Context: an optimization exercise on an open-source flow, tuned for small area, a short achievable clock period and few clock cycles. The choices shown serve that exercise and are no tape-out recipe.
Function was checked by simulation only, so behaviour that the tests miss may differ from the original.
Some runs may be left out. An edit can pass the tests and still lose a function that they never use.

[constraint.sdc]
create_clock -name core_clock -period 13.0 [get_ports {CLOCK_50_I}]
set_input_delay 2.6000 -clock core_clock [delete_from_list [all_inputs] [get_ports {CLOCK_50_I}]]
set_output_delay 2.6000 -clock core_clock [all_outputs]
set_load 0.01 [all_outputs]
[design.v]
module milestone1 (
	input logic CLOCK_50_I,                    
	input logic resetn,
	input  logic            M1_en,
	output  logic            M1_end,
	output logic   [17:0]   SRAM_address,
	input  logic   [15:0]   SRAM_read_data,
	output logic   [15:0]   SRAM_write_data,
	output logic            SRAM_we_n
);
typedef enum logic [6:0] {
  S_DELAY1,
	S_IDLE,
	IN_S_0,
	IN_S_1,
	IN_S_2,
	IN_S_3,
	IN_S_4,
	IN_S_5,
	IN_S_6,
	IN_S_7,
	IN_S_8,
	IN_S_9,
	IN_S_10,
	IN_S_11,
	IN_S_12,
	IN_S_13,
	IN_S_14,
	IN_S_15,
	IN_S_16,
	IN_S_17,
	IN_S_18,
	IN_S_19,
	IN_S_20,
	IN_S_21,
	CC_S0_0,
	CC_S0_1,
	CC_S0_2,
	CC_S0_3,
	CC_S0_4,
	CC_S0_5,
	CC_S1_0,
	CC_S1_1,
	CC_S1_2,
	CC_S1_3,
	CC_S1_4,
	CC_S1_5,
	EN_S_0,
	EN_S_1,
	EN_S_2,
	EN_S_3,
	EN_S_4,
	EN_S_5,
	EN_S_6,
	EN_S_7,
	EN_S_8,
	EN_S_9,
	EN_S_10,
	EN_S_11,
	EN_S_12,
	EN_S_13,
	EN_S_14,
	EN_S_15,
	EN_S_16,
	EN_S_17,
	EN_S_18,
	EN_S_19,
	EN_S_20,
	EN_S_21,
	EN_S_22,
	EN_S_23,
	EN_S_24,
	EN_S_25,
	EN_S_26,
	EN_S_27
} M1_state;
M1_state state;
parameter Yaddress = 18'd0,
Uaddress = 18'd38400,
Vaddress = 18'd57600,
RGBaddress = 18'd146944;
logic [17:0] data_counter;
logic [17:0] Y_counter;
logic [17:0] RGB_counter;
logic [17:0] U_counter; 
logic [9:0] Vert_count;
logic [9:0] Hori_count;
logic [15:0] Y;
logic [7:0] U [5:0];
logic [7:0] V [5:0];
logic [7:0] Ytest;
logic [7:0] Utest;
logic [7:0] Vtest;
logic [15:0] UPrime;
logic [15:0] VPrime;
logic [32:0] U_Even;
logic [32:0] U_Odd;
logic [32:0] V_Even;
logic [32:0] V_Odd;
logic [15:0] STORY;
logic [15:0] STORU;
logic [15:0] STORV;
logic [31:0] ans1;
logic [31:0] ans2;
logic [15:0] R;
logic [15:0] G;
logic [15:0] B;
logic [31:0] R0;
logic [31:0] G0;
logic [31:0] B0;
logic [31:0] R1;
logic [31:0] G1;
logic [31:0] B1;
logic [31:0] Mult_op_1, Mult_op_2, Mult_op_3, Mult_op_4, Mult_op_5, Mult_op_6, Mult_op_7, Mult_op_8;
logic [31:0] Mult_result1, Mult_result2, Mult_result3, Mult_result4;
logic [63:0] Mult_result_long1, Mult_result_long2, Mult_result_long3, Mult_result_long4;
assign Mult_result_long1 = Mult_op_1 * Mult_op_2;
assign Mult_result1 = Mult_result_long1[31:0];
assign Mult_result_long2 = Mult_op_3 * Mult_op_4;
assign Mult_result2 = Mult_result_long2[31:0];
assign Mult_result_long3 = Mult_op_5 * Mult_op_6;
assign Mult_result3 = Mult_result_long3[31:0];
assign Mult_result_long4 = Mult_op_7 * Mult_op_8;
assign Mult_result4 = Mult_result_long4[31:0];
always_comb begin
  			Mult_op_1 = 32'd0;
			Mult_op_2 = 32'd0;
			Mult_op_3 = 32'd0;
			Mult_op_4 = 32'd0;
			Mult_op_5 = 32'd0;
			Mult_op_6 = 32'd0;
			Mult_op_7 = 32'd0;
			Mult_op_8 = 32'd0;
	case(state)
		IN_S_5: begin
			Mult_op_1 = {24'd0,U[0]};
			Mult_op_2 = 32'd21;
			Mult_op_3 = {24'd0,V[0]};
			Mult_op_4 = 32'd21;
		end
		IN_S_6: begin
			Mult_op_1 = {24'd0,U[0]};
			Mult_op_2 = 32'd52;
			Mult_op_3 = {24'd0,V[0]};
			Mult_op_4 = 32'd52;
		end
		IN_S_7: begin
			Mult_op_1 = {24'd0,U[0]};
			Mult_op_2 = 32'd159;
			Mult_op_3 = {24'd0,V[0]};
			Mult_op_4 = 32'd159;
		end
		IN_S_8: begin
			Mult_op_1 = {24'd0,U[1]};
			Mult_op_2 = 32'd159;
			Mult_op_3 = {24'd0,V[1]};
			Mult_op_4 = 32'd159;
		end
		IN_S_9: begin
			Mult_op_1 = {24'd0,U[2]};
			Mult_op_2 = 32'd52;
			Mult_op_3 = {24'd0,V[2]};
			Mult_op_4 = 32'd52;
		end
		IN_S_10: begin
			Mult_op_1 = {24'd0,U[3]};
			Mult_op_2 = 32'd21;
			Mult_op_3 = {24'd0,V[3]};
			Mult_op_4 = 32'd21;
			Mult_op_5 = {24'd0,Y[15:8]}-32'd16;
			Mult_op_6 = 32'd76284;
			Mult_op_7 = {24'd0,Y[7:0]}-32'd16;
			Mult_op_8 = 32'd76284;
		end
		IN_S_11: begin
			Mult_op_1 = {24'd0,U[0]};
			Mult_op_2 = 32'd21;
			Mult_op_3 = {24'd0,V[0]};
			Mult_op_4 = 32'd21;
			Mult_op_5 = {24'd0,VPrime[15:8]}-32'd128;
			Mult_op_6 = 32'd104595;
			Mult_op_7 = {24'd0,VPrime[7:0]}-32'd128;
			Mult_op_8 = 32'd104595;
		end
		IN_S_12: begin
			Mult_op_1 = {24'd0,U[0]};
			Mult_op_2 = 32'd52;
			Mult_op_3 = {24'd0,V[0]};
			Mult_op_4 = 32'd52;
			Mult_op_5 = {24'd0,UPrime[15:8]}-32'd128;
			Mult_op_6 = 32'd25624;
			Mult_op_7 = {24'd0,UPrime[7:0]}-32'd128;
			Mult_op_8 = 32'd25624;
		end
		IN_S_13: begin
			Mult_op_1 = {24'd0,U[1]};
			Mult_op_2 = 32'd159;
			Mult_op_3 = {24'd0,V[1]};
			Mult_op_4 = 32'd159;
			Mult_op_5 = {24'd0,VPrime[15:8]}-32'd128;
			Mult_op_6 = 32'd53281;
			Mult_op_7 = {24'd0,VPrime[7:0]}-32'd128;
			Mult_op_8 = 32'd53281;
		end
		IN_S_14: begin
			Mult_op_1 = {24'd0,U[2]};
			Mult_op_2 = 32'd159;
			Mult_op_3 = {24'd0,V[2]};
			Mult_op_4 = 32'd159;
			Mult_op_5 = {24'd0,UPrime[15:8]}-32'd128;
			Mult_op_6 = 32'd132251;
			Mult_op_7 = {24'd0,UPrime[7:0]}-32'd128;
			Mult_op_8 = 32'd132251;;
		end
		IN_S_15: begin
			Mult_op_1 = {24'd0,U[3]};
			Mult_op_2 = 32'd52;
			Mult_op_3 = {24'd0,V[3]};
			Mult_op_4 = 32'd52;
		end
		IN_S_16: begin
			Mult_op_1 = {24'd0,U[4]};
			Mult_op_2 = 32'd21;
			Mult_op_3 = {24'd0,V[4]};
			Mult_op_4 = 32'd21;
			Mult_op_5 = {24'd0,Y[15:8]}-32'd16;
			Mult_op_6 = 32'd76284;
			Mult_op_7 = {24'd0,Y[7:0]}-32'd16;
			Mult_op_8 = 32'd76284;
		end
		IN_S_17: begin
			Mult_op_1 = {24'd0,U[0]};
			Mult_op_2 = 32'd21;
			Mult_op_3 = {24'd0,V[0]};
			Mult_op_4 = 32'd21;
			Mult_op_5 = {24'd0,VPrime[15:8]}-32'd128;
			Mult_op_6 = 32'd104595;
			Mult_op_7 = {24'd0,VPrime[7:0]}-32'd128;
			Mult_op_8 = 32'd104595;
		end
		IN_S_18: begin
			Mult_op_1 = {24'd0,U[1]};
			Mult_op_2 = 32'd52;
			Mult_op_3 = {24'd0,V[1]};
			Mult_op_4 = 32'd52;
			Mult_op_5 = {24'd0,UPrime[15:8]}-32'd128;
			Mult_op_6 = 32'd25624;
			Mult_op_7 = {24'd0,UPrime[7:0]}-32'd128;
			Mult_op_8 = 32'd25624;
		end
		IN_S_19: begin
			Mult_op_1 = {24'd0,U[2]};
			Mult_op_2 = 32'd159;
			Mult_op_3 = {24'd0,V[2]};
			Mult_op_4 = 32'd159;
			Mult_op_5 = {24'd0,VPrime[15:8]}-32'd128;
			Mult_op_6 = 32'd53281;
			Mult_op_7 = {24'd0,VPrime[7:0]}-32'd128;
			Mult_op_8 = 32'd53281;
		end
		IN_S_20: begin
			Mult_op_1 = {24'd0,U[3]};
			Mult_op_2 = 32'd159;
			Mult_op_3 = {24'd0,V[3]};
			Mult_op_4 = 32'd159;
			Mult_op_5 = {24'd0,UPrime[15:8]}-32'd128;
			Mult_op_6 = 32'd132251;
			Mult_op_7 = {24'd0,UPrime[7:0]}-32'd128;
			Mult_op_8 = 32'd132251;
		end
		IN_S_21: begin
			Mult_op_1 = {24'd0,U[4]};
			Mult_op_2 = 32'd52;
			Mult_op_3 = {24'd0,V[4]};
			Mult_op_4 = 32'd52;
		end
		CC_S0_0: begin
			Mult_op_1 = {24'd0,U[5]};
			Mult_op_2 = 32'd21;
			Mult_op_3 = {24'd0,V[5]};
			Mult_op_4 = 32'd21;
			Mult_op_5 = {24'd0,Y[15:8]}-32'd16;
			Mult_op_6 = 32'd76284;
			Mult_op_7 = {24'd0,Y[7:0]}-32'd16;
			Mult_op_8 = 32'd76284;
		end
		CC_S0_1: begin
			Mult_op_1 = {24'd0,U[0]};
			Mult_op_2 = 32'd21;
			Mult_op_3 = {24'd0,V[0]};
			Mult_op_4 = 32'd21;
			Mult_op_5 = {24'd0,VPrime[15:8]}-32'd128;
			Mult_op_6 = 32'd104595;
			Mult_op_7 = {24'd0,VPrime[7:0]}-32'd128;
			Mult_op_8 = 32'd104595;
		end
		CC_S0_2: begin
			Mult_op_1 = {24'd0,U[1]};
			Mult_op_2 = 32'd52;
			Mult_op_3 = {24'd0,V[1]};
			Mult_op_4 = 32'd52;
			Mult_op_5 = {24'd0,UPrime[15:8]}-32'd128;
			Mult_op_6 = 32'd25624;
			Mult_op_7 = {24'd0,UPrime[7:0]}-32'd128;
			Mult_op_8 = 32'd25624;
		end
		CC_S0_3: begin
			Mult_op_1 = {24'd0,U[2]};
			Mult_op_2 = 32'd159;
			Mult_op_3 = {24'd0,V[2]};
			Mult_op_4 = 32'd159;
			Mult_op_5 = {24'd0,VPrime[15:8]}-32'd128;
			Mult_op_6 = 32'd53281;
			Mult_op_7 = {24'd0,VPrime[7:0]}-32'd128;
			Mult_op_8 = 32'd53281;	
		end
		CC_S0_4: begin
			Mult_op_1 = {24'd0,U[3]};
			Mult_op_2 = 32'd159;
			Mult_op_3 = {24'd0,V[3]};
			Mult_op_4 = 32'd159;
			Mult_op_5 = {24'd0,UPrime[15:8]}-32'd128;
			Mult_op_6 = 32'd132251;
			Mult_op_7 = {24'd0,UPrime[7:0]}-32'd128;
			Mult_op_8 = 32'd132251;
		end
		CC_S0_5: begin
			Mult_op_1 = {24'd0,U[4]};
			Mult_op_2 = 32'd52;
			Mult_op_3 = {24'd0,V[4]};
			Mult_op_4 = 32'd52;
		end
		CC_S1_0: begin
			Mult_op_1 = {24'd0,U[5]};
			Mult_op_2 = 32'd21;
			Mult_op_3 = {24'd0,V[5]};
			Mult_op_4 = 32'd21;
			Mult_op_5 = {24'd0,Y[15:8]}-32'd16;
			Mult_op_6 = 32'd76284;
			Mult_op_7 = {24'd0,Y[7:0]}-32'd16;
			Mult_op_8 = 32'd76284;
		end
		CC_S1_1: begin
			Mult_op_1 = {24'd0,U[0]};
			Mult_op_2 = 32'd21;
			Mult_op_3 = {24'd0,V[0]};
			Mult_op_4 = 32'd21;
			Mult_op_5 = {24'd0,VPrime[15:8]}-32'd128;
			Mult_op_6 = 32'd104595;
			Mult_op_7 = {24'd0,VPrime[7:0]}-32'd128;
			Mult_op_8 = 32'd104595;
		end
		CC_S1_2: begin
			Mult_op_1 = {24'd0,U[1]};
			Mult_op_2 = 32'd52;
			Mult_op_3 = {24'd0,V[1]};
			Mult_op_4 = 32'd52;
			Mult_op_5 = {24'd0,UPrime[15:8]}-32'd128;
			Mult_op_6 = 32'd25624;
			Mult_op_7 = {24'd0,UPrime[7:0]}-32'd128;
			Mult_op_8 = 32'd25624;
		end
		CC_S1_3: begin
			Mult_op_1 = {24'd0,U[2]};
			Mult_op_2 = 32'd159;
			Mult_op_3 = {24'd0,V[2]};
			Mult_op_4 = 32'd159;
			Mult_op_5 = {24'd0,VPrime[15:8]}-32'd128;
			Mult_op_6 = 32'd53281;
			Mult_op_7 = {24'd0,VPrime[7:0]}-32'd128;
			Mult_op_8 = 32'd53281;
		end
		CC_S1_4: begin
			Mult_op_1 = {24'd0,U[3]};
			Mult_op_2 = 32'd159;
			Mult_op_3 = {24'd0,V[3]};
			Mult_op_4 = 32'd159;
			Mult_op_5 = {24'd0,UPrime[15:8]}-32'd128;
			Mult_op_6 = 32'd132251;
			Mult_op_7 = {24'd0,UPrime[7:0]}-32'd128;
			Mult_op_8 = 32'd132251;
		end
		CC_S1_5: begin
			Mult_op_1 = {24'd0,U[4]};
			Mult_op_2 = 32'd52;
			Mult_op_3 = {24'd0,V[4]};
			Mult_op_4 = 32'd52;
		end
		EN_S_0: begin
			Mult_op_1 = {24'd0,U[5]};
			Mult_op_2 = 32'd21;
			Mult_op_3 = {24'd0,V[5]};
			Mult_op_4 = 32'd21;
			Mult_op_5 = {24'd0,Y[15:8]}-32'd16;
			Mult_op_6 = 32'd76284;
			Mult_op_7 = {24'd0,Y[7:0]}-32'd16;
			Mult_op_8 = 32'd76284;
		end
		EN_S_1: begin
			Mult_op_1 = {24'd0,U[1]};
			Mult_op_2 = 32'd21;
			Mult_op_3 = {24'd0,V[1]};
			Mult_op_4 = 32'd21;
			Mult_op_5 = {24'd0,VPrime[15:8]}-32'd128;
			Mult_op_6 = 32'd104595;
			Mult_op_7 = {24'd0,VPrime[7:0]}-32'd128;
			Mult_op_8 = 32'd104595;
		end
		EN_S_2: begin
			Mult_op_1 = {24'd0,U[2]};
			Mult_op_2 = 32'd52;
			Mult_op_3 = {24'd0,V[2]};
			Mult_op_4 = 32'd52;
			Mult_op_5 = {24'd0,UPrime[15:8]}-32'd128;
			Mult_op_6 = 32'd25624;
			Mult_op_7 = {24'd0,UPrime[7:0]}-32'd128;
			Mult_op_8 = 32'd25624;
		end
		EN_S_3: begin
			Mult_op_1 = {24'd0,U[3]};
			Mult_op_2 = 32'd159;
			Mult_op_3 = {24'd0,V[3]};
			Mult_op_4 = 32'd159;
			Mult_op_5 = {24'd0,VPrime[15:8]}-32'd128;
			Mult_op_6 = 32'd53281;
			Mult_op_7 = {24'd0,VPrime[7:0]}-32'd128;
			Mult_op_8 = 32'd53281;	
		end
		EN_S_4: begin
			Mult_op_1 = {24'd0,U[4]};
			Mult_op_2 = 32'd159;
			Mult_op_3 = {24'd0,V[4]};
			Mult_op_4 = 32'd159;
			Mult_op_5 = {24'd0,UPrime[15:8]}-32'd128;
			Mult_op_6 = 32'd132251;
			Mult_op_7 = {24'd0,UPrime[7:0]}-32'd128;
			Mult_op_8 = 32'd132251;
		end
		EN_S_5: begin
			Mult_op_1 = {24'd0,U[5]};
			Mult_op_2 = 32'd52;
			Mult_op_3 = {24'd0,V[5]};
			Mult_op_4 = 32'd52;
		end
		EN_S_6: begin
			Mult_op_1 = {24'd0,U[5]};
			Mult_op_2 = 32'd21;
			Mult_op_3 = {24'd0,V[5]};
			Mult_op_4 = 32'd21;
			Mult_op_5 = {24'd0,Y[15:8]}-32'd16;
			Mult_op_6 = 32'd76284;
			Mult_op_7 = {24'd0,Y[7:0]}-32'd16;
			Mult_op_8 = 32'd76284;
		end
		EN_S_7: begin
			Mult_op_1 = {24'd0,U[2]};
			Mult_op_2 = 32'd21;
			Mult_op_3 = {24'd0,V[2]};
			Mult_op_4 = 32'd21;
			Mult_op_5 = {24'd0,VPrime[15:8]}-32'd128;
			Mult_op_6 = 32'd104595;
			Mult_op_7 = {24'd0,VPrime[7:0]}-32'd128;
			Mult_op_8 = 32'd104595;
		end
		EN_S_8: begin
			Mult_op_1 = {24'd0,U[3]};
			Mult_op_2 = 32'd52;
			Mult_op_3 = {24'd0,V[3]};
			Mult_op_4 = 32'd52;
			Mult_op_5 = {24'd0,UPrime[15:8]}-32'd128;
			Mult_op_6 = 32'd25624;
			Mult_op_7 = {24'd0,UPrime[7:0]}-32'd128;
			Mult_op_8 = 32'd25624;
		end
		EN_S_9: begin
			Mult_op_1 = {24'd0,U[4]};
			Mult_op_2 = 32'd159;
			Mult_op_3 = {24'd0,V[4]};
			Mult_op_4 = 32'd159;
			Mult_op_5 = {24'd0,VPrime[15:8]}-32'd128;
			Mult_op_6 = 32'd53281;
			Mult_op_7 = {24'd0,VPrime[7:0]}-32'd128;
			Mult_op_8 = 32'd53281;
		end
		EN_S_10: begin
			Mult_op_1 = {24'd0,U[5]};
			Mult_op_2 = 32'd159;
			Mult_op_3 = {24'd0,V[5]};
			Mult_op_4 = 32'd159;
			Mult_op_5 = {24'd0,UPrime[15:8]}-32'd128;
			Mult_op_6 = 32'd132251;
			Mult_op_7 = {24'd0,UPrime[7:0]}-32'd128;
			Mult_op_8 = 32'd132251;
		end
		EN_S_11: begin
			Mult_op_1 = {24'd0,U[5]};
			Mult_op_2 = 32'd52;
			Mult_op_3 = {24'd0,V[5]};
			Mult_op_4 = 32'd52;
		end
		EN_S_12: begin
			Mult_op_1 = {24'd0,U[5]};
			Mult_op_2 = 32'd21;
			Mult_op_3 = {24'd0,V[5]};
			Mult_op_4 = 32'd21;
			Mult_op_5 = {24'd0,Y[15:8]}-32'd16;
			Mult_op_6 = 32'd76284;
			Mult_op_7 = {24'd0,Y[7:0]}-32'd16;
			Mult_op_8 = 32'd76284;
		end
		EN_S_13: begin
			Mult_op_1 = {24'd0,U[3]};
			Mult_op_2 = 32'd21;
			Mult_op_3 = {24'd0,V[3]};
			Mult_op_4 = 32'd21;
			Mult_op_5 = {24'd0,VPrime[15:8]}-32'd128;
			Mult_op_6 = 32'd104595;
			Mult_op_7 = {24'd0,VPrime[7:0]}-32'd128;
			Mult_op_8 = 32'd104595;
		end
		EN_S_14: begin
			Mult_op_1 = {24'd0,U[4]};
			Mult_op_2 = 32'd52;
			Mult_op_3 = {24'd0,V[4]};
			Mult_op_4 = 32'd52;
			Mult_op_5 = {24'd0,UPrime[15:8]}-32'd128;
			Mult_op_6 = 32'd25624;
			Mult_op_7 = {24'd0,UPrime[7:0]}-32'd128;
			Mult_op_8 = 32'd25624;
		end
		EN_S_15: begin
			Mult_op_1 = {24'd0,U[5]};
			Mult_op_2 = 32'd159;
			Mult_op_3 = {24'd0,V[5]};
			Mult_op_4 = 32'd159;
			Mult_op_5 = {24'd0,VPrime[15:8]}-32'd128;
			Mult_op_6 = 32'd53281;
			Mult_op_7 = {24'd0,VPrime[7:0]}-32'd128;
			Mult_op_8 = 32'd53281;	
			end
		EN_S_16: begin
			Mult_op_1 = {24'd0,U[5]};
			Mult_op_2 = 32'd159;
			Mult_op_3 = {24'd0,V[5]};
			Mult_op_4 = 32'd159;
			Mult_op_5 = {24'd0,UPrime[15:8]}-32'd128;
			Mult_op_6 = 32'd132251;
			Mult_op_7 = {24'd0,UPrime[7:0]}-32'd128;
			Mult_op_8 = 32'd132251;
		end
		EN_S_17: begin
			Mult_op_1 = {24'd0,U[5]};
			Mult_op_2 = 32'd52;
			Mult_op_3 = {24'd0,V[5]};
			Mult_op_4 = 32'd52;
		end
		EN_S_18: begin
			Mult_op_1 = {24'd0,U[5]};
			Mult_op_2 = 32'd21;
			Mult_op_3 = {24'd0,V[5]};
			Mult_op_4 = 32'd21;
			Mult_op_5 = {24'd0,Y[15:8]}-32'd16;
			Mult_op_6 = 32'd76284;
			Mult_op_7 = {24'd0,Y[7:0]}-32'd16;
			Mult_op_8 = 32'd76284;
		end
		EN_S_19: begin
			Mult_op_5 = {24'd0,VPrime[15:8]}-32'd128;
			Mult_op_6 = 32'd104595;
			Mult_op_7 = {24'd0,VPrime[7:0]}-32'd128;
			Mult_op_8 = 32'd104595;
		end
		EN_S_20: begin
			Mult_op_5 = {24'd0,UPrime[15:8]}-32'd128;
			Mult_op_6 = 32'd25624;
			Mult_op_7 = {24'd0,UPrime[7:0]}-32'd128;
			Mult_op_8 = 32'd25624;
		end
		EN_S_21: begin
			Mult_op_5 = {24'd0,VPrime[15:8]}-32'd128;
			Mult_op_6 = 32'd53281;
			Mult_op_7 = {24'd0,VPrime[7:0]}-32'd128;
			Mult_op_8 = 32'd53281;
		end
		EN_S_22: begin
			Mult_op_5 = {24'd0,UPrime[15:8]}-32'd128;
			Mult_op_6 = 32'd132251;
			Mult_op_7 = {24'd0,UPrime[7:0]}-32'd128;
			Mult_op_8 = 32'd132251;
		end
		endcase
	end
	always_ff @ (posedge CLOCK_50_I or negedge resetn) begin
		if (resetn == 1'b0) begin	
			state <= S_IDLE;
			SRAM_we_n <= 1'b1;
			SRAM_write_data <= 16'd0;
			SRAM_address <= 18'd0;
			data_counter <= 18'd0;
			Y_counter <= 18'd0;
			RGB_counter <= 18'd0;
			Vert_count <= 10'd0;
			Hori_count <= 10'd0;
			M1_end <= 1'b0;
			Y <= 16'd0;
			UPrime <= 16'd0; 
			VPrime <= 16'd0;
			STORU <= 16'd0;
			STORV <= 16'd0;
			R <= 16'd0;
			G <= 16'd0;
			B <= 16'd0;
			R0 <= 32'd0;
			G0 <= 32'd0;
			B0 <= 32'd0;
			R1 <= 32'd0;
			G1 <= 32'd0;
			B1 <= 32'd0;
			{U[5], U[4], U[3], U[2], U[1], U[0]} <= 48'd0;
			{V[5], V[4], V[3], V[2], V[1], V[0]} <= 48'd0;
			ans1 <= 32'd0;
			ans2 <= 32'd0;
			end else begin
			case (state)
				S_IDLE: begin		
					if (Hori_count == 10'd319) begin
						Vert_count <= Vert_count + 10'd1;
						Hori_count <= 10'd0;
						data_counter <= data_counter - 18'd1;
					end
					if (Vert_count == 10'd239 && Hori_count == 10'd319) begin
						M1_end <= 1'b1;
					end
					if (M1_en == 1'b1 && M1_end!=1'b1 && !(Vert_count == 10'd239 && Hori_count == 10'd319))
					state <= IN_S_0;	
				end
				S_DELAY1: begin
				  state <= IN_S_0;	
				end
				IN_S_0: begin
				  SRAM_address <= Uaddress + data_counter;
					SRAM_we_n <= 1'b1;
					state <= IN_S_1;
				end
				IN_S_1: begin
				  SRAM_address <= Vaddress + data_counter;
					data_counter <= data_counter +18'd1;
					SRAM_we_n <= 1'b1;
					state <= IN_S_2;
				end
				IN_S_2: begin
				  SRAM_address <= Uaddress + data_counter;
					SRAM_we_n <= 1'b1;
					state <= IN_S_3;
				end
				IN_S_3: begin
				  SRAM_address <= Vaddress + data_counter;
				  data_counter <= data_counter +18'd1;
					SRAM_we_n <= 1'b1;
					U[0] <= SRAM_read_data[15:8];
					U[1] <= SRAM_read_data[7:0];
					state <= IN_S_4;
				end
				IN_S_4: begin
				  SRAM_address <= Yaddress + Y_counter;
					Y_counter <= Y_counter + 18'd1;
					SRAM_we_n <= 1'b1;
					V[0] <= SRAM_read_data[15:8];
					V[1] <= SRAM_read_data[7:0];
					state <= IN_S_5;
				end
				IN_S_5: begin
				  SRAM_address <= Uaddress + data_counter;
					SRAM_we_n <= 1'b1;
					ans1 <= $signed(Mult_result1);
					ans2 <= $signed(Mult_result2);
					U[2] <= SRAM_read_data[15:8];
					U[3] <= SRAM_read_data[7:0];
					state <= IN_S_6;
				end
				IN_S_6: begin
					SRAM_address <= Vaddress + data_counter;
					data_counter <= data_counter +18'd1;
					SRAM_we_n <= 1'b1;
					ans1 <= $signed(ans1-Mult_result1);
					ans2 <= $signed(ans2-Mult_result2);
					V[2] <= SRAM_read_data[15:8];
					V[3] <= SRAM_read_data[7:0];
					state <= IN_S_7;
				end
				IN_S_7: begin
					SRAM_we_n <= 1'b1;
					Y <= SRAM_read_data;
					Ytest <= SRAM_read_data[15:8];
					ans1 <= $signed(ans1+Mult_result1);
					ans2 <= $signed(ans2+Mult_result2);
					state <= IN_S_8;
				end
				IN_S_8: begin
					SRAM_we_n <= 1'b1;
					ans1 <= $signed(ans1+Mult_result1);
					ans2 <= $signed(ans2+Mult_result2);
					U[4] <= SRAM_read_data[15:8];
					U[5] <= SRAM_read_data[7:0];
					state <= IN_S_9;
				end
				IN_S_9: begin
					ans1 <= $signed(ans1-Mult_result1);
					ans2 <= $signed(ans2-Mult_result2);
					V[4] <= SRAM_read_data[15:8];
					V[5] <= SRAM_read_data[7:0];
					state <= IN_S_10;
				end
				IN_S_10: begin
					UPrime[15:8] <= U[0];
					UPrime[7:0] <= $signed(ans1+Mult_result1+8'd128) >>8;
					ans1 <= $signed(ans1+Mult_result1+8'd128) >> 8;
					Utest <= $signed(ans1+Mult_result1+8'd128) >> 8;
					VPrime[15:8] <= V[0];
					VPrime[7:0] <= $signed(ans2+Mult_result2+8'd128) >> 8;			
					ans2 <= $signed(ans2+Mult_result2+8'd128) >> 8;
					Vtest <= $signed(ans2+Mult_result2+8'd128) >> 8;
					R0 <= $signed(Mult_result3);
					G0 <= $signed(Mult_result3);
					B0 <= $signed(Mult_result3);
					R1 <= $signed(Mult_result4);
					G1 <= $signed(Mult_result4);
					B1 <= $signed(Mult_result4);
					state <= IN_S_11;
				end
				IN_S_11: begin
					ans1 <= $signed(Mult_result1);
					ans2 <= $signed(Mult_result2);
					R0 <= $signed(R0 + Mult_result3);
					R1 <= $signed(R1 + Mult_result4);
					state <= IN_S_12;
				end
				IN_S_12: begin
				  SRAM_address <= Yaddress + Y_counter;
					Y_counter <= Y_counter + 18'd1;
					SRAM_we_n <= 1'b1;
					ans1 <= $signed(ans1-Mult_result1);
					ans2 <= $signed(ans2-Mult_result2);
					G0 <= $signed(G0 - Mult_result3);
					G1 <= $signed(G1 - Mult_result4);
					state <= IN_S_13;
				end
				IN_S_13: begin
					SRAM_address <= Yaddress + Y_counter;
					Y_counter <= Y_counter + 18'd1;
					SRAM_we_n <= 1'b1;
					ans1 <= $signed(ans1+Mult_result1);
					ans2 <= $signed(ans2+Mult_result2);
					G0 <= $signed(G0 - Mult_result3);
					G1 <= $signed(G1 - Mult_result4);
					state <= IN_S_14;
				end
				IN_S_14: begin
				  SRAM_address <= Uaddress + data_counter;
					SRAM_we_n <= 1'b1;
					Hori_count <= Hori_count + 10'd1;
					ans1 <= $signed(ans1+Mult_result1);
					ans2 <= $signed(ans2+Mult_result2);
					B0 <= $signed(B0 + Mult_result3);
					B1 <= $signed(B1 + Mult_result4);
					state <= IN_S_15;
				end
				IN_S_15: begin
					SRAM_address <= Vaddress + data_counter;
					data_counter <= data_counter + 18'd1;
					SRAM_we_n <= 1'b1;
					Y <= SRAM_read_data;
					ans1 <= $signed(ans1-Mult_result1);
					ans2 <= $signed(ans2-Mult_result2);
					R[15:8] <= R0[31] ? 8'd0 : |R0[30:24] ? 8'd255 : R0[23:16];
					G[15:8] <= G0[31] ? 8'd0 : |G0[30:24] ? 8'd255 : G0[23:16];
					B[15:8] <= B0[31] ? 8'd0 : |B0[30:24] ? 8'd255 : B0[23:16];
					R[7:0] <= R1[31] ? 8'd0 : |R1[30:24] ? 8'd255 : R1[23:16];
					G[7:0] <= G1[31] ? 8'd0 : |G1[30:24] ? 8'd255 : G1[23:16];
					B[7:0] <= B1[31] ? 8'd0 : |B1[30:24] ? 8'd255 : B1[23:16];
					SRAM_we_n <= 1'b1;
					state <= IN_S_16;
				end
				IN_S_16: begin
					SRAM_address <= RGBaddress + RGB_counter;
					SRAM_write_data <= {R[15:8],G[15:8]};
					RGB_counter <= RGB_counter + 18'd1;
					STORY <= SRAM_read_data;
					UPrime[15:8] <= U[1];
					UPrime[7:0] <= $signed(ans1+Mult_result1+8'd128) >> 8;
					VPrime[15:8] <= V[1];
					VPrime[7:0] <= $signed(ans2+Mult_result2+8'd128) >> 8;			
					R0 <= $signed(Mult_result3);
					G0 <= $signed(Mult_result3);
					B0 <= $signed(Mult_result3);
					R1 <= $signed(Mult_result4);
					G1 <= $signed(Mult_result4);
					B1 <= $signed(Mult_result4);
					SRAM_we_n <= 1'b0;
					state <= IN_S_17;
				end
				IN_S_17: begin
					STORU <= SRAM_read_data;
					SRAM_address <= RGBaddress + RGB_counter;
					SRAM_write_data <= {B[15:8],R[7:0]};
					RGB_counter <= RGB_counter + 18'd1;
					ans1 <= $signed(Mult_result1);
					ans2 <= $signed(Mult_result2);
					R0 <= $signed(R0 + Mult_result3);
					R1 <= $signed(R1 + Mult_result4);
					SRAM_we_n <= 1'b0;
					state <= IN_S_18;
				end
				IN_S_18: begin
					STORV <= SRAM_read_data;
					SRAM_address <= RGBaddress + RGB_counter;
					SRAM_write_data <= {G[7:0],B[7:0]};
					RGB_counter <= RGB_counter + 18'd1;
					ans1 <= $signed(ans1-Mult_result1);
					ans2 <= $signed(ans2-Mult_result2);
					G0 <= $signed(G0 - Mult_result3);
					G1 <= $signed(G1 - Mult_result4);
					SRAM_we_n <= 1'b0;
					state <= IN_S_19;
				end
				IN_S_19: begin
					SRAM_address <= Yaddress + Y_counter;
					Y_counter <= Y_counter + 18'd1;
					SRAM_we_n <= 1'b1;
					Y <= STORY;
					ans1 <= $signed(ans1+Mult_result1);
					ans2 <= $signed(ans2+Mult_result2);
					G0 <= $signed(G0 - Mult_result3);
					G1 <= $signed(G1 - Mult_result4);
					state <= IN_S_20;
				end
				IN_S_20: begin
					SRAM_we_n <= 1'b1;
					ans1 <= $signed(ans1+Mult_result1);
					ans2 <= $signed(ans2+Mult_result2);
					B0 <= $signed(B0 + Mult_result3);
					B1 <= $signed(B1 + Mult_result4);
					state <= IN_S_21;
				end
				IN_S_21: begin
					SRAM_we_n <= 1'b1;
					Hori_count <= Hori_count + 10'd2;
					ans1 <= $signed(ans1-Mult_result1);
					ans2 <= $signed(ans2-Mult_result2);
					R[15:8] <= R0[31] ? 8'd0 : |R0[30:24] ? 8'd255 : R0[23:16];
					G[15:8] <= G0[31] ? 8'd0 : |G0[30:24] ? 8'd255 : G0[23:16];
					B[15:8] <= B0[31] ? 8'd0 : |B0[30:24] ? 8'd255 : B0[23:16];
					R[7:0] <= R1[31] ? 8'd0 : |R1[30:24] ? 8'd255 : R1[23:16];
					G[7:0] <= G1[31] ? 8'd0 : |G1[30:24] ? 8'd255 : G1[23:16];
					B[7:0] <= B1[31] ? 8'd0 : |B1[30:24] ? 8'd255 : B1[23:16];
					Hori_count <= Hori_count + 10'd2;
					state <= CC_S0_0;
					U_counter <= 18'd5;
				end
				CC_S0_0: begin	
					SRAM_address <= RGBaddress + RGB_counter;
					SRAM_write_data <= {R[15:8],G[15:8]};
					RGB_counter <= RGB_counter + 18'd1;
					STORY <= SRAM_read_data;
					UPrime[15:8] <= U[2];
					UPrime[7:0] <= $signed(ans1+Mult_result1+8'd128) >> 8;
					VPrime[15:8] <= V[2];
					VPrime[7:0] <= $signed(ans2+Mult_result2+8'd128) >> 8;			
					R0 <= Mult_result3;
					G0 <= Mult_result3;
					B0 <= Mult_result3;
					R1 <= Mult_result4;
					G1 <= Mult_result4;
					B1 <= Mult_result4;
					U[0] <= U[1];
					U[1] <= U[2];
					U[2] <= U[3];
					U[3] <= U[4];
					U[4] <= U[5];	
					U[5] <= STORU[15:8];
					V[0] <= V[1];
					V[1] <= V[2];
					V[2] <= V[3];
					V[3] <= V[4];
					V[4] <= V[5];	
					V[5] <= STORV[15:8];
					SRAM_we_n <= 1'b0;
					state <= CC_S0_1;	
				end
				CC_S0_1: begin
					Hori_count <= Hori_count + 10'd2;
					SRAM_address <= RGBaddress + RGB_counter;
					SRAM_write_data <= {B[15:8],R[7:0]};
					RGB_counter <= RGB_counter + 18'd1;
					ans1 <= $signed(Mult_result1);
					ans2 <= $signed(Mult_result2);
					R0 <= $signed(R0 + Mult_result3);
					R1 <= $signed(R1 + Mult_result4);
					SRAM_we_n <= 1'b0;
					state <= CC_S0_2;	
				end
				CC_S0_2: begin
					SRAM_address <= RGBaddress + RGB_counter;
					SRAM_write_data <= {G[7:0],B[7:0]};
					RGB_counter <= RGB_counter + 18'd1;
					ans1 <= $signed(ans1-Mult_result1);
					ans2 <= $signed(ans2-Mult_result2);
					G0 <= $signed(G0 - Mult_result3);
					G1 <= $signed(G1 - Mult_result4);
					SRAM_we_n <= 1'b0;
					state <= CC_S0_3;	
				end
				CC_S0_3: begin
					SRAM_address <= Yaddress + Y_counter;
					Y_counter <= Y_counter + 18'd1;
					Y <= STORY;
					SRAM_we_n <= 1'b1;
					ans1 <= $signed(ans1+Mult_result1);
					ans2 <= $signed(ans2+Mult_result2);
					G0 <= $signed(G0 - Mult_result3);
					G1 <= $signed(G1 - Mult_result4);
					state <= CC_S0_4;	
				end
				CC_S0_4: begin
					SRAM_address <= Uaddress + data_counter;
					SRAM_we_n <= 1'b1;
					ans1 <= $signed(ans1+Mult_result1);
					ans2 <= $signed(ans2+Mult_result2);
					B0 <= $signed(B0 + Mult_result3);
					B1 <= $signed(B1 + Mult_result4);
					state <= CC_S0_5;	
				end
				CC_S0_5: begin
					SRAM_address <= Vaddress + data_counter;
					data_counter <= data_counter + 18'd1;
					U_counter <= U_counter + 18'd1;
					SRAM_we_n <= 1'b1;
					ans1 <= $signed(ans1-Mult_result1);
					ans2 <= $signed(ans2-Mult_result2);
					R[15:8] <= R0[31] ? 8'd0 : |R0[30:24] ? 8'd255 : R0[23:16];
					G[15:8] <= G0[31] ? 8'd0 : |G0[30:24] ? 8'd255 : G0[23:16];
					B[15:8] <= B0[31] ? 8'd0 : |B0[30:24] ? 8'd255 : B0[23:16];
					R[7:0] <= R1[31] ? 8'd0 : |R1[30:24] ? 8'd255 : R1[23:16];
					G[7:0] <= G1[31] ? 8'd0 : |G1[30:24] ? 8'd255 : G1[23:16];
					B[7:0] <= B1[31] ? 8'd0 : |B1[30:24] ? 8'd255 : B1[23:16];
					state <= CC_S1_0;	
				end
				CC_S1_0: begin	
					Hori_count <= Hori_count + 10'd2;
					SRAM_address <= RGBaddress + RGB_counter;
					SRAM_write_data <= {R[15:8],G[15:8]};
					RGB_counter <= RGB_counter + 18'd1;
					STORY <= SRAM_read_data;
					UPrime[15:8] <= U[2];
					UPrime[7:0] <= $signed(ans1+Mult_result1+8'd128) >> 8;
					VPrime[15:8] <= V[2];
					VPrime[7:0] <= $signed(ans2+Mult_result2+8'd128) >> 8;			
					R0 <= $signed(Mult_result3);
					G0 <= $signed(Mult_result3);
					B0 <= $signed(Mult_result3);
					R1 <= $signed(Mult_result4);
					G1 <= $signed(Mult_result4);
					B1 <= $signed(Mult_result4);
					U[0] <= U[1];
					U[1] <= U[2];
					U[2] <= U[3];
					U[3] <= U[4];
					U[4] <= U[5];	
					U[5] <= STORU[7:0];
					V[0] <= V[1];
					V[1] <= V[2];
					V[2] <= V[3];
					V[3] <= V[4];
					V[4] <= V[5];	
					V[5] <= STORV[7:0];
					SRAM_we_n <= 1'b0;
					state <= CC_S1_1;	
				end
				CC_S1_1: begin
					STORU <= SRAM_read_data;
					SRAM_address <= RGBaddress + RGB_counter;
					SRAM_write_data <= {B[15:8],R[7:0]};
					RGB_counter <= RGB_counter + 18'd1;
					ans1 <= $signed(Mult_result1);
					ans2 <= $signed(Mult_result2);
					R0 <= $signed(R0 + Mult_result3);
					R1 <= $signed(R1 + Mult_result4);
					SRAM_we_n <= 1'b0;
					state <= CC_S1_2;	
				end
				CC_S1_2: begin
					STORV <= SRAM_read_data;
					SRAM_address <= RGBaddress + RGB_counter;
					SRAM_write_data <= {G[7:0],B[7:0]};
					RGB_counter <= RGB_counter + 18'd1;
					ans1 <= $signed(ans1-Mult_result1);
					ans2 <= $signed(ans2-Mult_result2);
					G0 <= $signed(G0 - Mult_result3);
					G1 <= $signed(G1 - Mult_result4);
					SRAM_we_n <= 1'b0;
					state <= CC_S1_3;	
				end
				CC_S1_3: begin
					SRAM_address <= Yaddress + Y_counter;
					Y_counter <= Y_counter + 18'd1;
					Y <= STORY;
					SRAM_we_n <= 1'b1;
					ans1 <= $signed(ans1+Mult_result1);
					ans2 <= $signed(ans2+Mult_result2);
					G0 <= $signed(G0 - Mult_result3);
					G1 <= $signed(G1 - Mult_result4);
					state <= CC_S1_4;	
				end
				CC_S1_4: begin
					SRAM_we_n <= 1'b1;
					ans1 <= $signed(ans1+Mult_result1);
					ans2 <= $signed(ans2+Mult_result2);
					B0 <= $signed(B0 + Mult_result3);
					B1 <= $signed(B1 + Mult_result4);
					state <= CC_S1_5;	
				end
				CC_S1_5: begin
					ans1 <= $signed(ans1-Mult_result1);
					ans2 <= $signed(ans2-Mult_result2);
					R[15:8] <= R0[31] ? 8'd0 : |R0[30:24] ? 8'd255 : R0[23:16];
					G[15:8] <= G0[31] ? 8'd0 : |G0[30:24] ? 8'd255 : G0[23:16];
					B[15:8] <= B0[31] ? 8'd0 : |B0[30:24] ? 8'd255 : B0[23:16];
					R[7:0] <= R1[31] ? 8'd0 : |R1[30:24] ? 8'd255 : R1[23:16];
					G[7:0] <= G1[31] ? 8'd0 : |G1[30:24] ? 8'd255 : G1[23:16];
					B[7:0] <= B1[31] ? 8'd0 : |B1[30:24] ? 8'd255 : B1[23:16];
					SRAM_we_n <= 1'b1;
					if (Hori_count == 10'd311) 
					   state <= EN_S_0;
					else 
					   state <= CC_S0_0;	
				end
				EN_S_0: begin	
					SRAM_address <= RGBaddress + RGB_counter;
					SRAM_write_data <= {R[15:8],G[15:8]};
					RGB_counter <= RGB_counter + 18'd1;
					STORY <= SRAM_read_data;
					UPrime[15:8] <= U[2];
					UPrime[7:0] <= $signed(ans1+Mult_result1+8'd128) >> 8;
					VPrime[15:8] <= V[2];
					VPrime[7:0] <= $signed(ans2+Mult_result2+8'd128) >> 8;			
					R0 <= $signed(Mult_result3);
					G0 <= $signed(Mult_result3);
					B0 <= $signed(Mult_result3);
					R1 <= $signed(Mult_result4);
					G1 <= $signed(Mult_result4);
					B1 <= $signed(Mult_result4);
					SRAM_we_n <= 1'b0;
					state <= EN_S_1;	
				end
				EN_S_1: begin
					SRAM_address <= RGBaddress + RGB_counter;
					SRAM_write_data <= {B[15:8],R[7:0]};
					RGB_counter <= RGB_counter + 18'd1;
					ans1 <= $signed(Mult_result1);
					ans2 <= $signed(Mult_result2);
					R0 <= $signed(R0 + Mult_result3);
					R1 <= $signed(R1 + Mult_result4);
					SRAM_we_n <= 1'b0;
					state <= EN_S_2;	
				end
				EN_S_2: begin
					SRAM_address <= RGBaddress + RGB_counter;
					SRAM_write_data <= {G[7:0],B[7:0]};
					RGB_counter <= RGB_counter + 18'd1;
					ans1 <= $signed(ans1-Mult_result1);
					ans2 <= $signed(ans2-Mult_result2);
					G0 <= $signed(G0 - Mult_result3);
					G1 <= $signed(G1 - Mult_result4);
					SRAM_we_n <= 1'b0;
					state <= EN_S_3;	
				end
				EN_S_3: begin
					SRAM_address <= Yaddress + Y_counter;
					Y_counter <= Y_counter + 18'd1;
					SRAM_we_n <= 1'b1;
					Y <= STORY;
					ans1 <= $signed(ans1+Mult_result1);
					ans2 <= $signed(ans2+Mult_result2);
					G0 <= $signed(G0 - Mult_result3);
					G1 <= $signed(G1 - Mult_result4);
					state <= EN_S_4;	
				end
				EN_S_4: begin
					SRAM_we_n <= 1'b1;
					ans1 <= $signed(ans1+Mult_result1);
					ans2 <= $signed(ans2+Mult_result2);
					B0 <= $signed(B0 + Mult_result3);
					B1 <= $signed(B1 + Mult_result4);
					state <= EN_S_5;	
				end
				EN_S_5: begin
					Hori_count <= Hori_count + 10'd2;
					SRAM_we_n <= 1'b1;
					ans1 <= $signed(ans1-Mult_result1);
					ans2 <= $signed(ans2-Mult_result2);
					R[15:8] <= R0[31] ? 8'd0 : |R0[30:24] ? 8'd255 : R0[23:16];
					G[15:8] <= G0[31] ? 8'd0 : |G0[30:24] ? 8'd255 : G0[23:16];
					B[15:8] <= B0[31] ? 8'd0 : |B0[30:24] ? 8'd255 : B0[23:16];
					R[7:0] <= R1[31] ? 8'd0 : |R1[30:24] ? 8'd255 : R1[23:16];
					G[7:0] <= G1[31] ? 8'd0 : |G1[30:24] ? 8'd255 : G1[23:16];
					B[7:0] <= B1[31] ? 8'd0 : |B1[30:24] ? 8'd255 : B1[23:16];
					SRAM_we_n <= 1'b1;
					state <= EN_S_6;	
				end
				EN_S_6: begin
					SRAM_address <= RGBaddress + RGB_counter;
					SRAM_write_data <= {R[15:8],G[15:8]};
					RGB_counter <= RGB_counter + 18'd1;
					STORY <= SRAM_read_data;
					UPrime[15:8] <= U[3];
					UPrime[7:0] <= $signed(ans1+Mult_result1+8'd128) >> 8;
					VPrime[15:8] <= V[3];
					VPrime[7:0] <= $signed(ans2+Mult_result2+8'd128) >> 8;			
					R0 <= $signed(Mult_result3);
					G0 <= $signed(Mult_result3);
					B0 <= $signed(Mult_result3);
					R1 <= $signed(Mult_result4);
					G1 <= $signed(Mult_result4);
					B1 <= $signed(Mult_result4);
					SRAM_we_n <= 1'b0;
					state <= EN_S_7;
				end
				EN_S_7: begin
					SRAM_address <= RGBaddress + RGB_counter;
					SRAM_write_data <= {B[15:8],R[7:0]};
					RGB_counter <= RGB_counter + 18'd1;
					ans1 <= $signed(Mult_result1);
					ans2 <= $signed(Mult_result2);
					R0 <= $signed(R0 + Mult_result3);
					R1 <= $signed(R1 + Mult_result4);
					SRAM_we_n <= 1'b0;	
					state <= EN_S_8;
				end
				EN_S_8: begin
					SRAM_address <= RGBaddress + RGB_counter;
					SRAM_write_data <= {G[7:0],B[7:0]};
					RGB_counter <= RGB_counter + 18'd1;
					ans1 <= $signed(ans1-Mult_result1);
					ans2 <= $signed(ans2-Mult_result2);
					G0 <= $signed(G0 - Mult_result3);
					G1 <= $signed(G1 - Mult_result4);
					SRAM_we_n <= 1'b0;	
					state <= EN_S_9;
				end
				EN_S_9: begin
					SRAM_address <= Yaddress + Y_counter;
					Y_counter <= Y_counter + 18'd1;
					SRAM_we_n <= 1'b1;
					Y <= STORY;
					ans1 <= $signed(ans1+Mult_result1);
					ans2 <= $signed(ans2+Mult_result2);
					G0 <= $signed(G0 - Mult_result3);
					G1 <= $signed(G1 - Mult_result4);
					state <= EN_S_10;
				end
				EN_S_10: begin
					SRAM_we_n <= 1'b1;
					ans1 <= $signed(ans1+Mult_result1);
					ans2 <= $signed(ans2+Mult_result2);
					B0 <= $signed(B0 + Mult_result3);
					B1 <= $signed(B1 + Mult_result4);
					state <= EN_S_11;
				end
				EN_S_11: begin
					SRAM_we_n <= 1'b1;
					Hori_count <= Hori_count + 10'd2;
					ans1 <= $signed(ans1-Mult_result1);
					ans2 <= $signed(ans2-Mult_result2);
					R[15:8] <= R0[31] ? 8'd0 : |R0[30:24] ? 8'd255 : R0[23:16];
					G[15:8] <= G0[31] ? 8'd0 : |G0[30:24] ? 8'd255 : G0[23:16];
					B[15:8] <= B0[31] ? 8'd0 : |B0[30:24] ? 8'd255 : B0[23:16];
					R[7:0] <= R1[31] ? 8'd0 : |R1[30:24] ? 8'd255 : R1[23:16];
					G[7:0] <= G1[31] ? 8'd0 : |G1[30:24] ? 8'd255 : G1[23:16];
					B[7:0] <= B1[31] ? 8'd0 : |B1[30:24] ? 8'd255 : B1[23:16];
					state <= EN_S_12;
				end
				EN_S_12: begin
					SRAM_address <= RGBaddress + RGB_counter;
					SRAM_write_data <= {R[15:8],G[15:8]};
					RGB_counter <= RGB_counter + 18'd1;
					STORY <= SRAM_read_data;
					UPrime[15:8] <= U[4];
					UPrime[7:0] <= $signed(ans1+Mult_result1+8'd128) >> 8;
					VPrime[15:8] <= V[4];
					VPrime[7:0] <= $signed(ans2+Mult_result2+8'd128) >> 8;			
					R0 <= $signed(Mult_result3);
					G0 <= $signed(Mult_result3);
					B0 <= $signed(Mult_result3);
					R1 <= $signed(Mult_result4);
					G1 <= $signed(Mult_result4);
					B1 <= $signed(Mult_result4);
					SRAM_we_n <= 1'b0;
					state <= EN_S_13;
				end
				EN_S_13: begin
					SRAM_address <= RGBaddress + RGB_counter;
					SRAM_write_data <= {B[15:8],R[7:0]};
					RGB_counter <= RGB_counter + 18'd1;
					ans1 <= $signed(Mult_result1);
					ans2 <= $signed(Mult_result2);
					R0 <= $signed(R0 + Mult_result3);
					R1 <= $signed(R1 + Mult_result4);
					SRAM_we_n <= 1'b0;
					state <= EN_S_14;
				end
				EN_S_14: begin
					SRAM_address <= RGBaddress + RGB_counter;
					SRAM_write_data <= {G[7:0],B[7:0]};
					RGB_counter <= RGB_counter + 18'd1;
					ans1 <= $signed(ans1-Mult_result1);
					ans2 <= $signed(ans2-Mult_result2);
					G0 <= $signed(G0 - Mult_result3);
					G1 <= $signed(G1 - Mult_result4);
					SRAM_we_n <= 1'b0;
					state <= EN_S_15;
				end
				EN_S_15: begin
					SRAM_we_n <= 1'b1;
					Y <= STORY;
					ans1 <= $signed(ans1+Mult_result1);
					ans2 <= $signed(ans2+Mult_result2);
					G0 <= $signed(G0 - Mult_result3);
					G1 <= $signed(G1 - Mult_result4);
					state <= EN_S_16;
				end
				EN_S_16: begin
					SRAM_we_n <= 1'b1;
					ans1 <= $signed(ans1+Mult_result1);
					ans2 <= $signed(ans2+Mult_result2);
					B0 <= $signed(B0 + Mult_result3);
					B1 <= $signed(B1 + Mult_result4);
					state <= EN_S_17;
				end
				EN_S_17: begin
					SRAM_we_n <= 1'b1;
					ans1 <= $signed(ans1-Mult_result1);
					ans2 <= $signed(ans2-Mult_result2);
					R[15:8] <= R0[31] ? 8'd0 : |R0[30:24] ? 8'd255 : R0[23:16];
					G[15:8] <= G0[31] ? 8'd0 : |G0[30:24] ? 8'd255 : G0[23:16];
					B[15:8] <= B0[31] ? 8'd0 : |B0[30:24] ? 8'd255 : B0[23:16];
					R[7:0] <= R1[31] ? 8'd0 : |R1[30:24] ? 8'd255 : R1[23:16];
					G[7:0] <= G1[31] ? 8'd0 : |G1[30:24] ? 8'd255 : G1[23:16];
					B[7:0] <= B1[31] ? 8'd0 : |B1[30:24] ? 8'd255 : B1[23:16];
					SRAM_we_n <= 1'b1;
					state <= EN_S_18;
				end
				EN_S_18: begin
					SRAM_address <= RGBaddress + RGB_counter;
					SRAM_write_data <= {R[15:8],G[15:8]};
					RGB_counter <= RGB_counter + 18'd1;
					Hori_count <= Hori_count + 10'd2;
					UPrime[15:8] <= U[5];
					UPrime[7:0] <= $signed(ans1+Mult_result1+8'd128) >> 8;
					VPrime[15:8] <= V[5];
					VPrime[7:0] <= $signed(ans2+Mult_result2+8'd128) >> 8;			
					R0 <= $signed(Mult_result3);
					G0 <= $signed(Mult_result3);
					B0 <= $signed(Mult_result3);
					R1 <= $signed(Mult_result4);
					G1 <= $signed(Mult_result4);
					B1 <= $signed(Mult_result4);
					SRAM_we_n <= 1'b0;
					state <= EN_S_19;
				end
				EN_S_19: begin
					SRAM_address <= RGBaddress + RGB_counter;
					SRAM_write_data <= {B[15:8],R[7:0]};
					RGB_counter <= RGB_counter + 18'd1;
					R0 <= $signed(R0 + Mult_result3);
					R1 <= $signed(R1 + Mult_result4);
					SRAM_we_n <= 1'b0;
					state <= EN_S_20;
				end
				EN_S_20: begin
					SRAM_address <= RGBaddress + RGB_counter;
					SRAM_write_data <= {G[7:0],B[7:0]};
					RGB_counter <= RGB_counter + 18'd1;
					G0 <= $signed(G0 - Mult_result3);
					G1 <= $signed(G1 - Mult_result4);
					SRAM_we_n <= 1'b0;
					state <= EN_S_21;
				end
				EN_S_21: begin
					SRAM_we_n <= 1'b1;
					G0 <= $signed(G0 - Mult_result3);
					G1 <= $signed(G1 - Mult_result4);
					state <= EN_S_22;
				end
				EN_S_22: begin
					SRAM_we_n <= 1'b1;
					B0 <= $signed(B0 + Mult_result3);
					B1 <= $signed(B1 + Mult_result4);
					state <= EN_S_23;
				end
				EN_S_23: begin
					Hori_count <= Hori_count + 10'd2;
					SRAM_we_n <= 1'b1;
					R[15:8] <= R0[31] ? 8'd0 : |R0[30:24] ? 8'd255 : R0[23:16];
					G[15:8] <= G0[31] ? 8'd0 : |G0[30:24] ? 8'd255 : G0[23:16];
					B[15:8] <= B0[31] ? 8'd0 : |B0[30:24] ? 8'd255 : B0[23:16];
					R[7:0] <= R1[31] ? 8'd0 : |R1[30:24] ? 8'd255 : R1[23:16];
					G[7:0] <= G1[31] ? 8'd0 : |G1[30:24] ? 8'd255 : G1[23:16];
					B[7:0] <= B1[31] ? 8'd0 : |B1[30:24] ? 8'd255 : B1[23:16];
					SRAM_we_n <= 1'b1;
					state <= EN_S_24;
				end
				EN_S_24: begin
					SRAM_address <= RGBaddress + RGB_counter;
					SRAM_write_data <= {R[15:8],G[15:8]};
					RGB_counter <= RGB_counter + 18'd1;
					SRAM_we_n <= 1'b0;
					state <= EN_S_25;
				end
				EN_S_25: begin
					SRAM_address <= RGBaddress + RGB_counter;
					SRAM_write_data <= {B[15:8],R[7:0]};
					RGB_counter <= RGB_counter + 18'd1;
					SRAM_we_n <= 1'b0;
					state <= EN_S_26;
				end
				EN_S_26: begin
					SRAM_address <= RGBaddress + RGB_counter;
					SRAM_write_data <= {G[7:0],B[7:0]};
					RGB_counter <= RGB_counter + 18'd1;
					SRAM_we_n <= 1'b0;
					state <= EN_S_27;
				end
				EN_S_27: begin
				  SRAM_we_n <= 1'b1;
				  state <= S_IDLE;
				end
				default: state <= S_IDLE;
			endcase
		end
	end
	endmodule
[run.sh]
#!/bin/bash
# synth_recipe.tcl (not shown) runs the flow's synth.tcl, then flattens the netlist and writes it again
# the make line also repeats each setting of config.mk as NAME=value (left out here)
make -C /OpenROAD-flow-scripts/flow DESIGN_CONFIG=/design/flow/config.mk WORK_HOME=/design/flow/orfs CLKGATE_MAP_FILE= SYNTH_SCRIPT=/design/flow/synth_recipe.tcl finish
[config.mk]
export PLATFORM = sky130hd
export DESIGN_NAME = milestone1
export DESIGN_NICKNAME = milestone1
export VERILOG_FILES = /design/flow/design.v
export SDC_FILE = /design/flow/constraint.sdc
export NUM_CORES = 4
export LEC_CHECK = 0
export CAP_MARGIN = 20
export CORE_MARGIN = 2
export CORE_UTILIZATION = 40
export SLEW_MARGIN = 20
### Met1 routing, run 1

Scale: 1 px per micron.
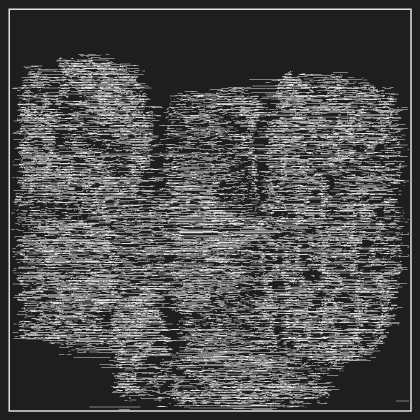
main direction = horizontal
longest straight run = 84.6 microns
share of all routed wire = 46%
nets with wire on the layer = 7955
met1 capacity usage during global routing: 33.6%
final wirelength: 190 mm
Via Count: 53500

### Clock distribution, run 1

Scale: 1 px per micron.
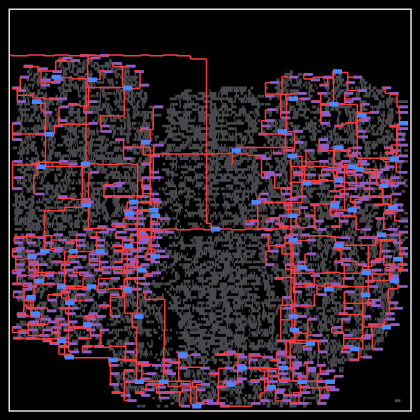
cells driving clock nets -> blue  # count 77
clock wires -> red  # length 11000 microns
flip-flops -> purple  # count 612
flops lie = spread over the die

==> run notes, run 1 <==
Status
The flow ran to the end and the layout has no timing, DRC or antenna violations.

Setup path
Data on the critical path is required at its endpoint by 13.62 ns. The worst setup path is captured at a flop. The critical path's top delay family is adder cells. The nature of the critical path startpoint is a flop.

The cell depth of the worst flop-to-flop path is 42. The reg2reg setup slack is 0.83 ns. At the worst endpoint, the arrival time is 12.79 ns.

The endpoint identified for the worst register-to-register timing path is G1[31]. The worst-path maximum fanout is 31. Together, buffers and inverters on the worst path number 7. On the critical path, the stage with the largest delay is an instance of fa_1.

The path type of the worst setup path is reg -> reg. For this run, the slowest stage of the critical path takes 0.61 ns. The worst register-to-register path begins at state[4].

CTS
The count of hold-fix buffers inserted at cts is 0. CTS saw 612 sinks. The clock latency of the later-clocked register in the worst-skew pair is 0.71 ns. Buffers inserted during clock tree synthesis total 77. The H-tree was split into 3 levels. The clock slew seen by the registers of the worst setup and hold paths is 0.07 ns. TritonCTS built the clock tree. The root buffer cell is clkbuf_16. The number of buffers on the longest clock path is 3.

Layout
The antenna diode count is 0. Relative to the synthesized area, the layout overhead comes to 9.02%. Of the cells placed in the final design, the portion with a size suffix greater than 1 is 5.41%.

The filler cell count in the final layout is 15500. In the final design database the tool counted 8356 nets.

Timing
The clock period minus worst slack is 12.17 ns. The remaining max-slew budget at the tightest pin is 25.8%. Adding up every negative setup slack in the final design gives 0 ns. The count of final setup violators is 0. The achievable clock frequency is 0.0822 GHz.

The worst slack on hold paths is 0.471 ns. At the pin with the least slew margin, the transition time is 1.11 ns. The number of hold-slack violations in the final timing report was 0. The share of the clock period used by the worst path after layout is 93.6%.

Setup repair after global routing left no endpoint under its margin. The setup skew after layout is 0.0573 ns. The worst path meets setup with 0.829 ns of slack. The final number of max-transition violations is 0.

Logic synthesis
Ranked by total cell area, the synthesized netlist is headed by dfrtp_1, fa_1, ha_1. Among all cell types in the netlist, the one instantiated most often is inv_1. The async set-reset flop share out of synthesis is 97.4%. The synthesized instance count is 7466. The synthesized design contains 612 register bits.

The leading register cell type out of synthesis is dfrtp_1. Summed over all instances, the cell type with the most area after synthesis is dfrtp_1. The synthesized area per cell is 8.41 sq um. Of the post-synthesis cell area, the dominant cell type holds 23.7%. The count of flip-flops with a built-in enable after synthesis is 16. The sequential share of the synthesized area is 24.5%. The post-synthesis cell type count is 107. The count of yosys warnings during synthesis is 3. The commonest cells after synthesis are inv_1, nor2_1, nand2_1. The synthesized netlist occupies a cell area of 62800 sq um.

GRT
The first-pass GRT wire length is 302 mm. The aggregate global-route resource usage is 23.4%. The total overflow reported by the global router is 0. The via count of the first global-routing pass is 52700.

The initial antenna violation count was 1. The pin count of the biggest net entering global routing is 179.

Floorplan
Once the floorplan was initialized, standard cells occupied 40.3% of the core. The top-level port count is 55. The standard-cell row count is 145. The region available for standard cell placement spans 156000 sq um. The floorplan step defined a die boundary enclosing 160000 sq um.

Placement
At the placement stage, the worst setup path has a slack of 0.762 ns. Routability-driven placement finished with a final weighted congestion of 0.939. Port buffering added 54 buffers. The detailed placer's ending HPWL is 141 mm.

Flow run
Across the run, the number of max-cap violations was 0.

Detailed routing
The first-iteration detailed-routing DRC count is 4522. The average wire per cell in the routed design is 20.0 microns. The residual antenna-violating net count after detailed routing is 0.

For this run, design rule violations remaining after detail routing come to 0. Dividing the detail-routed via count by the number of cells gives 5.64. The count of TritonRoute iterations in the first routing pass is 8.

Hold path
The kind of path behind the tightest hold check is reg -> reg. The source of the worst hold timing path is RGB_counter[2]. The worst hold endpoint is RGB_counter[2]. Counting instances, the worst hold path has a depth of 1.
Testbench counts for the RTL of run 1, summed over its fixed seeds: cycles 1,404,006.
### The whole layout, all layers, run 1

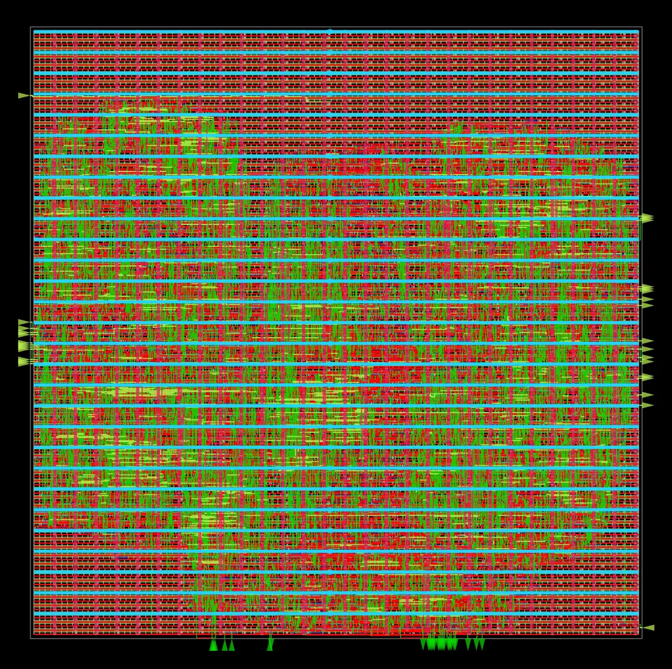
Util after Layout: 43.9%
Layout Cell Area excl Fill: 68500 sq um
number of standard cells in the final layout excluding fillers: 9485
DIE WIDTH: 400 microns

### Supply voltage drop heat map, run 1

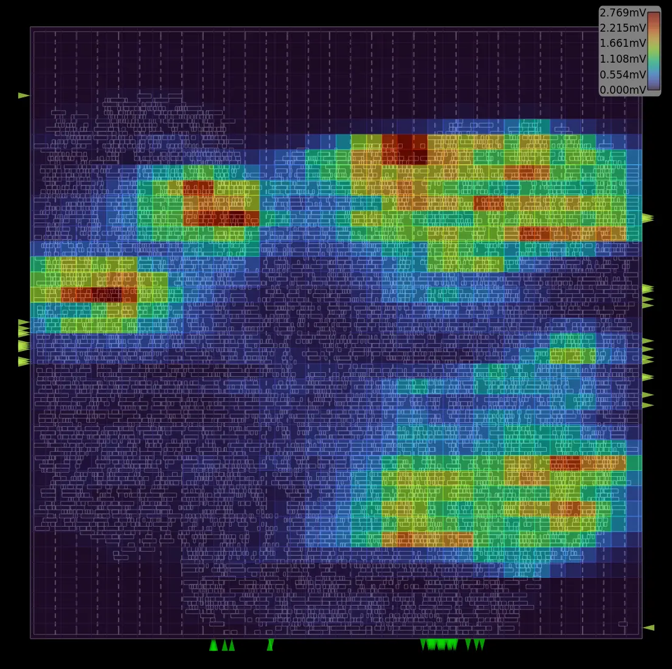

[run 1: registers in the layout, summed over array words and instances (netlist names), 18 cells and up]
register      cells
R0               32
G0               32
Y_counter        18
SRAM_address     18
R1               32
RGB_counter      18
ans1             32
data_counter     18
V                48
G1               32
U                48
ans2             32
B0               32
B1               32
[run 1: worst max path at each step]
stage,from,end,slack (ns),cells after the start
6_report,state[4],G1[31],0.83,42
4_1_cts,state[3],G1[31],0.68,41
5_1_grt,state[4],G0[31],0.16,42
2_1_floorplan,state[5],G0[31],2.04,41
3_5_place_dp,state[3],G1[31],0.76,41
3_3_place_gp,state[3],G0[31],0.98,41
[run 1: per-layer routing]
layer | up-vias | track usage (%) | share of wire (%)
met3 | 277 | 2.61 | 5.6
met1 | 26100 | 33.6 | 46
met2 | 1631 | 37.3 | 45
met4 | 0 | 6.48 | 2.7
li1 | 25500 | - | -
met5 | - | 0 | 0
[run 1: cell type report]
cell class / count / area, sq um / area share, %
multi-input cells: 5610 / 42900 / 62.7
repair buffers: 168 / 1450 / 2.11
flip-flops and latches: 612 / 15400 / 22.5
inverters: 900 / 3390 / 4.95
clock inverters: 34 / 485 / 0.709
clock buffers: 103 / 2230 / 3.25
well taps: 2058 / 2570 / 3.76
[run 1: per-stage QoR]
step,std cells,instance area (sq um)
detailed placement,9347,65700
global placement,9347,65700
CTS,9484,68400
finish,9485,68500
global route,9485,68500
floorplan,7467,62800
[run 1: cell families after synthesis]
logic type | share of synthesized area (%)
buffers and inverters | 7.45
AOI/OAI and AO/OA | 20.8
and+or+nand+nor | 14.5
other | 0.00597
adders and majority gates | 24.9
muxes | 2.37
xor gates and xnor gates | 5.41
DFF | 24.5
[run 1: layout by cell type (no fill, tap or decap), drive strengths merged, types with 42 or more instances in the layout]
cell / instances
dfrtp: 594
clkdlybuf4s50: 53
o22ai: 64
a22oi: 106
mux2i: 104
a221oi: 55
a21oi: 627
inv: 896
and3: 60
ha: 526
o211ai: 51
clkbuf: 103
nor2: 755
and2: 58
o21a: 42
a21o: 144
xnor2: 274
fa: 442
nor3: 110
xor2: 113
buf: 115
o21ai: 424
nand2b: 69
nand2: 654
o31ai: 85
o21bai: 81
nand3: 130
a211oi: 57
a31oi: 55
[run 1: timing repair]
item,4_1_cts,5_1_grt
setup endpoints to repair,0,7
gates resized for setup,0,5
buffers inserted,0,0
### Routed metal, one colour a layer, run 1

Scale: 1 px per micron. Two of the layers only.
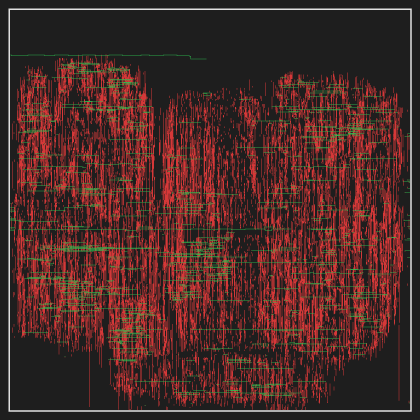

==> run 2: a larger rewrite; changed files in full <==
==> design.v <==
module milestone1 (
	input  logic        CLOCK_50_I,
	input  logic        resetn,
	input  logic        M1_en,
	output logic        M1_end,
	output logic [17:0] SRAM_address,
	input  logic [15:0] SRAM_read_data,
	output logic [15:0] SRAM_write_data,
	output logic        SRAM_we_n
);
localparam logic [17:0] UBASE = 18'd38400;
localparam logic [17:0] VOFS  = 18'd19200;
localparam logic [17:0] RGBBASE = 18'd146944;
logic [3:0]  ph;
logic        run;
logic [6:0]  gcnt;      
logic [15:0] ya;        
logic [17:0] ca;        
logic [17:0] ra;        
logic [7:0] UW [0:5];
logic [7:0] VW [0:5];
logic [7:0] SU, SV;
logic [7:0] PY, PU, PV;     
logic [7:0] YL;             
logic [7:0] INT;            
logic [7:0] EB;             
wire [7:0] rh = SRAM_read_data[15:8];
wire [7:0] rl = SRAM_read_data[7:0];
wire active = run | M1_en;
wire clamp  = (gcnt >= 7'd78);
wire last_g = (gcnt == 7'd79);
wire isel_v = (ph == 4'd0) || (ph == 4'd3);
wire [7:0] t0 = isel_v ? VW[0] : UW[0];
wire [7:0] t1 = isel_v ? VW[1] : UW[1];
wire [7:0] t2 = isel_v ? VW[2] : UW[2];
wire [7:0] t3 = isel_v ? VW[3] : UW[3];
wire [7:0] t4 = isel_v ? VW[4] : UW[4];
wire [7:0] t5 = isel_v ? VW[5] : UW[5];
wire [8:0] s1 = t0 + t5;
wire [8:0] s2 = t1 + t4;
wire [8:0] s3 = t2 + t3;
wire [15:0] S1 = {7'd0,s1}, S2 = {7'd0,s2}, S3 = {7'd0,s3};
wire [15:0] isum = (S1<<4) + (S1<<2) + S1 - (S2<<6) + (S2<<4) - (S2<<2) + (S3<<7) + (S3<<5) - S3 + 16'd128;
wire [7:0] ip = isum[15:8];
wire [27:0] Y28 = {20'd0, PY};
wire [27:0] U28 = {20'd0, PU};
wire [27:0] V28 = {20'd0, PV};
wire [27:0] Rs = (Y28<<16) + (Y28<<13) + (Y28<<11) + (Y28<<9) - (Y28<<2)
               + (V28<<17) - (V28<<15) + (V28<<13) - (V28<<11) + (V28<<7) + (V28<<4) + (V28<<2) - V28
               - 28'd14608704;
wire [27:0] Gs = (Y28<<16) + (Y28<<13) + (Y28<<11) + (Y28<<9) - (Y28<<2)
               - (U28<<15) + (U28<<13) - (U28<<10) - (U28<<5) + (U28<<3)
               - (V28<<16) + (V28<<14) - (V28<<12) - (V28<<5) - V28
               + 28'd8879296;
wire [27:0] Bs = (Y28<<16) + (Y28<<13) + (Y28<<11) + (Y28<<9) - (Y28<<2)
               + (U28<<17) + (U28<<10) + (U28<<7) + (U28<<5) - (U28<<2) - U28
               - 28'd18148672;
function automatic [7:0] clip(input logic [27:0] x);
	clip = x[27] ? 8'd0 : (|x[26:24]) ? 8'd255 : x[23:16];
endfunction
wire [7:0] Ro = clip(Rs);
wire [7:0] Go = clip(Gs);
wire [7:0] Bo = clip(Bs);
logic [3:0] nph;
always_comb begin
	case (ph)
		4'd6:  nph = last_g ? 4'd10 : 4'd7;
		4'd9:  nph = 4'd0;
		4'd13: nph = 4'd14;
		4'd15: nph = 4'd9;
		default: nph = ph + 4'd1;
	endcase
end
wire frame_done = (ph == 4'd6) && last_g && (&SRAM_address);
always_ff @(posedge CLOCK_50_I or negedge resetn) begin
	if (!resetn) begin
		ph <= 4'd10;
		run <= 1'b0;
		M1_end <= 1'b0;
		gcnt <= 7'd0;
		ya <= 16'd0;
		ca <= UBASE;
		ra <= RGBBASE;
		SRAM_address <= UBASE;
		SRAM_we_n <= 1'b1;
	end else if (active && !M1_end) begin
		run <= 1'b1;
		if (frame_done) begin
			M1_end <= 1'b1;
			SRAM_we_n <= 1'b1;
		end else begin
			ph <= nph;
			if (ph == 4'd6) gcnt <= last_g ? 7'd0 : gcnt + 7'd1;
			SRAM_we_n <= 1'b1;
			case (nph)
				4'd0, 4'd7, 4'd14: begin
					SRAM_address <= {2'b0, ya};
					ya <= ya + 16'd1;
				end
				4'd1, 4'd2, 4'd3, 4'd4, 4'd5, 4'd6: begin
					SRAM_address <= ra;
					ra <= ra + 18'd1;
					SRAM_we_n <= 1'b0;
				end
				4'd8, 4'd10, 4'd12, 4'd15: begin
					SRAM_address <= ca;
				end
				default: begin  
					SRAM_address <= ca + VOFS;
					if (nph != 4'd9 || !clamp) ca <= ca + 18'd1;
				end
			endcase
		end
	end
end
always_ff @(posedge CLOCK_50_I) begin
	case (ph)
		4'd0, 4'd3: SRAM_write_data <= {Ro, Go};
		4'd1, 4'd4: SRAM_write_data <= {EB, Ro};
		default:    SRAM_write_data <= {Go, Bo};
	endcase
	if (ph == 4'd0 || ph == 4'd3) EB <= Bo;
	if (ph == 4'd9 || ph == 4'd2) begin
		PY <= rh; YL <= rl;
		PU <= UW[2]; PV <= VW[2];
		INT <= ip;
	end else if (ph == 4'd0 || ph == 4'd3) begin
		PY <= YL; PU <= INT; PV <= ip;
	end
	if (ph == 4'd0 || ph == 4'd3) begin
		UW[0] <= UW[1]; UW[1] <= UW[2]; UW[2] <= UW[3]; UW[3] <= UW[4]; UW[4] <= UW[5];
		if (!clamp) UW[5] <= (ph == 4'd0) ? rh : SU;
		if (ph == 4'd0) SU <= rl;
	end else if (ph == 4'd12) begin
		UW[0] <= rh; UW[1] <= rh; UW[2] <= rh; UW[3] <= rl;
	end else if (ph == 4'd14) begin
		UW[4] <= rh; UW[5] <= rl;
	end
	if (ph == 4'd1 || ph == 4'd4) begin
		VW[0] <= VW[1]; VW[1] <= VW[2]; VW[2] <= VW[3]; VW[3] <= VW[4]; VW[4] <= VW[5];
		if (!clamp) VW[5] <= (ph == 4'd1) ? rh : SV;
		if (ph == 4'd1) SV <= rl;
	end else if (ph == 4'd13) begin
		VW[0] <= rh; VW[1] <= rh; VW[2] <= rh; VW[3] <= rl;
	end else if (ph == 4'd15) begin
		VW[4] <= rh; VW[5] <= rl;
	end
end
endmodule
### Routed metal, one colour a layer, run 2

Scale: 1.5 px per micron. Two of the layers only.
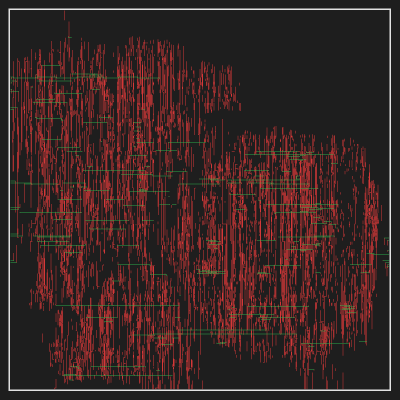
met2 -> red  # wire length 30.0 mm
met3 -> green  # wire length 2360 microns

### Supply voltage drop heat map, run 2

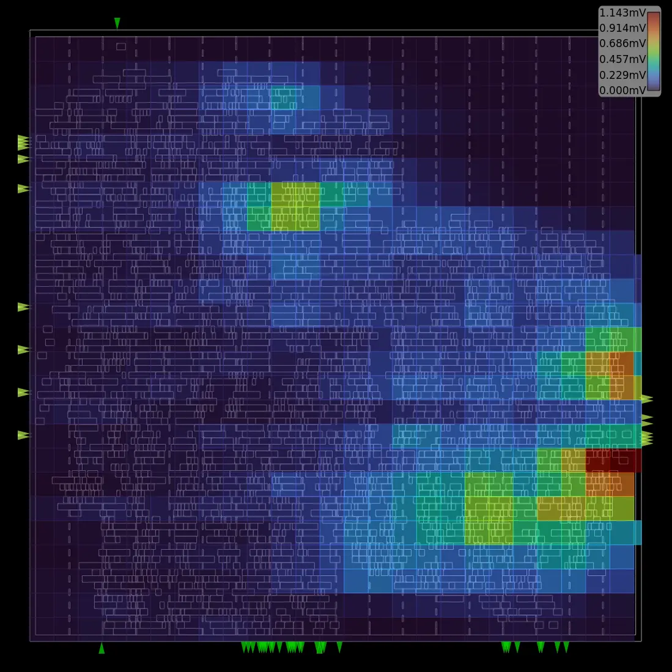

### Clock distribution, run 2

Scale: 2 px per micron.
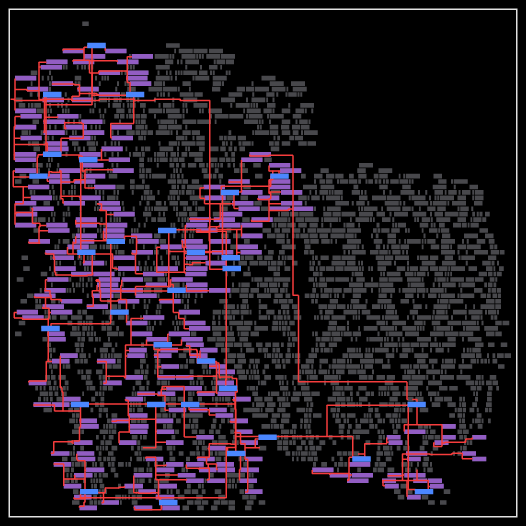
cells driving clock nets -> blue  # count 30
clock wires -> red  # length 3880 microns
flip-flops -> purple  # count 260
routed clock nets = 31

### The whole layout, all layers, run 2

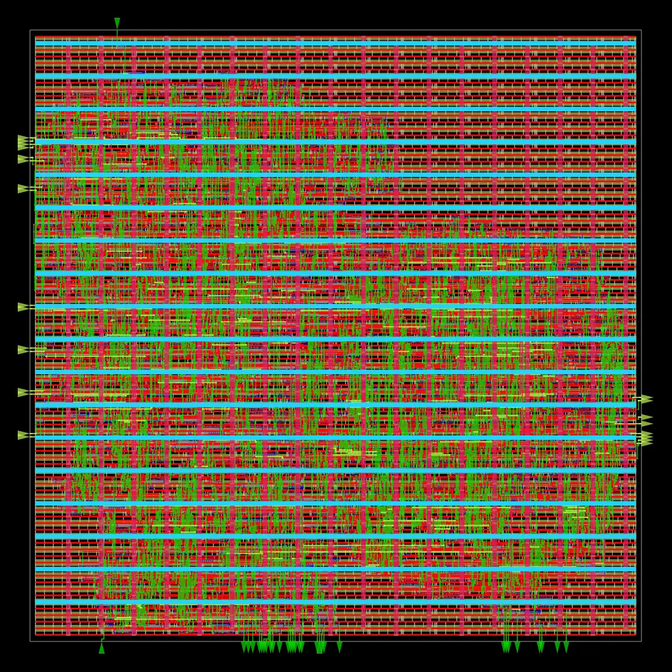
DIE WIDTH: 253 microns
vertical extent of the die: 253 microns
Layout Cell Area excl Fill: 27400 sq um
site row count: 91
count of boundary I/O pins: 55

==> run 2 against run 1 <==
Utilization grew 0.62 points; cell area shrank 60%; routed wire length is 67% lower; die area shrank 60%; global-route usage decreased by 3.4 points; first-iteration DRC count fell by 74%; critical path type unchanged; critical endpoint is now SRAM_write_data[3]; largest cell class unchanged.
==> run notes, run 2 <==
Status
The run finished with no timing, DRC or antenna violations.

Floorplan
The initial utilization of the core area, before any placement, comes to 40.4%. The die covers 64000 sq um. The core region is 61500 sq um.

Detailed routing
The average wire per cell in the routed design is 18.2 microns. Dividing the detail-routed via count by the number of cells gives 5.23. Summing over every cut layer, the via total after detailed routing is 18100. The routed design has 62.9 mm of wire. For this run, the detailed router's first-pass iteration total came to 8. The first-iteration detailed-routing DRC count is 1177. The detailed-route DRC error count is 0. Once detail routing completed, the nets flagged for antenna violations numbered 0.

GRT
The total overflow reported by the global router is 0. The initial antenna violation count is 0. The pin count of the biggest net entering global routing is 85.

The via count of the first global-routing pass was 18600. Global routing used 20.0% of the available tracks across all layers. The first global-routing pass estimated 101 mm of wire.

CTS
The sink count of the clock tree is 260. The root buffer cell is clkbuf_16. The clock slew seen by the registers of the worst setup and hold paths is 0.06 ns. The count of H-tree levels built during CTS is 1. TritonCTS built the clock tree. The count of instances resized after the clock tree is built is 0. In this run, CTS created clock tree buffers numbering 30. At the later pin of the worst-skew pair, clock insertion delay measures 0.59 ns. The number of hold buffers added after CTS was 0. The total setup buffers inserted after CTS is 0.

The clock passes through at most 3 buffers.

Layout
The final layout contains 3225 nets. Counting the fill cells in the layout gives 5933. The ratio of cells with drive above 1 in the final layout is 5.11%. Leaving out fill and tap cells, the most frequent cells in the layout are inv_1, nand2_1, ha_1, fa_1, edfxtp_1. The number of antenna diodes in the final layout is 0. The area growth from synthesis to layout is 10.3%. The most common cell after layout, fill and taps aside is inv_1. In the final layout, the registers with the most flip-flops are UW (48), VW (48).

Logic synthesis
The library cell with the largest summed area after synthesis is ha_1. The async set-reset flop share out of synthesis is 32.3%. By area the synthesized netlist is led by ha_1, edfxtp_1, fa_1.

The leading register cell type out of synthesis is edfxtp_1. The count of yosys warnings during synthesis is 3. In this run, synthesis produced a sequential element count of 260.

The top cell type by area accounts for 19.5% of the synthesized area. The sequential share of the synthesized area is 29.2%. Yosys mapped the design onto 73 distinct sky130hd cell types. Synthesis produced 2584 cells. After synthesis, the most frequently instantiated cells are inv_1, nand2_1, ha_1.

The synthesized cell area is 24800 sq um. In the post-synthesis netlist, the cell with the most instances is inv_1. A synthesized cell averages 9.60 sq um. Yosys mapped a number of flops with a built-in enable equal to 160.

Hold path
The min-delay analysis places its worst path in the category reg -> reg. The worst hold path cell count is 1.

Timing
Setup violations remaining at the end of the flow were counted as 0. The clock period minus worst slack is 8.72 ns. The share of the clock period used by the worst path after layout is 67.1%. The setup skew after layout is 0.0307 ns. The remaining max-slew budget at the tightest pin is 31.4%. The final number of max-transition violations is 0. The number of hold-slack violations in the final timing report was 0. After routing, the total negative slack on setup checks comes to 0 ns. Setup repair after global routing left no endpoint under its margin. For the pin with the worst max-slew slack, the measured transition is 1.03 ns.

Setup slack closes at 4.28 ns. The tightest hold path in the finished design has a slack of 0.461 ns. The achievable clock frequency is 0.115 GHz.

Setup path
STA classifies the critical path startpoint as a flop. The cell depth of the worst flop-to-flop path is 31. The arrival time of data at the critical path endpoint is 9.17 ns. The delay of the slowest cell on the worst path is 0.51 ns. The worst setup path is of the reg -> reg kind. The worst-path maximum fanout is 7.

STA puts the critical path data required time at 13.46 ns. The critical path endpoint category is a flop. Among all stages on the critical path, the largest delay is contributed by fa_1.

Placement
The HPWL after detailed placement is 50.1 mm. During placement, the flow inserted port buffers numbering 54. In this run the cell area measured after placement is 26300 sq um.

The global placement routability congestion is 0.929. The pre-CTS setup slack is 4.39 ns.

Flow run
Max-cap violations in this run came to 0.
Testbench counts for the RTL of run 2, summed over its fixed seeds: cycles 1,157,760.
-- run 2: cell types whose count changed after synthesis, moves of 94 or more --
cell | previous run | this run
nand3_1 | 130 | 33
nor2_1 | 755 | 111
a22oi_1 | 106 | 12
ha_1 | 526 | 386
nand2_1 | 654 | 430
a21oi_1 | 626 | 92
a21o_1 | 144 | 33
dfrtp_1 | 594 | 67
xnor2_1 | 273 | 85
fa_1 | 442 | 180
o21ai_0 | 412 | 69
inv_1 | 897 | 446
edfxtp_1 | 16 | 160
clkbuf_1 | 293 | 48
-- run 2: worst max-delay path, delay by kind of cell, from the launching register on --
family                   cells  cell delay (ns)
buffers and inverters        5             0.35
AND/OR/NAND/NOR              3             0.80
AO/OA/AOI/OAI               12             2.72
flip-flops                   1             0.47
XOR/XNOR                     2             0.64
adder cells (fa/ha/maj)      9             3.64
-- run 2: cells by family after synthesis --
logic type | Yosys count | synth area share (%)
multiplexers | 45 | 1.95
AO/OA/AOI/OAI | 369 | 9.88
AND/OR/NAND/NOR | 721 | 12.7
XOR/XNOR | 127 | 4.72
buffers and inverters | 496 | 7.51
flip-flops | 260 | 29.2
adder cells (fa/ha/maj) | 566 | 34.0
-- run 2: metal layers --
metal  GRT usage, %  part of all wire (%)
met1           27.7                    47
met2           34.1                    48
met3           1.98                   3.8
met4           3.65                   1.5
met5              0                     0
-- run 2: path summary, 6_finish.rpt --
check,startpoint,end,slack (ns)
setup / recovery,PY[3],SRAM_write_data[3],4.28
hold / removal,run,run,0.46
setup reg to reg,PY[3],SRAM_write_data[3],4.28
hold reg to reg,run,run,0.46
max in group asynchronous,resetn,SRAM_address[4],10.41
min in group asynchronous,resetn,SRAM_address[17],2.06
-- run 2: final cells by class --
type | count | area, sq um | area share [%]
clock buffers | 43 | 860 | 3.14
well taps | 790 | 988 | 3.61
flip-flops and latches | 260 | 7250 | 26.5
inverters | 447 | 1680 | 6.14
multi-input cells | 1828 | 15800 | 57.6
clock inverters | 13 | 149 | 0.544
repair buffers | 73 | 684 | 2.50
-- run 2: through the flow --
step / util [%] / std cells
final: 44.5 / 3454
after global routing: 44.5 / 3454
after CTS: 44.5 / 3454
after detailed placement: 42.9 / 3398
after global placement: 42.9 / 3398
after floorplan: - / 2584
### Met1 routing, run 2

Scale: 2 px per micron.
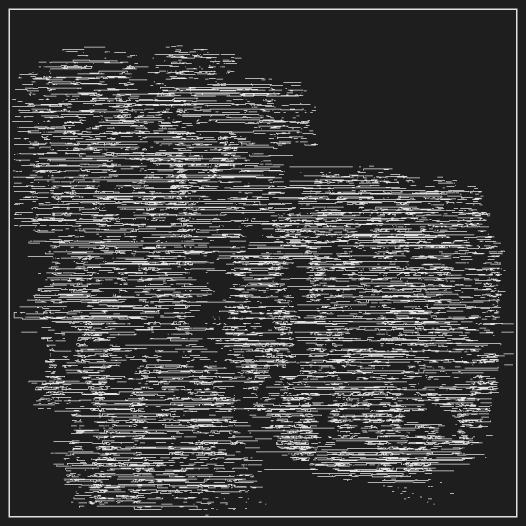

## Run 3: files that changed since run 2, shown whole
==> design.v <==
module milestone1 (
	input  logic        CLOCK_50_I,
	input  logic        resetn,
	input  logic        M1_en,
	output logic        M1_end,
	output logic [17:0] SRAM_address,
	input  logic [15:0] SRAM_read_data,
	output logic [15:0] SRAM_write_data,
	output logic        SRAM_we_n
);
localparam logic [17:0] UBASE = 18'd38400;
localparam logic [17:0] VOFS  = 18'd19200;
localparam logic [17:0] RGBBASE = 18'd146944;
logic [3:0]  ph;
logic        run, first, rs;
logic        isel_v, selR;
logic [6:0]  gcnt;      
logic [15:0] ya;        
logic [17:0] ca;        
logic [17:0] ra;        
logic [7:0] UW [0:5];
logic [7:0] VW [0:5];
logic [7:0] SU, SV;
logic [7:0] YH, YL;         
logic [7:0] PY, PX;         
logic [7:0] PGU, PGV;       
logic [7:0] EB;             
wire [7:0] rh = SRAM_read_data[15:8];
wire [7:0] rl = SRAM_read_data[7:0];
wire active = run | M1_en;
wire clamp  = (gcnt >= 7'd78);
wire last_g = (gcnt == 7'd79);
wire [7:0] t0 = isel_v ? VW[0] : UW[0];
wire [7:0] t1 = isel_v ? VW[1] : UW[1];
wire [7:0] t2 = isel_v ? VW[2] : UW[2];
wire [7:0] t3 = isel_v ? VW[3] : UW[3];
wire [7:0] t4 = isel_v ? VW[4] : UW[4];
wire [7:0] t5 = isel_v ? VW[5] : UW[5];
logic [8:0] S1, S2, S3;
always_ff @(posedge CLOCK_50_I) begin
	S1 <= t0 + t5;
	S2 <= t1 + t4;
	S3 <= t2 + t3;
end
wire q_1 = S1[7] ^ S1[5];
wire q_2 = S1[7] & S1[5];
wire q_3 = S1[8] ^ S1[6];
wire q_4 = S1[8] & S1[6];
wire q_5 = S1[5] ^ S1[3];
wire q_6 = S1[5] & S1[3];
wire q_7 = S1[6] ^ S1[4] ^ S1[2];
wire q_8 = (S1[6] & S1[4]) | (S1[6] & S1[2]) | (S1[4] & S1[2]);
wire q_9 = S2[2] ^ S3[1] ^ ~S2[4];
wire q_10 = (S2[2] & S3[1]) | (S2[2] & ~S2[4]) | (S3[1] & ~S2[4]);
wire q_11 = q_1 ^ S1[3] ^ S2[3];
wire q_12 = (q_1 & S1[3]) | (q_1 & S2[3]) | (S1[3] & S2[3]);
wire q_13 = S3[2] ^ S3[0] ^ ~S2[5];
wire q_14 = (S3[2] & S3[0]) | (S3[2] & ~S2[5]) | (S3[0] & ~S2[5]);
wire q_15 = S2[1] ^ S3[7];
wire q_16 = ~(S2[1] | S3[7]);
wire q_17 = q_3 ^ S1[4] ^ S2[4];
wire q_18 = (q_3 & S1[4]) | (q_3 & S2[4]) | (S1[4] & S2[4]);
wire q_19 = S3[3] ^ S3[1] ^ q_2;
wire q_20 = (S3[3] & S3[1]) | (S3[3] & q_2) | (S3[1] & q_2);
wire q_21 = S2[6] ^ S2[2] ^ S3[8];
wire q_22 = (S2[6] & S2[2]) | (S2[6] & S3[8]) | (S2[2] & S3[8]);
wire q_23 = S1[7] ^ S1[5] ^ S2[5];
wire q_24 = (S1[7] & S1[5]) | (S1[7] & S2[5]) | (S1[5] & S2[5]);
wire q_25 = S3[4] ^ S3[2] ^ q_4;
wire q_26 = (S3[4] & S3[2]) | (S3[4] & q_4) | (S3[2] & q_4);
wire q_27 = ~S2[7] ^ ~S2[3] ^ 1'b1;
wire q_28 = (~S2[7] & ~S2[3]) | (~S2[7] & 1'b1) | (~S2[3] & 1'b1);
wire q_29 = S1[8] ^ S1[6] ^ S2[6];
wire q_30 = (S1[8] & S1[6]) | (S1[8] & S2[6]) | (S1[6] & S2[6]);
wire q_31 = S3[5] ^ S3[3] ^ ~S2[8];
wire q_32 = (S3[5] & S3[3]) | (S3[5] & ~S2[8]) | (S3[3] & ~S2[8]);
wire q_33 = ~S2[4] ^ 1'b1;
wire q_34 = ~S2[4] & 1'b1;
wire q_35 = S1[7] ^ S2[7] ^ S3[6];
wire q_36 = (S1[7] & S2[7]) | (S1[7] & S3[6]) | (S2[7] & S3[6]);
wire q_37 = S1[8] ^ S2[8];
wire q_38 = S1[8] & S2[8];
wire q_39 = S1[2] ^ S1[0];
wire q_40 = S1[2] & S1[0];
wire q_41 = S1[3] ^ S1[1];
wire q_42 = S1[3] & S1[1];
wire q_43 = S1[4] ^ S1[2] ^ S1[0];
wire q_44 = (S1[4] & S1[2]) | (S1[4] & S1[0]) | (S1[2] & S1[0]);
wire q_45 = S2[0] ^ ~S2[2];
wire q_46 = S2[0] & ~S2[2];
wire q_47 = q_5 ^ S1[1] ^ S2[1];
wire q_48 = (q_5 & S1[1]) | (q_5 & S2[1]) | (S1[1] & S2[1]);
wire q_49 = S3[0] ^ ~S2[3] ^ ~S3[5];
wire q_50 = (S3[0] & ~S2[3]) | (S3[0] & ~S3[5]) | (~S2[3] & ~S3[5]);
wire q_51 = q_7 ^ q_9 ^ q_6;
wire q_52 = (q_7 & q_9) | (q_7 & q_6) | (q_9 & q_6);
wire q_53 = ~S2[0] ^ ~S3[6] ^ 1'b1;
wire q_54 = (~S2[0] & ~S3[6]) | (~S2[0] & 1'b1) | (~S3[6] & 1'b1);
wire q_55 = q_11 ^ q_13 ^ q_15;
wire q_56 = (q_11 & q_13) | (q_11 & q_15) | (q_13 & q_15);
wire q_57 = q_8 ^ q_10 ^ 1'b1;
wire q_58 = (q_8 & q_10) | (q_8 & 1'b1) | (q_10 & 1'b1);
wire q_59 = q_17 ^ q_19 ^ q_12;
wire q_60 = (q_17 & q_19) | (q_17 & q_12) | (q_19 & q_12);
wire q_61 = q_14 ^ q_16 ^ ~q_21;
wire q_62 = (q_14 & q_16) | (q_14 & ~q_21) | (q_16 & ~q_21);
wire q_63 = q_23 ^ q_25 ^ q_27;
wire q_64 = (q_23 & q_25) | (q_23 & q_27) | (q_25 & q_27);
wire q_65 = q_18 ^ q_20 ^ ~q_22;
wire q_66 = (q_18 & q_20) | (q_18 & ~q_22) | (q_20 & ~q_22);
wire q_67 = q_29 ^ q_31 ^ q_33;
wire q_68 = (q_29 & q_31) | (q_29 & q_33) | (q_31 & q_33);
wire q_69 = q_24 ^ q_26 ^ q_28;
wire q_70 = (q_24 & q_26) | (q_24 & q_28) | (q_26 & q_28);
wire q_71 = q_35 ^ S3[4] ^ q_30;
wire q_72 = (q_35 & S3[4]) | (q_35 & q_30) | (S3[4] & q_30);
wire q_73 = q_32 ^ q_34 ^ ~S2[5];
wire q_74 = (q_32 & q_34) | (q_32 & ~S2[5]) | (q_34 & ~S2[5]);
wire q_75 = q_37 ^ S3[7] ^ S3[5];
wire q_76 = (q_37 & S3[7]) | (q_37 & S3[5]) | (S3[7] & S3[5]);
wire q_77 = q_36 ^ ~S2[6] ^ 1'b1;
wire q_78 = (q_36 & ~S2[6]) | (q_36 & 1'b1) | (~S2[6] & 1'b1);
wire q_79 = S3[8] ^ S3[6] ^ q_38;
wire q_80 = (S3[8] & S3[6]) | (S3[8] & q_38) | (S3[6] & q_38);
wire q_81 = ~S2[7] ^ 1'b1;
wire q_82 = ~S2[7] & 1'b1;
wire q_83 = S3[7] ^ ~S2[8];
wire q_84 = S3[7] & ~S2[8];
wire q_85 = q_39 ^ ~S2[0];
wire q_86 = q_39 & ~S2[0];
wire q_87 = q_41 ^ q_40 ^ ~S2[1];
wire q_88 = (q_41 & q_40) | (q_41 & ~S2[1]) | (q_40 & ~S2[1]);
wire q_89 = q_43 ^ q_45 ^ q_42;
wire q_90 = (q_43 & q_45) | (q_43 & q_42) | (q_45 & q_42);
wire q_91 = q_47 ^ q_49 ^ q_44;
wire q_92 = (q_47 & q_49) | (q_47 & q_44) | (q_49 & q_44);
wire q_93 = q_51 ^ q_53 ^ q_48;
wire q_94 = (q_51 & q_53) | (q_51 & q_48) | (q_53 & q_48);
wire q_95 = q_55 ^ q_57 ^ q_52;
wire q_96 = (q_55 & q_57) | (q_55 & q_52) | (q_57 & q_52);
wire q_97 = q_59 ^ q_61 ^ q_56;
wire q_98 = (q_59 & q_61) | (q_59 & q_56) | (q_61 & q_56);
wire q_99 = q_63 ^ q_65 ^ q_60;
wire q_100 = (q_63 & q_65) | (q_63 & q_60) | (q_65 & q_60);
wire q_101 = q_67 ^ q_69 ^ q_64;
wire q_102 = (q_67 & q_69) | (q_67 & q_64) | (q_69 & q_64);
wire q_103 = q_71 ^ q_73 ^ q_68;
wire q_104 = (q_71 & q_73) | (q_71 & q_68) | (q_73 & q_68);
wire q_105 = q_75 ^ q_77 ^ q_72;
wire q_106 = (q_75 & q_77) | (q_75 & q_72) | (q_77 & q_72);
wire q_107 = q_79 ^ q_81 ^ q_76;
wire q_108 = (q_79 & q_81) | (q_79 & q_76) | (q_81 & q_76);
wire q_109 = q_83 ^ q_80 ^ q_82;
wire q_110 = (q_83 & q_80) | (q_83 & q_82) | (q_80 & q_82);
wire q_111 = S1[0] ^ ~S3[0];
wire q_112 = S1[0] & ~S3[0];
wire q_113 = S1[1] ^ ~S3[1];
wire q_114 = S1[1] & ~S3[1];
wire q_115 = q_85 ^ ~S3[2] ^ 1'b1;
wire q_116 = (q_85 & ~S3[2]) | (q_85 & 1'b1) | (~S3[2] & 1'b1);
wire q_117 = q_87 ^ q_86 ^ ~S3[3];
wire q_118 = (q_87 & q_86) | (q_87 & ~S3[3]) | (q_86 & ~S3[3]);
wire q_119 = q_89 ^ q_88 ^ ~S3[4];
wire q_120 = (q_89 & q_88) | (q_89 & ~S3[4]) | (q_88 & ~S3[4]);
wire q_121 = q_91 ^ q_46 ^ q_90;
wire q_122 = (q_91 & q_46) | (q_91 & q_90) | (q_46 & q_90);
wire q_123 = q_93 ^ q_50 ^ q_92;
wire q_124 = (q_93 & q_50) | (q_93 & q_92) | (q_50 & q_92);
wire q_125 = q_95 ^ q_54 ^ q_94;
wire q_126 = (q_95 & q_54) | (q_95 & q_94) | (q_54 & q_94);
wire q_127 = q_97 ^ q_58 ^ q_96;
wire q_128 = (q_97 & q_58) | (q_97 & q_96) | (q_58 & q_96);
wire q_129 = q_99 ^ q_62 ^ q_98;
wire q_130 = (q_99 & q_62) | (q_99 & q_98) | (q_62 & q_98);
wire q_131 = q_101 ^ q_66 ^ q_100;
wire q_132 = (q_101 & q_66) | (q_101 & q_100) | (q_66 & q_100);
wire q_133 = q_103 ^ q_70 ^ q_102;
wire q_134 = (q_103 & q_70) | (q_103 & q_102) | (q_70 & q_102);
wire q_135 = q_105 ^ q_74 ^ q_104;
wire q_136 = (q_105 & q_74) | (q_105 & q_104) | (q_74 & q_104);
wire q_137 = q_107 ^ q_78 ^ q_106;
wire q_138 = (q_107 & q_78) | (q_107 & q_106) | (q_78 & q_106);
wire q_139 = q_109 ^ q_108 ^ 1'b1;
wire q_140 = (q_109 & q_108) | (q_109 & 1'b1) | (q_108 & 1'b1);
wire q_141 = S3[8] ^ q_84 ^ q_110;
wire q_142 = (S3[8] & q_84) | (S3[8] & q_110) | (q_84 & q_110);
wire [15:0] q_a = {q_141, q_139, q_137, q_135, q_133, q_131, q_129, q_127, q_125, q_123, q_121, q_119, q_117, q_115, q_113, q_111};
wire [15:0] q_b = {q_140, q_138, q_136, q_134, q_132, q_130, q_128, q_126, q_124, q_122, q_120, q_118, q_116, q_114, q_112, 1'b1};
wire [15:0] isum = q_a + q_b;
wire [7:0] ip = isum[15:8];
wire [7:0] XR = PX & {8{selR}};
wire [7:0] XB = PX & {8{~selR}};
wire rb_1 = PX[7] ^ PX[6];
wire rb_2 = PX[7] & PX[6];
wire rb_3 = PY[2] ^ PY[0];
wire rb_4 = PY[2] & PY[0];
wire rb_5 = PY[3] ^ PY[1] ^ PX[5];
wire rb_6 = (PY[3] & PY[1]) | (PY[3] & PX[5]) | (PY[1] & PX[5]);
wire rb_7 = PY[4] ^ PY[2] ^ PY[0];
wire rb_8 = (PY[4] & PY[2]) | (PY[4] & PY[0]) | (PY[2] & PY[0]);
wire rb_9 = PY[5] ^ PY[3] ^ PY[1];
wire rb_10 = (PY[5] & PY[3]) | (PY[5] & PY[1]) | (PY[3] & PY[1]);
wire rb_11 = PY[6] ^ PY[4] ^ PY[2];
wire rb_12 = (PY[6] & PY[4]) | (PY[6] & PY[2]) | (PY[4] & PY[2]);
wire rb_13 = XR[4] ^ XR[3];
wire rb_14 = XR[4] & XR[3];
wire rb_15 = PY[7] ^ PY[5] ^ PY[3];
wire rb_16 = (PY[7] & PY[5]) | (PY[7] & PY[3]) | (PY[5] & PY[3]);
wire rb_17 = PY[0] ^ XR[5] ^ XR[4];
wire rb_18 = (PY[0] & XR[5]) | (PY[0] & XR[4]) | (XR[5] & XR[4]);
wire rb_19 = XB[6] ^ ~XR[1];
wire rb_20 = XB[6] & ~XR[1];
wire rb_21 = PY[6] ^ PY[4] ^ PY[1];
wire rb_22 = (PY[6] & PY[4]) | (PY[6] & PY[1]) | (PY[4] & PY[1]);
wire rb_23 = PX[0] ^ XR[6] ^ XR[5];
wire rb_24 = (PX[0] & XR[6]) | (PX[0] & XR[5]) | (XR[6] & XR[5]);
wire rb_25 = XB[7] ^ ~XR[2] ^ ~selR;
wire rb_26 = (XB[7] & ~XR[2]) | (XB[7] & ~selR) | (~XR[2] & ~selR);
wire rb_27 = PY[7] ^ PY[5] ^ PY[2];
wire rb_28 = (PY[7] & PY[5]) | (PY[7] & PY[2]) | (PY[5] & PY[2]);
wire rb_29 = PX[1] ^ XR[7] ^ XR[6];
wire rb_30 = (PX[1] & XR[7]) | (PX[1] & XR[6]) | (XR[7] & XR[6]);
wire rb_31 = PY[6] ^ PY[3] ^ PX[2];
wire rb_32 = (PY[6] & PY[3]) | (PY[6] & PX[2]) | (PY[3] & PX[2]);
wire rb_33 = PX[4] ^ PX[3];
wire rb_34 = PX[4] & PX[3];
wire rb_35 = PX[5] ^ PX[4] ^ PX[1];
wire rb_36 = (PX[5] & PX[4]) | (PX[5] & PX[1]) | (PX[4] & PX[1]);
wire rb_37 = PX[6] ^ PX[5] ^ PX[2];
wire rb_38 = (PX[6] & PX[5]) | (PX[6] & PX[2]) | (PX[5] & PX[2]);
wire rb_39 = XB[3] ^ ~PY[4];
wire rb_40 = XB[3] & ~PY[4];
wire rb_41 = rb_1 ^ PX[3] ^ PX[0];
wire rb_42 = (rb_1 & PX[3]) | (rb_1 & PX[0]) | (PX[3] & PX[0]);
wire rb_43 = XB[4] ^ ~PY[5] ^ 1'b1;
wire rb_44 = (XB[4] & ~PY[5]) | (XB[4] & 1'b1) | (~PY[5] & 1'b1);
wire rb_45 = PX[7] ^ PX[4] ^ PX[1];
wire rb_46 = (PX[7] & PX[4]) | (PX[7] & PX[1]) | (PX[4] & PX[1]);
wire rb_47 = XB[5] ^ rb_2 ^ ~PY[6];
wire rb_48 = (XB[5] & rb_2) | (XB[5] & ~PY[6]) | (rb_2 & ~PY[6]);
wire rb_49 = PY[0] ^ PX[5] ^ PX[2];
wire rb_50 = (PY[0] & PX[5]) | (PY[0] & PX[2]) | (PX[5] & PX[2]);
wire rb_51 = XB[6] ^ ~PY[7] ^ 1'b1;
wire rb_52 = (XB[6] & ~PY[7]) | (XB[6] & 1'b1) | (~PY[7] & 1'b1);
wire rb_53 = PY[1] ^ PX[6] ^ PX[3];
wire rb_54 = (PY[1] & PX[6]) | (PY[1] & PX[3]) | (PX[6] & PX[3]);
wire rb_55 = XB[7] ^ XB[0] ^ ~selR;
wire rb_56 = (XB[7] & XB[0]) | (XB[7] & ~selR) | (XB[0] & ~selR);
wire rb_57 = rb_3 ^ PX[7] ^ PX[4];
wire rb_58 = (rb_3 & PX[7]) | (rb_3 & PX[4]) | (PX[7] & PX[4]);
wire rb_59 = XR[0] ^ XB[1] ^ ~selR;
wire rb_60 = (XR[0] & XB[1]) | (XR[0] & ~selR) | (XB[1] & ~selR);
wire rb_61 = rb_5 ^ XR[1] ^ XR[0];
wire rb_62 = (rb_5 & XR[1]) | (rb_5 & XR[0]) | (XR[1] & XR[0]);
wire rb_63 = XB[2] ^ selR ^ rb_4;
wire rb_64 = (XB[2] & selR) | (XB[2] & rb_4) | (selR & rb_4);
wire rb_65 = rb_7 ^ PX[6] ^ XR[2];
wire rb_66 = (rb_7 & PX[6]) | (rb_7 & XR[2]) | (PX[6] & XR[2]);
wire rb_67 = XR[1] ^ XB[3] ^ rb_6;
wire rb_68 = (XR[1] & XB[3]) | (XR[1] & rb_6) | (XB[3] & rb_6);
wire rb_69 = rb_9 ^ PX[7] ^ XR[3];
wire rb_70 = (rb_9 & PX[7]) | (rb_9 & XR[3]) | (PX[7] & XR[3]);
wire rb_71 = XR[2] ^ XB[4] ^ rb_8;
wire rb_72 = (XR[2] & XB[4]) | (XR[2] & rb_8) | (XB[4] & rb_8);
wire rb_73 = rb_11 ^ rb_13 ^ XB[5];
wire rb_74 = (rb_11 & rb_13) | (rb_11 & XB[5]) | (rb_13 & XB[5]);
wire rb_75 = rb_10 ^ ~XR[0] ^ 1'b1;
wire rb_76 = (rb_10 & ~XR[0]) | (rb_10 & 1'b1) | (~XR[0] & 1'b1);
wire rb_77 = rb_15 ^ rb_17 ^ rb_19;
wire rb_78 = (rb_15 & rb_17) | (rb_15 & rb_19) | (rb_17 & rb_19);
wire rb_79 = rb_12 ^ rb_14 ^ 1'b1;
wire rb_80 = (rb_12 & rb_14) | (rb_12 & 1'b1) | (rb_14 & 1'b1);
wire rb_81 = rb_21 ^ rb_23 ^ rb_25;
wire rb_82 = (rb_21 & rb_23) | (rb_21 & rb_25) | (rb_23 & rb_25);
wire rb_83 = rb_16 ^ rb_18 ^ rb_20;
wire rb_84 = (rb_16 & rb_18) | (rb_16 & rb_20) | (rb_18 & rb_20);
wire rb_85 = rb_27 ^ rb_29 ^ rb_22;
wire rb_86 = (rb_27 & rb_29) | (rb_27 & rb_22) | (rb_29 & rb_22);
wire rb_87 = rb_24 ^ rb_26 ^ ~XR[3];
wire rb_88 = (rb_24 & rb_26) | (rb_24 & ~XR[3]) | (rb_26 & ~XR[3]);
wire rb_89 = rb_31 ^ XR[7] ^ rb_28;
wire rb_90 = (rb_31 & XR[7]) | (rb_31 & rb_28) | (XR[7] & rb_28);
wire rb_91 = rb_30 ^ ~XR[4] ^ ~selR;
wire rb_92 = (rb_30 & ~XR[4]) | (rb_30 & ~selR) | (~XR[4] & ~selR);
wire rb_93 = PY[7] ^ PY[4] ^ PX[3];
wire rb_94 = (PY[7] & PY[4]) | (PY[7] & PX[3]) | (PY[4] & PX[3]);
wire rb_95 = rb_32 ^ ~XR[5];
wire rb_96 = rb_32 & ~XR[5];
wire rb_97 = PY[5] ^ PX[4] ^ ~XR[6];
wire rb_98 = (PY[5] & PX[4]) | (PY[5] & ~XR[6]) | (PX[4] & ~XR[6]);
wire rb_99 = PY[6] ^ PX[5];
wire rb_100 = PY[6] & PX[5];
wire rb_101 = PX[2] ^ PX[1];
wire rb_102 = PX[2] & PX[1];
wire rb_103 = PX[3] ^ PX[2] ^ XB[0];
wire rb_104 = (PX[3] & PX[2]) | (PX[3] & XB[0]) | (PX[2] & XB[0]);
wire rb_105 = rb_33 ^ PX[0] ^ XB[1];
wire rb_106 = (rb_33 & PX[0]) | (rb_33 & XB[1]) | (PX[0] & XB[1]);
wire rb_107 = rb_35 ^ XB[2] ^ rb_34;
wire rb_108 = (rb_35 & XB[2]) | (rb_35 & rb_34) | (XB[2] & rb_34);
wire rb_109 = rb_37 ^ rb_39 ^ rb_36;
wire rb_110 = (rb_37 & rb_39) | (rb_37 & rb_36) | (rb_39 & rb_36);
wire rb_111 = rb_41 ^ rb_43 ^ rb_38;
wire rb_112 = (rb_41 & rb_43) | (rb_41 & rb_38) | (rb_43 & rb_38);
wire rb_113 = rb_45 ^ rb_47 ^ rb_42;
wire rb_114 = (rb_45 & rb_47) | (rb_45 & rb_42) | (rb_47 & rb_42);
wire rb_115 = rb_49 ^ rb_51 ^ rb_46;
wire rb_116 = (rb_49 & rb_51) | (rb_49 & rb_46) | (rb_51 & rb_46);
wire rb_117 = rb_53 ^ rb_55 ^ rb_50;
wire rb_118 = (rb_53 & rb_55) | (rb_53 & rb_50) | (rb_55 & rb_50);
wire rb_119 = rb_57 ^ rb_59 ^ rb_54;
wire rb_120 = (rb_57 & rb_59) | (rb_57 & rb_54) | (rb_59 & rb_54);
wire rb_121 = rb_61 ^ rb_63 ^ rb_58;
wire rb_122 = (rb_61 & rb_63) | (rb_61 & rb_58) | (rb_63 & rb_58);
wire rb_123 = rb_65 ^ rb_67 ^ rb_62;
wire rb_124 = (rb_65 & rb_67) | (rb_65 & rb_62) | (rb_67 & rb_62);
wire rb_125 = rb_69 ^ rb_71 ^ rb_66;
wire rb_126 = (rb_69 & rb_71) | (rb_69 & rb_66) | (rb_71 & rb_66);
wire rb_127 = rb_73 ^ rb_75 ^ rb_70;
wire rb_128 = (rb_73 & rb_75) | (rb_73 & rb_70) | (rb_75 & rb_70);
wire rb_129 = rb_77 ^ rb_79 ^ rb_74;
wire rb_130 = (rb_77 & rb_79) | (rb_77 & rb_74) | (rb_79 & rb_74);
wire rb_131 = rb_81 ^ rb_83 ^ rb_78;
wire rb_132 = (rb_81 & rb_83) | (rb_81 & rb_78) | (rb_83 & rb_78);
wire rb_133 = rb_85 ^ rb_87 ^ rb_82;
wire rb_134 = (rb_85 & rb_87) | (rb_85 & rb_82) | (rb_87 & rb_82);
wire rb_135 = rb_89 ^ rb_91 ^ rb_86;
wire rb_136 = (rb_89 & rb_91) | (rb_89 & rb_86) | (rb_91 & rb_86);
wire rb_137 = rb_93 ^ rb_95 ^ rb_90;
wire rb_138 = (rb_93 & rb_95) | (rb_93 & rb_90) | (rb_95 & rb_90);
wire rb_139 = rb_97 ^ rb_94 ^ rb_96;
wire rb_140 = (rb_97 & rb_94) | (rb_97 & rb_96) | (rb_94 & rb_96);
wire rb_141 = rb_99 ^ rb_98 ^ ~XR[7];
wire rb_142 = (rb_99 & rb_98) | (rb_99 & ~XR[7]) | (rb_98 & ~XR[7]);
wire rb_143 = PY[7] ^ PX[6] ^ selR;
wire rb_144 = (PY[7] & PX[6]) | (PY[7] & selR) | (PX[6] & selR);
wire rb_145 = rb_101 ^ ~PY[0];
wire rb_146 = rb_101 & ~PY[0];
wire rb_147 = rb_103 ^ rb_102 ^ ~PY[1];
wire rb_148 = (rb_103 & rb_102) | (rb_103 & ~PY[1]) | (rb_102 & ~PY[1]);
wire rb_149 = rb_105 ^ rb_104 ^ ~PY[2];
wire rb_150 = (rb_105 & rb_104) | (rb_105 & ~PY[2]) | (rb_104 & ~PY[2]);
wire rb_151 = rb_107 ^ rb_106 ^ ~PY[3];
wire rb_152 = (rb_107 & rb_106) | (rb_107 & ~PY[3]) | (rb_106 & ~PY[3]);
wire rb_153 = rb_109 ^ rb_108 ^ 1'b1;
wire rb_154 = (rb_109 & rb_108) | (rb_109 & 1'b1) | (rb_108 & 1'b1);
wire rb_155 = rb_111 ^ rb_40 ^ rb_110;
wire rb_156 = (rb_111 & rb_40) | (rb_111 & rb_110) | (rb_40 & rb_110);
wire rb_157 = rb_113 ^ rb_44 ^ rb_112;
wire rb_158 = (rb_113 & rb_44) | (rb_113 & rb_112) | (rb_44 & rb_112);
wire rb_159 = rb_115 ^ rb_48 ^ rb_114;
wire rb_160 = (rb_115 & rb_48) | (rb_115 & rb_114) | (rb_48 & rb_114);
wire rb_161 = rb_117 ^ rb_52 ^ rb_116;
wire rb_162 = (rb_117 & rb_52) | (rb_117 & rb_116) | (rb_52 & rb_116);
wire rb_163 = rb_119 ^ rb_56 ^ rb_118;
wire rb_164 = (rb_119 & rb_56) | (rb_119 & rb_118) | (rb_56 & rb_118);
wire rb_165 = rb_121 ^ rb_60 ^ rb_120;
wire rb_166 = (rb_121 & rb_60) | (rb_121 & rb_120) | (rb_60 & rb_120);
wire rb_167 = rb_123 ^ rb_64 ^ rb_122;
wire rb_168 = (rb_123 & rb_64) | (rb_123 & rb_122) | (rb_64 & rb_122);
wire rb_169 = rb_125 ^ rb_68 ^ rb_124;
wire rb_170 = (rb_125 & rb_68) | (rb_125 & rb_124) | (rb_68 & rb_124);
wire rb_171 = rb_127 ^ rb_72 ^ rb_126;
wire rb_172 = (rb_127 & rb_72) | (rb_127 & rb_126) | (rb_72 & rb_126);
wire rb_173 = rb_129 ^ rb_76 ^ rb_128;
wire rb_174 = (rb_129 & rb_76) | (rb_129 & rb_128) | (rb_76 & rb_128);
wire rb_175 = rb_131 ^ rb_80 ^ rb_130;
wire rb_176 = (rb_131 & rb_80) | (rb_131 & rb_130) | (rb_80 & rb_130);
wire rb_177 = rb_133 ^ rb_84 ^ rb_132;
wire rb_178 = (rb_133 & rb_84) | (rb_133 & rb_132) | (rb_84 & rb_132);
wire rb_179 = rb_135 ^ rb_88 ^ rb_134;
wire rb_180 = (rb_135 & rb_88) | (rb_135 & rb_134) | (rb_88 & rb_134);
wire rb_181 = rb_137 ^ rb_92 ^ rb_136;
wire rb_182 = (rb_137 & rb_92) | (rb_137 & rb_136) | (rb_92 & rb_136);
wire rb_183 = rb_139 ^ rb_138 ^ 1'b1;
wire rb_184 = (rb_139 & rb_138) | (rb_139 & 1'b1) | (rb_138 & 1'b1);
wire rb_185 = rb_141 ^ rb_140 ^ ~selR;
wire rb_186 = (rb_141 & rb_140) | (rb_141 & ~selR) | (rb_140 & ~selR);
wire rb_187 = rb_143 ^ rb_100 ^ rb_142;
wire rb_188 = (rb_143 & rb_100) | (rb_143 & rb_142) | (rb_100 & rb_142);
wire rb_189 = PX[7] ^ rb_144;
wire rb_190 = PX[7] & rb_144;
wire [26:0] rb_a = {1'b1, 1'b1, rb_189, rb_187, rb_185, rb_183, rb_181, rb_179, rb_177, rb_175, rb_173, rb_171, rb_169, rb_167, rb_165, rb_163, rb_161, rb_159, rb_157, rb_155, rb_153, rb_151, rb_149, rb_147, rb_145, PX[1], PX[0]};
wire [26:0] rb_b = {1'b0, rb_190, rb_188, rb_186, rb_184, rb_182, rb_180, rb_178, rb_176, rb_174, rb_172, rb_170, rb_168, rb_166, rb_164, rb_162, rb_160, rb_158, rb_156, rb_154, rb_152, rb_150, rb_148, rb_146, 1'b1, PX[0], 1'b0};
wire [26:0] RBs = rb_a + rb_b;
wire g_1 = PY[7] ^ PY[5];
wire g_2 = PY[7] & PY[5];
wire g_3 = PY[6] ^ PY[4];
wire g_4 = PY[6] & PY[4];
wire g_5 = PY[7] ^ PY[5];
wire g_6 = PY[7] & PY[5];
wire g_7 = PY[5] ^ PY[3] ^ PY[1];
wire g_8 = (PY[5] & PY[3]) | (PY[5] & PY[1]) | (PY[3] & PY[1]);
wire g_9 = PY[6] ^ PY[4] ^ PY[2];
wire g_10 = (PY[6] & PY[4]) | (PY[6] & PY[2]) | (PY[4] & PY[2]);
wire g_11 = PGU[2] ^ PGV[1] ^ ~PGU[5];
wire g_12 = (PGU[2] & PGV[1]) | (PGU[2] & ~PGU[5]) | (PGV[1] & ~PGU[5]);
wire g_13 = g_1 ^ PY[3] ^ PY[0];
wire g_14 = (g_1 & PY[3]) | (g_1 & PY[0]) | (PY[3] & PY[0]);
wire g_15 = PGU[3] ^ PGV[2] ^ ~PGU[6];
wire g_16 = (PGU[3] & PGV[2]) | (PGU[3] & ~PGU[6]) | (PGV[2] & ~PGU[6]);
wire g_17 = PGU[1] ^ PGV[4];
wire g_18 = ~(PGU[1] | PGV[4]);
wire g_19 = g_3 ^ PY[1] ^ PGU[4];
wire g_20 = (g_3 & PY[1]) | (g_3 & PGU[4]) | (PY[1] & PGU[4]);
wire g_21 = PGV[3] ^ g_2 ^ ~PGU[7];
wire g_22 = (PGV[3] & g_2) | (PGV[3] & ~PGU[7]) | (g_2 & ~PGU[7]);
wire g_23 = PGU[2] ^ PGV[5] ^ PGV[1];
wire g_24 = (PGU[2] & PGV[5]) | (PGU[2] & PGV[1]) | (PGV[5] & PGV[1]);
wire g_25 = g_5 ^ PY[2] ^ PGU[5];
wire g_26 = (g_5 & PY[2]) | (g_5 & PGU[5]) | (PY[2] & PGU[5]);
wire g_27 = PGV[4] ^ g_4 ^ ~PGU[3];
wire g_28 = (PGV[4] & g_4) | (PGV[4] & ~PGU[3]) | (g_4 & ~PGU[3]);
wire g_29 = ~PGV[6] ^ ~PGV[2] ^ 1'b1;
wire g_30 = (~PGV[6] & ~PGV[2]) | (~PGV[6] & 1'b1) | (~PGV[2] & 1'b1);
wire g_31 = PY[6] ^ PY[3] ^ PGU[6];
wire g_32 = (PY[6] & PY[3]) | (PY[6] & PGU[6]) | (PY[3] & PGU[6]);
wire g_33 = PGV[5] ^ g_6 ^ ~PGU[4];
wire g_34 = (PGV[5] & g_6) | (PGV[5] & ~PGU[4]) | (g_6 & ~PGU[4]);
wire g_35 = PGV[7] ^ PGV[3];
wire g_36 = ~(PGV[7] | PGV[3]);
wire g_37 = PY[7] ^ PY[4] ^ PGU[7];
wire g_38 = (PY[7] & PY[4]) | (PY[7] & PGU[7]) | (PY[4] & PGU[7]);
wire g_39 = PGV[6] ^ ~PGU[5] ^ ~PGV[4];
wire g_40 = (PGV[6] & ~PGU[5]) | (PGV[6] & ~PGV[4]) | (~PGU[5] & ~PGV[4]);
wire g_41 = PY[5] ^ PGV[7];
wire g_42 = PY[5] & PGV[7];
wire g_43 = PGU[2] ^ ~PY[3];
wire g_44 = PGU[2] & ~PY[3];
wire g_45 = PGU[3] ^ ~PY[4] ^ ~PGU[1];
wire g_46 = (PGU[3] & ~PY[4]) | (PGU[3] & ~PGU[1]) | (~PY[4] & ~PGU[1]);
wire g_47 = PGU[4] ^ ~PY[5] ^ ~PGU[2];
wire g_48 = (PGU[4] & ~PY[5]) | (PGU[4] & ~PGU[2]) | (~PY[5] & ~PGU[2]);
wire g_49 = PGU[5] ^ ~PY[6];
wire g_50 = PGU[5] & ~PY[6];
wire g_51 = PY[0] ^ PGU[6] ^ ~PY[7];
wire g_52 = (PY[0] & PGU[6]) | (PY[0] & ~PY[7]) | (PGU[6] & ~PY[7]);
wire g_53 = PY[1] ^ PGU[7] ^ ~PGU[5];
wire g_54 = (PY[1] & PGU[7]) | (PY[1] & ~PGU[5]) | (PGU[7] & ~PGU[5]);
wire g_55 = PGU[0] ^ PGV[5];
wire g_56 = ~(PGU[0] | PGV[5]);
wire g_57 = PY[2] ^ PY[0] ^ ~PGU[6];
wire g_58 = (PY[2] & PY[0]) | (PY[2] & ~PGU[6]) | (PY[0] & ~PGU[6]);
wire g_59 = ~PGU[1] ^ ~PGV[6] ^ 1'b1;
wire g_60 = (~PGU[1] & ~PGV[6]) | (~PGU[1] & 1'b1) | (~PGV[6] & 1'b1);
wire g_61 = PY[3] ^ PY[1] ^ ~PGU[7];
wire g_62 = (PY[3] & PY[1]) | (PY[3] & ~PGU[7]) | (PY[1] & ~PGU[7]);
wire g_63 = PGU[2] ^ PGV[7] ^ PGV[0];
wire g_64 = (PGU[2] & PGV[7]) | (PGU[2] & PGV[0]) | (PGV[7] & PGV[0]);
wire g_65 = PY[4] ^ PY[2] ^ PY[0];
wire g_66 = (PY[4] & PY[2]) | (PY[4] & PY[0]) | (PY[2] & PY[0]);
wire g_67 = PGU[0] ^ ~PGU[3] ^ ~PGV[1];
wire g_68 = (PGU[0] & ~PGU[3]) | (PGU[0] & ~PGV[1]) | (~PGU[3] & ~PGV[1]);
wire g_69 = g_7 ^ PGU[1] ^ PGV[0];
wire g_70 = (g_7 & PGU[1]) | (g_7 & PGV[0]) | (PGU[1] & PGV[0]);
wire g_71 = ~PGU[4] ^ ~PGV[2] ^ 1'b1;
wire g_72 = (~PGU[4] & ~PGV[2]) | (~PGU[4] & 1'b1) | (~PGV[2] & 1'b1);
wire g_73 = g_9 ^ g_11 ^ g_8;
wire g_74 = (g_9 & g_11) | (g_9 & g_8) | (g_11 & g_8);
wire g_75 = ~PGU[0] ^ ~PGV[3] ^ 1'b1;
wire g_76 = (~PGU[0] & ~PGV[3]) | (~PGU[0] & 1'b1) | (~PGV[3] & 1'b1);
wire g_77 = g_13 ^ g_15 ^ g_17;
wire g_78 = (g_13 & g_15) | (g_13 & g_17) | (g_15 & g_17);
wire g_79 = g_10 ^ g_12 ^ ~PGV[0];
wire g_80 = (g_10 & g_12) | (g_10 & ~PGV[0]) | (g_12 & ~PGV[0]);
wire g_81 = g_19 ^ g_21 ^ g_14;
wire g_82 = (g_19 & g_21) | (g_19 & g_14) | (g_21 & g_14);
wire g_83 = g_16 ^ g_18 ^ ~g_23;
wire g_84 = (g_16 & g_18) | (g_16 & ~g_23) | (g_18 & ~g_23);
wire g_85 = g_25 ^ g_27 ^ g_29;
wire g_86 = (g_25 & g_27) | (g_25 & g_29) | (g_27 & g_29);
wire g_87 = g_20 ^ g_22 ^ ~g_24;
wire g_88 = (g_20 & g_22) | (g_20 & ~g_24) | (g_22 & ~g_24);
wire g_89 = g_31 ^ g_33 ^ g_35;
wire g_90 = (g_31 & g_33) | (g_31 & g_35) | (g_33 & g_35);
wire g_91 = g_26 ^ g_28 ^ g_30;
wire g_92 = (g_26 & g_28) | (g_26 & g_30) | (g_28 & g_30);
wire g_93 = g_37 ^ g_39 ^ g_32;
wire g_94 = (g_37 & g_39) | (g_37 & g_32) | (g_39 & g_32);
wire g_95 = g_34 ^ g_36 ^ 1'b1;
wire g_96 = (g_34 & g_36) | (g_34 & 1'b1) | (g_36 & 1'b1);
wire g_97 = g_41 ^ g_38 ^ g_40;
wire g_98 = (g_41 & g_38) | (g_41 & g_40) | (g_38 & g_40);
wire g_99 = ~PGU[6] ^ ~PGV[5] ^ 1'b1;
wire g_100 = (~PGU[6] & ~PGV[5]) | (~PGU[6] & 1'b1) | (~PGV[5] & 1'b1);
wire g_101 = PY[6] ^ g_42 ^ ~PGU[7];
wire g_102 = (PY[6] & g_42) | (PY[6] & ~PGU[7]) | (g_42 & ~PGU[7]);
wire g_103 = ~PGV[6] ^ 1'b1;
wire g_104 = ~PGV[6] & 1'b1;
wire g_105 = PY[7] ^ ~PGV[7];
wire g_106 = PY[7] & ~PGV[7];
wire g_107 = g_43 ^ ~PGU[0];
wire g_108 = g_43 & ~PGU[0];
wire g_109 = g_45 ^ g_44 ^ ~PGV[6];
wire g_110 = (g_45 & g_44) | (g_45 & ~PGV[6]) | (g_44 & ~PGV[6]);
wire g_111 = g_47 ^ g_46 ^ ~PGV[7];
wire g_112 = (g_47 & g_46) | (g_47 & ~PGV[7]) | (g_46 & ~PGV[7]);
wire g_113 = g_49 ^ g_48 ^ ~PGU[3];
wire g_114 = (g_49 & g_48) | (g_49 & ~PGU[3]) | (g_48 & ~PGU[3]);
wire g_115 = g_51 ^ g_50 ^ ~PGU[4];
wire g_116 = (g_51 & g_50) | (g_51 & ~PGU[4]) | (g_50 & ~PGU[4]);
wire g_117 = g_53 ^ g_55 ^ g_52;
wire g_118 = (g_53 & g_55) | (g_53 & g_52) | (g_55 & g_52);
wire g_119 = g_57 ^ g_59 ^ g_54;
wire g_120 = (g_57 & g_59) | (g_57 & g_54) | (g_59 & g_54);
wire g_121 = g_61 ^ g_58 ^ g_60;
wire g_122 = (g_61 & g_58) | (g_61 & g_60) | (g_58 & g_60);
wire g_123 = g_65 ^ g_67 ^ g_62;
wire g_124 = (g_65 & g_67) | (g_65 & g_62) | (g_67 & g_62);
wire g_125 = g_69 ^ g_71 ^ g_66;
wire g_126 = (g_69 & g_71) | (g_69 & g_66) | (g_71 & g_66);
wire g_127 = g_73 ^ g_75 ^ g_70;
wire g_128 = (g_73 & g_75) | (g_73 & g_70) | (g_75 & g_70);
wire g_129 = g_77 ^ g_79 ^ g_74;
wire g_130 = (g_77 & g_79) | (g_77 & g_74) | (g_79 & g_74);
wire g_131 = g_81 ^ g_83 ^ g_78;
wire g_132 = (g_81 & g_83) | (g_81 & g_78) | (g_83 & g_78);
wire g_133 = g_85 ^ g_87 ^ g_82;
wire g_134 = (g_85 & g_87) | (g_85 & g_82) | (g_87 & g_82);
wire g_135 = g_89 ^ g_91 ^ g_86;
wire g_136 = (g_89 & g_91) | (g_89 & g_86) | (g_91 & g_86);
wire g_137 = g_93 ^ g_95 ^ g_90;
wire g_138 = (g_93 & g_95) | (g_93 & g_90) | (g_95 & g_90);
wire g_139 = g_97 ^ g_99 ^ g_94;
wire g_140 = (g_97 & g_99) | (g_97 & g_94) | (g_99 & g_94);
wire g_141 = g_101 ^ g_103 ^ g_98;
wire g_142 = (g_101 & g_103) | (g_101 & g_98) | (g_103 & g_98);
wire g_143 = g_105 ^ g_102 ^ g_104;
wire g_144 = (g_105 & g_102) | (g_105 & g_104) | (g_102 & g_104);
wire g_145 = PY[0] ^ PGV[2];
wire g_146 = ~(PY[0] | PGV[2]);
wire g_147 = PGU[0] ^ ~PY[1] ^ ~PGV[3];
wire g_148 = (PGU[0] & ~PY[1]) | (PGU[0] & ~PGV[3]) | (~PY[1] & ~PGV[3]);
wire g_149 = PGU[1] ^ ~PY[2] ^ ~PGV[4];
wire g_150 = (PGU[1] & ~PY[2]) | (PGU[1] & ~PGV[4]) | (~PY[2] & ~PGV[4]);
wire g_151 = g_107 ^ ~PGV[5] ^ ~PGV[0];
wire g_152 = (g_107 & ~PGV[5]) | (g_107 & ~PGV[0]) | (~PGV[5] & ~PGV[0]);
wire g_153 = g_109 ^ g_108 ^ ~PGV[1];
wire g_154 = (g_109 & g_108) | (g_109 & ~PGV[1]) | (g_108 & ~PGV[1]);
wire g_155 = g_111 ^ g_110 ^ ~PGV[2];
wire g_156 = (g_111 & g_110) | (g_111 & ~PGV[2]) | (g_110 & ~PGV[2]);
wire g_157 = g_113 ^ g_112 ^ ~PGV[3];
wire g_158 = (g_113 & g_112) | (g_113 & ~PGV[3]) | (g_112 & ~PGV[3]);
wire g_159 = g_115 ^ g_114 ^ ~PGV[4];
wire g_160 = (g_115 & g_114) | (g_115 & ~PGV[4]) | (g_114 & ~PGV[4]);
wire g_161 = g_117 ^ g_116 ^ 1'b1;
wire g_162 = (g_117 & g_116) | (g_117 & 1'b1) | (g_116 & 1'b1);
wire g_163 = g_119 ^ g_56 ^ g_118;
wire g_164 = (g_119 & g_56) | (g_119 & g_118) | (g_56 & g_118);
wire g_165 = g_121 ^ g_120 ^ ~g_63;
wire g_166 = (g_121 & g_120) | (g_121 & ~g_63) | (g_120 & ~g_63);
wire g_167 = g_123 ^ g_122 ^ ~g_64;
wire g_168 = (g_123 & g_122) | (g_123 & ~g_64) | (g_122 & ~g_64);
wire g_169 = g_125 ^ g_68 ^ g_124;
wire g_170 = (g_125 & g_68) | (g_125 & g_124) | (g_68 & g_124);
wire g_171 = g_127 ^ g_72 ^ g_126;
wire g_172 = (g_127 & g_72) | (g_127 & g_126) | (g_72 & g_126);
wire g_173 = g_129 ^ g_76 ^ g_128;
wire g_174 = (g_129 & g_76) | (g_129 & g_128) | (g_76 & g_128);
wire g_175 = g_131 ^ g_80 ^ g_130;
wire g_176 = (g_131 & g_80) | (g_131 & g_130) | (g_80 & g_130);
wire g_177 = g_133 ^ g_84 ^ g_132;
wire g_178 = (g_133 & g_84) | (g_133 & g_132) | (g_84 & g_132);
wire g_179 = g_135 ^ g_88 ^ g_134;
wire g_180 = (g_135 & g_88) | (g_135 & g_134) | (g_88 & g_134);
wire g_181 = g_137 ^ g_92 ^ g_136;
wire g_182 = (g_137 & g_92) | (g_137 & g_136) | (g_92 & g_136);
wire g_183 = g_139 ^ g_96 ^ g_138;
wire g_184 = (g_139 & g_96) | (g_139 & g_138) | (g_96 & g_138);
wire g_185 = g_141 ^ g_100 ^ g_140;
wire g_186 = (g_141 & g_100) | (g_141 & g_140) | (g_100 & g_140);
wire g_187 = g_143 ^ g_142 ^ 1'b1;
wire g_188 = (g_143 & g_142) | (g_143 & 1'b1) | (g_142 & 1'b1);
wire g_189 = g_106 ^ g_144;
wire g_190 = g_106 & g_144;
wire [26:0] g_a = {1'b1, 1'b1, g_189, g_187, g_185, g_183, g_181, g_179, g_177, g_175, g_173, g_171, g_169, g_167, g_165, g_163, g_161, g_159, g_157, g_155, g_153, g_151, g_149, g_147, g_145, ~PGV[1], ~PGV[0]};
wire [26:0] g_b = {1'b0, g_190, g_188, g_186, g_184, g_182, g_180, g_178, g_176, g_174, g_172, g_170, g_168, g_166, g_164, g_162, g_160, g_158, g_156, g_154, g_152, g_150, g_148, g_146, 1'b1, 1'b0, 1'b1};
wire [26:0] Gs = g_a + g_b;
function automatic [7:0] clip(input logic [26:0] x);
	clip = x[26] ? 8'd0 : (|x[25:24]) ? 8'd255 : x[23:16];
endfunction
wire [7:0] cRB = clip(RBs);
wire [7:0] cG  = clip(Gs);
logic [3:0] nph;
always_comb begin
	case (ph)
		4'd8:  nph = last_g ? 4'd10 : 4'd9;
		4'd9:  nph = 4'd0;
		4'd13: nph = 4'd9;
		4'd14: nph = 4'd10;
		default: nph = ph + 4'd1;
	endcase
end
wire frame_done = (ph == 4'd8) && last_g && (&SRAM_address);
always_ff @(posedge CLOCK_50_I or negedge resetn) begin
	if (!resetn) begin
		ph <= 4'd14;
		run <= 1'b0;
		first <= 1'b1;
		rs <= 1'b0;
		isel_v <= 1'b0;
		selR <= 1'b0;
		M1_end <= 1'b0;
		gcnt <= 7'd0;
		ya <= 16'd1;
		ca <= UBASE;
		ra <= RGBBASE;
		SRAM_address <= 18'd0;
		SRAM_we_n <= 1'b1;
	end else if (active && !M1_end) begin
		run <= 1'b1;
		isel_v <= (nph == 4'd0) || (nph == 4'd4);
		selR <= (nph == 4'd1) || (nph == 4'd2) || (nph == 4'd5) || (nph == 4'd6);
		if (ph == 4'd11) first <= 1'b0;
		if (ph == 4'd13) rs <= 1'b1;
		else if (ph == 4'd0) rs <= 1'b0;
		if (frame_done) begin
			M1_end <= 1'b1;
			SRAM_we_n <= 1'b1;
		end else begin
			ph <= nph;
			if (ph == 4'd8) gcnt <= last_g ? 7'd0 : gcnt + 7'd1;
			SRAM_we_n <= 1'b1;
			case (nph)
				4'd5, 4'd9: begin
					SRAM_address <= {2'b0, ya};
					ya <= ya + 16'd1;
				end
				4'd2, 4'd3, 4'd4, 4'd6, 4'd7, 4'd8: begin
					SRAM_address <= ra;
					ra <= ra + 18'd1;
					SRAM_we_n <= 1'b0;
				end
				4'd0: begin
					SRAM_address <= ca;
				end
				4'd11, 4'd13: begin
					SRAM_address <= ca;
					ca <= ca + 18'd1;
				end
				default: begin  
					SRAM_address <= ca + VOFS;
					if (nph == 4'd1 && !clamp) ca <= ca + 18'd1;
				end
			endcase
		end
	end
end
always_ff @(posedge CLOCK_50_I) begin
	if (ph == 4'd1 || ph == 4'd7 || (ph == 4'd11 && first)) begin
		YH <= rh; YL <= rl;
	end
	case (ph)
		4'd1, 4'd5: SRAM_write_data <= {cRB, cG};
		4'd2, 4'd6: SRAM_write_data <= {EB, cRB};
		default:    SRAM_write_data <= {cG, cRB};
	endcase
	if (ph == 4'd0 || ph == 4'd4) EB <= cRB;
	case (ph)
		4'd9, 4'd3: begin PY <= YH; PX <= UW[2]; end
		4'd0, 4'd4: begin PX <= VW[2]; PGU <= UW[2]; PGV <= VW[2]; end
		4'd1, 4'd5: begin PY <= YL; PX <= ip; PGV <= ip; end
		4'd2, 4'd6: begin PX <= ip; PGU <= ip; end
		default: ;
	endcase
	if (ph == 4'd2 || ph == 4'd6) begin
		UW[0] <= UW[1]; UW[1] <= UW[2]; UW[2] <= UW[3]; UW[3] <= UW[4]; UW[4] <= UW[5];
		if (!clamp) UW[5] <= (ph == 4'd2) ? rh : SU;
		if (ph == 4'd2) SU <= rl;
	end else if (ph == 4'd13) begin
		UW[0] <= rh; UW[1] <= rh; UW[2] <= rh; UW[3] <= rl;
	end else if (ph == 4'd0 && rs) begin
		UW[4] <= rh; UW[5] <= rl;
	end
	if (ph == 4'd3 || ph == 4'd7) begin
		VW[0] <= VW[1]; VW[1] <= VW[2]; VW[2] <= VW[3]; VW[3] <= VW[4]; VW[4] <= VW[5];
		if (!clamp) VW[5] <= (ph == 4'd3) ? rh : SV;
		if (ph == 4'd3) SV <= rl;
	end else if (ph == 4'd12) begin
		VW[0] <= rh; VW[1] <= rh; VW[2] <= rh; VW[3] <= rl;
	end else if (ph == 4'd9 && rs) begin
		VW[4] <= rh; VW[5] <= rl;
	end
end
endmodule
### Met1 routing, run 3

Scale: 2 px per micron.
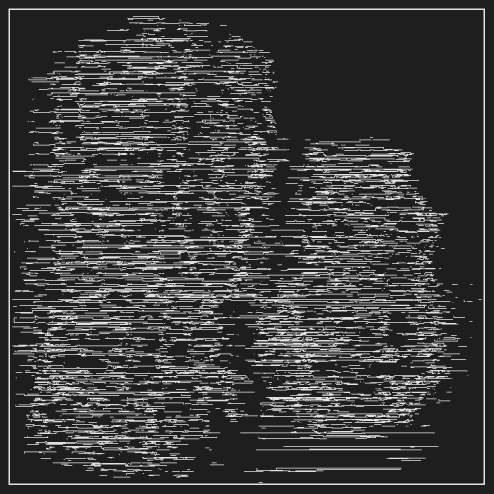
longest straight run = 82.8 microns
wire length on this layer = 24.7 mm
share of all routed wire = 47%
main direction = horizontal
nets with wire on the layer = 2396
final wirelength: 53.1 mm
Via Count: 14900

### The whole layout, all layers, run 3

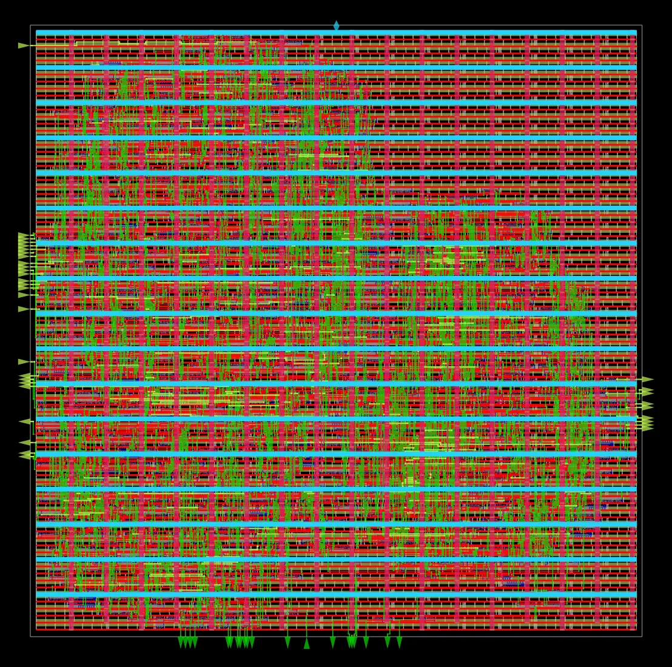
vertical extent of the die: 237 microns
area of the die: 56100 sq um
DIE WIDTH: 237 microns
site row count: 85
number of standard cells in the final layout excluding fillers: 2866

==> run 3 against run 2 <==
Die area shrank 12%; synthesized cell count down 19%; flip-flop and latch count grew 39; sequential share of layout area rose by 7.1 points; hold slack lost 0.016 ns; non-clock buffer count is 6 lower; critical path depth decreased by 15; register-to-register slack better by 2.7 ns; cell count down 17%; critical path type unchanged; critical endpoint is now SRAM_write_data[0]; largest cell class unchanged.
==> run notes, run 3 <==
Logic synthesis
In this run, synthesis produced a sequential element count of 299. The share of synthesized area in the top cell type comes to 23.3%. The sequential share of the synthesized area is 37.5%. By area the synthesized netlist is led by edfxtp_1, fa_1, ha_1. The count of yosys warnings during synthesis is 3. By instance count, the leading cell after synthesis is nand2_1. The synthesized netlist contains 82 unique library cells. In the synthesized netlist the async set-or-reset flop fraction comes to 29.4%. The mapped netlist covers 21700 sq um.

The commonest cells after synthesis are nand2_1, inv_1, fa_1. Summed over all instances, the cell type with the most area after synthesis is edfxtp_1. The leading register cell type out of synthesis is edfxtp_1. Synthesis produced 2095 cells.

Yosys mapped a number of flops with a built-in enable equal to 168. The synthesized area per cell is 10.3 sq um.

Setup path
The total buffers and inverters traversed by the critical path is 3. By startpoint and endpoint, the worst setup path is classified as reg -> reg. STA classifies the critical path endpoint as a flop. The most numerous cell on the critical path is inv_1.

The critical path data required time is 13.44 ns. The nature of the critical path startpoint is a flop. Traced cell by cell, the critical path runs through inv_1 > nand2_1 > ha_1 > inv_1 > fa_1 > fa_1 > ha_1 > a2111oi_0 > o21ai_1 > a41oi_1 > nand3b_1 > a31oi_1 > a31oi_1 > o21bai_1 > inv_1 > a32o_1. The worst flop-to-flop path startpoint is selR.

The largest individual stage delay along the critical path comes from the cell a31oi_1. Along the worst path, the maximum fanout reaches 23. The reg-to-reg critical path endpoint is SRAM_write_data[0]. STA puts the critical path data arrival time at 6.48 ns.

The number of cells on the worst reg-to-reg path is 16. On the critical path the largest part of the delay comes from compound AO/OA/AOI/OAI gates. The reg2reg setup slack is 6.96 ns. The delay of the slowest cell on the worst path is 0.70 ns.

GRT
Entering global routing, the biggest net connects 63 pins. After global routing the overflow that remains totals 0. The first-pass GRT wire length is 85.3 mm. The via count of the first global-routing pass came to 15400. The initial antenna violation count is 1.

CTS
The root buffer cell is clkbuf_16. The clock slew seen by the registers of the worst setup and hold paths is 0.06 ns. The number of buffers created by CTS is 37. In this run, post-CTS repair resized a total of 0 instances. Once the clock tree was built, the setup fixing pass inserted 0 buffers. TritonCTS built the clock tree. The count of H-tree levels built during CTS is 2. The clock passes through at most 3 buffers. The count of hold-fix buffers inserted at cts is 0. The clock latency of the later-clocked register in the worst-skew pair is 0.55 ns. The clock drives 299 sinks.

Layout
Compared with the post-synthesis result, the final layout area differs by 11.8%. In the final layout, the share of cells above drive strength 1 is 7.79%. The largest registers in the layout are UW (48), VW (48). The net total in the final layout is 2498.

The library cell used most frequently in the layout, excluding fill and tap cells, is nand2_1. The top cell types in the final layout, fill and taps aside, are nand2_1, inv_1, fa_1, edfxtp_1, ha_1. The antenna diode count is 0.

Placement
Detailed placement ended at an HPWL of 41.5 mm. The pre-CTS setup slack is 7.07 ns. The congestion estimate from routability-driven global placement came to 0.948.

The port buffer count is 54.

Detailed routing
Using the TritonRoute via totals, the vias-per-cell ratio works out to 5.19. Before antenna repair, the detailed router went through 7 iterations. The first-iteration detailed-routing DRC count is 1202. After detailed routing, the number of remaining DRC violations is 0.

The detail route stage leaves a number of antenna-violating nets equal to 0.

Timing
Setup violations remaining at the end of the flow were counted as 0. Measured against its own limit, the worst slew margin works out to 28.9%. Setup repair after global routing left no endpoint under its margin. At the pin with the least slew margin, the transition time is 1.07 ns.

In the finished design, the share of the clock period the worst path needs comes to 46.5%. After layout, the worst setup slack is 6.96 ns. The number of hold-slack violations in the final timing report is 0.

The clock period minus worst slack is 6.04 ns. The final number of max-transition violations is 0. The clock arrives with 0.0209 ns of skew. The achievable clock frequency is 0.165 GHz. The final total negative setup slack is 0 ns.

Floorplan
In this run the standard cell core region covers 53700 sq um. 55 I/O pins were placed. The effective utilization at floorplan is 40.3%.

Hold path
The kind of path behind the tightest hold check is reg -> reg. The worst hold endpoint is first. Counting instances, the worst hold path has a depth of 2.

The worst hold path begins at first.

Status
The flow ran to the end and the layout has no timing, DRC or antenna violations.

Flow run
Across the run, the number of max-cap violations was 0.
Testbench counts for the RTL of run 3, summed over its fixed seeds: cycles 1,157,766.
### Supply voltage drop heat map, run 3

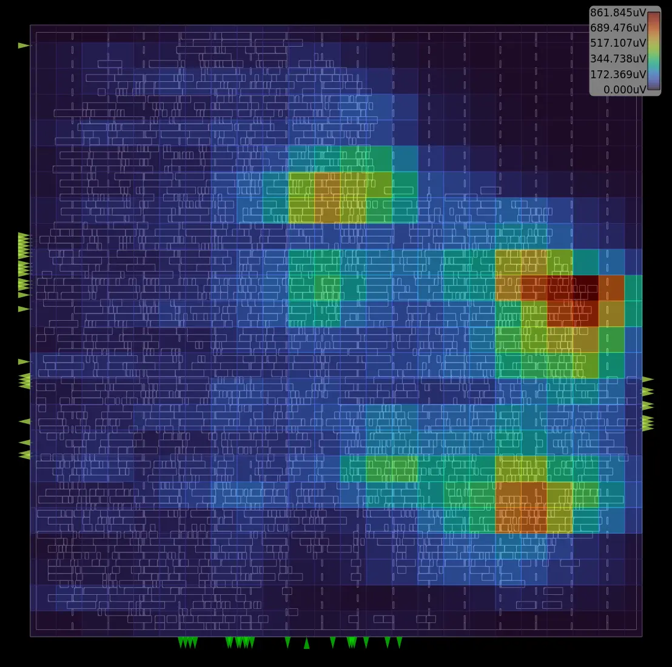

### Routed metal, one colour a layer, run 3

Scale: 1.5 px per micron. Two of the layers only.
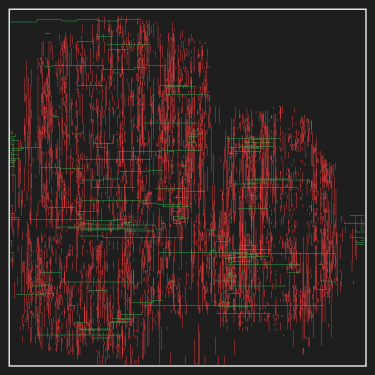
met3 -> green  # wire length 2500 microns
met2 -> red  # wire length 24.8 mm
routed wire length per instance: 18.5 microns
total global routing track utilization: 19.3%

[run 3: changes by cell type in the layout (fill, tap and decap cells not counted), sizes merged, moves of 21 or more]
cell   before  now
a21oi      92   64
dfxtp      16   43
ha        386  150
inv       449  316
mux2       26   47
nand2     430  325
[run 3: how the worst max path moves through the flow]
stage / from / to / cells after the start
global placement: PY[7] / SRAM_write_data[0] / 17
global route: selR / SRAM_write_data[0] / 16
CTS: selR / SRAM_write_data[0] / 16
detailed placement: PY[7] / SRAM_write_data[0] / 16
floorplan: PY[7] / SRAM_write_data[8] / 19
finish: selR / SRAM_write_data[0] / 16
[run 3: final cells by class]
class | count | area (sq um)
Tap cell | 696 | 871
Clock inverter | 17 | 184
Fill cell | 4972 | 29500
Multi-Input combinational cell | 1425 | 12200
Inverter | 312 | 1170
Timing Repair Buffer | 67 | 636
Sequential cell | 299 | 8130
Clock buffer | 50 | 1080
[run 3: logic make-up after synthesis]
group | Yosys count | synth area share, %
simple gates | 591 | 12.3
xor+xnor | 114 | 4.64
fa+ha+maj | 340 | 26.1
flops | 299 | 37.5
buf+inv | 371 | 6.47
mux | 73 | 3.64
compound gates | 307 | 9.36
[run 3: through the flow]
| step | area, sq um | util (%) | cells | hold WS, ns |
|---|---|---|---|---|
| after CTS | 24200 | 45.1 | 2866 | 0.444 |
| after detailed placement | 23000 | 42.8 | 2799 | 0.434 |
| after global routing | 24200 | 45.1 | 2866 | 0.456 |
| after floorplan | 21700 | - | 2095 | 0.421 |
| after global placement | 23000 | 42.8 | 2799 | 0.433 |
| final | 24200 | 45.1 | 2866 | 0.444 |
[run 3: worst reg2reg max path, cell delays in order (launching register included)]
cell and delay [ns]:
dfrtp_1 0.58, inv_1 0.69, nand2_1 0.21, ha_1 0.33, inv_1 0.05, fa_1 0.48, fa_1 0.48, ha_1 0.32
a2111oi_0 0.48, o21ai_1 0.20, a41oi_1 0.37, nand3b_1 0.20, a31oi_1 0.12, a31oi_1 0.70, o21bai_1 0.40, inv_1 0.09
a32o_1 0.23
[run 3: layer usage]
metal  part of all wire [%]  track usage (%)  up-vias
li1                       -                -     7093
met1                     47             26.9     7381
met2                     47             31.6      337
met3                    4.7             2.83       69
met4                    2.1             5.18        0
met5                      0                0        -
### Clock distribution, run 3

Scale: 2 px per micron.
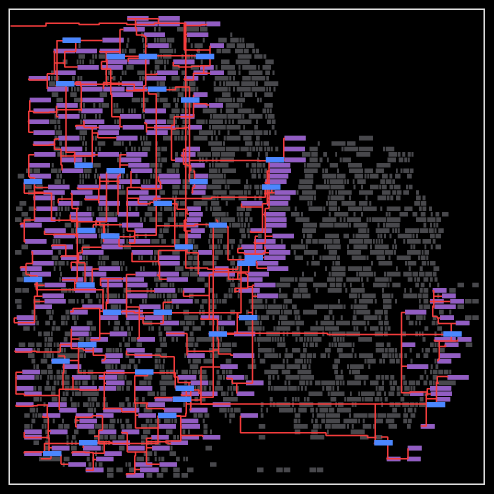

--- run 4 (changed files replaced; the others as in run 3) ---
removed: run.sh
==> design.v <==
module milestone1 (
	input  logic        CLOCK_50_I,
	input  logic        resetn,
	input  logic        M1_en,
	output logic        M1_end,
	output logic [17:0] SRAM_address,
	input  logic [15:0] SRAM_read_data,
	output logic [15:0] SRAM_write_data,
	output logic        SRAM_we_n
);
localparam logic [17:0] UBASE = 18'd38400;
localparam logic [17:0] VOFS  = 18'd19200;
localparam logic [17:0] RGBBASE = 18'd146944;
logic [4:0]  ph;
logic        run, first, fs, nob;
logic        isel_v, selR, selB, tyh;
logic [6:0]  gcnt;      
logic [15:0] ya;        
logic [17:0] ra;        
logic [7:0] UW [0:5];
logic [7:0] VW [0:5];
logic [7:0] SU, SV, NV;
logic [7:0] YH, YL;         
logic [7:0] PY;             
logic [7:0] PX;             
logic [7:0] PGU, PGV;       
logic [10:0] PRBa, PRBb, PGa, PGb;    
logic        PRBc, PGc;             
logic [7:0] IP;             
logic [7:0] EB;             
wire [7:0] rh = SRAM_read_data[15:8];
wire [7:0] rl = SRAM_read_data[7:0];
wire clamp  = (gcnt >= 7'd78);
wire last_g = (gcnt == 7'd79);
wire rowend9;    
wire [7:0] t0 = isel_v ? VW[0] : UW[0];
wire [7:0] t1 = isel_v ? VW[1] : UW[1];
wire [7:0] t2 = isel_v ? VW[2] : UW[2];
wire [7:0] t3 = isel_v ? VW[3] : UW[3];
wire [7:0] t4 = isel_v ? VW[4] : UW[4];
wire [7:0] t5 = isel_v ? VW[5] : UW[5];
logic [8:0] S1, S2, S3;
wire [9:0] s1c = {1'b0, t0, 1'b1} + {1'b0, t5, 1'b1};    
wire [9:0] s3c = {1'b0, t2, 1'b1} + {1'b0, t3, 1'b1};    
wire q_1 = S1[5] ^ S1[3] ^ S1[1];
wire q_2 = (S1[5] & S1[3]) | (S1[5] & S1[1]) | (S1[3] & S1[1]);
wire q_3 = S1[6] ^ S1[4] ^ S1[2];
wire q_4 = (S1[6] & S1[4]) | (S1[6] & S1[2]) | (S1[4] & S1[2]);
wire q_5 = S3[1] ^ ~S2[4];
wire q_6 = S3[1] & ~S2[4];
wire q_7 = S1[7] ^ S1[5] ^ S1[3];
wire q_8 = (S1[7] & S1[5]) | (S1[7] & S1[3]) | (S1[5] & S1[3]);
wire q_9 = S3[2] ^ S3[0] ^ ~S2[5];
wire q_10 = (S3[2] & S3[0]) | (S3[2] & ~S2[5]) | (S3[0] & ~S2[5]);
wire q_11 = S2[3] ^ S2[2];
wire q_12 = ~(S2[3] | S2[2]);
wire q_13 = S1[8] ^ S1[6] ^ S1[4];
wire q_14 = (S1[8] & S1[6]) | (S1[8] & S1[4]) | (S1[6] & S1[4]);
wire q_15 = S3[3] ^ S3[1] ^ ~S2[6];
wire q_16 = (S3[3] & S3[1]) | (S3[3] & ~S2[6]) | (S3[1] & ~S2[6]);
wire q_17 = S2[4] ^ S2[3] ^ S3[8];
wire q_18 = (S2[4] & S2[3]) | (S2[4] & S3[8]) | (S2[3] & S3[8]);
wire q_19 = S1[7] ^ S1[5] ^ S3[4];
wire q_20 = (S1[7] & S1[5]) | (S1[7] & S3[4]) | (S1[5] & S3[4]);
wire q_21 = S3[2] ^ ~S2[7] ^ ~S2[5];
wire q_22 = (S3[2] & ~S2[7]) | (S3[2] & ~S2[5]) | (~S2[7] & ~S2[5]);
wire q_23 = ~S2[4] ^ 1'b1;
wire q_24 = ~S2[4] & 1'b1;
wire q_25 = S1[8] ^ S1[6] ^ S3[5];
wire q_26 = (S1[8] & S1[6]) | (S1[8] & S3[5]) | (S1[6] & S3[5]);
wire q_27 = S3[3] ^ ~S2[8] ^ ~S2[6];
wire q_28 = (S3[3] & ~S2[8]) | (S3[3] & ~S2[6]) | (~S2[8] & ~S2[6]);
wire q_29 = ~S2[5] ^ 1'b1;
wire q_30 = ~S2[5] & 1'b1;
wire q_31 = S1[7] ^ S3[6] ^ S3[4];
wire q_32 = (S1[7] & S3[6]) | (S1[7] & S3[4]) | (S3[6] & S3[4]);
wire q_33 = S1[8] ^ S3[7];
wire q_34 = S1[8] & S3[7];
wire q_35 = S1[4] ^ S1[2] ^ S1[0];
wire q_36 = (S1[4] & S1[2]) | (S1[4] & S1[0]) | (S1[2] & S1[0]);
wire q_37 = q_1 ^ S3[0] ^ ~S2[3];
wire q_38 = (q_1 & S3[0]) | (q_1 & ~S2[3]) | (S3[0] & ~S2[3]);
wire q_39 = S2[1] ^ S2[0];
wire q_40 = ~(S2[1] | S2[0]);
wire q_41 = q_3 ^ q_5 ^ q_2;
wire q_42 = (q_3 & q_5) | (q_3 & q_2) | (q_5 & q_2);
wire q_43 = S2[2] ^ S2[1] ^ S3[6];
wire q_44 = (S2[2] & S2[1]) | (S2[2] & S3[6]) | (S2[1] & S3[6]);
wire q_45 = q_7 ^ q_9 ^ q_11;
wire q_46 = (q_7 & q_9) | (q_7 & q_11) | (q_9 & q_11);
wire q_47 = q_4 ^ q_6 ^ ~S3[7];
wire q_48 = (q_4 & q_6) | (q_4 & ~S3[7]) | (q_6 & ~S3[7]);
wire q_49 = q_13 ^ q_15 ^ q_8;
wire q_50 = (q_13 & q_15) | (q_13 & q_8) | (q_15 & q_8);
wire q_51 = q_10 ^ q_12 ^ ~q_17;
wire q_52 = (q_10 & q_12) | (q_10 & ~q_17) | (q_12 & ~q_17);
wire q_53 = q_19 ^ q_21 ^ q_23;
wire q_54 = (q_19 & q_21) | (q_19 & q_23) | (q_21 & q_23);
wire q_55 = q_14 ^ q_16 ^ ~q_18;
wire q_56 = (q_14 & q_16) | (q_14 & ~q_18) | (q_16 & ~q_18);
wire q_57 = q_25 ^ q_27 ^ q_29;
wire q_58 = (q_25 & q_27) | (q_25 & q_29) | (q_27 & q_29);
wire q_59 = q_20 ^ q_22 ^ q_24;
wire q_60 = (q_20 & q_22) | (q_20 & q_24) | (q_22 & q_24);
wire q_61 = q_31 ^ q_26 ^ q_28;
wire q_62 = (q_31 & q_26) | (q_31 & q_28) | (q_26 & q_28);
wire q_63 = q_30 ^ ~S2[7] ^ ~S2[6];
wire q_64 = (q_30 & ~S2[7]) | (q_30 & ~S2[6]) | (~S2[7] & ~S2[6]);
wire q_65 = q_33 ^ S3[5] ^ q_32;
wire q_66 = (q_33 & S3[5]) | (q_33 & q_32) | (S3[5] & q_32);
wire q_67 = ~S2[8] ^ ~S2[7] ^ 1'b1;
wire q_68 = (~S2[8] & ~S2[7]) | (~S2[8] & 1'b1) | (~S2[7] & 1'b1);
wire q_69 = S3[8] ^ S3[6] ^ q_34;
wire q_70 = (S3[8] & S3[6]) | (S3[8] & q_34) | (S3[6] & q_34);
wire q_71 = S1[2] ^ S1[0];
wire q_72 = S1[2] & S1[0];
wire q_73 = S1[3] ^ S1[1] ^ ~S2[1];
wire q_74 = (S1[3] & S1[1]) | (S1[3] & ~S2[1]) | (S1[1] & ~S2[1]);
wire q_75 = q_35 ^ ~S2[2] ^ ~S2[0];
wire q_76 = (q_35 & ~S2[2]) | (q_35 & ~S2[0]) | (~S2[2] & ~S2[0]);
wire q_77 = q_37 ^ q_39 ^ q_36;
wire q_78 = (q_37 & q_39) | (q_37 & q_36) | (q_39 & q_36);
wire q_79 = q_41 ^ q_38 ^ q_40;
wire q_80 = (q_41 & q_38) | (q_41 & q_40) | (q_38 & q_40);
wire q_81 = q_45 ^ q_47 ^ q_42;
wire q_82 = (q_45 & q_47) | (q_45 & q_42) | (q_47 & q_42);
wire q_83 = q_49 ^ q_51 ^ q_46;
wire q_84 = (q_49 & q_51) | (q_49 & q_46) | (q_51 & q_46);
wire q_85 = q_53 ^ q_55 ^ q_50;
wire q_86 = (q_53 & q_55) | (q_53 & q_50) | (q_55 & q_50);
wire q_87 = q_57 ^ q_59 ^ q_54;
wire q_88 = (q_57 & q_59) | (q_57 & q_54) | (q_59 & q_54);
wire q_89 = q_61 ^ q_63 ^ q_58;
wire q_90 = (q_61 & q_63) | (q_61 & q_58) | (q_63 & q_58);
wire q_91 = q_65 ^ q_67 ^ q_62;
wire q_92 = (q_65 & q_67) | (q_65 & q_62) | (q_67 & q_62);
wire q_93 = q_69 ^ q_66 ^ q_68;
wire q_94 = (q_69 & q_66) | (q_69 & q_68) | (q_66 & q_68);
wire q_95 = S1[0] ^ ~S3[0];
wire q_96 = S1[0] & ~S3[0];
wire q_97 = S1[1] ^ ~S3[1];
wire q_98 = S1[1] & ~S3[1];
wire q_99 = q_71 ^ ~S2[0] ^ ~S3[2];
wire q_100 = (q_71 & ~S2[0]) | (q_71 & ~S3[2]) | (~S2[0] & ~S3[2]);
wire q_101 = q_73 ^ q_72 ^ ~S3[3];
wire q_102 = (q_73 & q_72) | (q_73 & ~S3[3]) | (q_72 & ~S3[3]);
wire q_103 = q_75 ^ q_74 ^ ~S3[4];
wire q_104 = (q_75 & q_74) | (q_75 & ~S3[4]) | (q_74 & ~S3[4]);
wire q_105 = q_77 ^ q_76 ^ ~S3[5];
wire q_106 = (q_77 & q_76) | (q_77 & ~S3[5]) | (q_76 & ~S3[5]);
wire q_107 = q_79 ^ q_78 ^ ~q_43;
wire q_108 = (q_79 & q_78) | (q_79 & ~q_43) | (q_78 & ~q_43);
wire q_109 = q_81 ^ q_80 ^ ~q_44;
wire q_110 = (q_81 & q_80) | (q_81 & ~q_44) | (q_80 & ~q_44);
wire q_111 = q_83 ^ q_48 ^ q_82;
wire q_112 = (q_83 & q_48) | (q_83 & q_82) | (q_48 & q_82);
wire q_113 = q_85 ^ q_52 ^ q_84;
wire q_114 = (q_85 & q_52) | (q_85 & q_84) | (q_52 & q_84);
wire q_115 = q_87 ^ q_56 ^ q_86;
wire q_116 = (q_87 & q_56) | (q_87 & q_86) | (q_56 & q_86);
wire q_117 = q_89 ^ q_60 ^ q_88;
wire q_118 = (q_89 & q_60) | (q_89 & q_88) | (q_60 & q_88);
wire q_119 = q_91 ^ q_64 ^ q_90;
wire q_120 = (q_91 & q_64) | (q_91 & q_90) | (q_64 & q_90);
wire q_121 = q_93 ^ q_92 ^ ~S2[8];
wire q_122 = (q_93 & q_92) | (q_93 & ~S2[8]) | (q_92 & ~S2[8]);
wire q_123 = S3[7] ^ q_70 ^ q_94;
wire q_124 = (S3[7] & q_70) | (S3[7] & q_94) | (q_70 & q_94);
wire q_125 = S3[8] ^ 1'b1;
wire q_126 = S3[8] & 1'b1;
wire [15:0] q_a = {q_125, q_123, q_121, q_119, q_117, q_115, q_113, q_111, q_109, q_107, q_105, q_103, q_101, q_99, q_97, q_95};
wire [15:0] q_b = {q_124, q_122, q_120, q_118, q_116, q_114, q_112, q_110, q_108, q_106, q_104, q_102, q_100, q_98, q_96, 1'b1};
wire [15:0] isum = q_a + q_b;
always_ff @(posedge CLOCK_50_I) begin
	S1 <= s1c[9:1];
	S2 <= t1 + t4;
	S3 <= s3c[9:1];
	IP <= isum[15:8];
end
wire [7:0] XR = PX & {8{selR}};
wire [7:0] XB = PX & {8{selB}};
wire rb_1 = PX[7] ^ PX[6];
wire rb_2 = PX[7] & PX[6];
wire rb_3 = PY[2] ^ PY[0];
wire rb_4 = PY[2] & PY[0];
wire rb_5 = PY[3] ^ PY[1] ^ PX[5];
wire rb_6 = (PY[3] & PY[1]) | (PY[3] & PX[5]) | (PY[1] & PX[5]);
wire rb_7 = PY[4] ^ PY[2] ^ PY[0];
wire rb_8 = (PY[4] & PY[2]) | (PY[4] & PY[0]) | (PY[2] & PY[0]);
wire rb_9 = PY[5] ^ PY[3] ^ PY[1];
wire rb_10 = (PY[5] & PY[3]) | (PY[5] & PY[1]) | (PY[3] & PY[1]);
wire rb_11 = PY[6] ^ PY[4] ^ PY[2];
wire rb_12 = (PY[6] & PY[4]) | (PY[6] & PY[2]) | (PY[4] & PY[2]);
wire rb_13 = XR[4] ^ XR[3];
wire rb_14 = XR[4] & XR[3];
wire rb_15 = PY[7] ^ PY[5] ^ PY[3];
wire rb_16 = (PY[7] & PY[5]) | (PY[7] & PY[3]) | (PY[5] & PY[3]);
wire rb_17 = PY[0] ^ XR[5] ^ XR[4];
wire rb_18 = (PY[0] & XR[5]) | (PY[0] & XR[4]) | (XR[5] & XR[4]);
wire rb_19 = XB[6] ^ ~XR[1];
wire rb_20 = XB[6] & ~XR[1];
wire rb_21 = PY[6] ^ PY[4] ^ PY[1];
wire rb_22 = (PY[6] & PY[4]) | (PY[6] & PY[1]) | (PY[4] & PY[1]);
wire rb_23 = PX[0] ^ XR[6] ^ XR[5];
wire rb_24 = (PX[0] & XR[6]) | (PX[0] & XR[5]) | (XR[6] & XR[5]);
wire rb_25 = XB[7] ^ selB ^ ~XR[2];
wire rb_26 = (XB[7] & selB) | (XB[7] & ~XR[2]) | (selB & ~XR[2]);
wire rb_27 = PY[7] ^ PY[5] ^ PY[2];
wire rb_28 = (PY[7] & PY[5]) | (PY[7] & PY[2]) | (PY[5] & PY[2]);
wire rb_29 = PX[1] ^ XR[7] ^ XR[6];
wire rb_30 = (PX[1] & XR[7]) | (PX[1] & XR[6]) | (XR[7] & XR[6]);
wire rb_31 = PY[6] ^ PY[3] ^ PX[2];
wire rb_32 = (PY[6] & PY[3]) | (PY[6] & PX[2]) | (PY[3] & PX[2]);
wire rb_33 = PX[4] ^ PX[3];
wire rb_34 = PX[4] & PX[3];
wire rb_35 = PX[5] ^ PX[4] ^ PX[1];
wire rb_36 = (PX[5] & PX[4]) | (PX[5] & PX[1]) | (PX[4] & PX[1]);
wire rb_37 = PX[6] ^ PX[5] ^ PX[2];
wire rb_38 = (PX[6] & PX[5]) | (PX[6] & PX[2]) | (PX[5] & PX[2]);
wire rb_39 = XB[3] ^ ~PY[4];
wire rb_40 = XB[3] & ~PY[4];
wire rb_41 = rb_1 ^ PX[3] ^ PX[0];
wire rb_42 = (rb_1 & PX[3]) | (rb_1 & PX[0]) | (PX[3] & PX[0]);
wire rb_43 = XB[4] ^ ~PY[5] ^ 1'b1;
wire rb_44 = (XB[4] & ~PY[5]) | (XB[4] & 1'b1) | (~PY[5] & 1'b1);
wire rb_45 = PX[7] ^ PX[4] ^ PX[1];
wire rb_46 = (PX[7] & PX[4]) | (PX[7] & PX[1]) | (PX[4] & PX[1]);
wire rb_47 = XB[5] ^ rb_2 ^ ~PY[6];
wire rb_48 = (XB[5] & rb_2) | (XB[5] & ~PY[6]) | (rb_2 & ~PY[6]);
wire rb_49 = PY[0] ^ PX[5] ^ PX[2];
wire rb_50 = (PY[0] & PX[5]) | (PY[0] & PX[2]) | (PX[5] & PX[2]);
wire rb_51 = XB[6] ^ ~PY[7] ^ 1'b1;
wire rb_52 = (XB[6] & ~PY[7]) | (XB[6] & 1'b1) | (~PY[7] & 1'b1);
wire rb_53 = PY[1] ^ PX[6] ^ PX[3];
wire rb_54 = (PY[1] & PX[6]) | (PY[1] & PX[3]) | (PX[6] & PX[3]);
wire rb_55 = XB[7] ^ XB[0] ^ selB;
wire rb_56 = (XB[7] & XB[0]) | (XB[7] & selB) | (XB[0] & selB);
wire rb_57 = rb_3 ^ PX[7] ^ PX[4];
wire rb_58 = (rb_3 & PX[7]) | (rb_3 & PX[4]) | (PX[7] & PX[4]);
wire rb_59 = XR[0] ^ XB[1] ^ selB;
wire rb_60 = (XR[0] & XB[1]) | (XR[0] & selB) | (XB[1] & selB);
wire rb_61 = rb_5 ^ XR[1] ^ XR[0];
wire rb_62 = (rb_5 & XR[1]) | (rb_5 & XR[0]) | (XR[1] & XR[0]);
wire rb_63 = XB[2] ^ selR ^ rb_4;
wire rb_64 = (XB[2] & selR) | (XB[2] & rb_4) | (selR & rb_4);
wire rb_65 = rb_7 ^ PX[6] ^ XR[2];
wire rb_66 = (rb_7 & PX[6]) | (rb_7 & XR[2]) | (PX[6] & XR[2]);
wire rb_67 = XR[1] ^ XB[3] ^ rb_6;
wire rb_68 = (XR[1] & XB[3]) | (XR[1] & rb_6) | (XB[3] & rb_6);
wire rb_69 = rb_9 ^ PX[7] ^ XR[3];
wire rb_70 = (rb_9 & PX[7]) | (rb_9 & XR[3]) | (PX[7] & XR[3]);
wire rb_71 = XR[2] ^ XB[4] ^ rb_8;
wire rb_72 = (XR[2] & XB[4]) | (XR[2] & rb_8) | (XB[4] & rb_8);
wire rb_73 = rb_11 ^ rb_13 ^ XB[5];
wire rb_74 = (rb_11 & rb_13) | (rb_11 & XB[5]) | (rb_13 & XB[5]);
wire rb_75 = rb_10 ^ ~XR[0] ^ 1'b1;
wire rb_76 = (rb_10 & ~XR[0]) | (rb_10 & 1'b1) | (~XR[0] & 1'b1);
wire rb_77 = rb_15 ^ rb_17 ^ rb_19;
wire rb_78 = (rb_15 & rb_17) | (rb_15 & rb_19) | (rb_17 & rb_19);
wire rb_79 = rb_12 ^ rb_14 ^ 1'b1;
wire rb_80 = (rb_12 & rb_14) | (rb_12 & 1'b1) | (rb_14 & 1'b1);
wire rb_81 = rb_21 ^ rb_23 ^ rb_25;
wire rb_82 = (rb_21 & rb_23) | (rb_21 & rb_25) | (rb_23 & rb_25);
wire rb_83 = rb_16 ^ rb_18 ^ rb_20;
wire rb_84 = (rb_16 & rb_18) | (rb_16 & rb_20) | (rb_18 & rb_20);
wire rb_85 = rb_27 ^ rb_29 ^ rb_22;
wire rb_86 = (rb_27 & rb_29) | (rb_27 & rb_22) | (rb_29 & rb_22);
wire rb_87 = rb_24 ^ rb_26 ^ ~XR[3];
wire rb_88 = (rb_24 & rb_26) | (rb_24 & ~XR[3]) | (rb_26 & ~XR[3]);
wire rb_89 = rb_31 ^ XR[7] ^ selB;
wire rb_90 = (rb_31 & XR[7]) | (rb_31 & selB) | (XR[7] & selB);
wire rb_91 = rb_28 ^ rb_30 ^ ~XR[4];
wire rb_92 = (rb_28 & rb_30) | (rb_28 & ~XR[4]) | (rb_30 & ~XR[4]);
wire rb_93 = PY[7] ^ PY[4] ^ PX[3];
wire rb_94 = (PY[7] & PY[4]) | (PY[7] & PX[3]) | (PY[4] & PX[3]);
wire rb_95 = rb_32 ^ ~XR[5];
wire rb_96 = rb_32 & ~XR[5];
wire rb_97 = PY[5] ^ PX[4] ^ ~XR[6];
wire rb_98 = (PY[5] & PX[4]) | (PY[5] & ~XR[6]) | (PX[4] & ~XR[6]);
wire rb_99 = PY[6] ^ PX[5];
wire rb_100 = PY[6] & PX[5];
wire rb_101 = PX[2] ^ PX[1];
wire rb_102 = PX[2] & PX[1];
wire rb_103 = PX[3] ^ PX[2] ^ XB[0];
wire rb_104 = (PX[3] & PX[2]) | (PX[3] & XB[0]) | (PX[2] & XB[0]);
wire rb_105 = rb_33 ^ PX[0] ^ XB[1];
wire rb_106 = (rb_33 & PX[0]) | (rb_33 & XB[1]) | (PX[0] & XB[1]);
wire rb_107 = rb_35 ^ XB[2] ^ rb_34;
wire rb_108 = (rb_35 & XB[2]) | (rb_35 & rb_34) | (XB[2] & rb_34);
wire rb_109 = rb_37 ^ rb_39 ^ rb_36;
wire rb_110 = (rb_37 & rb_39) | (rb_37 & rb_36) | (rb_39 & rb_36);
wire rb_111 = rb_41 ^ rb_43 ^ rb_38;
wire rb_112 = (rb_41 & rb_43) | (rb_41 & rb_38) | (rb_43 & rb_38);
wire rb_113 = rb_45 ^ rb_47 ^ rb_42;
wire rb_114 = (rb_45 & rb_47) | (rb_45 & rb_42) | (rb_47 & rb_42);
wire rb_115 = rb_49 ^ rb_51 ^ rb_46;
wire rb_116 = (rb_49 & rb_51) | (rb_49 & rb_46) | (rb_51 & rb_46);
wire rb_117 = rb_53 ^ rb_55 ^ rb_50;
wire rb_118 = (rb_53 & rb_55) | (rb_53 & rb_50) | (rb_55 & rb_50);
wire rb_119 = rb_57 ^ rb_59 ^ rb_54;
wire rb_120 = (rb_57 & rb_59) | (rb_57 & rb_54) | (rb_59 & rb_54);
wire rb_121 = rb_61 ^ rb_63 ^ rb_58;
wire rb_122 = (rb_61 & rb_63) | (rb_61 & rb_58) | (rb_63 & rb_58);
wire rb_123 = rb_65 ^ rb_67 ^ rb_62;
wire rb_124 = (rb_65 & rb_67) | (rb_65 & rb_62) | (rb_67 & rb_62);
wire rb_125 = rb_69 ^ rb_71 ^ rb_66;
wire rb_126 = (rb_69 & rb_71) | (rb_69 & rb_66) | (rb_71 & rb_66);
wire rb_127 = rb_73 ^ rb_75 ^ rb_70;
wire rb_128 = (rb_73 & rb_75) | (rb_73 & rb_70) | (rb_75 & rb_70);
wire rb_129 = rb_77 ^ rb_79 ^ rb_74;
wire rb_130 = (rb_77 & rb_79) | (rb_77 & rb_74) | (rb_79 & rb_74);
wire rb_131 = rb_81 ^ rb_83 ^ rb_78;
wire rb_132 = (rb_81 & rb_83) | (rb_81 & rb_78) | (rb_83 & rb_78);
wire rb_133 = rb_85 ^ rb_87 ^ rb_82;
wire rb_134 = (rb_85 & rb_87) | (rb_85 & rb_82) | (rb_87 & rb_82);
wire rb_135 = rb_89 ^ rb_91 ^ rb_86;
wire rb_136 = (rb_89 & rb_91) | (rb_89 & rb_86) | (rb_91 & rb_86);
wire rb_137 = rb_93 ^ rb_95 ^ rb_90;
wire rb_138 = (rb_93 & rb_95) | (rb_93 & rb_90) | (rb_95 & rb_90);
wire rb_139 = rb_97 ^ rb_94 ^ rb_96;
wire rb_140 = (rb_97 & rb_94) | (rb_97 & rb_96) | (rb_94 & rb_96);
wire rb_141 = rb_99 ^ selB ^ rb_98;
wire rb_142 = (rb_99 & selB) | (rb_99 & rb_98) | (selB & rb_98);
wire rb_143 = PY[7] ^ PX[6] ^ selR;
wire rb_144 = (PY[7] & PX[6]) | (PY[7] & selR) | (PX[6] & selR);
wire rb_145 = rb_101 ^ ~PY[0];
wire rb_146 = rb_101 & ~PY[0];
wire rb_147 = rb_103 ^ rb_102 ^ ~PY[1];
wire rb_148 = (rb_103 & rb_102) | (rb_103 & ~PY[1]) | (rb_102 & ~PY[1]);
wire rb_149 = rb_105 ^ rb_104 ^ ~PY[2];
wire rb_150 = (rb_105 & rb_104) | (rb_105 & ~PY[2]) | (rb_104 & ~PY[2]);
wire rb_151 = rb_107 ^ rb_106 ^ ~PY[3];
wire rb_152 = (rb_107 & rb_106) | (rb_107 & ~PY[3]) | (rb_106 & ~PY[3]);
wire rb_153 = rb_109 ^ rb_108 ^ 1'b1;
wire rb_154 = (rb_109 & rb_108) | (rb_109 & 1'b1) | (rb_108 & 1'b1);
wire rb_155 = rb_111 ^ rb_40 ^ rb_110;
wire rb_156 = (rb_111 & rb_40) | (rb_111 & rb_110) | (rb_40 & rb_110);
wire rb_157 = rb_113 ^ rb_44 ^ rb_112;
wire rb_158 = (rb_113 & rb_44) | (rb_113 & rb_112) | (rb_44 & rb_112);
wire rb_159 = rb_115 ^ rb_48 ^ rb_114;
wire rb_160 = (rb_115 & rb_48) | (rb_115 & rb_114) | (rb_48 & rb_114);
wire rb_161 = rb_117 ^ rb_52 ^ rb_116;
wire rb_162 = (rb_117 & rb_52) | (rb_117 & rb_116) | (rb_52 & rb_116);
wire rb_163 = rb_119 ^ rb_56 ^ rb_118;
wire rb_164 = (rb_119 & rb_56) | (rb_119 & rb_118) | (rb_56 & rb_118);
wire rb_165 = rb_121 ^ rb_60 ^ rb_120;
wire rb_166 = (rb_121 & rb_60) | (rb_121 & rb_120) | (rb_60 & rb_120);
wire rb_167 = rb_123 ^ rb_64 ^ rb_122;
wire rb_168 = (rb_123 & rb_64) | (rb_123 & rb_122) | (rb_64 & rb_122);
wire rb_169 = rb_125 ^ rb_68 ^ rb_124;
wire rb_170 = (rb_125 & rb_68) | (rb_125 & rb_124) | (rb_68 & rb_124);
wire rb_171 = rb_127 ^ rb_72 ^ rb_126;
wire rb_172 = (rb_127 & rb_72) | (rb_127 & rb_126) | (rb_72 & rb_126);
wire rb_173 = rb_129 ^ rb_76 ^ rb_128;
wire rb_174 = (rb_129 & rb_76) | (rb_129 & rb_128) | (rb_76 & rb_128);
wire rb_175 = rb_131 ^ rb_80 ^ rb_130;
wire rb_176 = (rb_131 & rb_80) | (rb_131 & rb_130) | (rb_80 & rb_130);
wire rb_177 = rb_133 ^ rb_84 ^ rb_132;
wire rb_178 = (rb_133 & rb_84) | (rb_133 & rb_132) | (rb_84 & rb_132);
wire rb_179 = rb_135 ^ rb_88 ^ rb_134;
wire rb_180 = (rb_135 & rb_88) | (rb_135 & rb_134) | (rb_88 & rb_134);
wire rb_181 = rb_137 ^ rb_92 ^ rb_136;
wire rb_182 = (rb_137 & rb_92) | (rb_137 & rb_136) | (rb_92 & rb_136);
wire rb_183 = rb_139 ^ rb_138 ^ 1'b1;
wire rb_184 = (rb_139 & rb_138) | (rb_139 & 1'b1) | (rb_138 & 1'b1);
wire rb_185 = rb_141 ^ rb_140 ^ ~XR[7];
wire rb_186 = (rb_141 & rb_140) | (rb_141 & ~XR[7]) | (rb_140 & ~XR[7]);
wire rb_187 = rb_143 ^ rb_100 ^ rb_142;
wire rb_188 = (rb_143 & rb_100) | (rb_143 & rb_142) | (rb_100 & rb_142);
wire rb_189 = PX[7] ^ rb_144;
wire rb_190 = PX[7] & rb_144;
wire [26:0] rb_a = {1'b1, 1'b1, rb_189, rb_187, rb_185, rb_183, rb_181, rb_179, rb_177, rb_175, rb_173, rb_171, rb_169, rb_167, rb_165, rb_163, rb_161, rb_159, rb_157, rb_155, rb_153, rb_151, rb_149, rb_147, rb_145, PX[1], PX[0]};
wire [26:0] rb_b = {1'b0, rb_190, rb_188, rb_186, rb_184, rb_182, rb_180, rb_178, rb_176, rb_174, rb_172, rb_170, rb_168, rb_166, rb_164, rb_162, rb_160, rb_158, rb_156, rb_154, rb_152, rb_150, rb_148, rb_146, 1'b1, PX[0], 1'b0};
wire [16:0] rb_lo = {1'b0, rb_a[15:0]} + {1'b0, rb_b[15:0]};
wire g_1 = PY[7] ^ PY[5];
wire g_2 = PY[7] & PY[5];
wire g_3 = PY[6] ^ PY[4];
wire g_4 = PY[6] & PY[4];
wire g_5 = PY[7] ^ PY[5];
wire g_6 = PY[7] & PY[5];
wire g_7 = PY[5] ^ PY[3] ^ PY[1];
wire g_8 = (PY[5] & PY[3]) | (PY[5] & PY[1]) | (PY[3] & PY[1]);
wire g_9 = PY[6] ^ PY[4] ^ PY[2];
wire g_10 = (PY[6] & PY[4]) | (PY[6] & PY[2]) | (PY[4] & PY[2]);
wire g_11 = PGU[2] ^ PGV[1] ^ ~PGU[5];
wire g_12 = (PGU[2] & PGV[1]) | (PGU[2] & ~PGU[5]) | (PGV[1] & ~PGU[5]);
wire g_13 = g_1 ^ PY[3] ^ PY[0];
wire g_14 = (g_1 & PY[3]) | (g_1 & PY[0]) | (PY[3] & PY[0]);
wire g_15 = PGU[3] ^ PGV[2] ^ ~PGU[6];
wire g_16 = (PGU[3] & PGV[2]) | (PGU[3] & ~PGU[6]) | (PGV[2] & ~PGU[6]);
wire g_17 = PGU[1] ^ PGV[4];
wire g_18 = ~(PGU[1] | PGV[4]);
wire g_19 = g_3 ^ PY[1] ^ PGU[4];
wire g_20 = (g_3 & PY[1]) | (g_3 & PGU[4]) | (PY[1] & PGU[4]);
wire g_21 = PGV[3] ^ g_2 ^ ~PGU[7];
wire g_22 = (PGV[3] & g_2) | (PGV[3] & ~PGU[7]) | (g_2 & ~PGU[7]);
wire g_23 = PGU[2] ^ PGV[5] ^ PGV[1];
wire g_24 = (PGU[2] & PGV[5]) | (PGU[2] & PGV[1]) | (PGV[5] & PGV[1]);
wire g_25 = g_5 ^ PY[2] ^ PGU[5];
wire g_26 = (g_5 & PY[2]) | (g_5 & PGU[5]) | (PY[2] & PGU[5]);
wire g_27 = PGV[4] ^ g_4 ^ ~PGU[3];
wire g_28 = (PGV[4] & g_4) | (PGV[4] & ~PGU[3]) | (g_4 & ~PGU[3]);
wire g_29 = ~PGV[6] ^ ~PGV[2] ^ 1'b1;
wire g_30 = (~PGV[6] & ~PGV[2]) | (~PGV[6] & 1'b1) | (~PGV[2] & 1'b1);
wire g_31 = PY[6] ^ PY[3] ^ PGU[6];
wire g_32 = (PY[6] & PY[3]) | (PY[6] & PGU[6]) | (PY[3] & PGU[6]);
wire g_33 = PGV[5] ^ g_6 ^ ~PGU[4];
wire g_34 = (PGV[5] & g_6) | (PGV[5] & ~PGU[4]) | (g_6 & ~PGU[4]);
wire g_35 = PGV[7] ^ PGV[3];
wire g_36 = ~(PGV[7] | PGV[3]);
wire g_37 = PY[7] ^ PY[4] ^ PGU[7];
wire g_38 = (PY[7] & PY[4]) | (PY[7] & PGU[7]) | (PY[4] & PGU[7]);
wire g_39 = PGV[6] ^ ~PGU[5] ^ ~PGV[4];
wire g_40 = (PGV[6] & ~PGU[5]) | (PGV[6] & ~PGV[4]) | (~PGU[5] & ~PGV[4]);
wire g_41 = PY[5] ^ PGV[7];
wire g_42 = PY[5] & PGV[7];
wire g_43 = PGU[2] ^ ~PY[3];
wire g_44 = PGU[2] & ~PY[3];
wire g_45 = PGU[3] ^ ~PY[4] ^ ~PGU[1];
wire g_46 = (PGU[3] & ~PY[4]) | (PGU[3] & ~PGU[1]) | (~PY[4] & ~PGU[1]);
wire g_47 = PGU[4] ^ ~PY[5] ^ ~PGU[2];
wire g_48 = (PGU[4] & ~PY[5]) | (PGU[4] & ~PGU[2]) | (~PY[5] & ~PGU[2]);
wire g_49 = PGU[5] ^ ~PY[6];
wire g_50 = PGU[5] & ~PY[6];
wire g_51 = PY[0] ^ PGU[6] ^ ~PY[7];
wire g_52 = (PY[0] & PGU[6]) | (PY[0] & ~PY[7]) | (PGU[6] & ~PY[7]);
wire g_53 = PY[1] ^ PGU[7] ^ ~PGU[5];
wire g_54 = (PY[1] & PGU[7]) | (PY[1] & ~PGU[5]) | (PGU[7] & ~PGU[5]);
wire g_55 = PGU[0] ^ PGV[5];
wire g_56 = ~(PGU[0] | PGV[5]);
wire g_57 = PY[2] ^ PY[0] ^ ~PGU[6];
wire g_58 = (PY[2] & PY[0]) | (PY[2] & ~PGU[6]) | (PY[0] & ~PGU[6]);
wire g_59 = ~PGU[1] ^ ~PGV[6] ^ 1'b1;
wire g_60 = (~PGU[1] & ~PGV[6]) | (~PGU[1] & 1'b1) | (~PGV[6] & 1'b1);
wire g_61 = PY[3] ^ PY[1] ^ ~PGU[7];
wire g_62 = (PY[3] & PY[1]) | (PY[3] & ~PGU[7]) | (PY[1] & ~PGU[7]);
wire g_63 = PGU[2] ^ PGV[7] ^ PGV[0];
wire g_64 = (PGU[2] & PGV[7]) | (PGU[2] & PGV[0]) | (PGV[7] & PGV[0]);
wire g_65 = PY[4] ^ PY[2] ^ PY[0];
wire g_66 = (PY[4] & PY[2]) | (PY[4] & PY[0]) | (PY[2] & PY[0]);
wire g_67 = PGU[0] ^ ~PGU[3] ^ ~PGV[1];
wire g_68 = (PGU[0] & ~PGU[3]) | (PGU[0] & ~PGV[1]) | (~PGU[3] & ~PGV[1]);
wire g_69 = g_7 ^ PGU[1] ^ PGV[0];
wire g_70 = (g_7 & PGU[1]) | (g_7 & PGV[0]) | (PGU[1] & PGV[0]);
wire g_71 = ~PGU[4] ^ ~PGV[2] ^ 1'b1;
wire g_72 = (~PGU[4] & ~PGV[2]) | (~PGU[4] & 1'b1) | (~PGV[2] & 1'b1);
wire g_73 = g_9 ^ g_11 ^ g_8;
wire g_74 = (g_9 & g_11) | (g_9 & g_8) | (g_11 & g_8);
wire g_75 = ~PGU[0] ^ ~PGV[3] ^ 1'b1;
wire g_76 = (~PGU[0] & ~PGV[3]) | (~PGU[0] & 1'b1) | (~PGV[3] & 1'b1);
wire g_77 = g_13 ^ g_15 ^ g_17;
wire g_78 = (g_13 & g_15) | (g_13 & g_17) | (g_15 & g_17);
wire g_79 = g_10 ^ g_12 ^ ~PGV[0];
wire g_80 = (g_10 & g_12) | (g_10 & ~PGV[0]) | (g_12 & ~PGV[0]);
wire g_81 = g_19 ^ g_21 ^ g_14;
wire g_82 = (g_19 & g_21) | (g_19 & g_14) | (g_21 & g_14);
wire g_83 = g_16 ^ g_18 ^ ~g_23;
wire g_84 = (g_16 & g_18) | (g_16 & ~g_23) | (g_18 & ~g_23);
wire g_85 = g_25 ^ g_27 ^ g_29;
wire g_86 = (g_25 & g_27) | (g_25 & g_29) | (g_27 & g_29);
wire g_87 = g_20 ^ g_22 ^ ~g_24;
wire g_88 = (g_20 & g_22) | (g_20 & ~g_24) | (g_22 & ~g_24);
wire g_89 = g_31 ^ g_33 ^ g_35;
wire g_90 = (g_31 & g_33) | (g_31 & g_35) | (g_33 & g_35);
wire g_91 = g_26 ^ g_28 ^ g_30;
wire g_92 = (g_26 & g_28) | (g_26 & g_30) | (g_28 & g_30);
wire g_93 = g_37 ^ g_39 ^ g_32;
wire g_94 = (g_37 & g_39) | (g_37 & g_32) | (g_39 & g_32);
wire g_95 = g_34 ^ g_36 ^ 1'b1;
wire g_96 = (g_34 & g_36) | (g_34 & 1'b1) | (g_36 & 1'b1);
wire g_97 = g_41 ^ g_38 ^ g_40;
wire g_98 = (g_41 & g_38) | (g_41 & g_40) | (g_38 & g_40);
wire g_99 = ~PGU[6] ^ ~PGV[5] ^ 1'b1;
wire g_100 = (~PGU[6] & ~PGV[5]) | (~PGU[6] & 1'b1) | (~PGV[5] & 1'b1);
wire g_101 = PY[6] ^ g_42 ^ ~PGU[7];
wire g_102 = (PY[6] & g_42) | (PY[6] & ~PGU[7]) | (g_42 & ~PGU[7]);
wire g_103 = ~PGV[6] ^ 1'b1;
wire g_104 = ~PGV[6] & 1'b1;
wire g_105 = PY[7] ^ ~PGV[7];
wire g_106 = PY[7] & ~PGV[7];
wire g_107 = g_43 ^ ~PGU[0];
wire g_108 = g_43 & ~PGU[0];
wire g_109 = g_45 ^ g_44 ^ ~PGV[6];
wire g_110 = (g_45 & g_44) | (g_45 & ~PGV[6]) | (g_44 & ~PGV[6]);
wire g_111 = g_47 ^ g_46 ^ ~PGV[7];
wire g_112 = (g_47 & g_46) | (g_47 & ~PGV[7]) | (g_46 & ~PGV[7]);
wire g_113 = g_49 ^ g_48 ^ ~PGU[3];
wire g_114 = (g_49 & g_48) | (g_49 & ~PGU[3]) | (g_48 & ~PGU[3]);
wire g_115 = g_51 ^ g_50 ^ ~PGU[4];
wire g_116 = (g_51 & g_50) | (g_51 & ~PGU[4]) | (g_50 & ~PGU[4]);
wire g_117 = g_53 ^ g_55 ^ g_52;
wire g_118 = (g_53 & g_55) | (g_53 & g_52) | (g_55 & g_52);
wire g_119 = g_57 ^ g_59 ^ g_54;
wire g_120 = (g_57 & g_59) | (g_57 & g_54) | (g_59 & g_54);
wire g_121 = g_61 ^ g_58 ^ g_60;
wire g_122 = (g_61 & g_58) | (g_61 & g_60) | (g_58 & g_60);
wire g_123 = g_65 ^ g_67 ^ g_62;
wire g_124 = (g_65 & g_67) | (g_65 & g_62) | (g_67 & g_62);
wire g_125 = g_69 ^ g_71 ^ g_66;
wire g_126 = (g_69 & g_71) | (g_69 & g_66) | (g_71 & g_66);
wire g_127 = g_73 ^ g_75 ^ g_70;
wire g_128 = (g_73 & g_75) | (g_73 & g_70) | (g_75 & g_70);
wire g_129 = g_77 ^ g_79 ^ g_74;
wire g_130 = (g_77 & g_79) | (g_77 & g_74) | (g_79 & g_74);
wire g_131 = g_81 ^ g_83 ^ g_78;
wire g_132 = (g_81 & g_83) | (g_81 & g_78) | (g_83 & g_78);
wire g_133 = g_85 ^ g_87 ^ g_82;
wire g_134 = (g_85 & g_87) | (g_85 & g_82) | (g_87 & g_82);
wire g_135 = g_89 ^ g_91 ^ g_86;
wire g_136 = (g_89 & g_91) | (g_89 & g_86) | (g_91 & g_86);
wire g_137 = g_93 ^ g_95 ^ g_90;
wire g_138 = (g_93 & g_95) | (g_93 & g_90) | (g_95 & g_90);
wire g_139 = g_97 ^ g_99 ^ g_94;
wire g_140 = (g_97 & g_99) | (g_97 & g_94) | (g_99 & g_94);
wire g_141 = g_101 ^ g_103 ^ g_98;
wire g_142 = (g_101 & g_103) | (g_101 & g_98) | (g_103 & g_98);
wire g_143 = g_105 ^ g_102 ^ g_104;
wire g_144 = (g_105 & g_102) | (g_105 & g_104) | (g_102 & g_104);
wire g_145 = PY[0] ^ PGV[2];
wire g_146 = ~(PY[0] | PGV[2]);
wire g_147 = PGU[0] ^ ~PY[1] ^ ~PGV[3];
wire g_148 = (PGU[0] & ~PY[1]) | (PGU[0] & ~PGV[3]) | (~PY[1] & ~PGV[3]);
wire g_149 = PGU[1] ^ ~PY[2] ^ ~PGV[4];
wire g_150 = (PGU[1] & ~PY[2]) | (PGU[1] & ~PGV[4]) | (~PY[2] & ~PGV[4]);
wire g_151 = g_107 ^ ~PGV[5] ^ ~PGV[0];
wire g_152 = (g_107 & ~PGV[5]) | (g_107 & ~PGV[0]) | (~PGV[5] & ~PGV[0]);
wire g_153 = g_109 ^ g_108 ^ ~PGV[1];
wire g_154 = (g_109 & g_108) | (g_109 & ~PGV[1]) | (g_108 & ~PGV[1]);
wire g_155 = g_111 ^ g_110 ^ ~PGV[2];
wire g_156 = (g_111 & g_110) | (g_111 & ~PGV[2]) | (g_110 & ~PGV[2]);
wire g_157 = g_113 ^ g_112 ^ ~PGV[3];
wire g_158 = (g_113 & g_112) | (g_113 & ~PGV[3]) | (g_112 & ~PGV[3]);
wire g_159 = g_115 ^ g_114 ^ ~PGV[4];
wire g_160 = (g_115 & g_114) | (g_115 & ~PGV[4]) | (g_114 & ~PGV[4]);
wire g_161 = g_117 ^ g_116 ^ 1'b1;
wire g_162 = (g_117 & g_116) | (g_117 & 1'b1) | (g_116 & 1'b1);
wire g_163 = g_119 ^ g_56 ^ g_118;
wire g_164 = (g_119 & g_56) | (g_119 & g_118) | (g_56 & g_118);
wire g_165 = g_121 ^ g_120 ^ ~g_63;
wire g_166 = (g_121 & g_120) | (g_121 & ~g_63) | (g_120 & ~g_63);
wire g_167 = g_123 ^ g_122 ^ ~g_64;
wire g_168 = (g_123 & g_122) | (g_123 & ~g_64) | (g_122 & ~g_64);
wire g_169 = g_125 ^ g_68 ^ g_124;
wire g_170 = (g_125 & g_68) | (g_125 & g_124) | (g_68 & g_124);
wire g_171 = g_127 ^ g_72 ^ g_126;
wire g_172 = (g_127 & g_72) | (g_127 & g_126) | (g_72 & g_126);
wire g_173 = g_129 ^ g_76 ^ g_128;
wire g_174 = (g_129 & g_76) | (g_129 & g_128) | (g_76 & g_128);
wire g_175 = g_131 ^ g_80 ^ g_130;
wire g_176 = (g_131 & g_80) | (g_131 & g_130) | (g_80 & g_130);
wire g_177 = g_133 ^ g_84 ^ g_132;
wire g_178 = (g_133 & g_84) | (g_133 & g_132) | (g_84 & g_132);
wire g_179 = g_135 ^ g_88 ^ g_134;
wire g_180 = (g_135 & g_88) | (g_135 & g_134) | (g_88 & g_134);
wire g_181 = g_137 ^ g_92 ^ g_136;
wire g_182 = (g_137 & g_92) | (g_137 & g_136) | (g_92 & g_136);
wire g_183 = g_139 ^ g_96 ^ g_138;
wire g_184 = (g_139 & g_96) | (g_139 & g_138) | (g_96 & g_138);
wire g_185 = g_141 ^ g_100 ^ g_140;
wire g_186 = (g_141 & g_100) | (g_141 & g_140) | (g_100 & g_140);
wire g_187 = g_143 ^ g_142 ^ 1'b1;
wire g_188 = (g_143 & g_142) | (g_143 & 1'b1) | (g_142 & 1'b1);
wire g_189 = g_106 ^ g_144;
wire g_190 = g_106 & g_144;
wire [26:0] g_a = {1'b1, 1'b1, g_189, g_187, g_185, g_183, g_181, g_179, g_177, g_175, g_173, g_171, g_169, g_167, g_165, g_163, g_161, g_159, g_157, g_155, g_153, g_151, g_149, g_147, g_145, ~PGV[1], ~PGV[0]};
wire [26:0] g_b = {1'b0, g_190, g_188, g_186, g_184, g_182, g_180, g_178, g_176, g_174, g_172, g_170, g_168, g_166, g_164, g_162, g_160, g_158, g_156, g_154, g_152, g_150, g_148, g_146, 1'b1, 1'b0, 1'b1};
wire [16:0] g_lo = {1'b0, g_a[15:0]} + {1'b0, g_b[15:0]};
always_ff @(posedge CLOCK_50_I) begin
	PRBa <= rb_a[26:16]; PRBb <= rb_b[26:16]; PRBc <= rb_lo[16];
	PGa  <= g_a[26:16];  PGb  <= g_b[26:16];  PGc  <= g_lo[16];
end
function automatic [7:0] clip(input logic [10:0] x);
	clip = x[10] ? 8'd0 : (|x[9:8]) ? 8'd255 : x[7:0];
endfunction
wire [10:0] PRB = PRBa + PRBb + {10'd0, PRBc};
wire [10:0] PG  = PGa + PGb + {10'd0, PGc};
wire [7:0] cRB = clip(PRB);
wire [7:0] cG  = clip(PG);
logic [4:0] nph;
always_comb begin
	case (ph)
		5'd9:  nph = ((last_g && !nob) || fs) ? 5'd10 : 5'd0;
		5'd15: nph = 5'd7;
		default: nph = ph + 5'd1;
	endcase
end
assign rowend9 = (ph == 5'd9) && (nph == 5'd10);
wire wr_ph = (nph == 5'd3) || (nph == 5'd4) || (nph == 5'd5) ||
             (!nob && ((nph == 5'd9) || (nph == 5'd0) || (nph == 5'd1) || (nph == 5'd10) || (nph == 5'd11)));
wire [1:0]  cinc = (nph == 5'd12 || nph == 5'd13) ? 2'd1 : (last_g || fs) ? 2'd0 : {ya[0], ~ya[0]};
wire frame_done = (ph == 5'd11) && !nob && (&SRAM_address);
always_ff @(posedge CLOCK_50_I or negedge resetn) begin
	if (!resetn) begin
		ph <= 5'd7;
		run <= 1'b0;
		first <= 1'b1;
		fs <= 1'b1;
		nob <= 1'b1;
		isel_v <= 1'b0;
		selR <= 1'b0;
		selB <= 1'b0;
		tyh <= 1'b0;
		M1_end <= 1'b0;
		gcnt <= 7'd0;
		ya <= 16'd0;
		ra <= RGBBASE;
		SRAM_address <= UBASE + VOFS;
		SRAM_we_n <= 1'b1;
	end else begin
		if (M1_en) run <= 1'b1;
		if (run && !M1_end) begin
		isel_v <= (nph == 5'd9) || (nph == 5'd5);
		tyh <= (nph == 5'd9) || (nph == 5'd5);
		selR <= (nph == 5'd1) || (nph == 5'd2) || (nph == 5'd7) || (nph == 5'd8);
		selB <= !((nph == 5'd1) || (nph == 5'd2) || (nph == 5'd7) || (nph == 5'd8));
		if (ph == 5'd9) fs <= 1'b0;
		if (ph == 5'd7 && !fs) first <= 1'b0;
		if (ph == 5'd12) nob <= 1'b1;
		else if (ph == 5'd1) nob <= 1'b0;
		if (frame_done) begin
			M1_end <= 1'b1;
			SRAM_we_n <= 1'b1;
		end else begin
			ph <= nph;
			if (ph == 5'd9 && !nob) gcnt <= last_g ? 7'd0 : gcnt + 7'd1;
			SRAM_we_n <= !wr_ph;
			if (wr_ph) begin
				SRAM_address <= ra;
				ra <= ra + 18'd1;
			end else begin
				case (nph)
					5'd2, 5'd6, 5'd14: begin
						SRAM_address <= {2'b0, ya};
						if (nph != 5'd14 || first) ya <= ya + 16'd1;
					end
					5'd7, 5'd12: SRAM_address <= UBASE + VOFS + {3'd0, ya[15:1]} + {16'd0, cinc};
					5'd8, 5'd13: SRAM_address <= UBASE + {3'd0, ya[15:1]} + {16'd0, cinc};
					default: ;
				endcase
			end
		end
		end
	end
end
wire u_sh  = (ph == 5'd0) || (ph == 5'd7) || (ph == 5'd10) || (ph == 5'd11) || (ph == 5'd12) ||
             (ph == 5'd13) || (ph == 5'd15);
wire u_rh  = ((ph == 5'd0) && !clamp) || (ph == 5'd10) || (ph == 5'd15);
wire u_su  = ((ph == 5'd7) && !clamp) || (ph == 5'd13);
wire v_sh  = (ph == 5'd1) || ((ph == 5'd7) && !nob) || rowend9 || (ph == 5'd10) ||
             (ph == 5'd11) || (ph == 5'd12) || (ph == 5'd14) || (ph == 5'd15);
wire v_rh  = rowend9 || (ph == 5'd14);
wire v_nv  = (ph == 5'd1) && !clamp;
wire v_sv  = ((ph == 5'd7) && !clamp) || (ph == 5'd12) || (ph == 5'd15);
always_ff @(posedge CLOCK_50_I) begin
	if (((ph == 5'd4 || ph == 5'd8) && !nob) || (ph == 5'd7 && first)) begin
		YH <= rh; YL <= rl;
	end
	case (ph)
		5'd2, 5'd8: SRAM_write_data <= {cRB, cG};
		5'd3, 5'd9: SRAM_write_data <= {EB, cRB};
		default:    SRAM_write_data <= {cG, cRB};
	endcase
	if (ph == 5'd1 || ph == 5'd7) EB <= cRB;
	case (ph)
		5'd9, 5'd5: begin PY <= YH; PX <= UW[2]; end
		5'd0, 5'd6: begin PX <= VW[2]; PGU <= UW[2]; PGV <= VW[2]; end
		5'd1, 5'd7: begin PY <= YL; PX <= IP; PGV <= IP; end
		5'd2, 5'd8: begin PX <= IP; PGU <= IP; end
		default: ;
	endcase
	if (u_sh) begin
		UW[0] <= UW[1]; UW[1] <= UW[2]; UW[2] <= UW[3]; UW[3] <= UW[4]; UW[4] <= UW[5];
		if (u_rh) UW[5] <= rh;
		else if (u_su) UW[5] <= SU;
	end
	if (u_rh) SU <= rl;
	if (v_sh) begin
		VW[0] <= VW[1]; VW[1] <= VW[2]; VW[2] <= VW[3]; VW[3] <= VW[4]; VW[4] <= VW[5];
		if (v_rh) VW[5] <= rh;
		else if (v_nv) VW[5] <= NV;
		else if (v_sv) VW[5] <= SV;
	end
	if (ph == 5'd9 || ph == 5'd14) SV <= rl;
	if (ph == 5'd9) NV <= rh;
end
endmodule
==> flow/run.sh <==
#!/bin/bash
# The standard layout (standard.sh, unchanged synthesis and steps), with the
# timing repair after CTS and global routing asked to reach 9 ns of setup slack
# at the design's clock period, using only gate sizing, pin swaps and buffering
# (no gate cloning, no buffer removal). The full make output, which holds every
# tool's output, goes to layout.log here; ORFS keeps each step's log under orfs/logs.
set -euo pipefail
bash standard.sh SETUP_SLACK_MARGIN=9 SKIP_GATE_CLONING=1 SETUP_MOVE_SEQUENCE=sizeup,swap,buffer finish > layout.log 2>&1
==> standard.sh <==
#!/bin/bash
# synth_recipe.tcl (not shown) runs the flow's synth.tcl, then flattens the netlist and writes it again
# the make line also repeats each setting of config.mk as NAME=value (left out here)
make -C /OpenROAD-flow-scripts/flow DESIGN_CONFIG=/design/flow/config.mk WORK_HOME=/design/flow/orfs CLKGATE_MAP_FILE= SYNTH_SCRIPT=/design/flow/synth_recipe.tcl "${@:-finish}"
==> config.mk <==
export PLATFORM = sky130hd
export DESIGN_NAME = milestone1
export DESIGN_NICKNAME = milestone1
export VERILOG_FILES = /design/flow/design.v
export SDC_FILE = /design/flow/constraint.sdc
export NUM_CORES = 4
export LEC_CHECK = 0
export CAP_MARGIN = 20
export CORE_MARGIN = 2
export CORE_UTILIZATION = 40
export CTS_CLUSTER_DIAMETER = 100
export CTS_CLUSTER_SIZE = 25
export SLEW_MARGIN = 20
### Clock distribution, run 4

Scale: 2 px per micron.
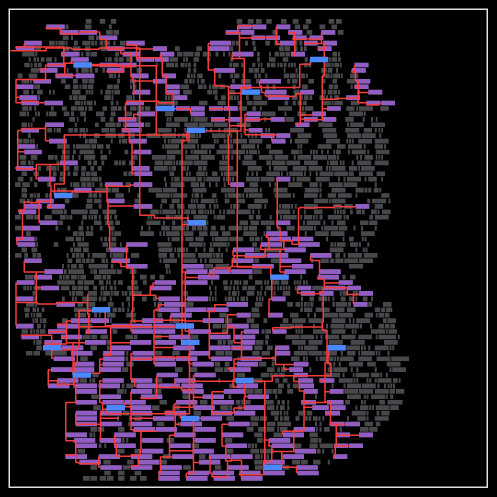
cells driving clock nets -> blue  # count 18
flip-flops -> purple  # count 340
clock wires -> red  # length 4070 microns
routed clock nets = 19

### Met1 routing, run 4

Scale: 2 px per micron.
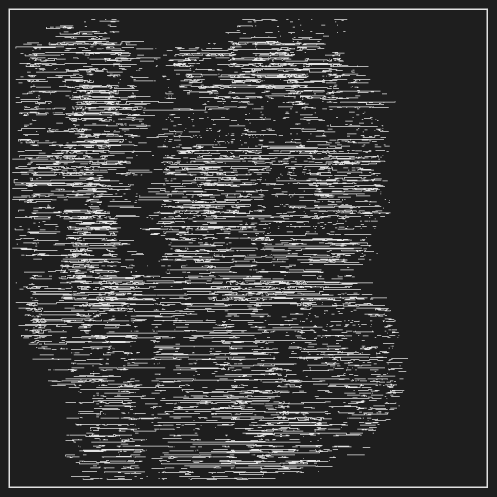
nets with wire on the layer = 2280
wire length on this layer = 21.7 mm
longest straight run = 66.2 microns
share of all routed wire = 44%
main direction = horizontal

### Routed metal, one colour a layer, run 4

Scale: 1.5 px per micron. Two of the layers only.
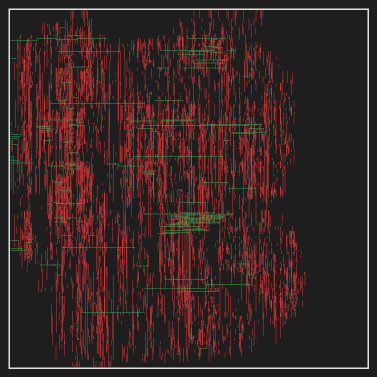
met3 -> green  # wire length 1780 microns
met2 -> red  # wire length 24.7 mm

### The whole layout, all layers, run 4

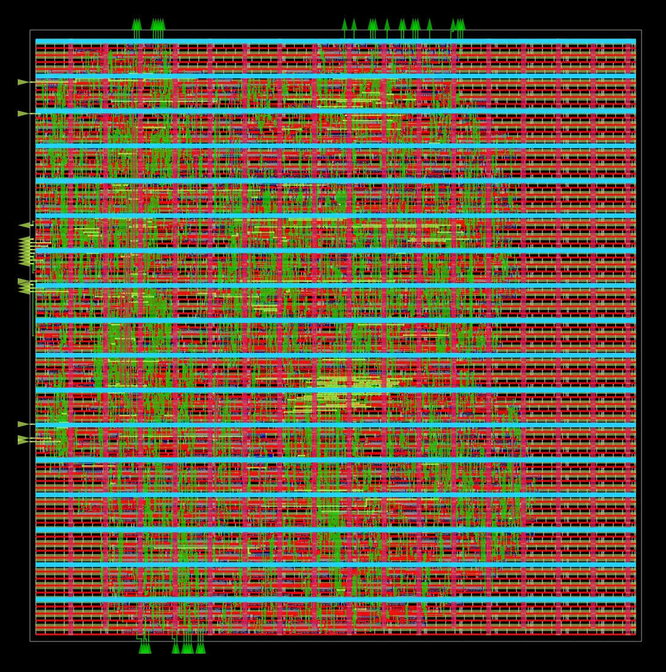
area of the die: 56800 sq um
DIE WIDTH: 238 microns
final wirelength: 49.4 mm

==> run 4 against run 3 <==
Clock skew increased by 0.0094 ns; sequential share of layout area grew 3.0 points.
==> run notes, run 4 <==
CTS
The clock drives 340 sinks. In this run the number of H-tree levels came out at 1. The cell sitting at the root of the clock tree is a clkbuf_16. The clock latency of the later-clocked register in the worst-skew pair is 0.55 ns. The clock tree from TritonCTS is built. The count of hold-fix buffers inserted at cts is 0.

The number of buffers created by CTS is 18. Clock-pin slew was measured on the worst setup and hold paths at 0.10 ns. The number of buffers on the longest clock path is 3.

Layout
In the layout the commonest cells are inv_1, fa_1, edfxtp_1, nand2_1, ha_1. Relative to the synthesized area, the layout overhead comes to 11.9%. The finished layout cell area is 24600 sq um.

The largest registers in the layout are UW (48), VW (48). In the final layout, the share of cells above drive strength 1 is 14.5%. The antenna diode count is 0.

The final layout contains 2378 nets. The most common cell after layout, fill and taps aside is inv_1. After filler insertion, the fill cell instance count of the layout stands at 5000.

Floorplan
The standard-cell row count is 85. The core region is 54000 sq um. The top-level port count is 55. Once the floorplan was initialized, standard cells occupied 40.6% of the core.

Logic synthesis
During synthesis, Yosys emitted a total of 3 warnings. In the synthesized netlist the async set-or-reset flop fraction comes to 21.5%. Ranked by instance count, the synthesized netlist is headed by inv_1, fa_1, edfxtp_1. The leading register cell type out of synthesis is edfxtp_1. The count of flip-flops with a built-in enable after synthesis is 176. The mapped netlist covers 22000 sq um. The sequential share of the synthesized area is 40.8%. Counting flops and latches in the post-synthesis netlist gives 340. The share of the synthesized area in the top cell type is 24.1%.

The synthesized instance count is 1926. After synthesis, the cell types taking the most area are edfxtp_1, fa_1, dfxtp_1. Among all cell types in the netlist, the one instantiated most often is inv_1. The synthesized area per cell is 11.4 sq um. The library cell with the largest summed area after synthesis is edfxtp_1. The post-synthesis cell type count is 91.

GRT
The initial antenna violation count was 0. The first global-routing pass estimated 80.3 mm of wire. The total overflow reported by the global router is 0. The via count of the first global-routing pass is 15000. Across every metal layer, demand over resource in global routing totals 17.9%. Entering global routing, the biggest net connects 74 pins.

Timing
In the finished design, the share of the clock period the worst path needs comes to 30.5%. Setup repair after global routing could not meet its margin everywhere. The final total negative setup slack is 0 ns.

The achievable clock frequency is 0.252 GHz. The remaining max-slew budget at the tightest pin is 37.5%. The transition at the pin with the smallest max-transition slack is 0.934 ns.

The final number of max-transition violations is 0. For the finished layout, the period the worst path requires is 3.96 ns. Setup violations remaining at the end of the flow were counted as 0.

Between clock sinks in the finished design, the worst skew comes to 0.0303 ns. The number of hold-slack violations in the final timing report is 0.

Hold path
The kind of path behind the tightest hold check is reg -> reg. The worst hold endpoint is VW[0][7]. The source of the worst hold timing path is VW[1][7]. The worst hold path cell count is 0.

Placement
The global placement routability congestion is 0.898. The total placed instance area is 23300 sq um. Detailed placement ended at an HPWL of 37.3 mm. The port buffer count is 54.

Setup path
STA classifies the critical path endpoint as a flop. The cell depth of the worst flop-to-flop path is 18. Data on the critical path arrives at its endpoint at 4.43 ns. The nature of the critical path startpoint is a flop.

The reg2reg setup slack is 9.04 ns. The reg-to-reg critical path endpoint is IP[7]. The worst-path maximum fanout is 4. Data on the critical path is required at its endpoint by 13.47 ns. The worst flop-to-flop path startpoint is S1[4]. The path type of the worst setup path is reg -> reg. The most critical setup path has its startpoint at S1[4].

Detailed routing
The average wire per cell in the routed design is 18.2 microns. For this run, design rule violations remaining after detail routing come to 0. The detailed router finished its first iteration with 1050 violations.

The final route contains 14100 vias. The first detailed-routing pass took 6 iterations. The count of nets left with antenna violations once routing finished came out at 0.

The average via count per standard cell is 5.19.

Flow run
Max-cap violations in this run came to 0.

Status
The flow ran to the end and the layout has no timing, DRC or antenna violations.
Testbench counts for the RTL of run 4, summed over its fixed seeds: cycles 1,164,996.
-- run 4: cell count changes in the layout (fill, tap and decap cells not counted), sizes merged, moves of 19 or more --
cell	delta
nand2	-175
clkdlybuf4s50	-36
dfxtp	+48
dlygate4sd2	+31
xnor2	-31
o21ai	-19
mux2	+30
buf	+52
clkbuf	-21
-- run 4: metrics by stage --
step	setup WS (ns)	utilization (%)	hold WS, ns	cells
2_1_floorplan	9.00	-	0.420	1926
3_3_place_gp	8.40	43.0	0.423	2636
3_5_place_dp	8.18	43.1	0.429	2636
4_1_cts	8.95	44.9	0.451	2698
5_1_grt	8.87	45.5	0.463	2723
6_report	9.04	45.5	0.447	2723
-- run 4: final cells by class --
| cell class | count | area, sq um | area share [%] |
|---|---|---|---|
| timing repair buffer | 119 | 995 | 4.05 |
| tap | 696 | 871 | 3.54 |
| clock buffer | 28 | 519 | 2.11 |
| inverter | 327 | 1240 | 5.03 |
| sequential | 340 | 8990 | 36.6 |
| multi-input combinational | 1209 | 11900 | 48.3 |
| clock inverter | 4 | 81.3 | 0.331 |
-- run 4: cell families after synthesis --
| group | synth area share [%] |
|---|---|
| XOR/XNOR | 3.15 |
| multiplexers | 4.97 |
| adder cells (fa/ha/maj) | 26.7 |
| flip-flops | 40.8 |
| AO/OA/AOI/OAI | 8.97 |
| buffers and inverters | 6.66 |
| AND/OR/NAND/NOR | 8.79 |
-- run 4: worst max-delay path by stage --
stage	endpoint	slack [ns]	cells after the start
6_report	IP[7]	9.04	18
5_1_grt	IP[7]	8.87	18
4_1_cts	IP[7]	8.95	15
3_5_place_dp	SRAM_address[14]	8.18	18
3_3_place_gp	SRAM_address[14]	8.40	18
2_1_floorplan	IP[7]	9.00	17
-- run 4: critical path, stage by stage (launching register included) --
cell and delay [ns]:
dfxtp_4 0.37, fa_1 0.54, inv_2 0.04, fa_1 0.48, inv_2 0.04, fa_1 0.48, inv_1 0.05, fa_1 0.45
inv_2 0.08, ha_4 0.14, buf_4 0.11, nor2_1 0.04, a21oi_2 0.19, nand4_1 0.14, and2_4 0.18, a21oi_4 0.19
nor3_4 0.06, o21bai_1 0.17, xnor2_1 0.14
-- run 4: routing by layer --
metal	share of wire, %	global-route usage [%]	vias up
met4	2.4	4.45	0
met3	3.6	1.98	66
li1	-	-	6641
met2	50	31.3	266
met5	0	0	-
met1	44	23.6	7170
-- run 4: repair_timing --
item | 4_1_cts | 5_1_grt
endpoints found under the setup margin | 77 | 23
pin swaps | 19 | 14
setup buffers | 30 | 25
resized for setup | 88 | 37
### Floorplan with the power grid, run 4

Scale: 2 px per micron. Pins as bars on the die edge. Tap cells in grey.
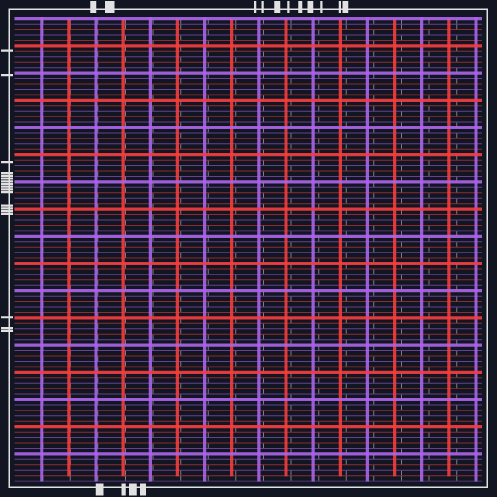

--- run 5: outline of the changes from run 4 ---
design.v: 686 -> 686 lines; modules unchanged: 0
  milestone1: edited, 686 -> 686 lines
### Floorplan with the power grid, run 5

Scale: 2 px per micron. Pins as bars on the die edge. Tap cells in grey.
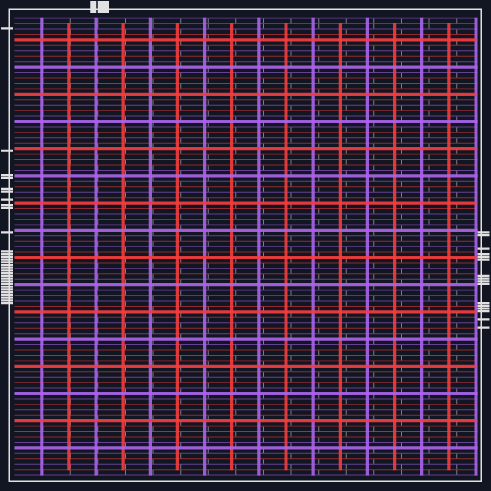
VDD -> red
VSS -> purple
met1 rails = 85
signal pins = 55

### Met1 routing, run 5

Scale: 2 px per micron.
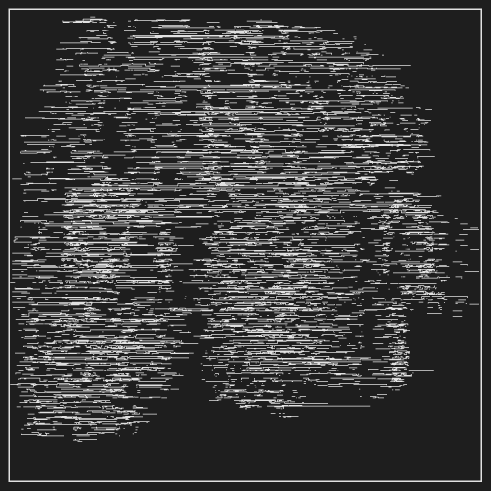
longest straight run = 78.2 microns
share of all routed wire = 46%
met1 capacity usage during global routing: 26.2%
final wirelength: 50.5 mm
Via Count: 14000

### Routed metal, one colour a layer, run 5

Scale: 1.5 px per micron. Two of the layers only.
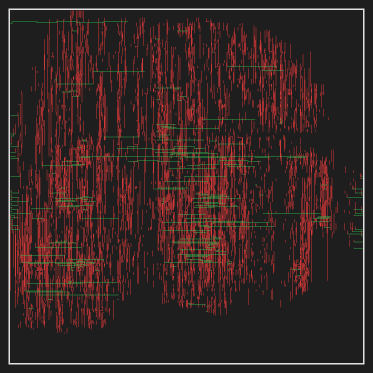
met2 -> red  # wire length 23.2 mm
met3 -> green  # wire length 2640 microns
total global routing track utilization: 18.2%
routed wire length per instance: 18.7 microns

### The whole layout, all layers, run 5

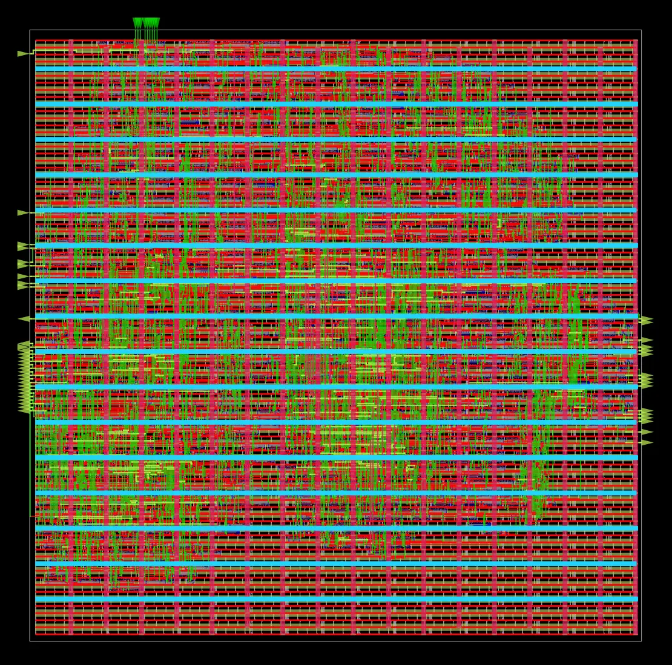
Util after Layout: 46.5%
DIE WIDTH: 235 microns
site row count: 84

==> run 5 against run 4 <==
Utilization up 1.0 points; still clean on timing, DRC and antenna; critical endpoint is now SRAM_address[14]; cell area down 0.16%; global-route usage up 0.38 points; non-clock buffer count up 37; setup slack worse by 0.074 ns.
==> run notes, run 5 <==
Status
The run finished with no timing, DRC or antenna violations.

Logic synthesis
By area the synthesized netlist is led by edfxtp_1, fa_1, dfxtp_1. The leading register cell type out of synthesis is edfxtp_1. Of all flip-flops after synthesis, the portion carrying an async set or reset was 22.0%. In this run, synthesis inferred 168 flip-flops with an integrated enable. Of all cell types, the one taking the most synthesized area is edfxtp_1.

The most common cell in the synthesized netlist is inv_1. After synthesis the netlist holds a flip-flop and latch count of 332. In the synthesized netlist, the cells that appear most often are inv_1, fa_1, edfxtp_1. Dividing the synthesized area by the synthesized cell count gives 11.4 sq um. The sequential share of the synthesized area is 40.7%. The synthesized instance count is 1874. After synthesis, the netlist uses 84 different library cells. The synthesized design devotes to its leading area cell type 23.6% of total area.

For this run, the number of Yosys warnings is 3. The synthesized cell area is 21400 sq um.

Setup path
The setup path with the least slack is of type reg -> reg. The reg-to-reg critical path endpoint is SRAM_address[14]. The worst register-to-register path begins at ph[2].

The worst setup path is captured at a flop. In this run the register-to-register setup slack is 8.96 ns. In this run the worst path has a maximum fanout of 30. The nature of the critical path startpoint is a flop. The worst register-to-register path has a depth of 14.

STA puts the critical path data required time at 13.48 ns. For the worst setup path, the data arrival time is 4.52 ns.

GRT
The initial antenna violation count is 0. The first-pass GRT wire length is 79.5 mm. After global routing the overflow that remains totals 0.

The via count of the first global-routing pass is 14100. The pin count of the biggest net entering global routing is 74.

Detailed routing
The first-iteration detailed-routing DRC count is 1137. The count of TritonRoute iterations in the first routing pass is 8. The residual antenna-violating net count after detailed routing is 0. The average via count per standard cell is 5.17.

The detailed-route DRC error count is 0.

Timing
Setup violations remaining at the end of the flow were counted as 0. The clock period minus worst slack is 4.04 ns. The worst path uses 31.0% of the clock period. Static timing analysis puts the maximum clock frequency at 0.248 GHz.

The setup skew after layout is 0.0397 ns. The remaining max-slew budget at the tightest pin is 28.1%. Setup repair after global routing could not meet its margin everywhere. The transition at the pin with the smallest max-transition slack is 1.07 ns. The number of hold-slack violations in the final timing report was 0. The final number of max-transition violations is 0. The slack of the critical path is 8.96 ns.

The final total negative setup slack is 0 ns.

Layout
The most common cell after layout, fill and taps aside is inv_1. The net total in the final layout is 2364. The filler cell count in the final layout is 4840. The synthesis-to-finish area growth is 14.6%. The number of antenna diodes in the final layout is 0. The ratio of cells with drive above 1 in the final layout is 17.3%.

In the layout the commonest cells are inv_1, fa_1, edfxtp_1, ha_1, nand2_1. The largest registers in the layout are UW (48), VW (48).

Hold path
The worst hold path begins at VW[5][2]. The worst hold endpoint is VW[4][2]. The worst hold path cell count is 0.

The tightest min-delay check is of the reg -> reg type.

Placement
At the end of routability-driven placement, the weighted congestion stood at 0.871. The wire-length estimate of the detail-placed layout is 37.7 mm. The pre-CTS setup slack is 8.29 ns. The port buffer count is 54.

CTS
The sink count of the clock tree is 332. Buffers inserted during clock tree synthesis total 18. After clock tree synthesis, the clock-pin slew on the worst setup and hold paths is 0.10 ns. CTS built an H-tree with a depth of 1. The count of hold-fix buffers inserted at cts is 0. The root buffer cell is clkbuf_16. The clock latency of the later-clocked register in the worst-skew pair is 0.55 ns. The clock tree from TritonCTS is built.

No sink is reached through more buffers than the 3 on the longest clock path.

Flow run
The total of max-cap violations is 0.

Floorplan
The top-level port count is 55. The core region is 52800 sq um. The die covers 55400 sq um.

The effective utilization at floorplan is 40.5%.
Testbench counts for the RTL of run 5, summed over its fixed seeds: cycles 1,164,996.
[run 5: repair_timing]
| action | CTS | global route |
|---|---|---|
| endpoints found under the hold margin | 0 | 0 |
| setup endpoints to repair | 92 | 70 |
| pin swaps | 26 | 33 |
| buffers inserted | 55 | 38 |
| gates cloned | 0 | 0 |
| gates resized for setup | 110 | 68 |
[run 5: per-stage QoR]
stage / area [sq um] / hold WS [ns] / cells
final: 24500 / 0.446 / 2702
after global routing: 24500 / 0.450 / 2702
after CTS: 24000 / 0.450 / 2664
after detailed placement: 22700 / 0.427 / 2577
after global placement: 22700 / 0.425 / 2576
after floorplan: 21500 / 0.420 / 1874
[run 5: area by class of cell]
type	count	area, sq um	share of cell area [%]
Timing Repair Buffer	156	1330	5.40
Sequential cell	332	8750	35.7
Tap cell	688	861	3.51
Multi-Input combinational cell	1164	11700	47.9
Inverter	330	1270	5.18
Clock inverter	6	68.8	0.281
Clock buffer	26	502	2.05
[run 5: kinds of logic after synthesis]
kind of cell | Yosys count | synth area share (%)
buffers and inverters | 378 | 6.81
and+or+nand+nor | 372 | 8.27
adders and majority gates | 343 | 27.3
DFF | 332 | 40.7
AOI/OAI and AO/OA | 276 | 8.88
muxes | 94 | 4.81
xor gates and xnor gates | 79 | 3.23
[run 5: worst max-delay path by stage]
| stage | startpoint | end | depth (start not counted) |
|---|---|---|---|
| finish | ph[2] | SRAM_address[14] | 14 |
| global placement | ph[3] | SRAM_address[14] | 15 |
| detailed placement | ph[3] | SRAM_address[14] | 15 |
| CTS | ph[1] | SRAM_address[14] | 16 |
| global route | ph[2] | SRAM_address[14] | 14 |
| floorplan | ph[2] | SRAM_address[14] | 19 |
[run 5: metal layers]
layer | GRT usage (%) | part of all wire, %
met5 | 0 | 0
met4 | 4.34 | 2.5
met3 | 2.49 | 5.2
met2 | 29.3 | 46
met1 | 26.2 | 46
[run 5: worst max-delay path: stages, from the launching register on]
cell and delay (ns):
dfstp_4 0.80, nand4bb_4 0.25, inv_8 0.09, or3_4 0.42, or3_4 0.41, o32ai_1 0.15
ha_2 0.26, fa_2 0.24, nand3_4 0.12, o31ai_4 0.31, a21oi_2 0.10, or4_1 0.47
nand3_1 0.10, a221oi_1 0.10, nor3_2 0.12
### Clock distribution, run 5

Scale: 2 px per micron.
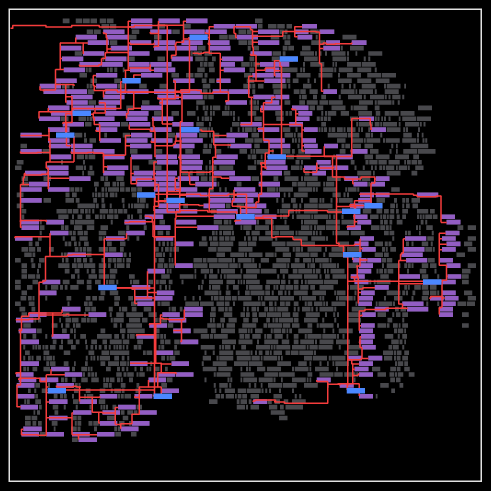

==> inputs of run 6 (changes only) <==
--- a/design.v
+++ b/design.v
@@ -587,7 +587,7 @@
 assign rowend9 = (ph == 5'd9) && (nph == 5'd10);
 wire wr_ph = (nph == 5'd3) || (nph == 5'd4) || (nph == 5'd5) ||
              (!nob && ((nph == 5'd9) || (nph == 5'd0) || (nph == 5'd1) || (nph == 5'd10) || (nph == 5'd11)));
-wire [1:0]  cinc = (nph == 5'd12 || nph == 5'd13) ? 2'd1 : (last_g || fs) ? 2'd0 : {ya[0], ~ya[0]};
+logic [1:0] cinc;
 wire frame_done = (ph == 5'd11) && !nob && (&SRAM_address);
 always_ff @(posedge CLOCK_50_I or negedge resetn) begin
 	if (!resetn) begin
@@ -600,6 +600,7 @@
 		selR <= 1'b0;
 		selB <= 1'b0;
 		tyh <= 1'b0;
+		cinc <= 2'd0;
 		M1_end <= 1'b0;
 		gcnt <= 7'd0;
 		ya <= 16'd0;
@@ -611,6 +612,7 @@
 		if (run && !M1_end) begin
 		isel_v <= (nph == 5'd9) || (nph == 5'd5);
 		tyh <= (nph == 5'd9) || (nph == 5'd5);
+		cinc <= (nph == 5'd11 || nph == 5'd12) ? 2'd1 : (last_g || fs) ? 2'd0 : 2'd2;
 		selR <= (nph == 5'd1) || (nph == 5'd2) || (nph == 5'd7) || (nph == 5'd8);
 		selB <= !((nph == 5'd1) || (nph == 5'd2) || (nph == 5'd7) || (nph == 5'd8));
 		if (ph == 5'd9) fs <= 1'b0;
### Clock distribution, run 6

Scale: 2 px per micron.
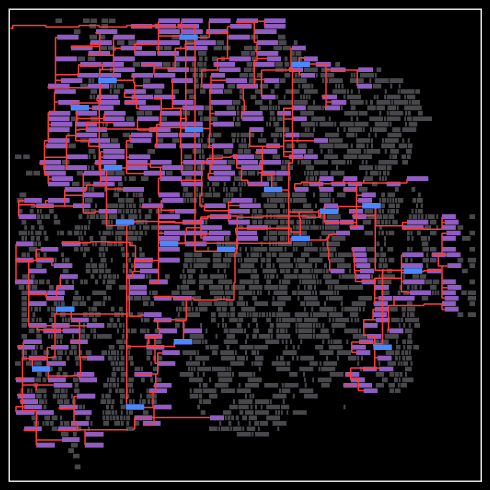
cells driving clock nets -> blue  # count 19
flip-flops -> purple  # count 334
clock wires -> red  # length 4070 microns
flops lie = spread over the die

### Met1 routing, run 6

Scale: 2 px per micron.
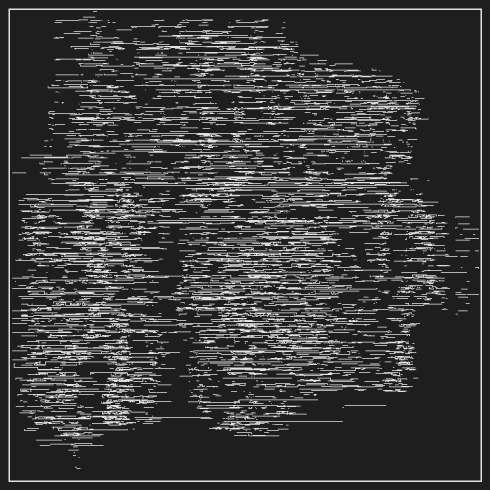
longest straight run = 77.3 microns
share of all routed wire = 47%
wire length on this layer = 22.7 mm

### Routed metal, one colour a layer, run 6

Scale: 1.5 px per micron. Two of the layers only.
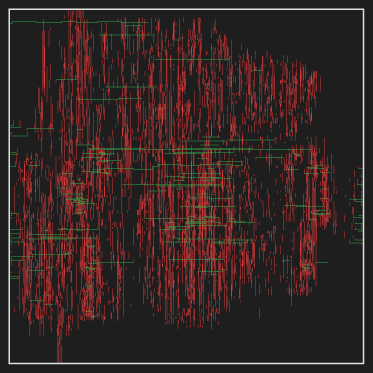
met2 -> red  # wire length 22.2 mm
met3 -> green  # wire length 2340 microns

### Floorplan with the power grid, run 6

Scale: 2 px per micron. Pins as bars on the die edge. Tap cells in grey.
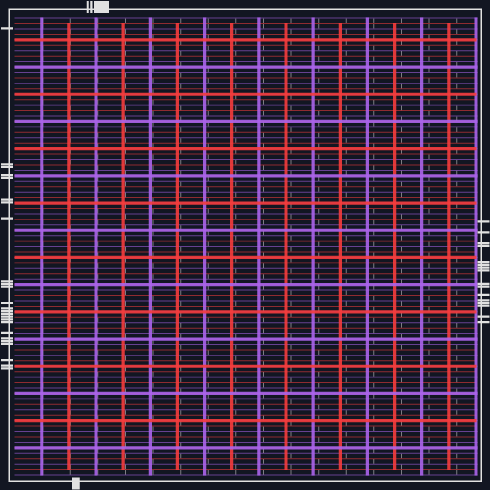
VDD -> red
VSS -> purple
met5 straps = 16
signal pins = 55
rows = 84
met4 straps = 17

==> run 6 against run 5 <==
Critical path type unchanged; largest cell class unchanged; synthesized cell count decreased by 0.43%; sequential share of layout area grew 1.2 points; global-route usage down 0.73 points; non-clock buffer count decreased by 40; register-to-register slack got worse by 0.03 ns; highest routed layer unchanged; critical path depth is 3 lower; cell area decreased by 2.9%.
==> run notes, run 6 <==
Status
The run finished with no timing, DRC or antenna violations.

Setup path
The largest single stage delay on the critical path is 0.55 ns. The most numerous cell on the critical path is fa_1. The path type of the worst setup path is reg -> reg. The slowest stage of the critical path is the fa_1 cell. The critical path data required time is 13.45 ns. STA classifies the critical path startpoint as a flop. The worst setup path is captured at a flop. Data on the critical path arrives at its endpoint at 4.52 ns.

The critical path contains buffers and inverters numbering 2 combined. The worst-path maximum fanout is 7. The critical path's top delay family is adder cells. Traced cell by cell, the critical path runs through inv_1 > fa_1 > fa_1 > fa_1 > inv_1 > fa_1 > ha_1 > a21o_1 > a21oi_1 > o21ai_0 > a21o_1.

Floorplan
The die outline area is 55300 sq um. For this configuration, the core starts out at a cell density of 40.5%. The core region is 52800 sq um. The die width is 235 microns. From bottom edge to top edge, the die measures 235 microns.

The top-level port count is 55. The standard-cell row count is 84.

Timing
Setup violations remaining at the end of the flow were counted as 0. The transition at the pin with the smallest max-transition slack is 1.08 ns. The share of the clock period used by the worst path after layout is 31.3%. The setup skew after layout is 0.0298 ns.

The achievable clock frequency is 0.246 GHz. Setup repair after global routing could not meet its margin everywhere. The remaining max-slew budget at the tightest pin is 27.5%. The clock period minus worst slack is 4.06 ns.

The number of hold-slack violations in the final timing report was 0. The final number of max-transition violations came to 0. Setup total negative slack on the finished layout was measured at 0 ns.

Logic synthesis
The Yosys step of the flow raised 3 warnings. In the synthesized netlist the dominant register cell turns out to be edfxtp_1. Synthesis instantiated 84 different standard cells from the library. The sequential share of the synthesized area is 41.0%.

The library cell with the largest summed area after synthesis is edfxtp_1. After technology mapping, the gate count stands at 1866. The share of the synthesized area in the top cell type is 23.6%.

The count of flip-flops with a built-in enable after synthesis is 168. The synthesized cell area is 21400 sq um. The synthesized area per cell is 11.5 sq um. The register bit count reported by yosys is 334. By count the netlist is led by inv_1, fa_1, edfxtp_1.

The async set-reset flop share out of synthesis is 22.5%. Ranked by total cell area, the synthesized netlist is headed by edfxtp_1, fa_1, dfxtp_1. In the post-synthesis netlist, the cell with the most instances is inv_1.

Detailed routing
After detailed routing, the total wire length is 48.1 mm. The average via count per standard cell is 5.12. For this block, the initial DRC count from the detailed router was 921. The count of TritonRoute iterations in the first routing pass is 9. In the final routed layout, each cell accounts on average for 18.1 microns.

The count of nets left with antenna violations once routing finished came out at 0. The detailed-route DRC error count is 0. The detailed-route via count is 13600.

Layout
The net total in the final layout is 2315. Relative to the synthesized area, the layout overhead comes to 11.3%. The finished layout cell area is 23800 sq um.

0 antenna diodes ended up in the layout. The top cell types in the final layout, fill and taps aside, are inv_1, fa_1, edfxtp_1, ha_1, nand2_1. In the final layout, the registers with the most flip-flops are UW (48), VW (48). Leaving out fill and tap cells, the most frequent cell in the layout is inv_1. The ratio of cells with drive above 1 in the final layout is 11.9%.

GRT
The total overflow reported by the global router is 0. Entering global routing, the biggest net connects 76 pins. The via count of the first global-routing pass is 13900.

The initial antenna violation count is 0. Global routing consumed, over all layers together, 17.5% of the routing resources. The first-pass GRT wire length is 77.4 mm.

CTS
The count of hold-fix buffers inserted at cts is 0. TritonCTS built the clock tree. The sink count of the clock tree is 334. The number of buffers created by CTS is 19. The clock latency of the later-clocked register in the worst-skew pair is 0.55 ns.

The count of H-tree levels built during CTS is 1. After clock tree synthesis, the clock-pin slew on the worst setup and hold paths is 0.10 ns. The number of buffers on the longest clock path is 3. The root buffer cell chosen for the clock tree is clkbuf_16.

Placement
In this run the tool buffered the top-level ports with 54 buffer cells. The detailed placer's ending HPWL is 37.1 mm. The placed instances occupy a cell area of 22700 sq um. Routability-driven placement finished with a final weighted congestion of 0.898.

Hold path
The worst hold path belongs to the class reg -> reg.

Flow run
The total of max-cap violations is 0.
Testbench counts for the RTL of run 6, summed over its fixed seeds: cycles 1,164,996.
[run 6: worst register-to-register path, stage by stage (launching register included)]
cell	delay (ns)
edfxtp_1	0.54
inv_1	0.47
fa_1	0.55
fa_1	0.50
fa_1	0.55
inv_1	0.06
fa_1	0.41
ha_1	0.32
a21o_1	0.19
a21oi_1	0.12
o21ai_0	0.10
a21o_1	0.19
[run 6: per-stage QoR]
step | utilization (%) | std cells | hold WS (ns) | setup slack [ns]
after floorplan | - | 1866 | 0.420 | 9.01
after global placement | 42.9 | 2564 | 0.423 | 8.66
after detailed placement | 43.0 | 2565 | 0.429 | 8.54
after CTS | 44.4 | 2612 | 0.450 | 8.75
after global routing | 45.1 | 2654 | 0.465 | 8.70
final | 45.1 | 2654 | 0.450 | 8.94
[run 6: layer usage]
layer  global-route usage, %  up-vias  part of all wire [%]  wire, microns
met5                       0        -                     0              0
met4                    3.28        0                   1.8            852
met3                    2.23       45                   4.9           2340
met2                    27.9      371                    46          22200
met1                    25.8     6739                    47          22700
li1                        -     6442                     -              -
[run 6: cell families (layout without fill, tap and decap cells)]
kind of cell | after synthesis | in the layout | share of synthesized area (%)
AO/OA/AOI/OAI | 275 | 275 | 8.96
XOR/XNOR | 80 | 80 | 3.28
adder cells (fa/ha/maj) | 343 | 343 | 27.3
buffers and inverters | 385 | 485 | 6.90
flip-flops | 334 | 334 | 41.0
multiplexers | 87 | 87 | 4.46
AND/OR/NAND/NOR | 362 | 362 | 8.17
[run 6: layout make-up]
| cell class | instances | area (sq um) |
|---|---|---|
| fillers | 4924 | 29000 |
| multi-input cells | 1147 | 11300 |
| flip-flops and latches | 334 | 8780 |
| inverters | 335 | 1270 |
| repair buffers | 116 | 981 |
| well taps | 688 | 861 |
| clock buffers | 28 | 519 |
| clock inverters | 6 | 90.1 |
[run 6: timing repair]
item | CTS | global route
setup endpoints to repair | 96 | 49
endpoints found under the hold margin | 0 | 0
pin swaps | 10 | 1
setup buffers | 13 | 42
gates resized for setup | 56 | 22
[run 6: final timing paths]
path | from | endpoint | slack [ns] | cells past startpoint
worst max-delay path | PY[3] | PRBc | 8.94 | 11
worst min-delay path | VW[4][0] | VW[3][0] | 0.45 | 0
worst max register to register | PY[3] | PRBc | 8.94 | 11
worst min register to register | VW[4][0] | VW[3][0] | 0.45 | 0
max in group asynchronous | resetn | selR | 10.11 | 1
min in group asynchronous | resetn | gcnt[3] | 2.17 | 1
### The whole layout, all layers, run 6

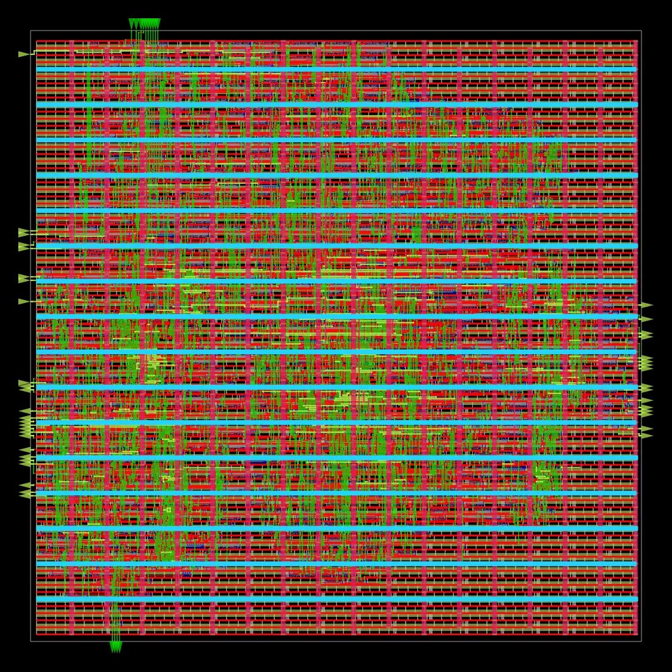

==> inputs of run 7 (changes only) <==
==> flow/run.sh (replaced) <==
#!/bin/bash
# The standard layout (standard.sh, unchanged synthesis and steps), with the
# timing repair after CTS and global routing asked to reach 9.2 ns of setup slack
# at the design's clock period, using only gate sizing, pin swaps and buffering
# (no gate cloning, no buffer removal). The full make output, which holds every
# tool's output, goes to layout.log here; ORFS keeps each step's log under orfs/logs.
set -euo pipefail
bash standard.sh SETUP_SLACK_MARGIN=9.2 SKIP_GATE_CLONING=1 SETUP_MOVE_SEQUENCE=sizeup,swap,buffer finish > layout.log 2>&1
### The whole layout, all layers, run 7

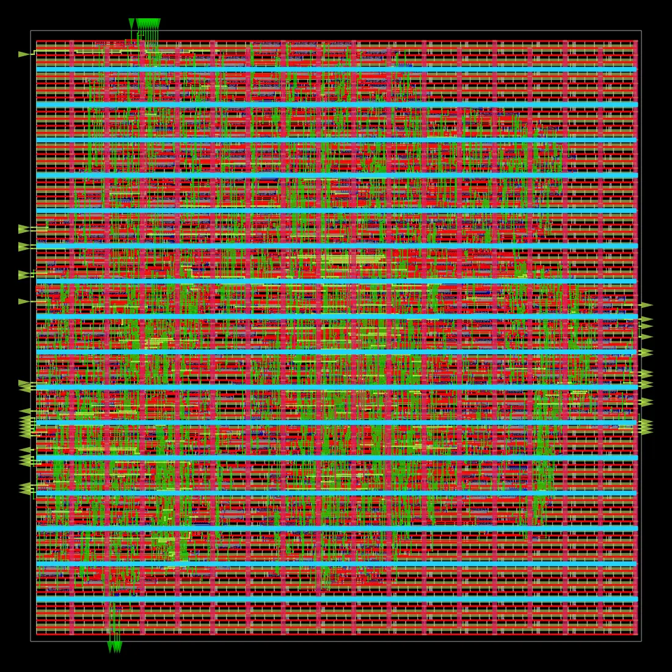
number of standard cells in the final layout excluding fillers: 2673
DIE WIDTH: 235 microns

### Routed metal, one colour a layer, run 7

Scale: 1.5 px per micron. Two of the layers only.
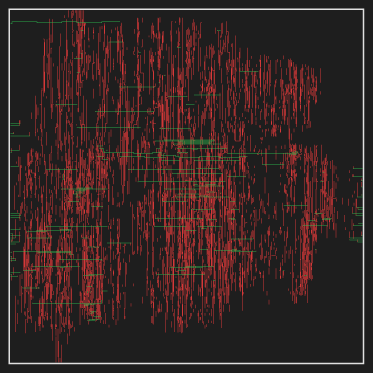
met3 -> green  # wire length 1990 microns
met2 -> red  # wire length 22.4 mm
Via Count: 13600
routed wire length per instance: 18.1 microns
total global routing track utilization: 17.8%

### Met1 routing, run 7

Scale: 2 px per micron.
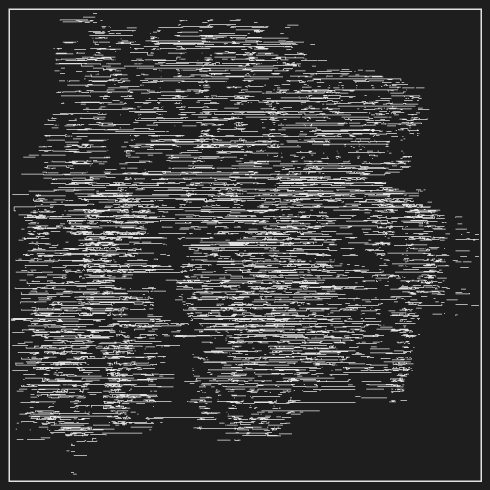
longest straight run = 86.0 microns
nets with wire on the layer = 2228
wire length on this layer = 23.0 mm

### Supply voltage drop heat map, run 7

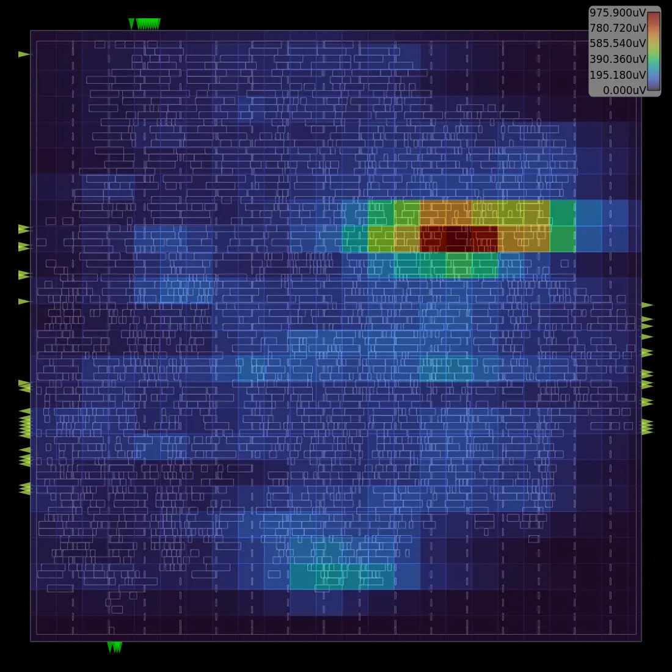

==> run 7 against run 6 <==
Still clean; sequential share of layout area fell by 0.38 points; die area did not move; first-iteration DRC count rose by 0.98%; clock skew fell by 0.0050 ns; critical path depth rose by 4; utilization rose by 0.49 points; cell area rose by 1.1%; flip-flop and latch count did not move; critical path type unchanged; largest cell class unchanged.
==> run notes, run 7 <==
Timing
The transition at the pin with the smallest max-transition slack is 1.06 ns. Summed over all failing endpoints, the final setup total negative slack is 0 ns. For the finished layout, the period the worst path requires is 3.97 ns. Setup repair after global routing could not meet its margin everywhere. The final number of max-transition violations is 0. The achievable clock frequency is 0.252 GHz. The number of hold-slack violations in the final timing report is 0. Setup violations remaining at the end of the flow were counted as 0.

The remaining max-slew budget at the tightest pin is 29.1%. The share of the clock period used by the worst path after layout is 30.5%. On the final layout, the worst clock skew is 0.0247 ns.

Placement
Routability-driven placement finished with a final weighted congestion of 0.909. The detailed placer's ending HPWL is 36.9 mm. During placement, the flow inserted port buffers numbering 54.

Logic synthesis
The share of the synthesized area in the top cell type is 23.6%. The synthesized instance count is 1866. Yosys instantiated no cell more often than inv_1.

The sequential share of the synthesized area is 41.0%. The count of flip-flops with a built-in enable after synthesis is 168. After synthesis, the share of flip-flops with an asynchronous set or reset is 22.5%. The mapped netlist covers 21400 sq um.

After synthesis, the netlist uses 84 different library cells. The register bit count reported by yosys is 334. The Yosys step of the flow raised 3 warnings.

The synthesized area per cell is 11.5 sq um. For this run, the leading register cell type out of synthesis is edfxtp_1. Of all cell types, the one taking the most synthesized area is edfxtp_1. Ranked by instance count, the synthesized netlist is headed by inv_1, fa_1, edfxtp_1. By area the synthesized netlist is led by edfxtp_1, fa_1, dfxtp_1.

Flow run
Across the run, the number of max-cap violations was 0.

Layout
The library cell used most frequently in the layout, excluding fill and tap cells, is inv_1. The largest registers in the layout are UW (48), VW (48). The ratio of cells with drive above 1 in the final layout is 15.2%. The antenna diode count is 0. The final core utilization is 45.6%. Counting the fill cells in the layout gives 4860. The net total in the final layout is 2334.

The top cell types in the final layout, fill and taps aside, are inv_1, fa_1, edfxtp_1, ha_1, nand2_1. The synthesis-to-finish area growth is 12.5%.

Floorplan
The initialized floorplan defines 84 standard-cell rows. The area inside the core boundary is 52800 sq um. The top-level port count is 55. The effective utilization at floorplan is 40.5%. The die outline area is 55300 sq um.

GRT
The first-pass GRT wire length is 78.6 mm. The via count of the first global-routing pass is 14100. The initial antenna violation count is 0. In the global route stage, met3 resource usage came out at 1.96%. The layer with the highest usage is met2. The pin count of the biggest net entering global routing is 76. For this run, global-route usage on met1 was measured as 25.9%.

The total overflow reported by the global router is 0. The fraction of met2 tracks used by global routing is 28.8%.

Detailed routing
The first detailed-routing pass ran for 6 iterations. The detailed-route DRC error count is 0. In the routed layout, each cell is associated on average with a via count of 5.11. In this run, the number of DRC markers left after iteration 0 of detailed routing was 930. Wires add up to 48.5 mm. The count of nets left with antenna violations once routing finished came out at 0.

Setup path
In this design, the stage delay of the slowest critical-path cell is 0.53 ns. The worst-path maximum fanout is 3. The cell with the largest stage delay on the worst path is fa_1. STA puts the critical path data arrival time at 4.44 ns.

The nature of the critical path startpoint is a flop. The path type of the worst setup path is reg -> reg. The critical path data required time is 13.47 ns. The most numerous cell type found on the critical path is fa_1. Walking the worst path, the cells encountered are fa_1 > inv_1 > fa_1 > inv_1 > fa_1 > fa_1 > ha_4 > a2111oi_4 > o21ai_1 > o211ai_1 > a21oi_2 > o41ai_4 > o2111ai_2 > a21oi_2 > xnor2_1. The worst setup path is captured at a flop.

CTS
The tree is rooted in a clkbuf_16. The number of buffers on the longest clock path is 3. CTS built an H-tree with a depth of 1.

The clock slew seen by the registers of the worst setup and hold paths is 0.10 ns. The clock latency of the later-clocked register in the worst-skew pair is 0.55 ns. For this design, the sink count on the clock tree is 334. The clock tree from TritonCTS is built. The number of buffers created by CTS is 19.

Status
The run finished with no timing, DRC or antenna violations.

Hold path
The kind of path behind the tightest hold check is reg -> reg.
run 7: cell counts after synthesis:
No cell type changed its count.
run 7: critical path: cells and delay by family, from the launching register on:
family | cells | cell delay [ns]
adder cells (fa/ha/maj) | 5 | 2.15
buffers and inverters | 2 | 0.10
flip-flops | 1 | 0.34
XOR/XNOR | 1 | 0.13
AO/OA/AOI/OAI | 7 | 1.18
run 7: kinds of logic after synthesis:
kind of cell	after synthesis	share of synthesized area, %
buf+inv	385	6.90
simple gates	362	8.17
fa+ha+maj	343	27.3
flops	334	41.0
compound gates	275	8.96
mux	87	4.46
xor+xnor	80	3.28
run 7: what timing repair did:
item / CTS / global route
cloned: 0 / 0
pin swaps: 15 / 22
resized for setup: 142 / 42
hold buffers: 0 / 0
setup endpoints to repair: 130 / 52
setup buffers: 55 / 20
run 7: final cells by class:
type	count	area [sq um]	area share, %
multi-input combinational	1147	11400	47.5
sequential	334	8780	36.5
inverter	335	1270	5.30
timing repair buffer	135	1090	4.54
tap	688	861	3.58
clock buffer	27	505	2.10
clock inverter	7	118	0.489
run 7: per-stage QoR:
step                hold WS (ns)  std cells  setup WS [ns]  instance area (sq um)
finish                     0.445       2673           9.03                  24100
global route               0.455       2673           8.86                  24100
CTS                        0.451       2653           8.98                  23800
detailed placement         0.428       2564           8.52                  22700
global placement           0.423       2564           8.65                  22700
floorplan                  0.420       1866           9.07                  21400
run 7: routing by layer:
metal,vias to the layer above,part of all wire (%)
li1,6489,-
met1,6812,48
met2,289,46
met3,58,4.1
met4,0,2.2
met5,-,0
run 7: worst paths after layout:
path / from / slack, ns / to / cells past startpoint
hold / removal: UW[5][2] / 0.45 / UW[4][2] / 0
max in group asynchronous: resetn / 10.11 / selB / 1
setup / recovery: S1[3] / 9.03 / IP[7] / 15
setup reg to reg: S1[3] / 9.03 / IP[7] / 15
hold reg to reg: UW[5][2] / 0.45 / UW[4][2] / 0
min in group asynchronous: resetn / 2.18 / gcnt[1] / 1
### Floorplan with the power grid, run 7

Scale: 2 px per micron. Pins as bars on the die edge. Tap cells in grey.
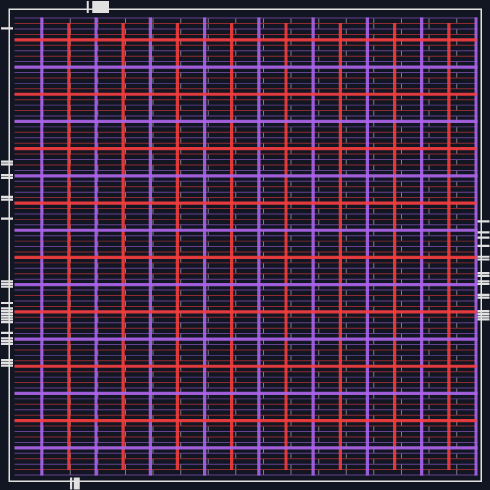

==> inputs of run 8 (changes only) <==
--- a/design.v
+++ b/design.v
@@ -25,7 +25,8 @@
 logic [7:0] PU, PV;         
 logic [10:0] PRBa, PRBb, PGa, PGb;    
 logic        PRBc, PGc;             
-logic [7:0] IP;             
+logic [7:0] IPa, IPb;       
+logic       IPc;            
 logic [7:0] EB;             
 wire [7:0] rh = SRAM_read_data[15:8];
 wire [7:0] rl = SRAM_read_data[7:0];
@@ -169,13 +170,14 @@
 wire q_126 = S3[8] & 1'b1;
 wire [15:0] q_a = {q_125, q_123, q_121, q_119, q_117, q_115, q_113, q_111, q_109, q_107, q_105, q_103, q_101, q_99, q_97, q_95};
 wire [15:0] q_b = {q_124, q_122, q_120, q_118, q_116, q_114, q_112, q_110, q_108, q_106, q_104, q_102, q_100, q_98, q_96, 1'b1};
-wire [15:0] isum = q_a + q_b;
+wire [8:0] q_lo = {1'b0, q_a[7:0]} + {1'b0, q_b[7:0]};
 always_ff @(posedge CLOCK_50_I) begin
 	S1 <= s1c[9:1];
 	S2 <= t1 + t4;
 	S3 <= s3c[9:1];
-	IP <= isum[15:8];
+	IPa <= q_a[15:8]; IPb <= q_b[15:8]; IPc <= q_lo[8];
 end
+wire [7:0] IP = IPa + IPb + {7'd0, IPc};
 wire [7:0] XR = PV & {8{selR}};              
 wire [7:0] XB = PU & {8{selB}};              
 wire [7:0] XC = XR | XB;                     
### Floorplan with the power grid, run 8

Scale: 2 px per micron. Pins as bars on the die edge. Tap cells in grey.
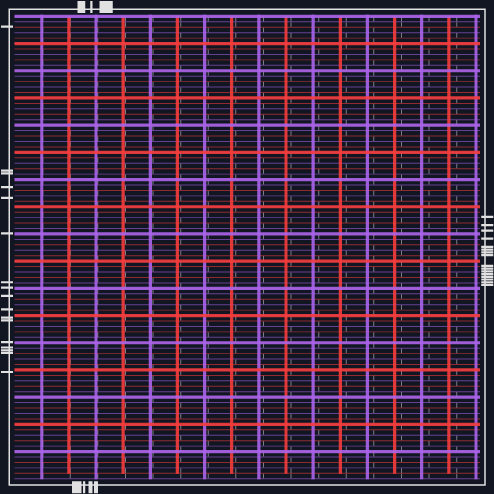
VDD -> red
VSS -> purple
rows = 85
met4 straps = 17
met5 straps = 17
signal pins = 55
tap cells = 696
vertical extent of the die: 237 microns
DIE WIDTH: 237 microns
placeable core area: 53800 sq um

### The whole layout, all layers, run 8

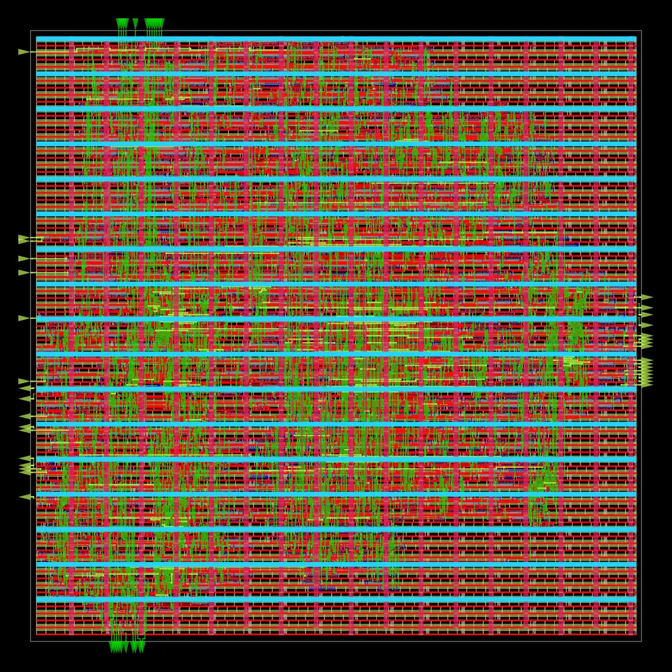
Util after Layout: 45.2%
area of the die: 56200 sq um

==> run 8 against run 7 <==
Still clean; count of clock-buffer cells in the layout is 1 higher; register-to-register slack better by 0.097 ns; flip-flop and latch count is 9 higher; via count is 0.27% higher; cell area is 1.2% higher; critical endpoint is now PGc; largest cell class unchanged; highest routed layer unchanged.
==> run notes, run 8 <==
Detailed routing
The average wire per cell in the routed design is 18.7 microns. The first detailed-routing pass ran for 5 iterations. The residual antenna-violating net count after detailed routing is 0. Summed over all layers, the routed wires come to 50.6 mm. Across all layers, the routed design uses 13700 vias. Dividing the detail-routed via count by the number of cells gives 5.07. The first routing iteration left 756 violations. The detailed-route DRC error count is 0.

Setup path
The critical path endpoint category is a flop. The cell depth of the worst flop-to-flop path is 13. The critical path data required time is 13.46 ns. The critical path in this run is classified as reg -> reg. The nature of the critical path startpoint is a flop. Data on the critical path arrives at its endpoint at 4.33 ns. The worst-path maximum fanout is 4.

Placement
Including well taps, the total number of placed cells is 2610. The global placement routability congestion is 0.908. Input and output buffers added on the ports amount to 54. The pre-CTS setup slack is 8.66 ns. Detailed placement ended at an HPWL of 38.9 mm.

Logic synthesis
The top cell type by area accounts for 23.2% of the synthesized area. The sequential share of the synthesized area is 41.2%. The xor-xnor portion of the synthesized cell area is 2.90%. The compound-cell area share of the yosys netlist is 9.73%. The synthesized instance count is 1902. In the synthesized netlist, mux cells make up 3.79% of the area. In this run, synthesis inferred 168 flip-flops with an integrated enable. For this run, the leading register cell type out of synthesis is edfxtp_1.

After synthesis, the cell types taking the most area are edfxtp_1, fa_1, dfxtp_1. The async set-reset flop share out of synthesis is 21.9%. The most common cell in the synthesized netlist is inv_1. The count of yosys warnings during synthesis is 3. A synthesized cell averages 11.4 sq um. The register bit count reported by yosys is 343. The synthesized cell area is 21700 sq um. Of the total synthesized cell area, the portion taken by AND, OR, NAND and NOR gates is 8.88%. The library cell with the largest summed area after synthesis is edfxtp_1.

Counting instances in the post-synthesis netlist gives the leading cell types as inv_1, fa_1, edfxtp_1. The post-synthesis cell type count is 89. Of the total synthesized cell area, the portion taken by full adders, half adders and majority gates is 26.9%. The main combinational cell family by area after synthesis is adder cells.

Layout
In the layout the commonest cells are inv_1, fa_1, edfxtp_1, nand2_1, ha_1. The final cell count without fillers is 2701. The ratio of cells with drive above 1 in the final layout is 13.5%. From synthesis to final layout, the design area changed by 12.0%.

In the final layout, the registers with the most flip-flops are UW (48), VW (48). Fill cells in the final layout number 4969. The net total in the final layout is 2351.

Leaving out fill and tap cells, the most frequent cell in the layout is inv_1.

Timing
The remaining max-slew budget at the tightest pin is 37.2%. Setup violations remaining at the end of the flow were counted as 0. The number of hold-slack violations in the final timing report is 0.

The slack of the critical path is 9.13 ns. Hold timing on the final database bottoms out at a slack of 0.445 ns. The achievable clock frequency is 0.258 GHz.

The transition at the pin with the smallest max-transition slack is 0.942 ns. The final total negative setup slack is 0 ns. Subtracting the final worst setup slack from the clock period gives 3.87 ns. After layout, the worst path uses 29.8% of the clock period. The final number of max-transition violations was 0. Setup repair after global routing could not meet its margin everywhere.

GRT
In the global route stage, overall resource usage came out at 18.2%. For this run the aggregate overflow at the end of global routing stands at 0. The first global-routing pass estimated 80.4 mm of wire. Entering global routing, the biggest net connects 76 pins. The initial antenna violation count came to 0. The via count of the first global-routing pass was 14300.

Floorplan
In this run the core area contains 85 standard-cell rows. The initial utilization of the core area, before any placement, comes to 40.4%. The top-level port count is 55.

CTS
The sink count of the clock tree is 343. The root buffer cell is clkbuf_16. In this run the deepest clock path goes through 3 buffers. The count of H-tree levels built during CTS is 1.

Clock-pin slew was measured on the worst setup and hold paths at 0.10 ns. The number of buffers created by CTS is 21. TritonCTS built the clock tree.

Status
The run finished with no timing, DRC or antenna violations.

Hold path
The kind of path behind the tightest hold check is reg -> reg. The worst hold path passes through 0 cells.

Flow run
The total of max-cap violations is 0.
Testbench counts for the RTL of run 8, summed over its fixed seeds: cycles 1,164,996.
### Routed metal, one colour a layer, run 8

Scale: 1.5 px per micron. Two of the layers only.
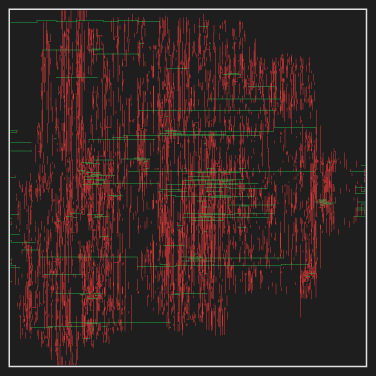
met3 -> green  # wire length 2380 microns
met2 -> red  # wire length 23.3 mm

### Clock distribution, run 8

Scale: 2 px per micron.
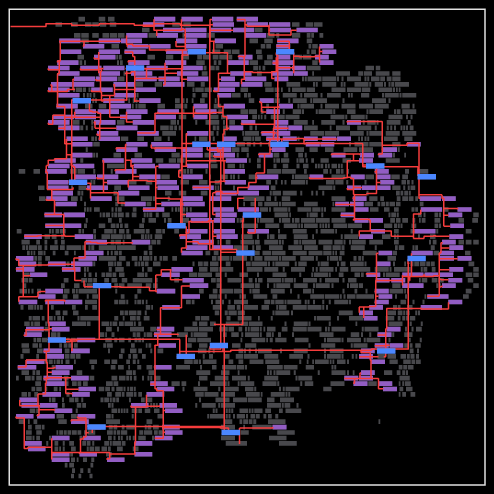
clock wires -> red  # length 4230 microns
cells driving clock nets -> blue  # count 21
flip-flops -> purple  # count 343
flops lie = spread over the die
routed clock nets = 22
worst skew pair latency: 0.57 ns
Fin Clk Skew: 0.0250 ns

## run 8: changes by cell type after synthesis, moves of 9 or more
cell | before | now
a222oi_1 | 10 | 0
dfxtp_1 | 91 | 100
inv_1 | 333 | 322
xor2_1 | 26 | 16
nand2_1 | 129 | 144
mux2_2 | 67 | 58
nand2b_1 | 16 | 26
## run 8: metal layers
layer / global-route usage [%] / share of wire (%) / up-vias
li1: - / - / 6563
met4: 4.75 / 2.1 / 0
met3: 2.97 / 4.7 / 49
met2: 29.0 / 46 / 290
met5: 0 / 0 / -
met1: 26.0 / 47 / 6783
## run 8: kinds of logic (layout without fill, tap and decap cells)
logic type | after synthesis | after routing
muxes | 75 | 75
other | 0 | 1
DFF | 343 | 343
adders and majority gates | 343 | 343
xor gates and xnor gates | 72 | 72
buffers and inverters | 372 | 474
and+or+nand+nor | 397 | 397
AOI/OAI and AO/OA | 300 | 300
## run 8: layout make-up
| cell class | count | area, sq um | area share, % |
|---|---|---|---|
| Timing Repair Buffer | 112 | 927 | 3.81 |
| Multi-Input combinational cell | 1187 | 11700 | 47.9 |
| Clock inverter | 10 | 141 | 0.581 |
| Tap cell | 696 | 871 | 3.58 |
| Sequential cell | 343 | 8960 | 36.8 |
| Inverter | 324 | 1230 | 5.07 |
| Antenna cell | 1 | 2.50 | 0.0103 |
| Clock buffer | 28 | 552 | 2.27 |
## run 8: final timing paths
| path | start | endpoint | slack (ns) |
|---|---|---|---|
| max | PY[1] | PGc | 9.13 |
| min | UW[3][3] | UW[2][3] | 0.44 |
| max reg2reg | PY[1] | PGc | 9.13 |
| min reg2reg | UW[3][3] | UW[2][3] | 0.44 |
| max in group asynchronous | resetn | selB | 10.16 |
| min in group asynchronous | resetn | gcnt[0] | 2.17 |
## run 8: critical path: stages (launching register included)
cell	delay, ns
edfxtp_1	0.53
buf_6	0.18
fa_2	0.58
inv_2	0.05
fa_1	0.47
inv_1	0.05
fa_1	0.52
inv_1	0.05
fa_1	0.49
inv_2	0.05
ha_4	0.21
a211o_1	0.33
nor3_1	0.18
nor3_1	0.08
## run 8: timing repair
item / 4_1_cts / 5_1_grt
endpoints found under the hold margin: 0 / 0
setup endpoints to repair: 44 / 34
cloned: 0 / 0
setup buffers: 43 / 8
pin swaps: 19 / 28
hold buffers: 0 / 0
resized for setup: 121 / 45
## run 8: through the flow
stage / cell area [sq um] / utilization [%]
3_3_place_gp: 23000 / 42.8
5_1_grt: 24300 / 45.2
6_report: 24400 / 45.2
4_1_cts: 24000 / 44.7
3_5_place_dp: 23000 / 42.8
2_1_floorplan: 21800 / -
### Supply voltage drop heat map, run 8

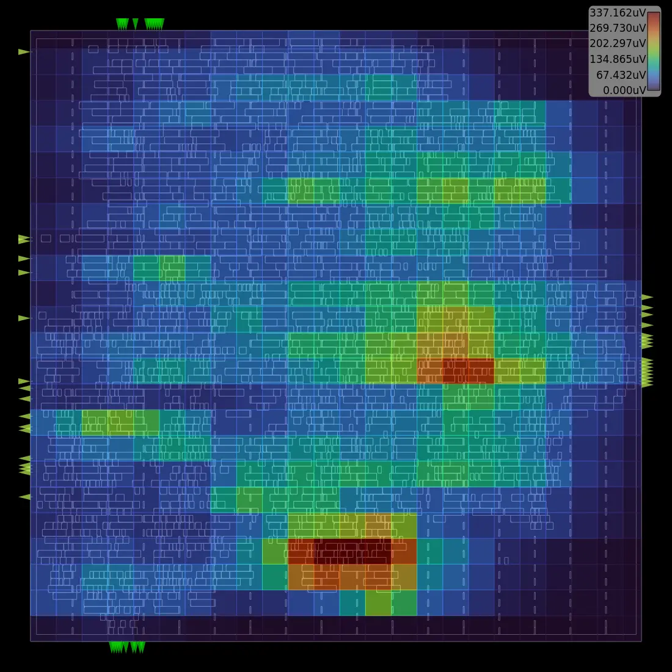

==> inputs of run 9 (changes only) <==
--- a/design.v
+++ b/design.v
@@ -25,8 +25,7 @@
 logic [7:0] PU, PV;         
 logic [10:0] PRBa, PRBb, PGa, PGb;    
 logic        PRBc, PGc;             
-logic [7:0] IPa, IPb;       
-logic       IPc;            
+logic [7:0] IP;             
 logic [7:0] EB;             
 wire [7:0] rh = SRAM_read_data[15:8];
 wire [7:0] rl = SRAM_read_data[7:0];
@@ -170,14 +169,13 @@
 wire q_126 = S3[8] & 1'b1;
 wire [15:0] q_a = {q_125, q_123, q_121, q_119, q_117, q_115, q_113, q_111, q_109, q_107, q_105, q_103, q_101, q_99, q_97, q_95};
 wire [15:0] q_b = {q_124, q_122, q_120, q_118, q_116, q_114, q_112, q_110, q_108, q_106, q_104, q_102, q_100, q_98, q_96, 1'b1};
-wire [8:0] q_lo = {1'b0, q_a[7:0]} + {1'b0, q_b[7:0]};
+wire [15:0] isum = q_a + q_b;
 always_ff @(posedge CLOCK_50_I) begin
 	S1 <= s1c[9:1];
 	S2 <= t1 + t4;
 	S3 <= s3c[9:1];
-	IPa <= q_a[15:8]; IPb <= q_b[15:8]; IPc <= q_lo[8];
+	IP <= isum[15:8];
 end
-wire [7:0] IP = IPa + IPb + {7'd0, IPc};
 wire [7:0] XR = PV & {8{selR}};              
 wire [7:0] XB = PU & {8{selB}};              
 wire [7:0] XC = XR | XB;                     
==> run.sh (new file) <==
#!/bin/bash
# synth_recipe.tcl (not shown) runs the flow's synth.tcl, then flattens the netlist and writes it again
# the make line also repeats each setting of config.mk as NAME=value (left out here)
make -C /OpenROAD-flow-scripts/flow DESIGN_CONFIG=/design/flow/config.mk WORK_HOME=/design/flow/orfs CLKGATE_MAP_FILE= SYNTH_SCRIPT=/design/flow/synth_recipe.tcl finish
removed: flow/run.sh
removed: standard.sh
### Supply voltage drop heat map, run 9

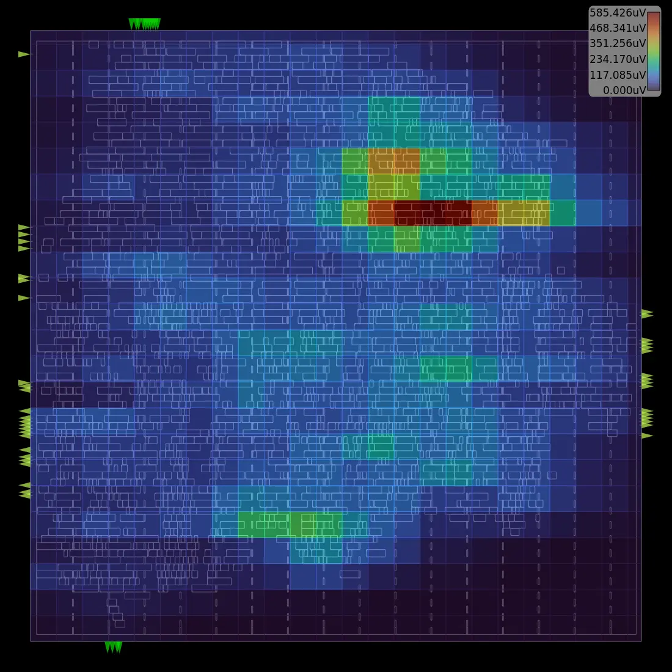

### Met1 routing, run 9

Scale: 2 px per micron.
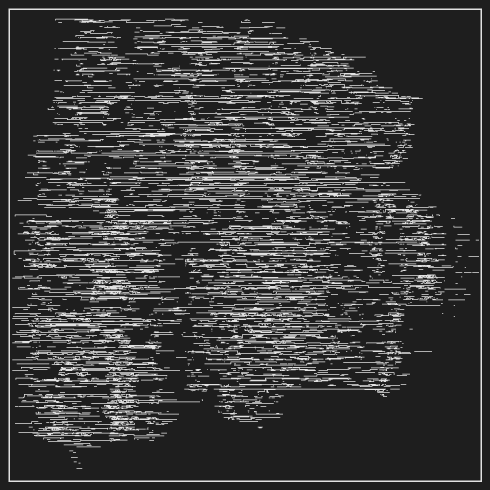
nets with wire on the layer = 2173
share of all routed wire = 48%
longest straight run = 86.0 microns

### The whole layout, all layers, run 9

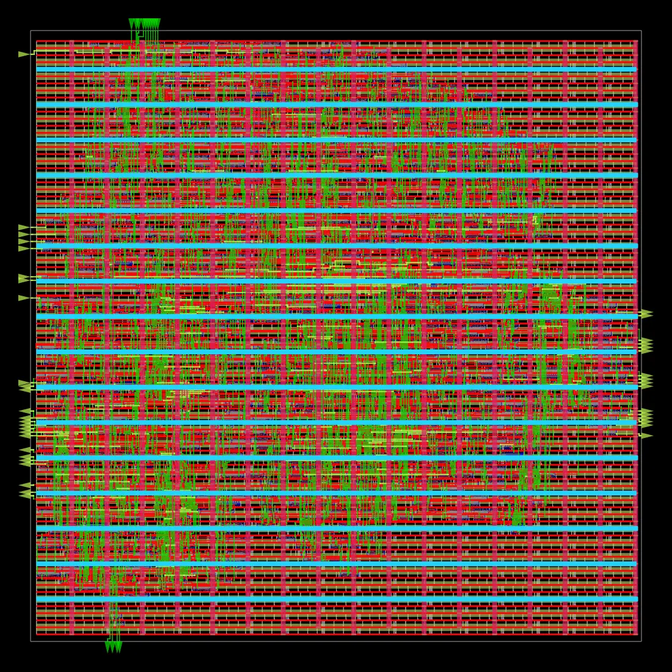
DIE WIDTH: 235 microns
final wirelength: 47.0 mm
vertical extent of the die: 235 microns
area of the die: 55300 sq um
Util after Layout: 43.9%

### Routed metal, one colour a layer, run 9

Scale: 1.5 px per micron. Two of the layers only.
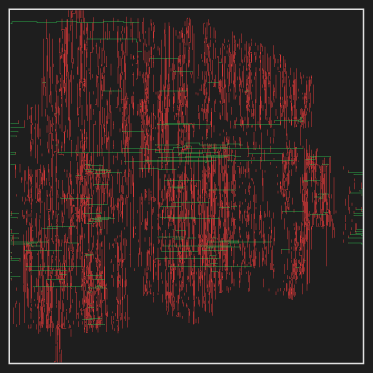
met2 -> red  # wire length 21.5 mm
met3 -> green  # wire length 2130 microns
routed wire length per instance: 18.1 microns
Via Count: 13200
total global routing track utilization: 17.2%

==> run 9 against run 8 <==
Critical endpoint is now IP[7]; setup slack lost 0.90 ns; maximum frequency shrank 19%; cell area shrank 4.9%; highest routed layer unchanged; still clean; largest cell class unchanged.
==> run notes, run 9 <==
CTS
The clock slew seen by the registers of the worst setup and hold paths is 0.10 ns. TritonCTS built the clock tree. Clock tree synthesis selected as its root buffer the cell clkbuf_16. The count of hold-fix buffers inserted at cts is 0. The clock latency of the later-clocked register in the worst-skew pair is 0.55 ns. The clock drives 334 sinks.

Post-CTS repair changed the size of 0 cells. CTS built an H-tree with a depth of 1. The number of buffers on the longest clock path is 3. Post-CTS timing repair inserted 0 buffers for setup. Buffers inserted during clock tree synthesis total 17.

Logic synthesis
The synthesized area per cell is 11.5 sq um. Ranked by instance count, the synthesized netlist is headed by inv_1, fa_1, edfxtp_1. In the synthesized netlist the dominant register cell turns out to be edfxtp_1. The synthesized netlist devotes 8.96% of its cell area to compound gates.

The mux share of post-synthesis cell area is 4.46%. By area, the combinational part of the netlist is dominated by adder cells. The share of the synthesized area in the top cell type is 23.6%. Of the total synthesized cell area, the portion taken by XOR and XNOR cells is 3.28%. The count of yosys warnings during synthesis is 3. The library cell with the largest summed area after synthesis is edfxtp_1. Yosys attributes the largest share of cell area to edfxtp_1, fa_1, dfxtp_1. Sequential elements use 41.0% of the synthesized area.

The async set-reset flop share out of synthesis is 22.5%. The synthesized cell area is 21400 sq um. The post-synthesis cell type count is 84. The adder-cell area share of the yosys netlist is 27.3%. The count of flip-flops with a built-in enable after synthesis is 168. The most numerous cell in the Yosys netlist is inv_1.

Timing
The transition at the pin with the smallest max-transition slack is 1.00 ns. Setup repair after global routing left no endpoint under its margin. The number of hold-slack violations in the final timing report is 0.

The clock period minus worst slack is 4.77 ns. The count of final setup violators is 0. In the final timing run, aggregate negative setup slack is 0 ns.

The achievable clock frequency is 0.210 GHz. In the finished design, the share of the clock period the worst path needs comes to 36.7%. Headroom to the max-slew limit came out at 32.7%. The final number of max-transition violations is 0. Across the routed clock network, the largest skew measured is 0.0380 ns.

Flow run
The tool flagged a number of max-cap violations equal to 0.

Placement
The port buffer count is 54. The global placement routability congestion is 0.885. The total placed instance area is 22600 sq um.

The detailed placer's ending HPWL is 36.6 mm.

GRT
The first-pass GRT wire length is 76.4 mm. The via count of the first global-routing pass is 13700. The initial antenna violation count is 0. The pin count of the biggest net entering global routing is 76. The total overflow left after global routing is 0.

Detailed routing
The detailed-route DRC error count is 0. The first-iteration detailed-routing DRC count is 1166. The average via count per standard cell is 5.08. The count of nets left with antenna violations once routing finished came out at 0.

Layout
In the final layout, the registers with the most flip-flops are UW (48), VW (48). The finished cells cover 23200 sq um. The synthesis-to-finish area growth is 8.24%.

The antenna diode count is 0. For this run, the post-layout net count is 2259. The library cells used most frequently in the layout, excluding fill and tap cells, are inv_1, fa_1, edfxtp_1, ha_1, nand2_1.

In the final layout, the share of cells above drive strength 1 is 7.08%. The most common cell after layout, fill and taps aside is inv_1.

Hold path
The kind of path behind the tightest hold check is reg -> reg.

Floorplan
The top-level port count is 55. The floorplan has 84 rows. The region available for standard cell placement spans 52800 sq um. For this configuration, the core starts out at a cell density of 40.5%.

Setup path
The delay of the slowest cell on the worst path is 0.61 ns. Traced cell by cell, the critical path runs through fa_1 > inv_1 > fa_1 > inv_1 > fa_1 > fa_1 > ha_1 > a2111oi_0 > o21ai_0 > o211ai_1 > a21oi_1 > o41ai_1 > o2111ai_1 > a21oi_1 > xnor2_1. The arrival time of data at the critical path endpoint is 5.24 ns.

STA classifies the critical path startpoint as a flop. Along the worst path, the maximum fanout reaches 4. STA classifies the critical path endpoint as a flop. By startpoint and endpoint, the worst setup path is classified as reg -> reg. The most numerous cell on the critical path is fa_1.

Status
The flow ran to the end and the layout has no timing, DRC or antenna violations.
Testbench counts for the RTL of run 9, summed over its fixed seeds: cycles 1,164,996.
==> run 9: changes by cell type after synthesis, moves of 9 or more <==
cell / delta
dfxtp_1: -9
mux2_2: +9
nand2_1: -15
nand2b_1: -10
inv_1: +11
a222oi_1: +10
xor2_1: +10
==> run 9: routing by layer <==
layer / vias to the layer above / share of wire (%) / GRT usage, %
met5: - / 0 / 0
met4: 0 / 1.5 / 2.93
met3: 41 / 4.5 / 1.89
met2: 294 / 46 / 27.3
met1: 6528 / 48 / 25.8
li1: 6322 / - / -
==> run 9: metrics by stage <==
stage	setup slack [ns]	util (%)	std cells	hold slack, ns
floorplan	8.39	-	1866	0.420
global placement	8.37	42.9	2566	0.422
detailed placement	8.18	42.9	2566	0.430
CTS	8.18	43.9	2596	0.425
global route	7.92	43.9	2596	0.463
finish	8.23	43.9	2596	0.430
==> run 9: worst paths after layout <==
kind | slack (ns) | startpoint | cells after the start | endpoint
max in group asynchronous | 10.12 | resetn | 1 | isel_v
min in group asynchronous | 2.18 | resetn | 1 | gcnt[1]
min reg2reg | 0.43 | UW[3][2] | 0 | UW[2][2]
min | 0.43 | UW[3][2] | 0 | UW[2][2]
max reg2reg | 8.23 | S1[1] | 15 | IP[7]
max | 8.23 | S1[1] | 15 | IP[7]
==> run 9: final cells by class <==
cell class / count / area, sq um
multi-input cells: 1147 / 11200
fillers: 4913 / 29600
repair buffers: 62 / 598
well taps: 688 / 861
flip-flops and latches: 334 / 8770
inverters: 335 / 1260
clock buffers: 26 / 459
clock inverters: 4 / 31.3
==> run 9: kinds of logic after synthesis <==
logic type / after synthesis
compound gates: 275
buf+inv: 385
fa+ha+maj: 343
flops: 334
simple gates: 362
xor+xnor: 80
mux: 87
==> run 9: worst max-delay path: cells and delay by family, from the launching register on <==
| kind | cells | cell delay [ns] |
|---|---|---|
| DFF | 1 | 0.35 |
| AOI/OAI and AO/OA | 7 | 1.91 |
| adders and majority gates | 5 | 2.21 |
| buffers and inverters | 2 | 0.10 |
| xor gates and xnor gates | 1 | 0.13 |

==> afterwards: timing with drivers on the ports <==
No port has a modelled driver above. Below, the same layouts with a new extraction and two added sets of constraints. Step 1 sets driving cells, clkbuf_16 on the clock port and buf_2 on the other inputs (assumed; they add their load-dependent delay and slew). Step 2 adds t to the input delays and takes it off the output delays; t is the mean of the earliest and latest rising clock arrival at the registers after step 1. Input paths then give back, and output paths get back, about the clock's delay inside the block. Slacks: ideal ports / drivers / drivers and shift; pairs: ideal ports / drivers.
run	t (ns)	setup WS [ns]	pins driven straight from the clock port
run 1	0.764	0.829 / 0.829 / 0.829	1
run 2	0.634	4.284 / 4.284 / 4.284	1
run 3	0.609	6.956 / 6.956 / 6.956	1
run 4	0.585	9.038 / 8.991 / 9.038	1
run 5	0.585	8.965 / 8.965 / 8.965	1
run 6	0.596	8.935 / 8.935 / 8.935	1
run 7	0.593	9.030 / 9.030 / 9.030	1
run 8	0.618	9.127 / 9.091 / 9.127	1
run 9	0.591	8.229 / 8.229 / 8.229	1
After both steps setup and hold are still met in every run listed.
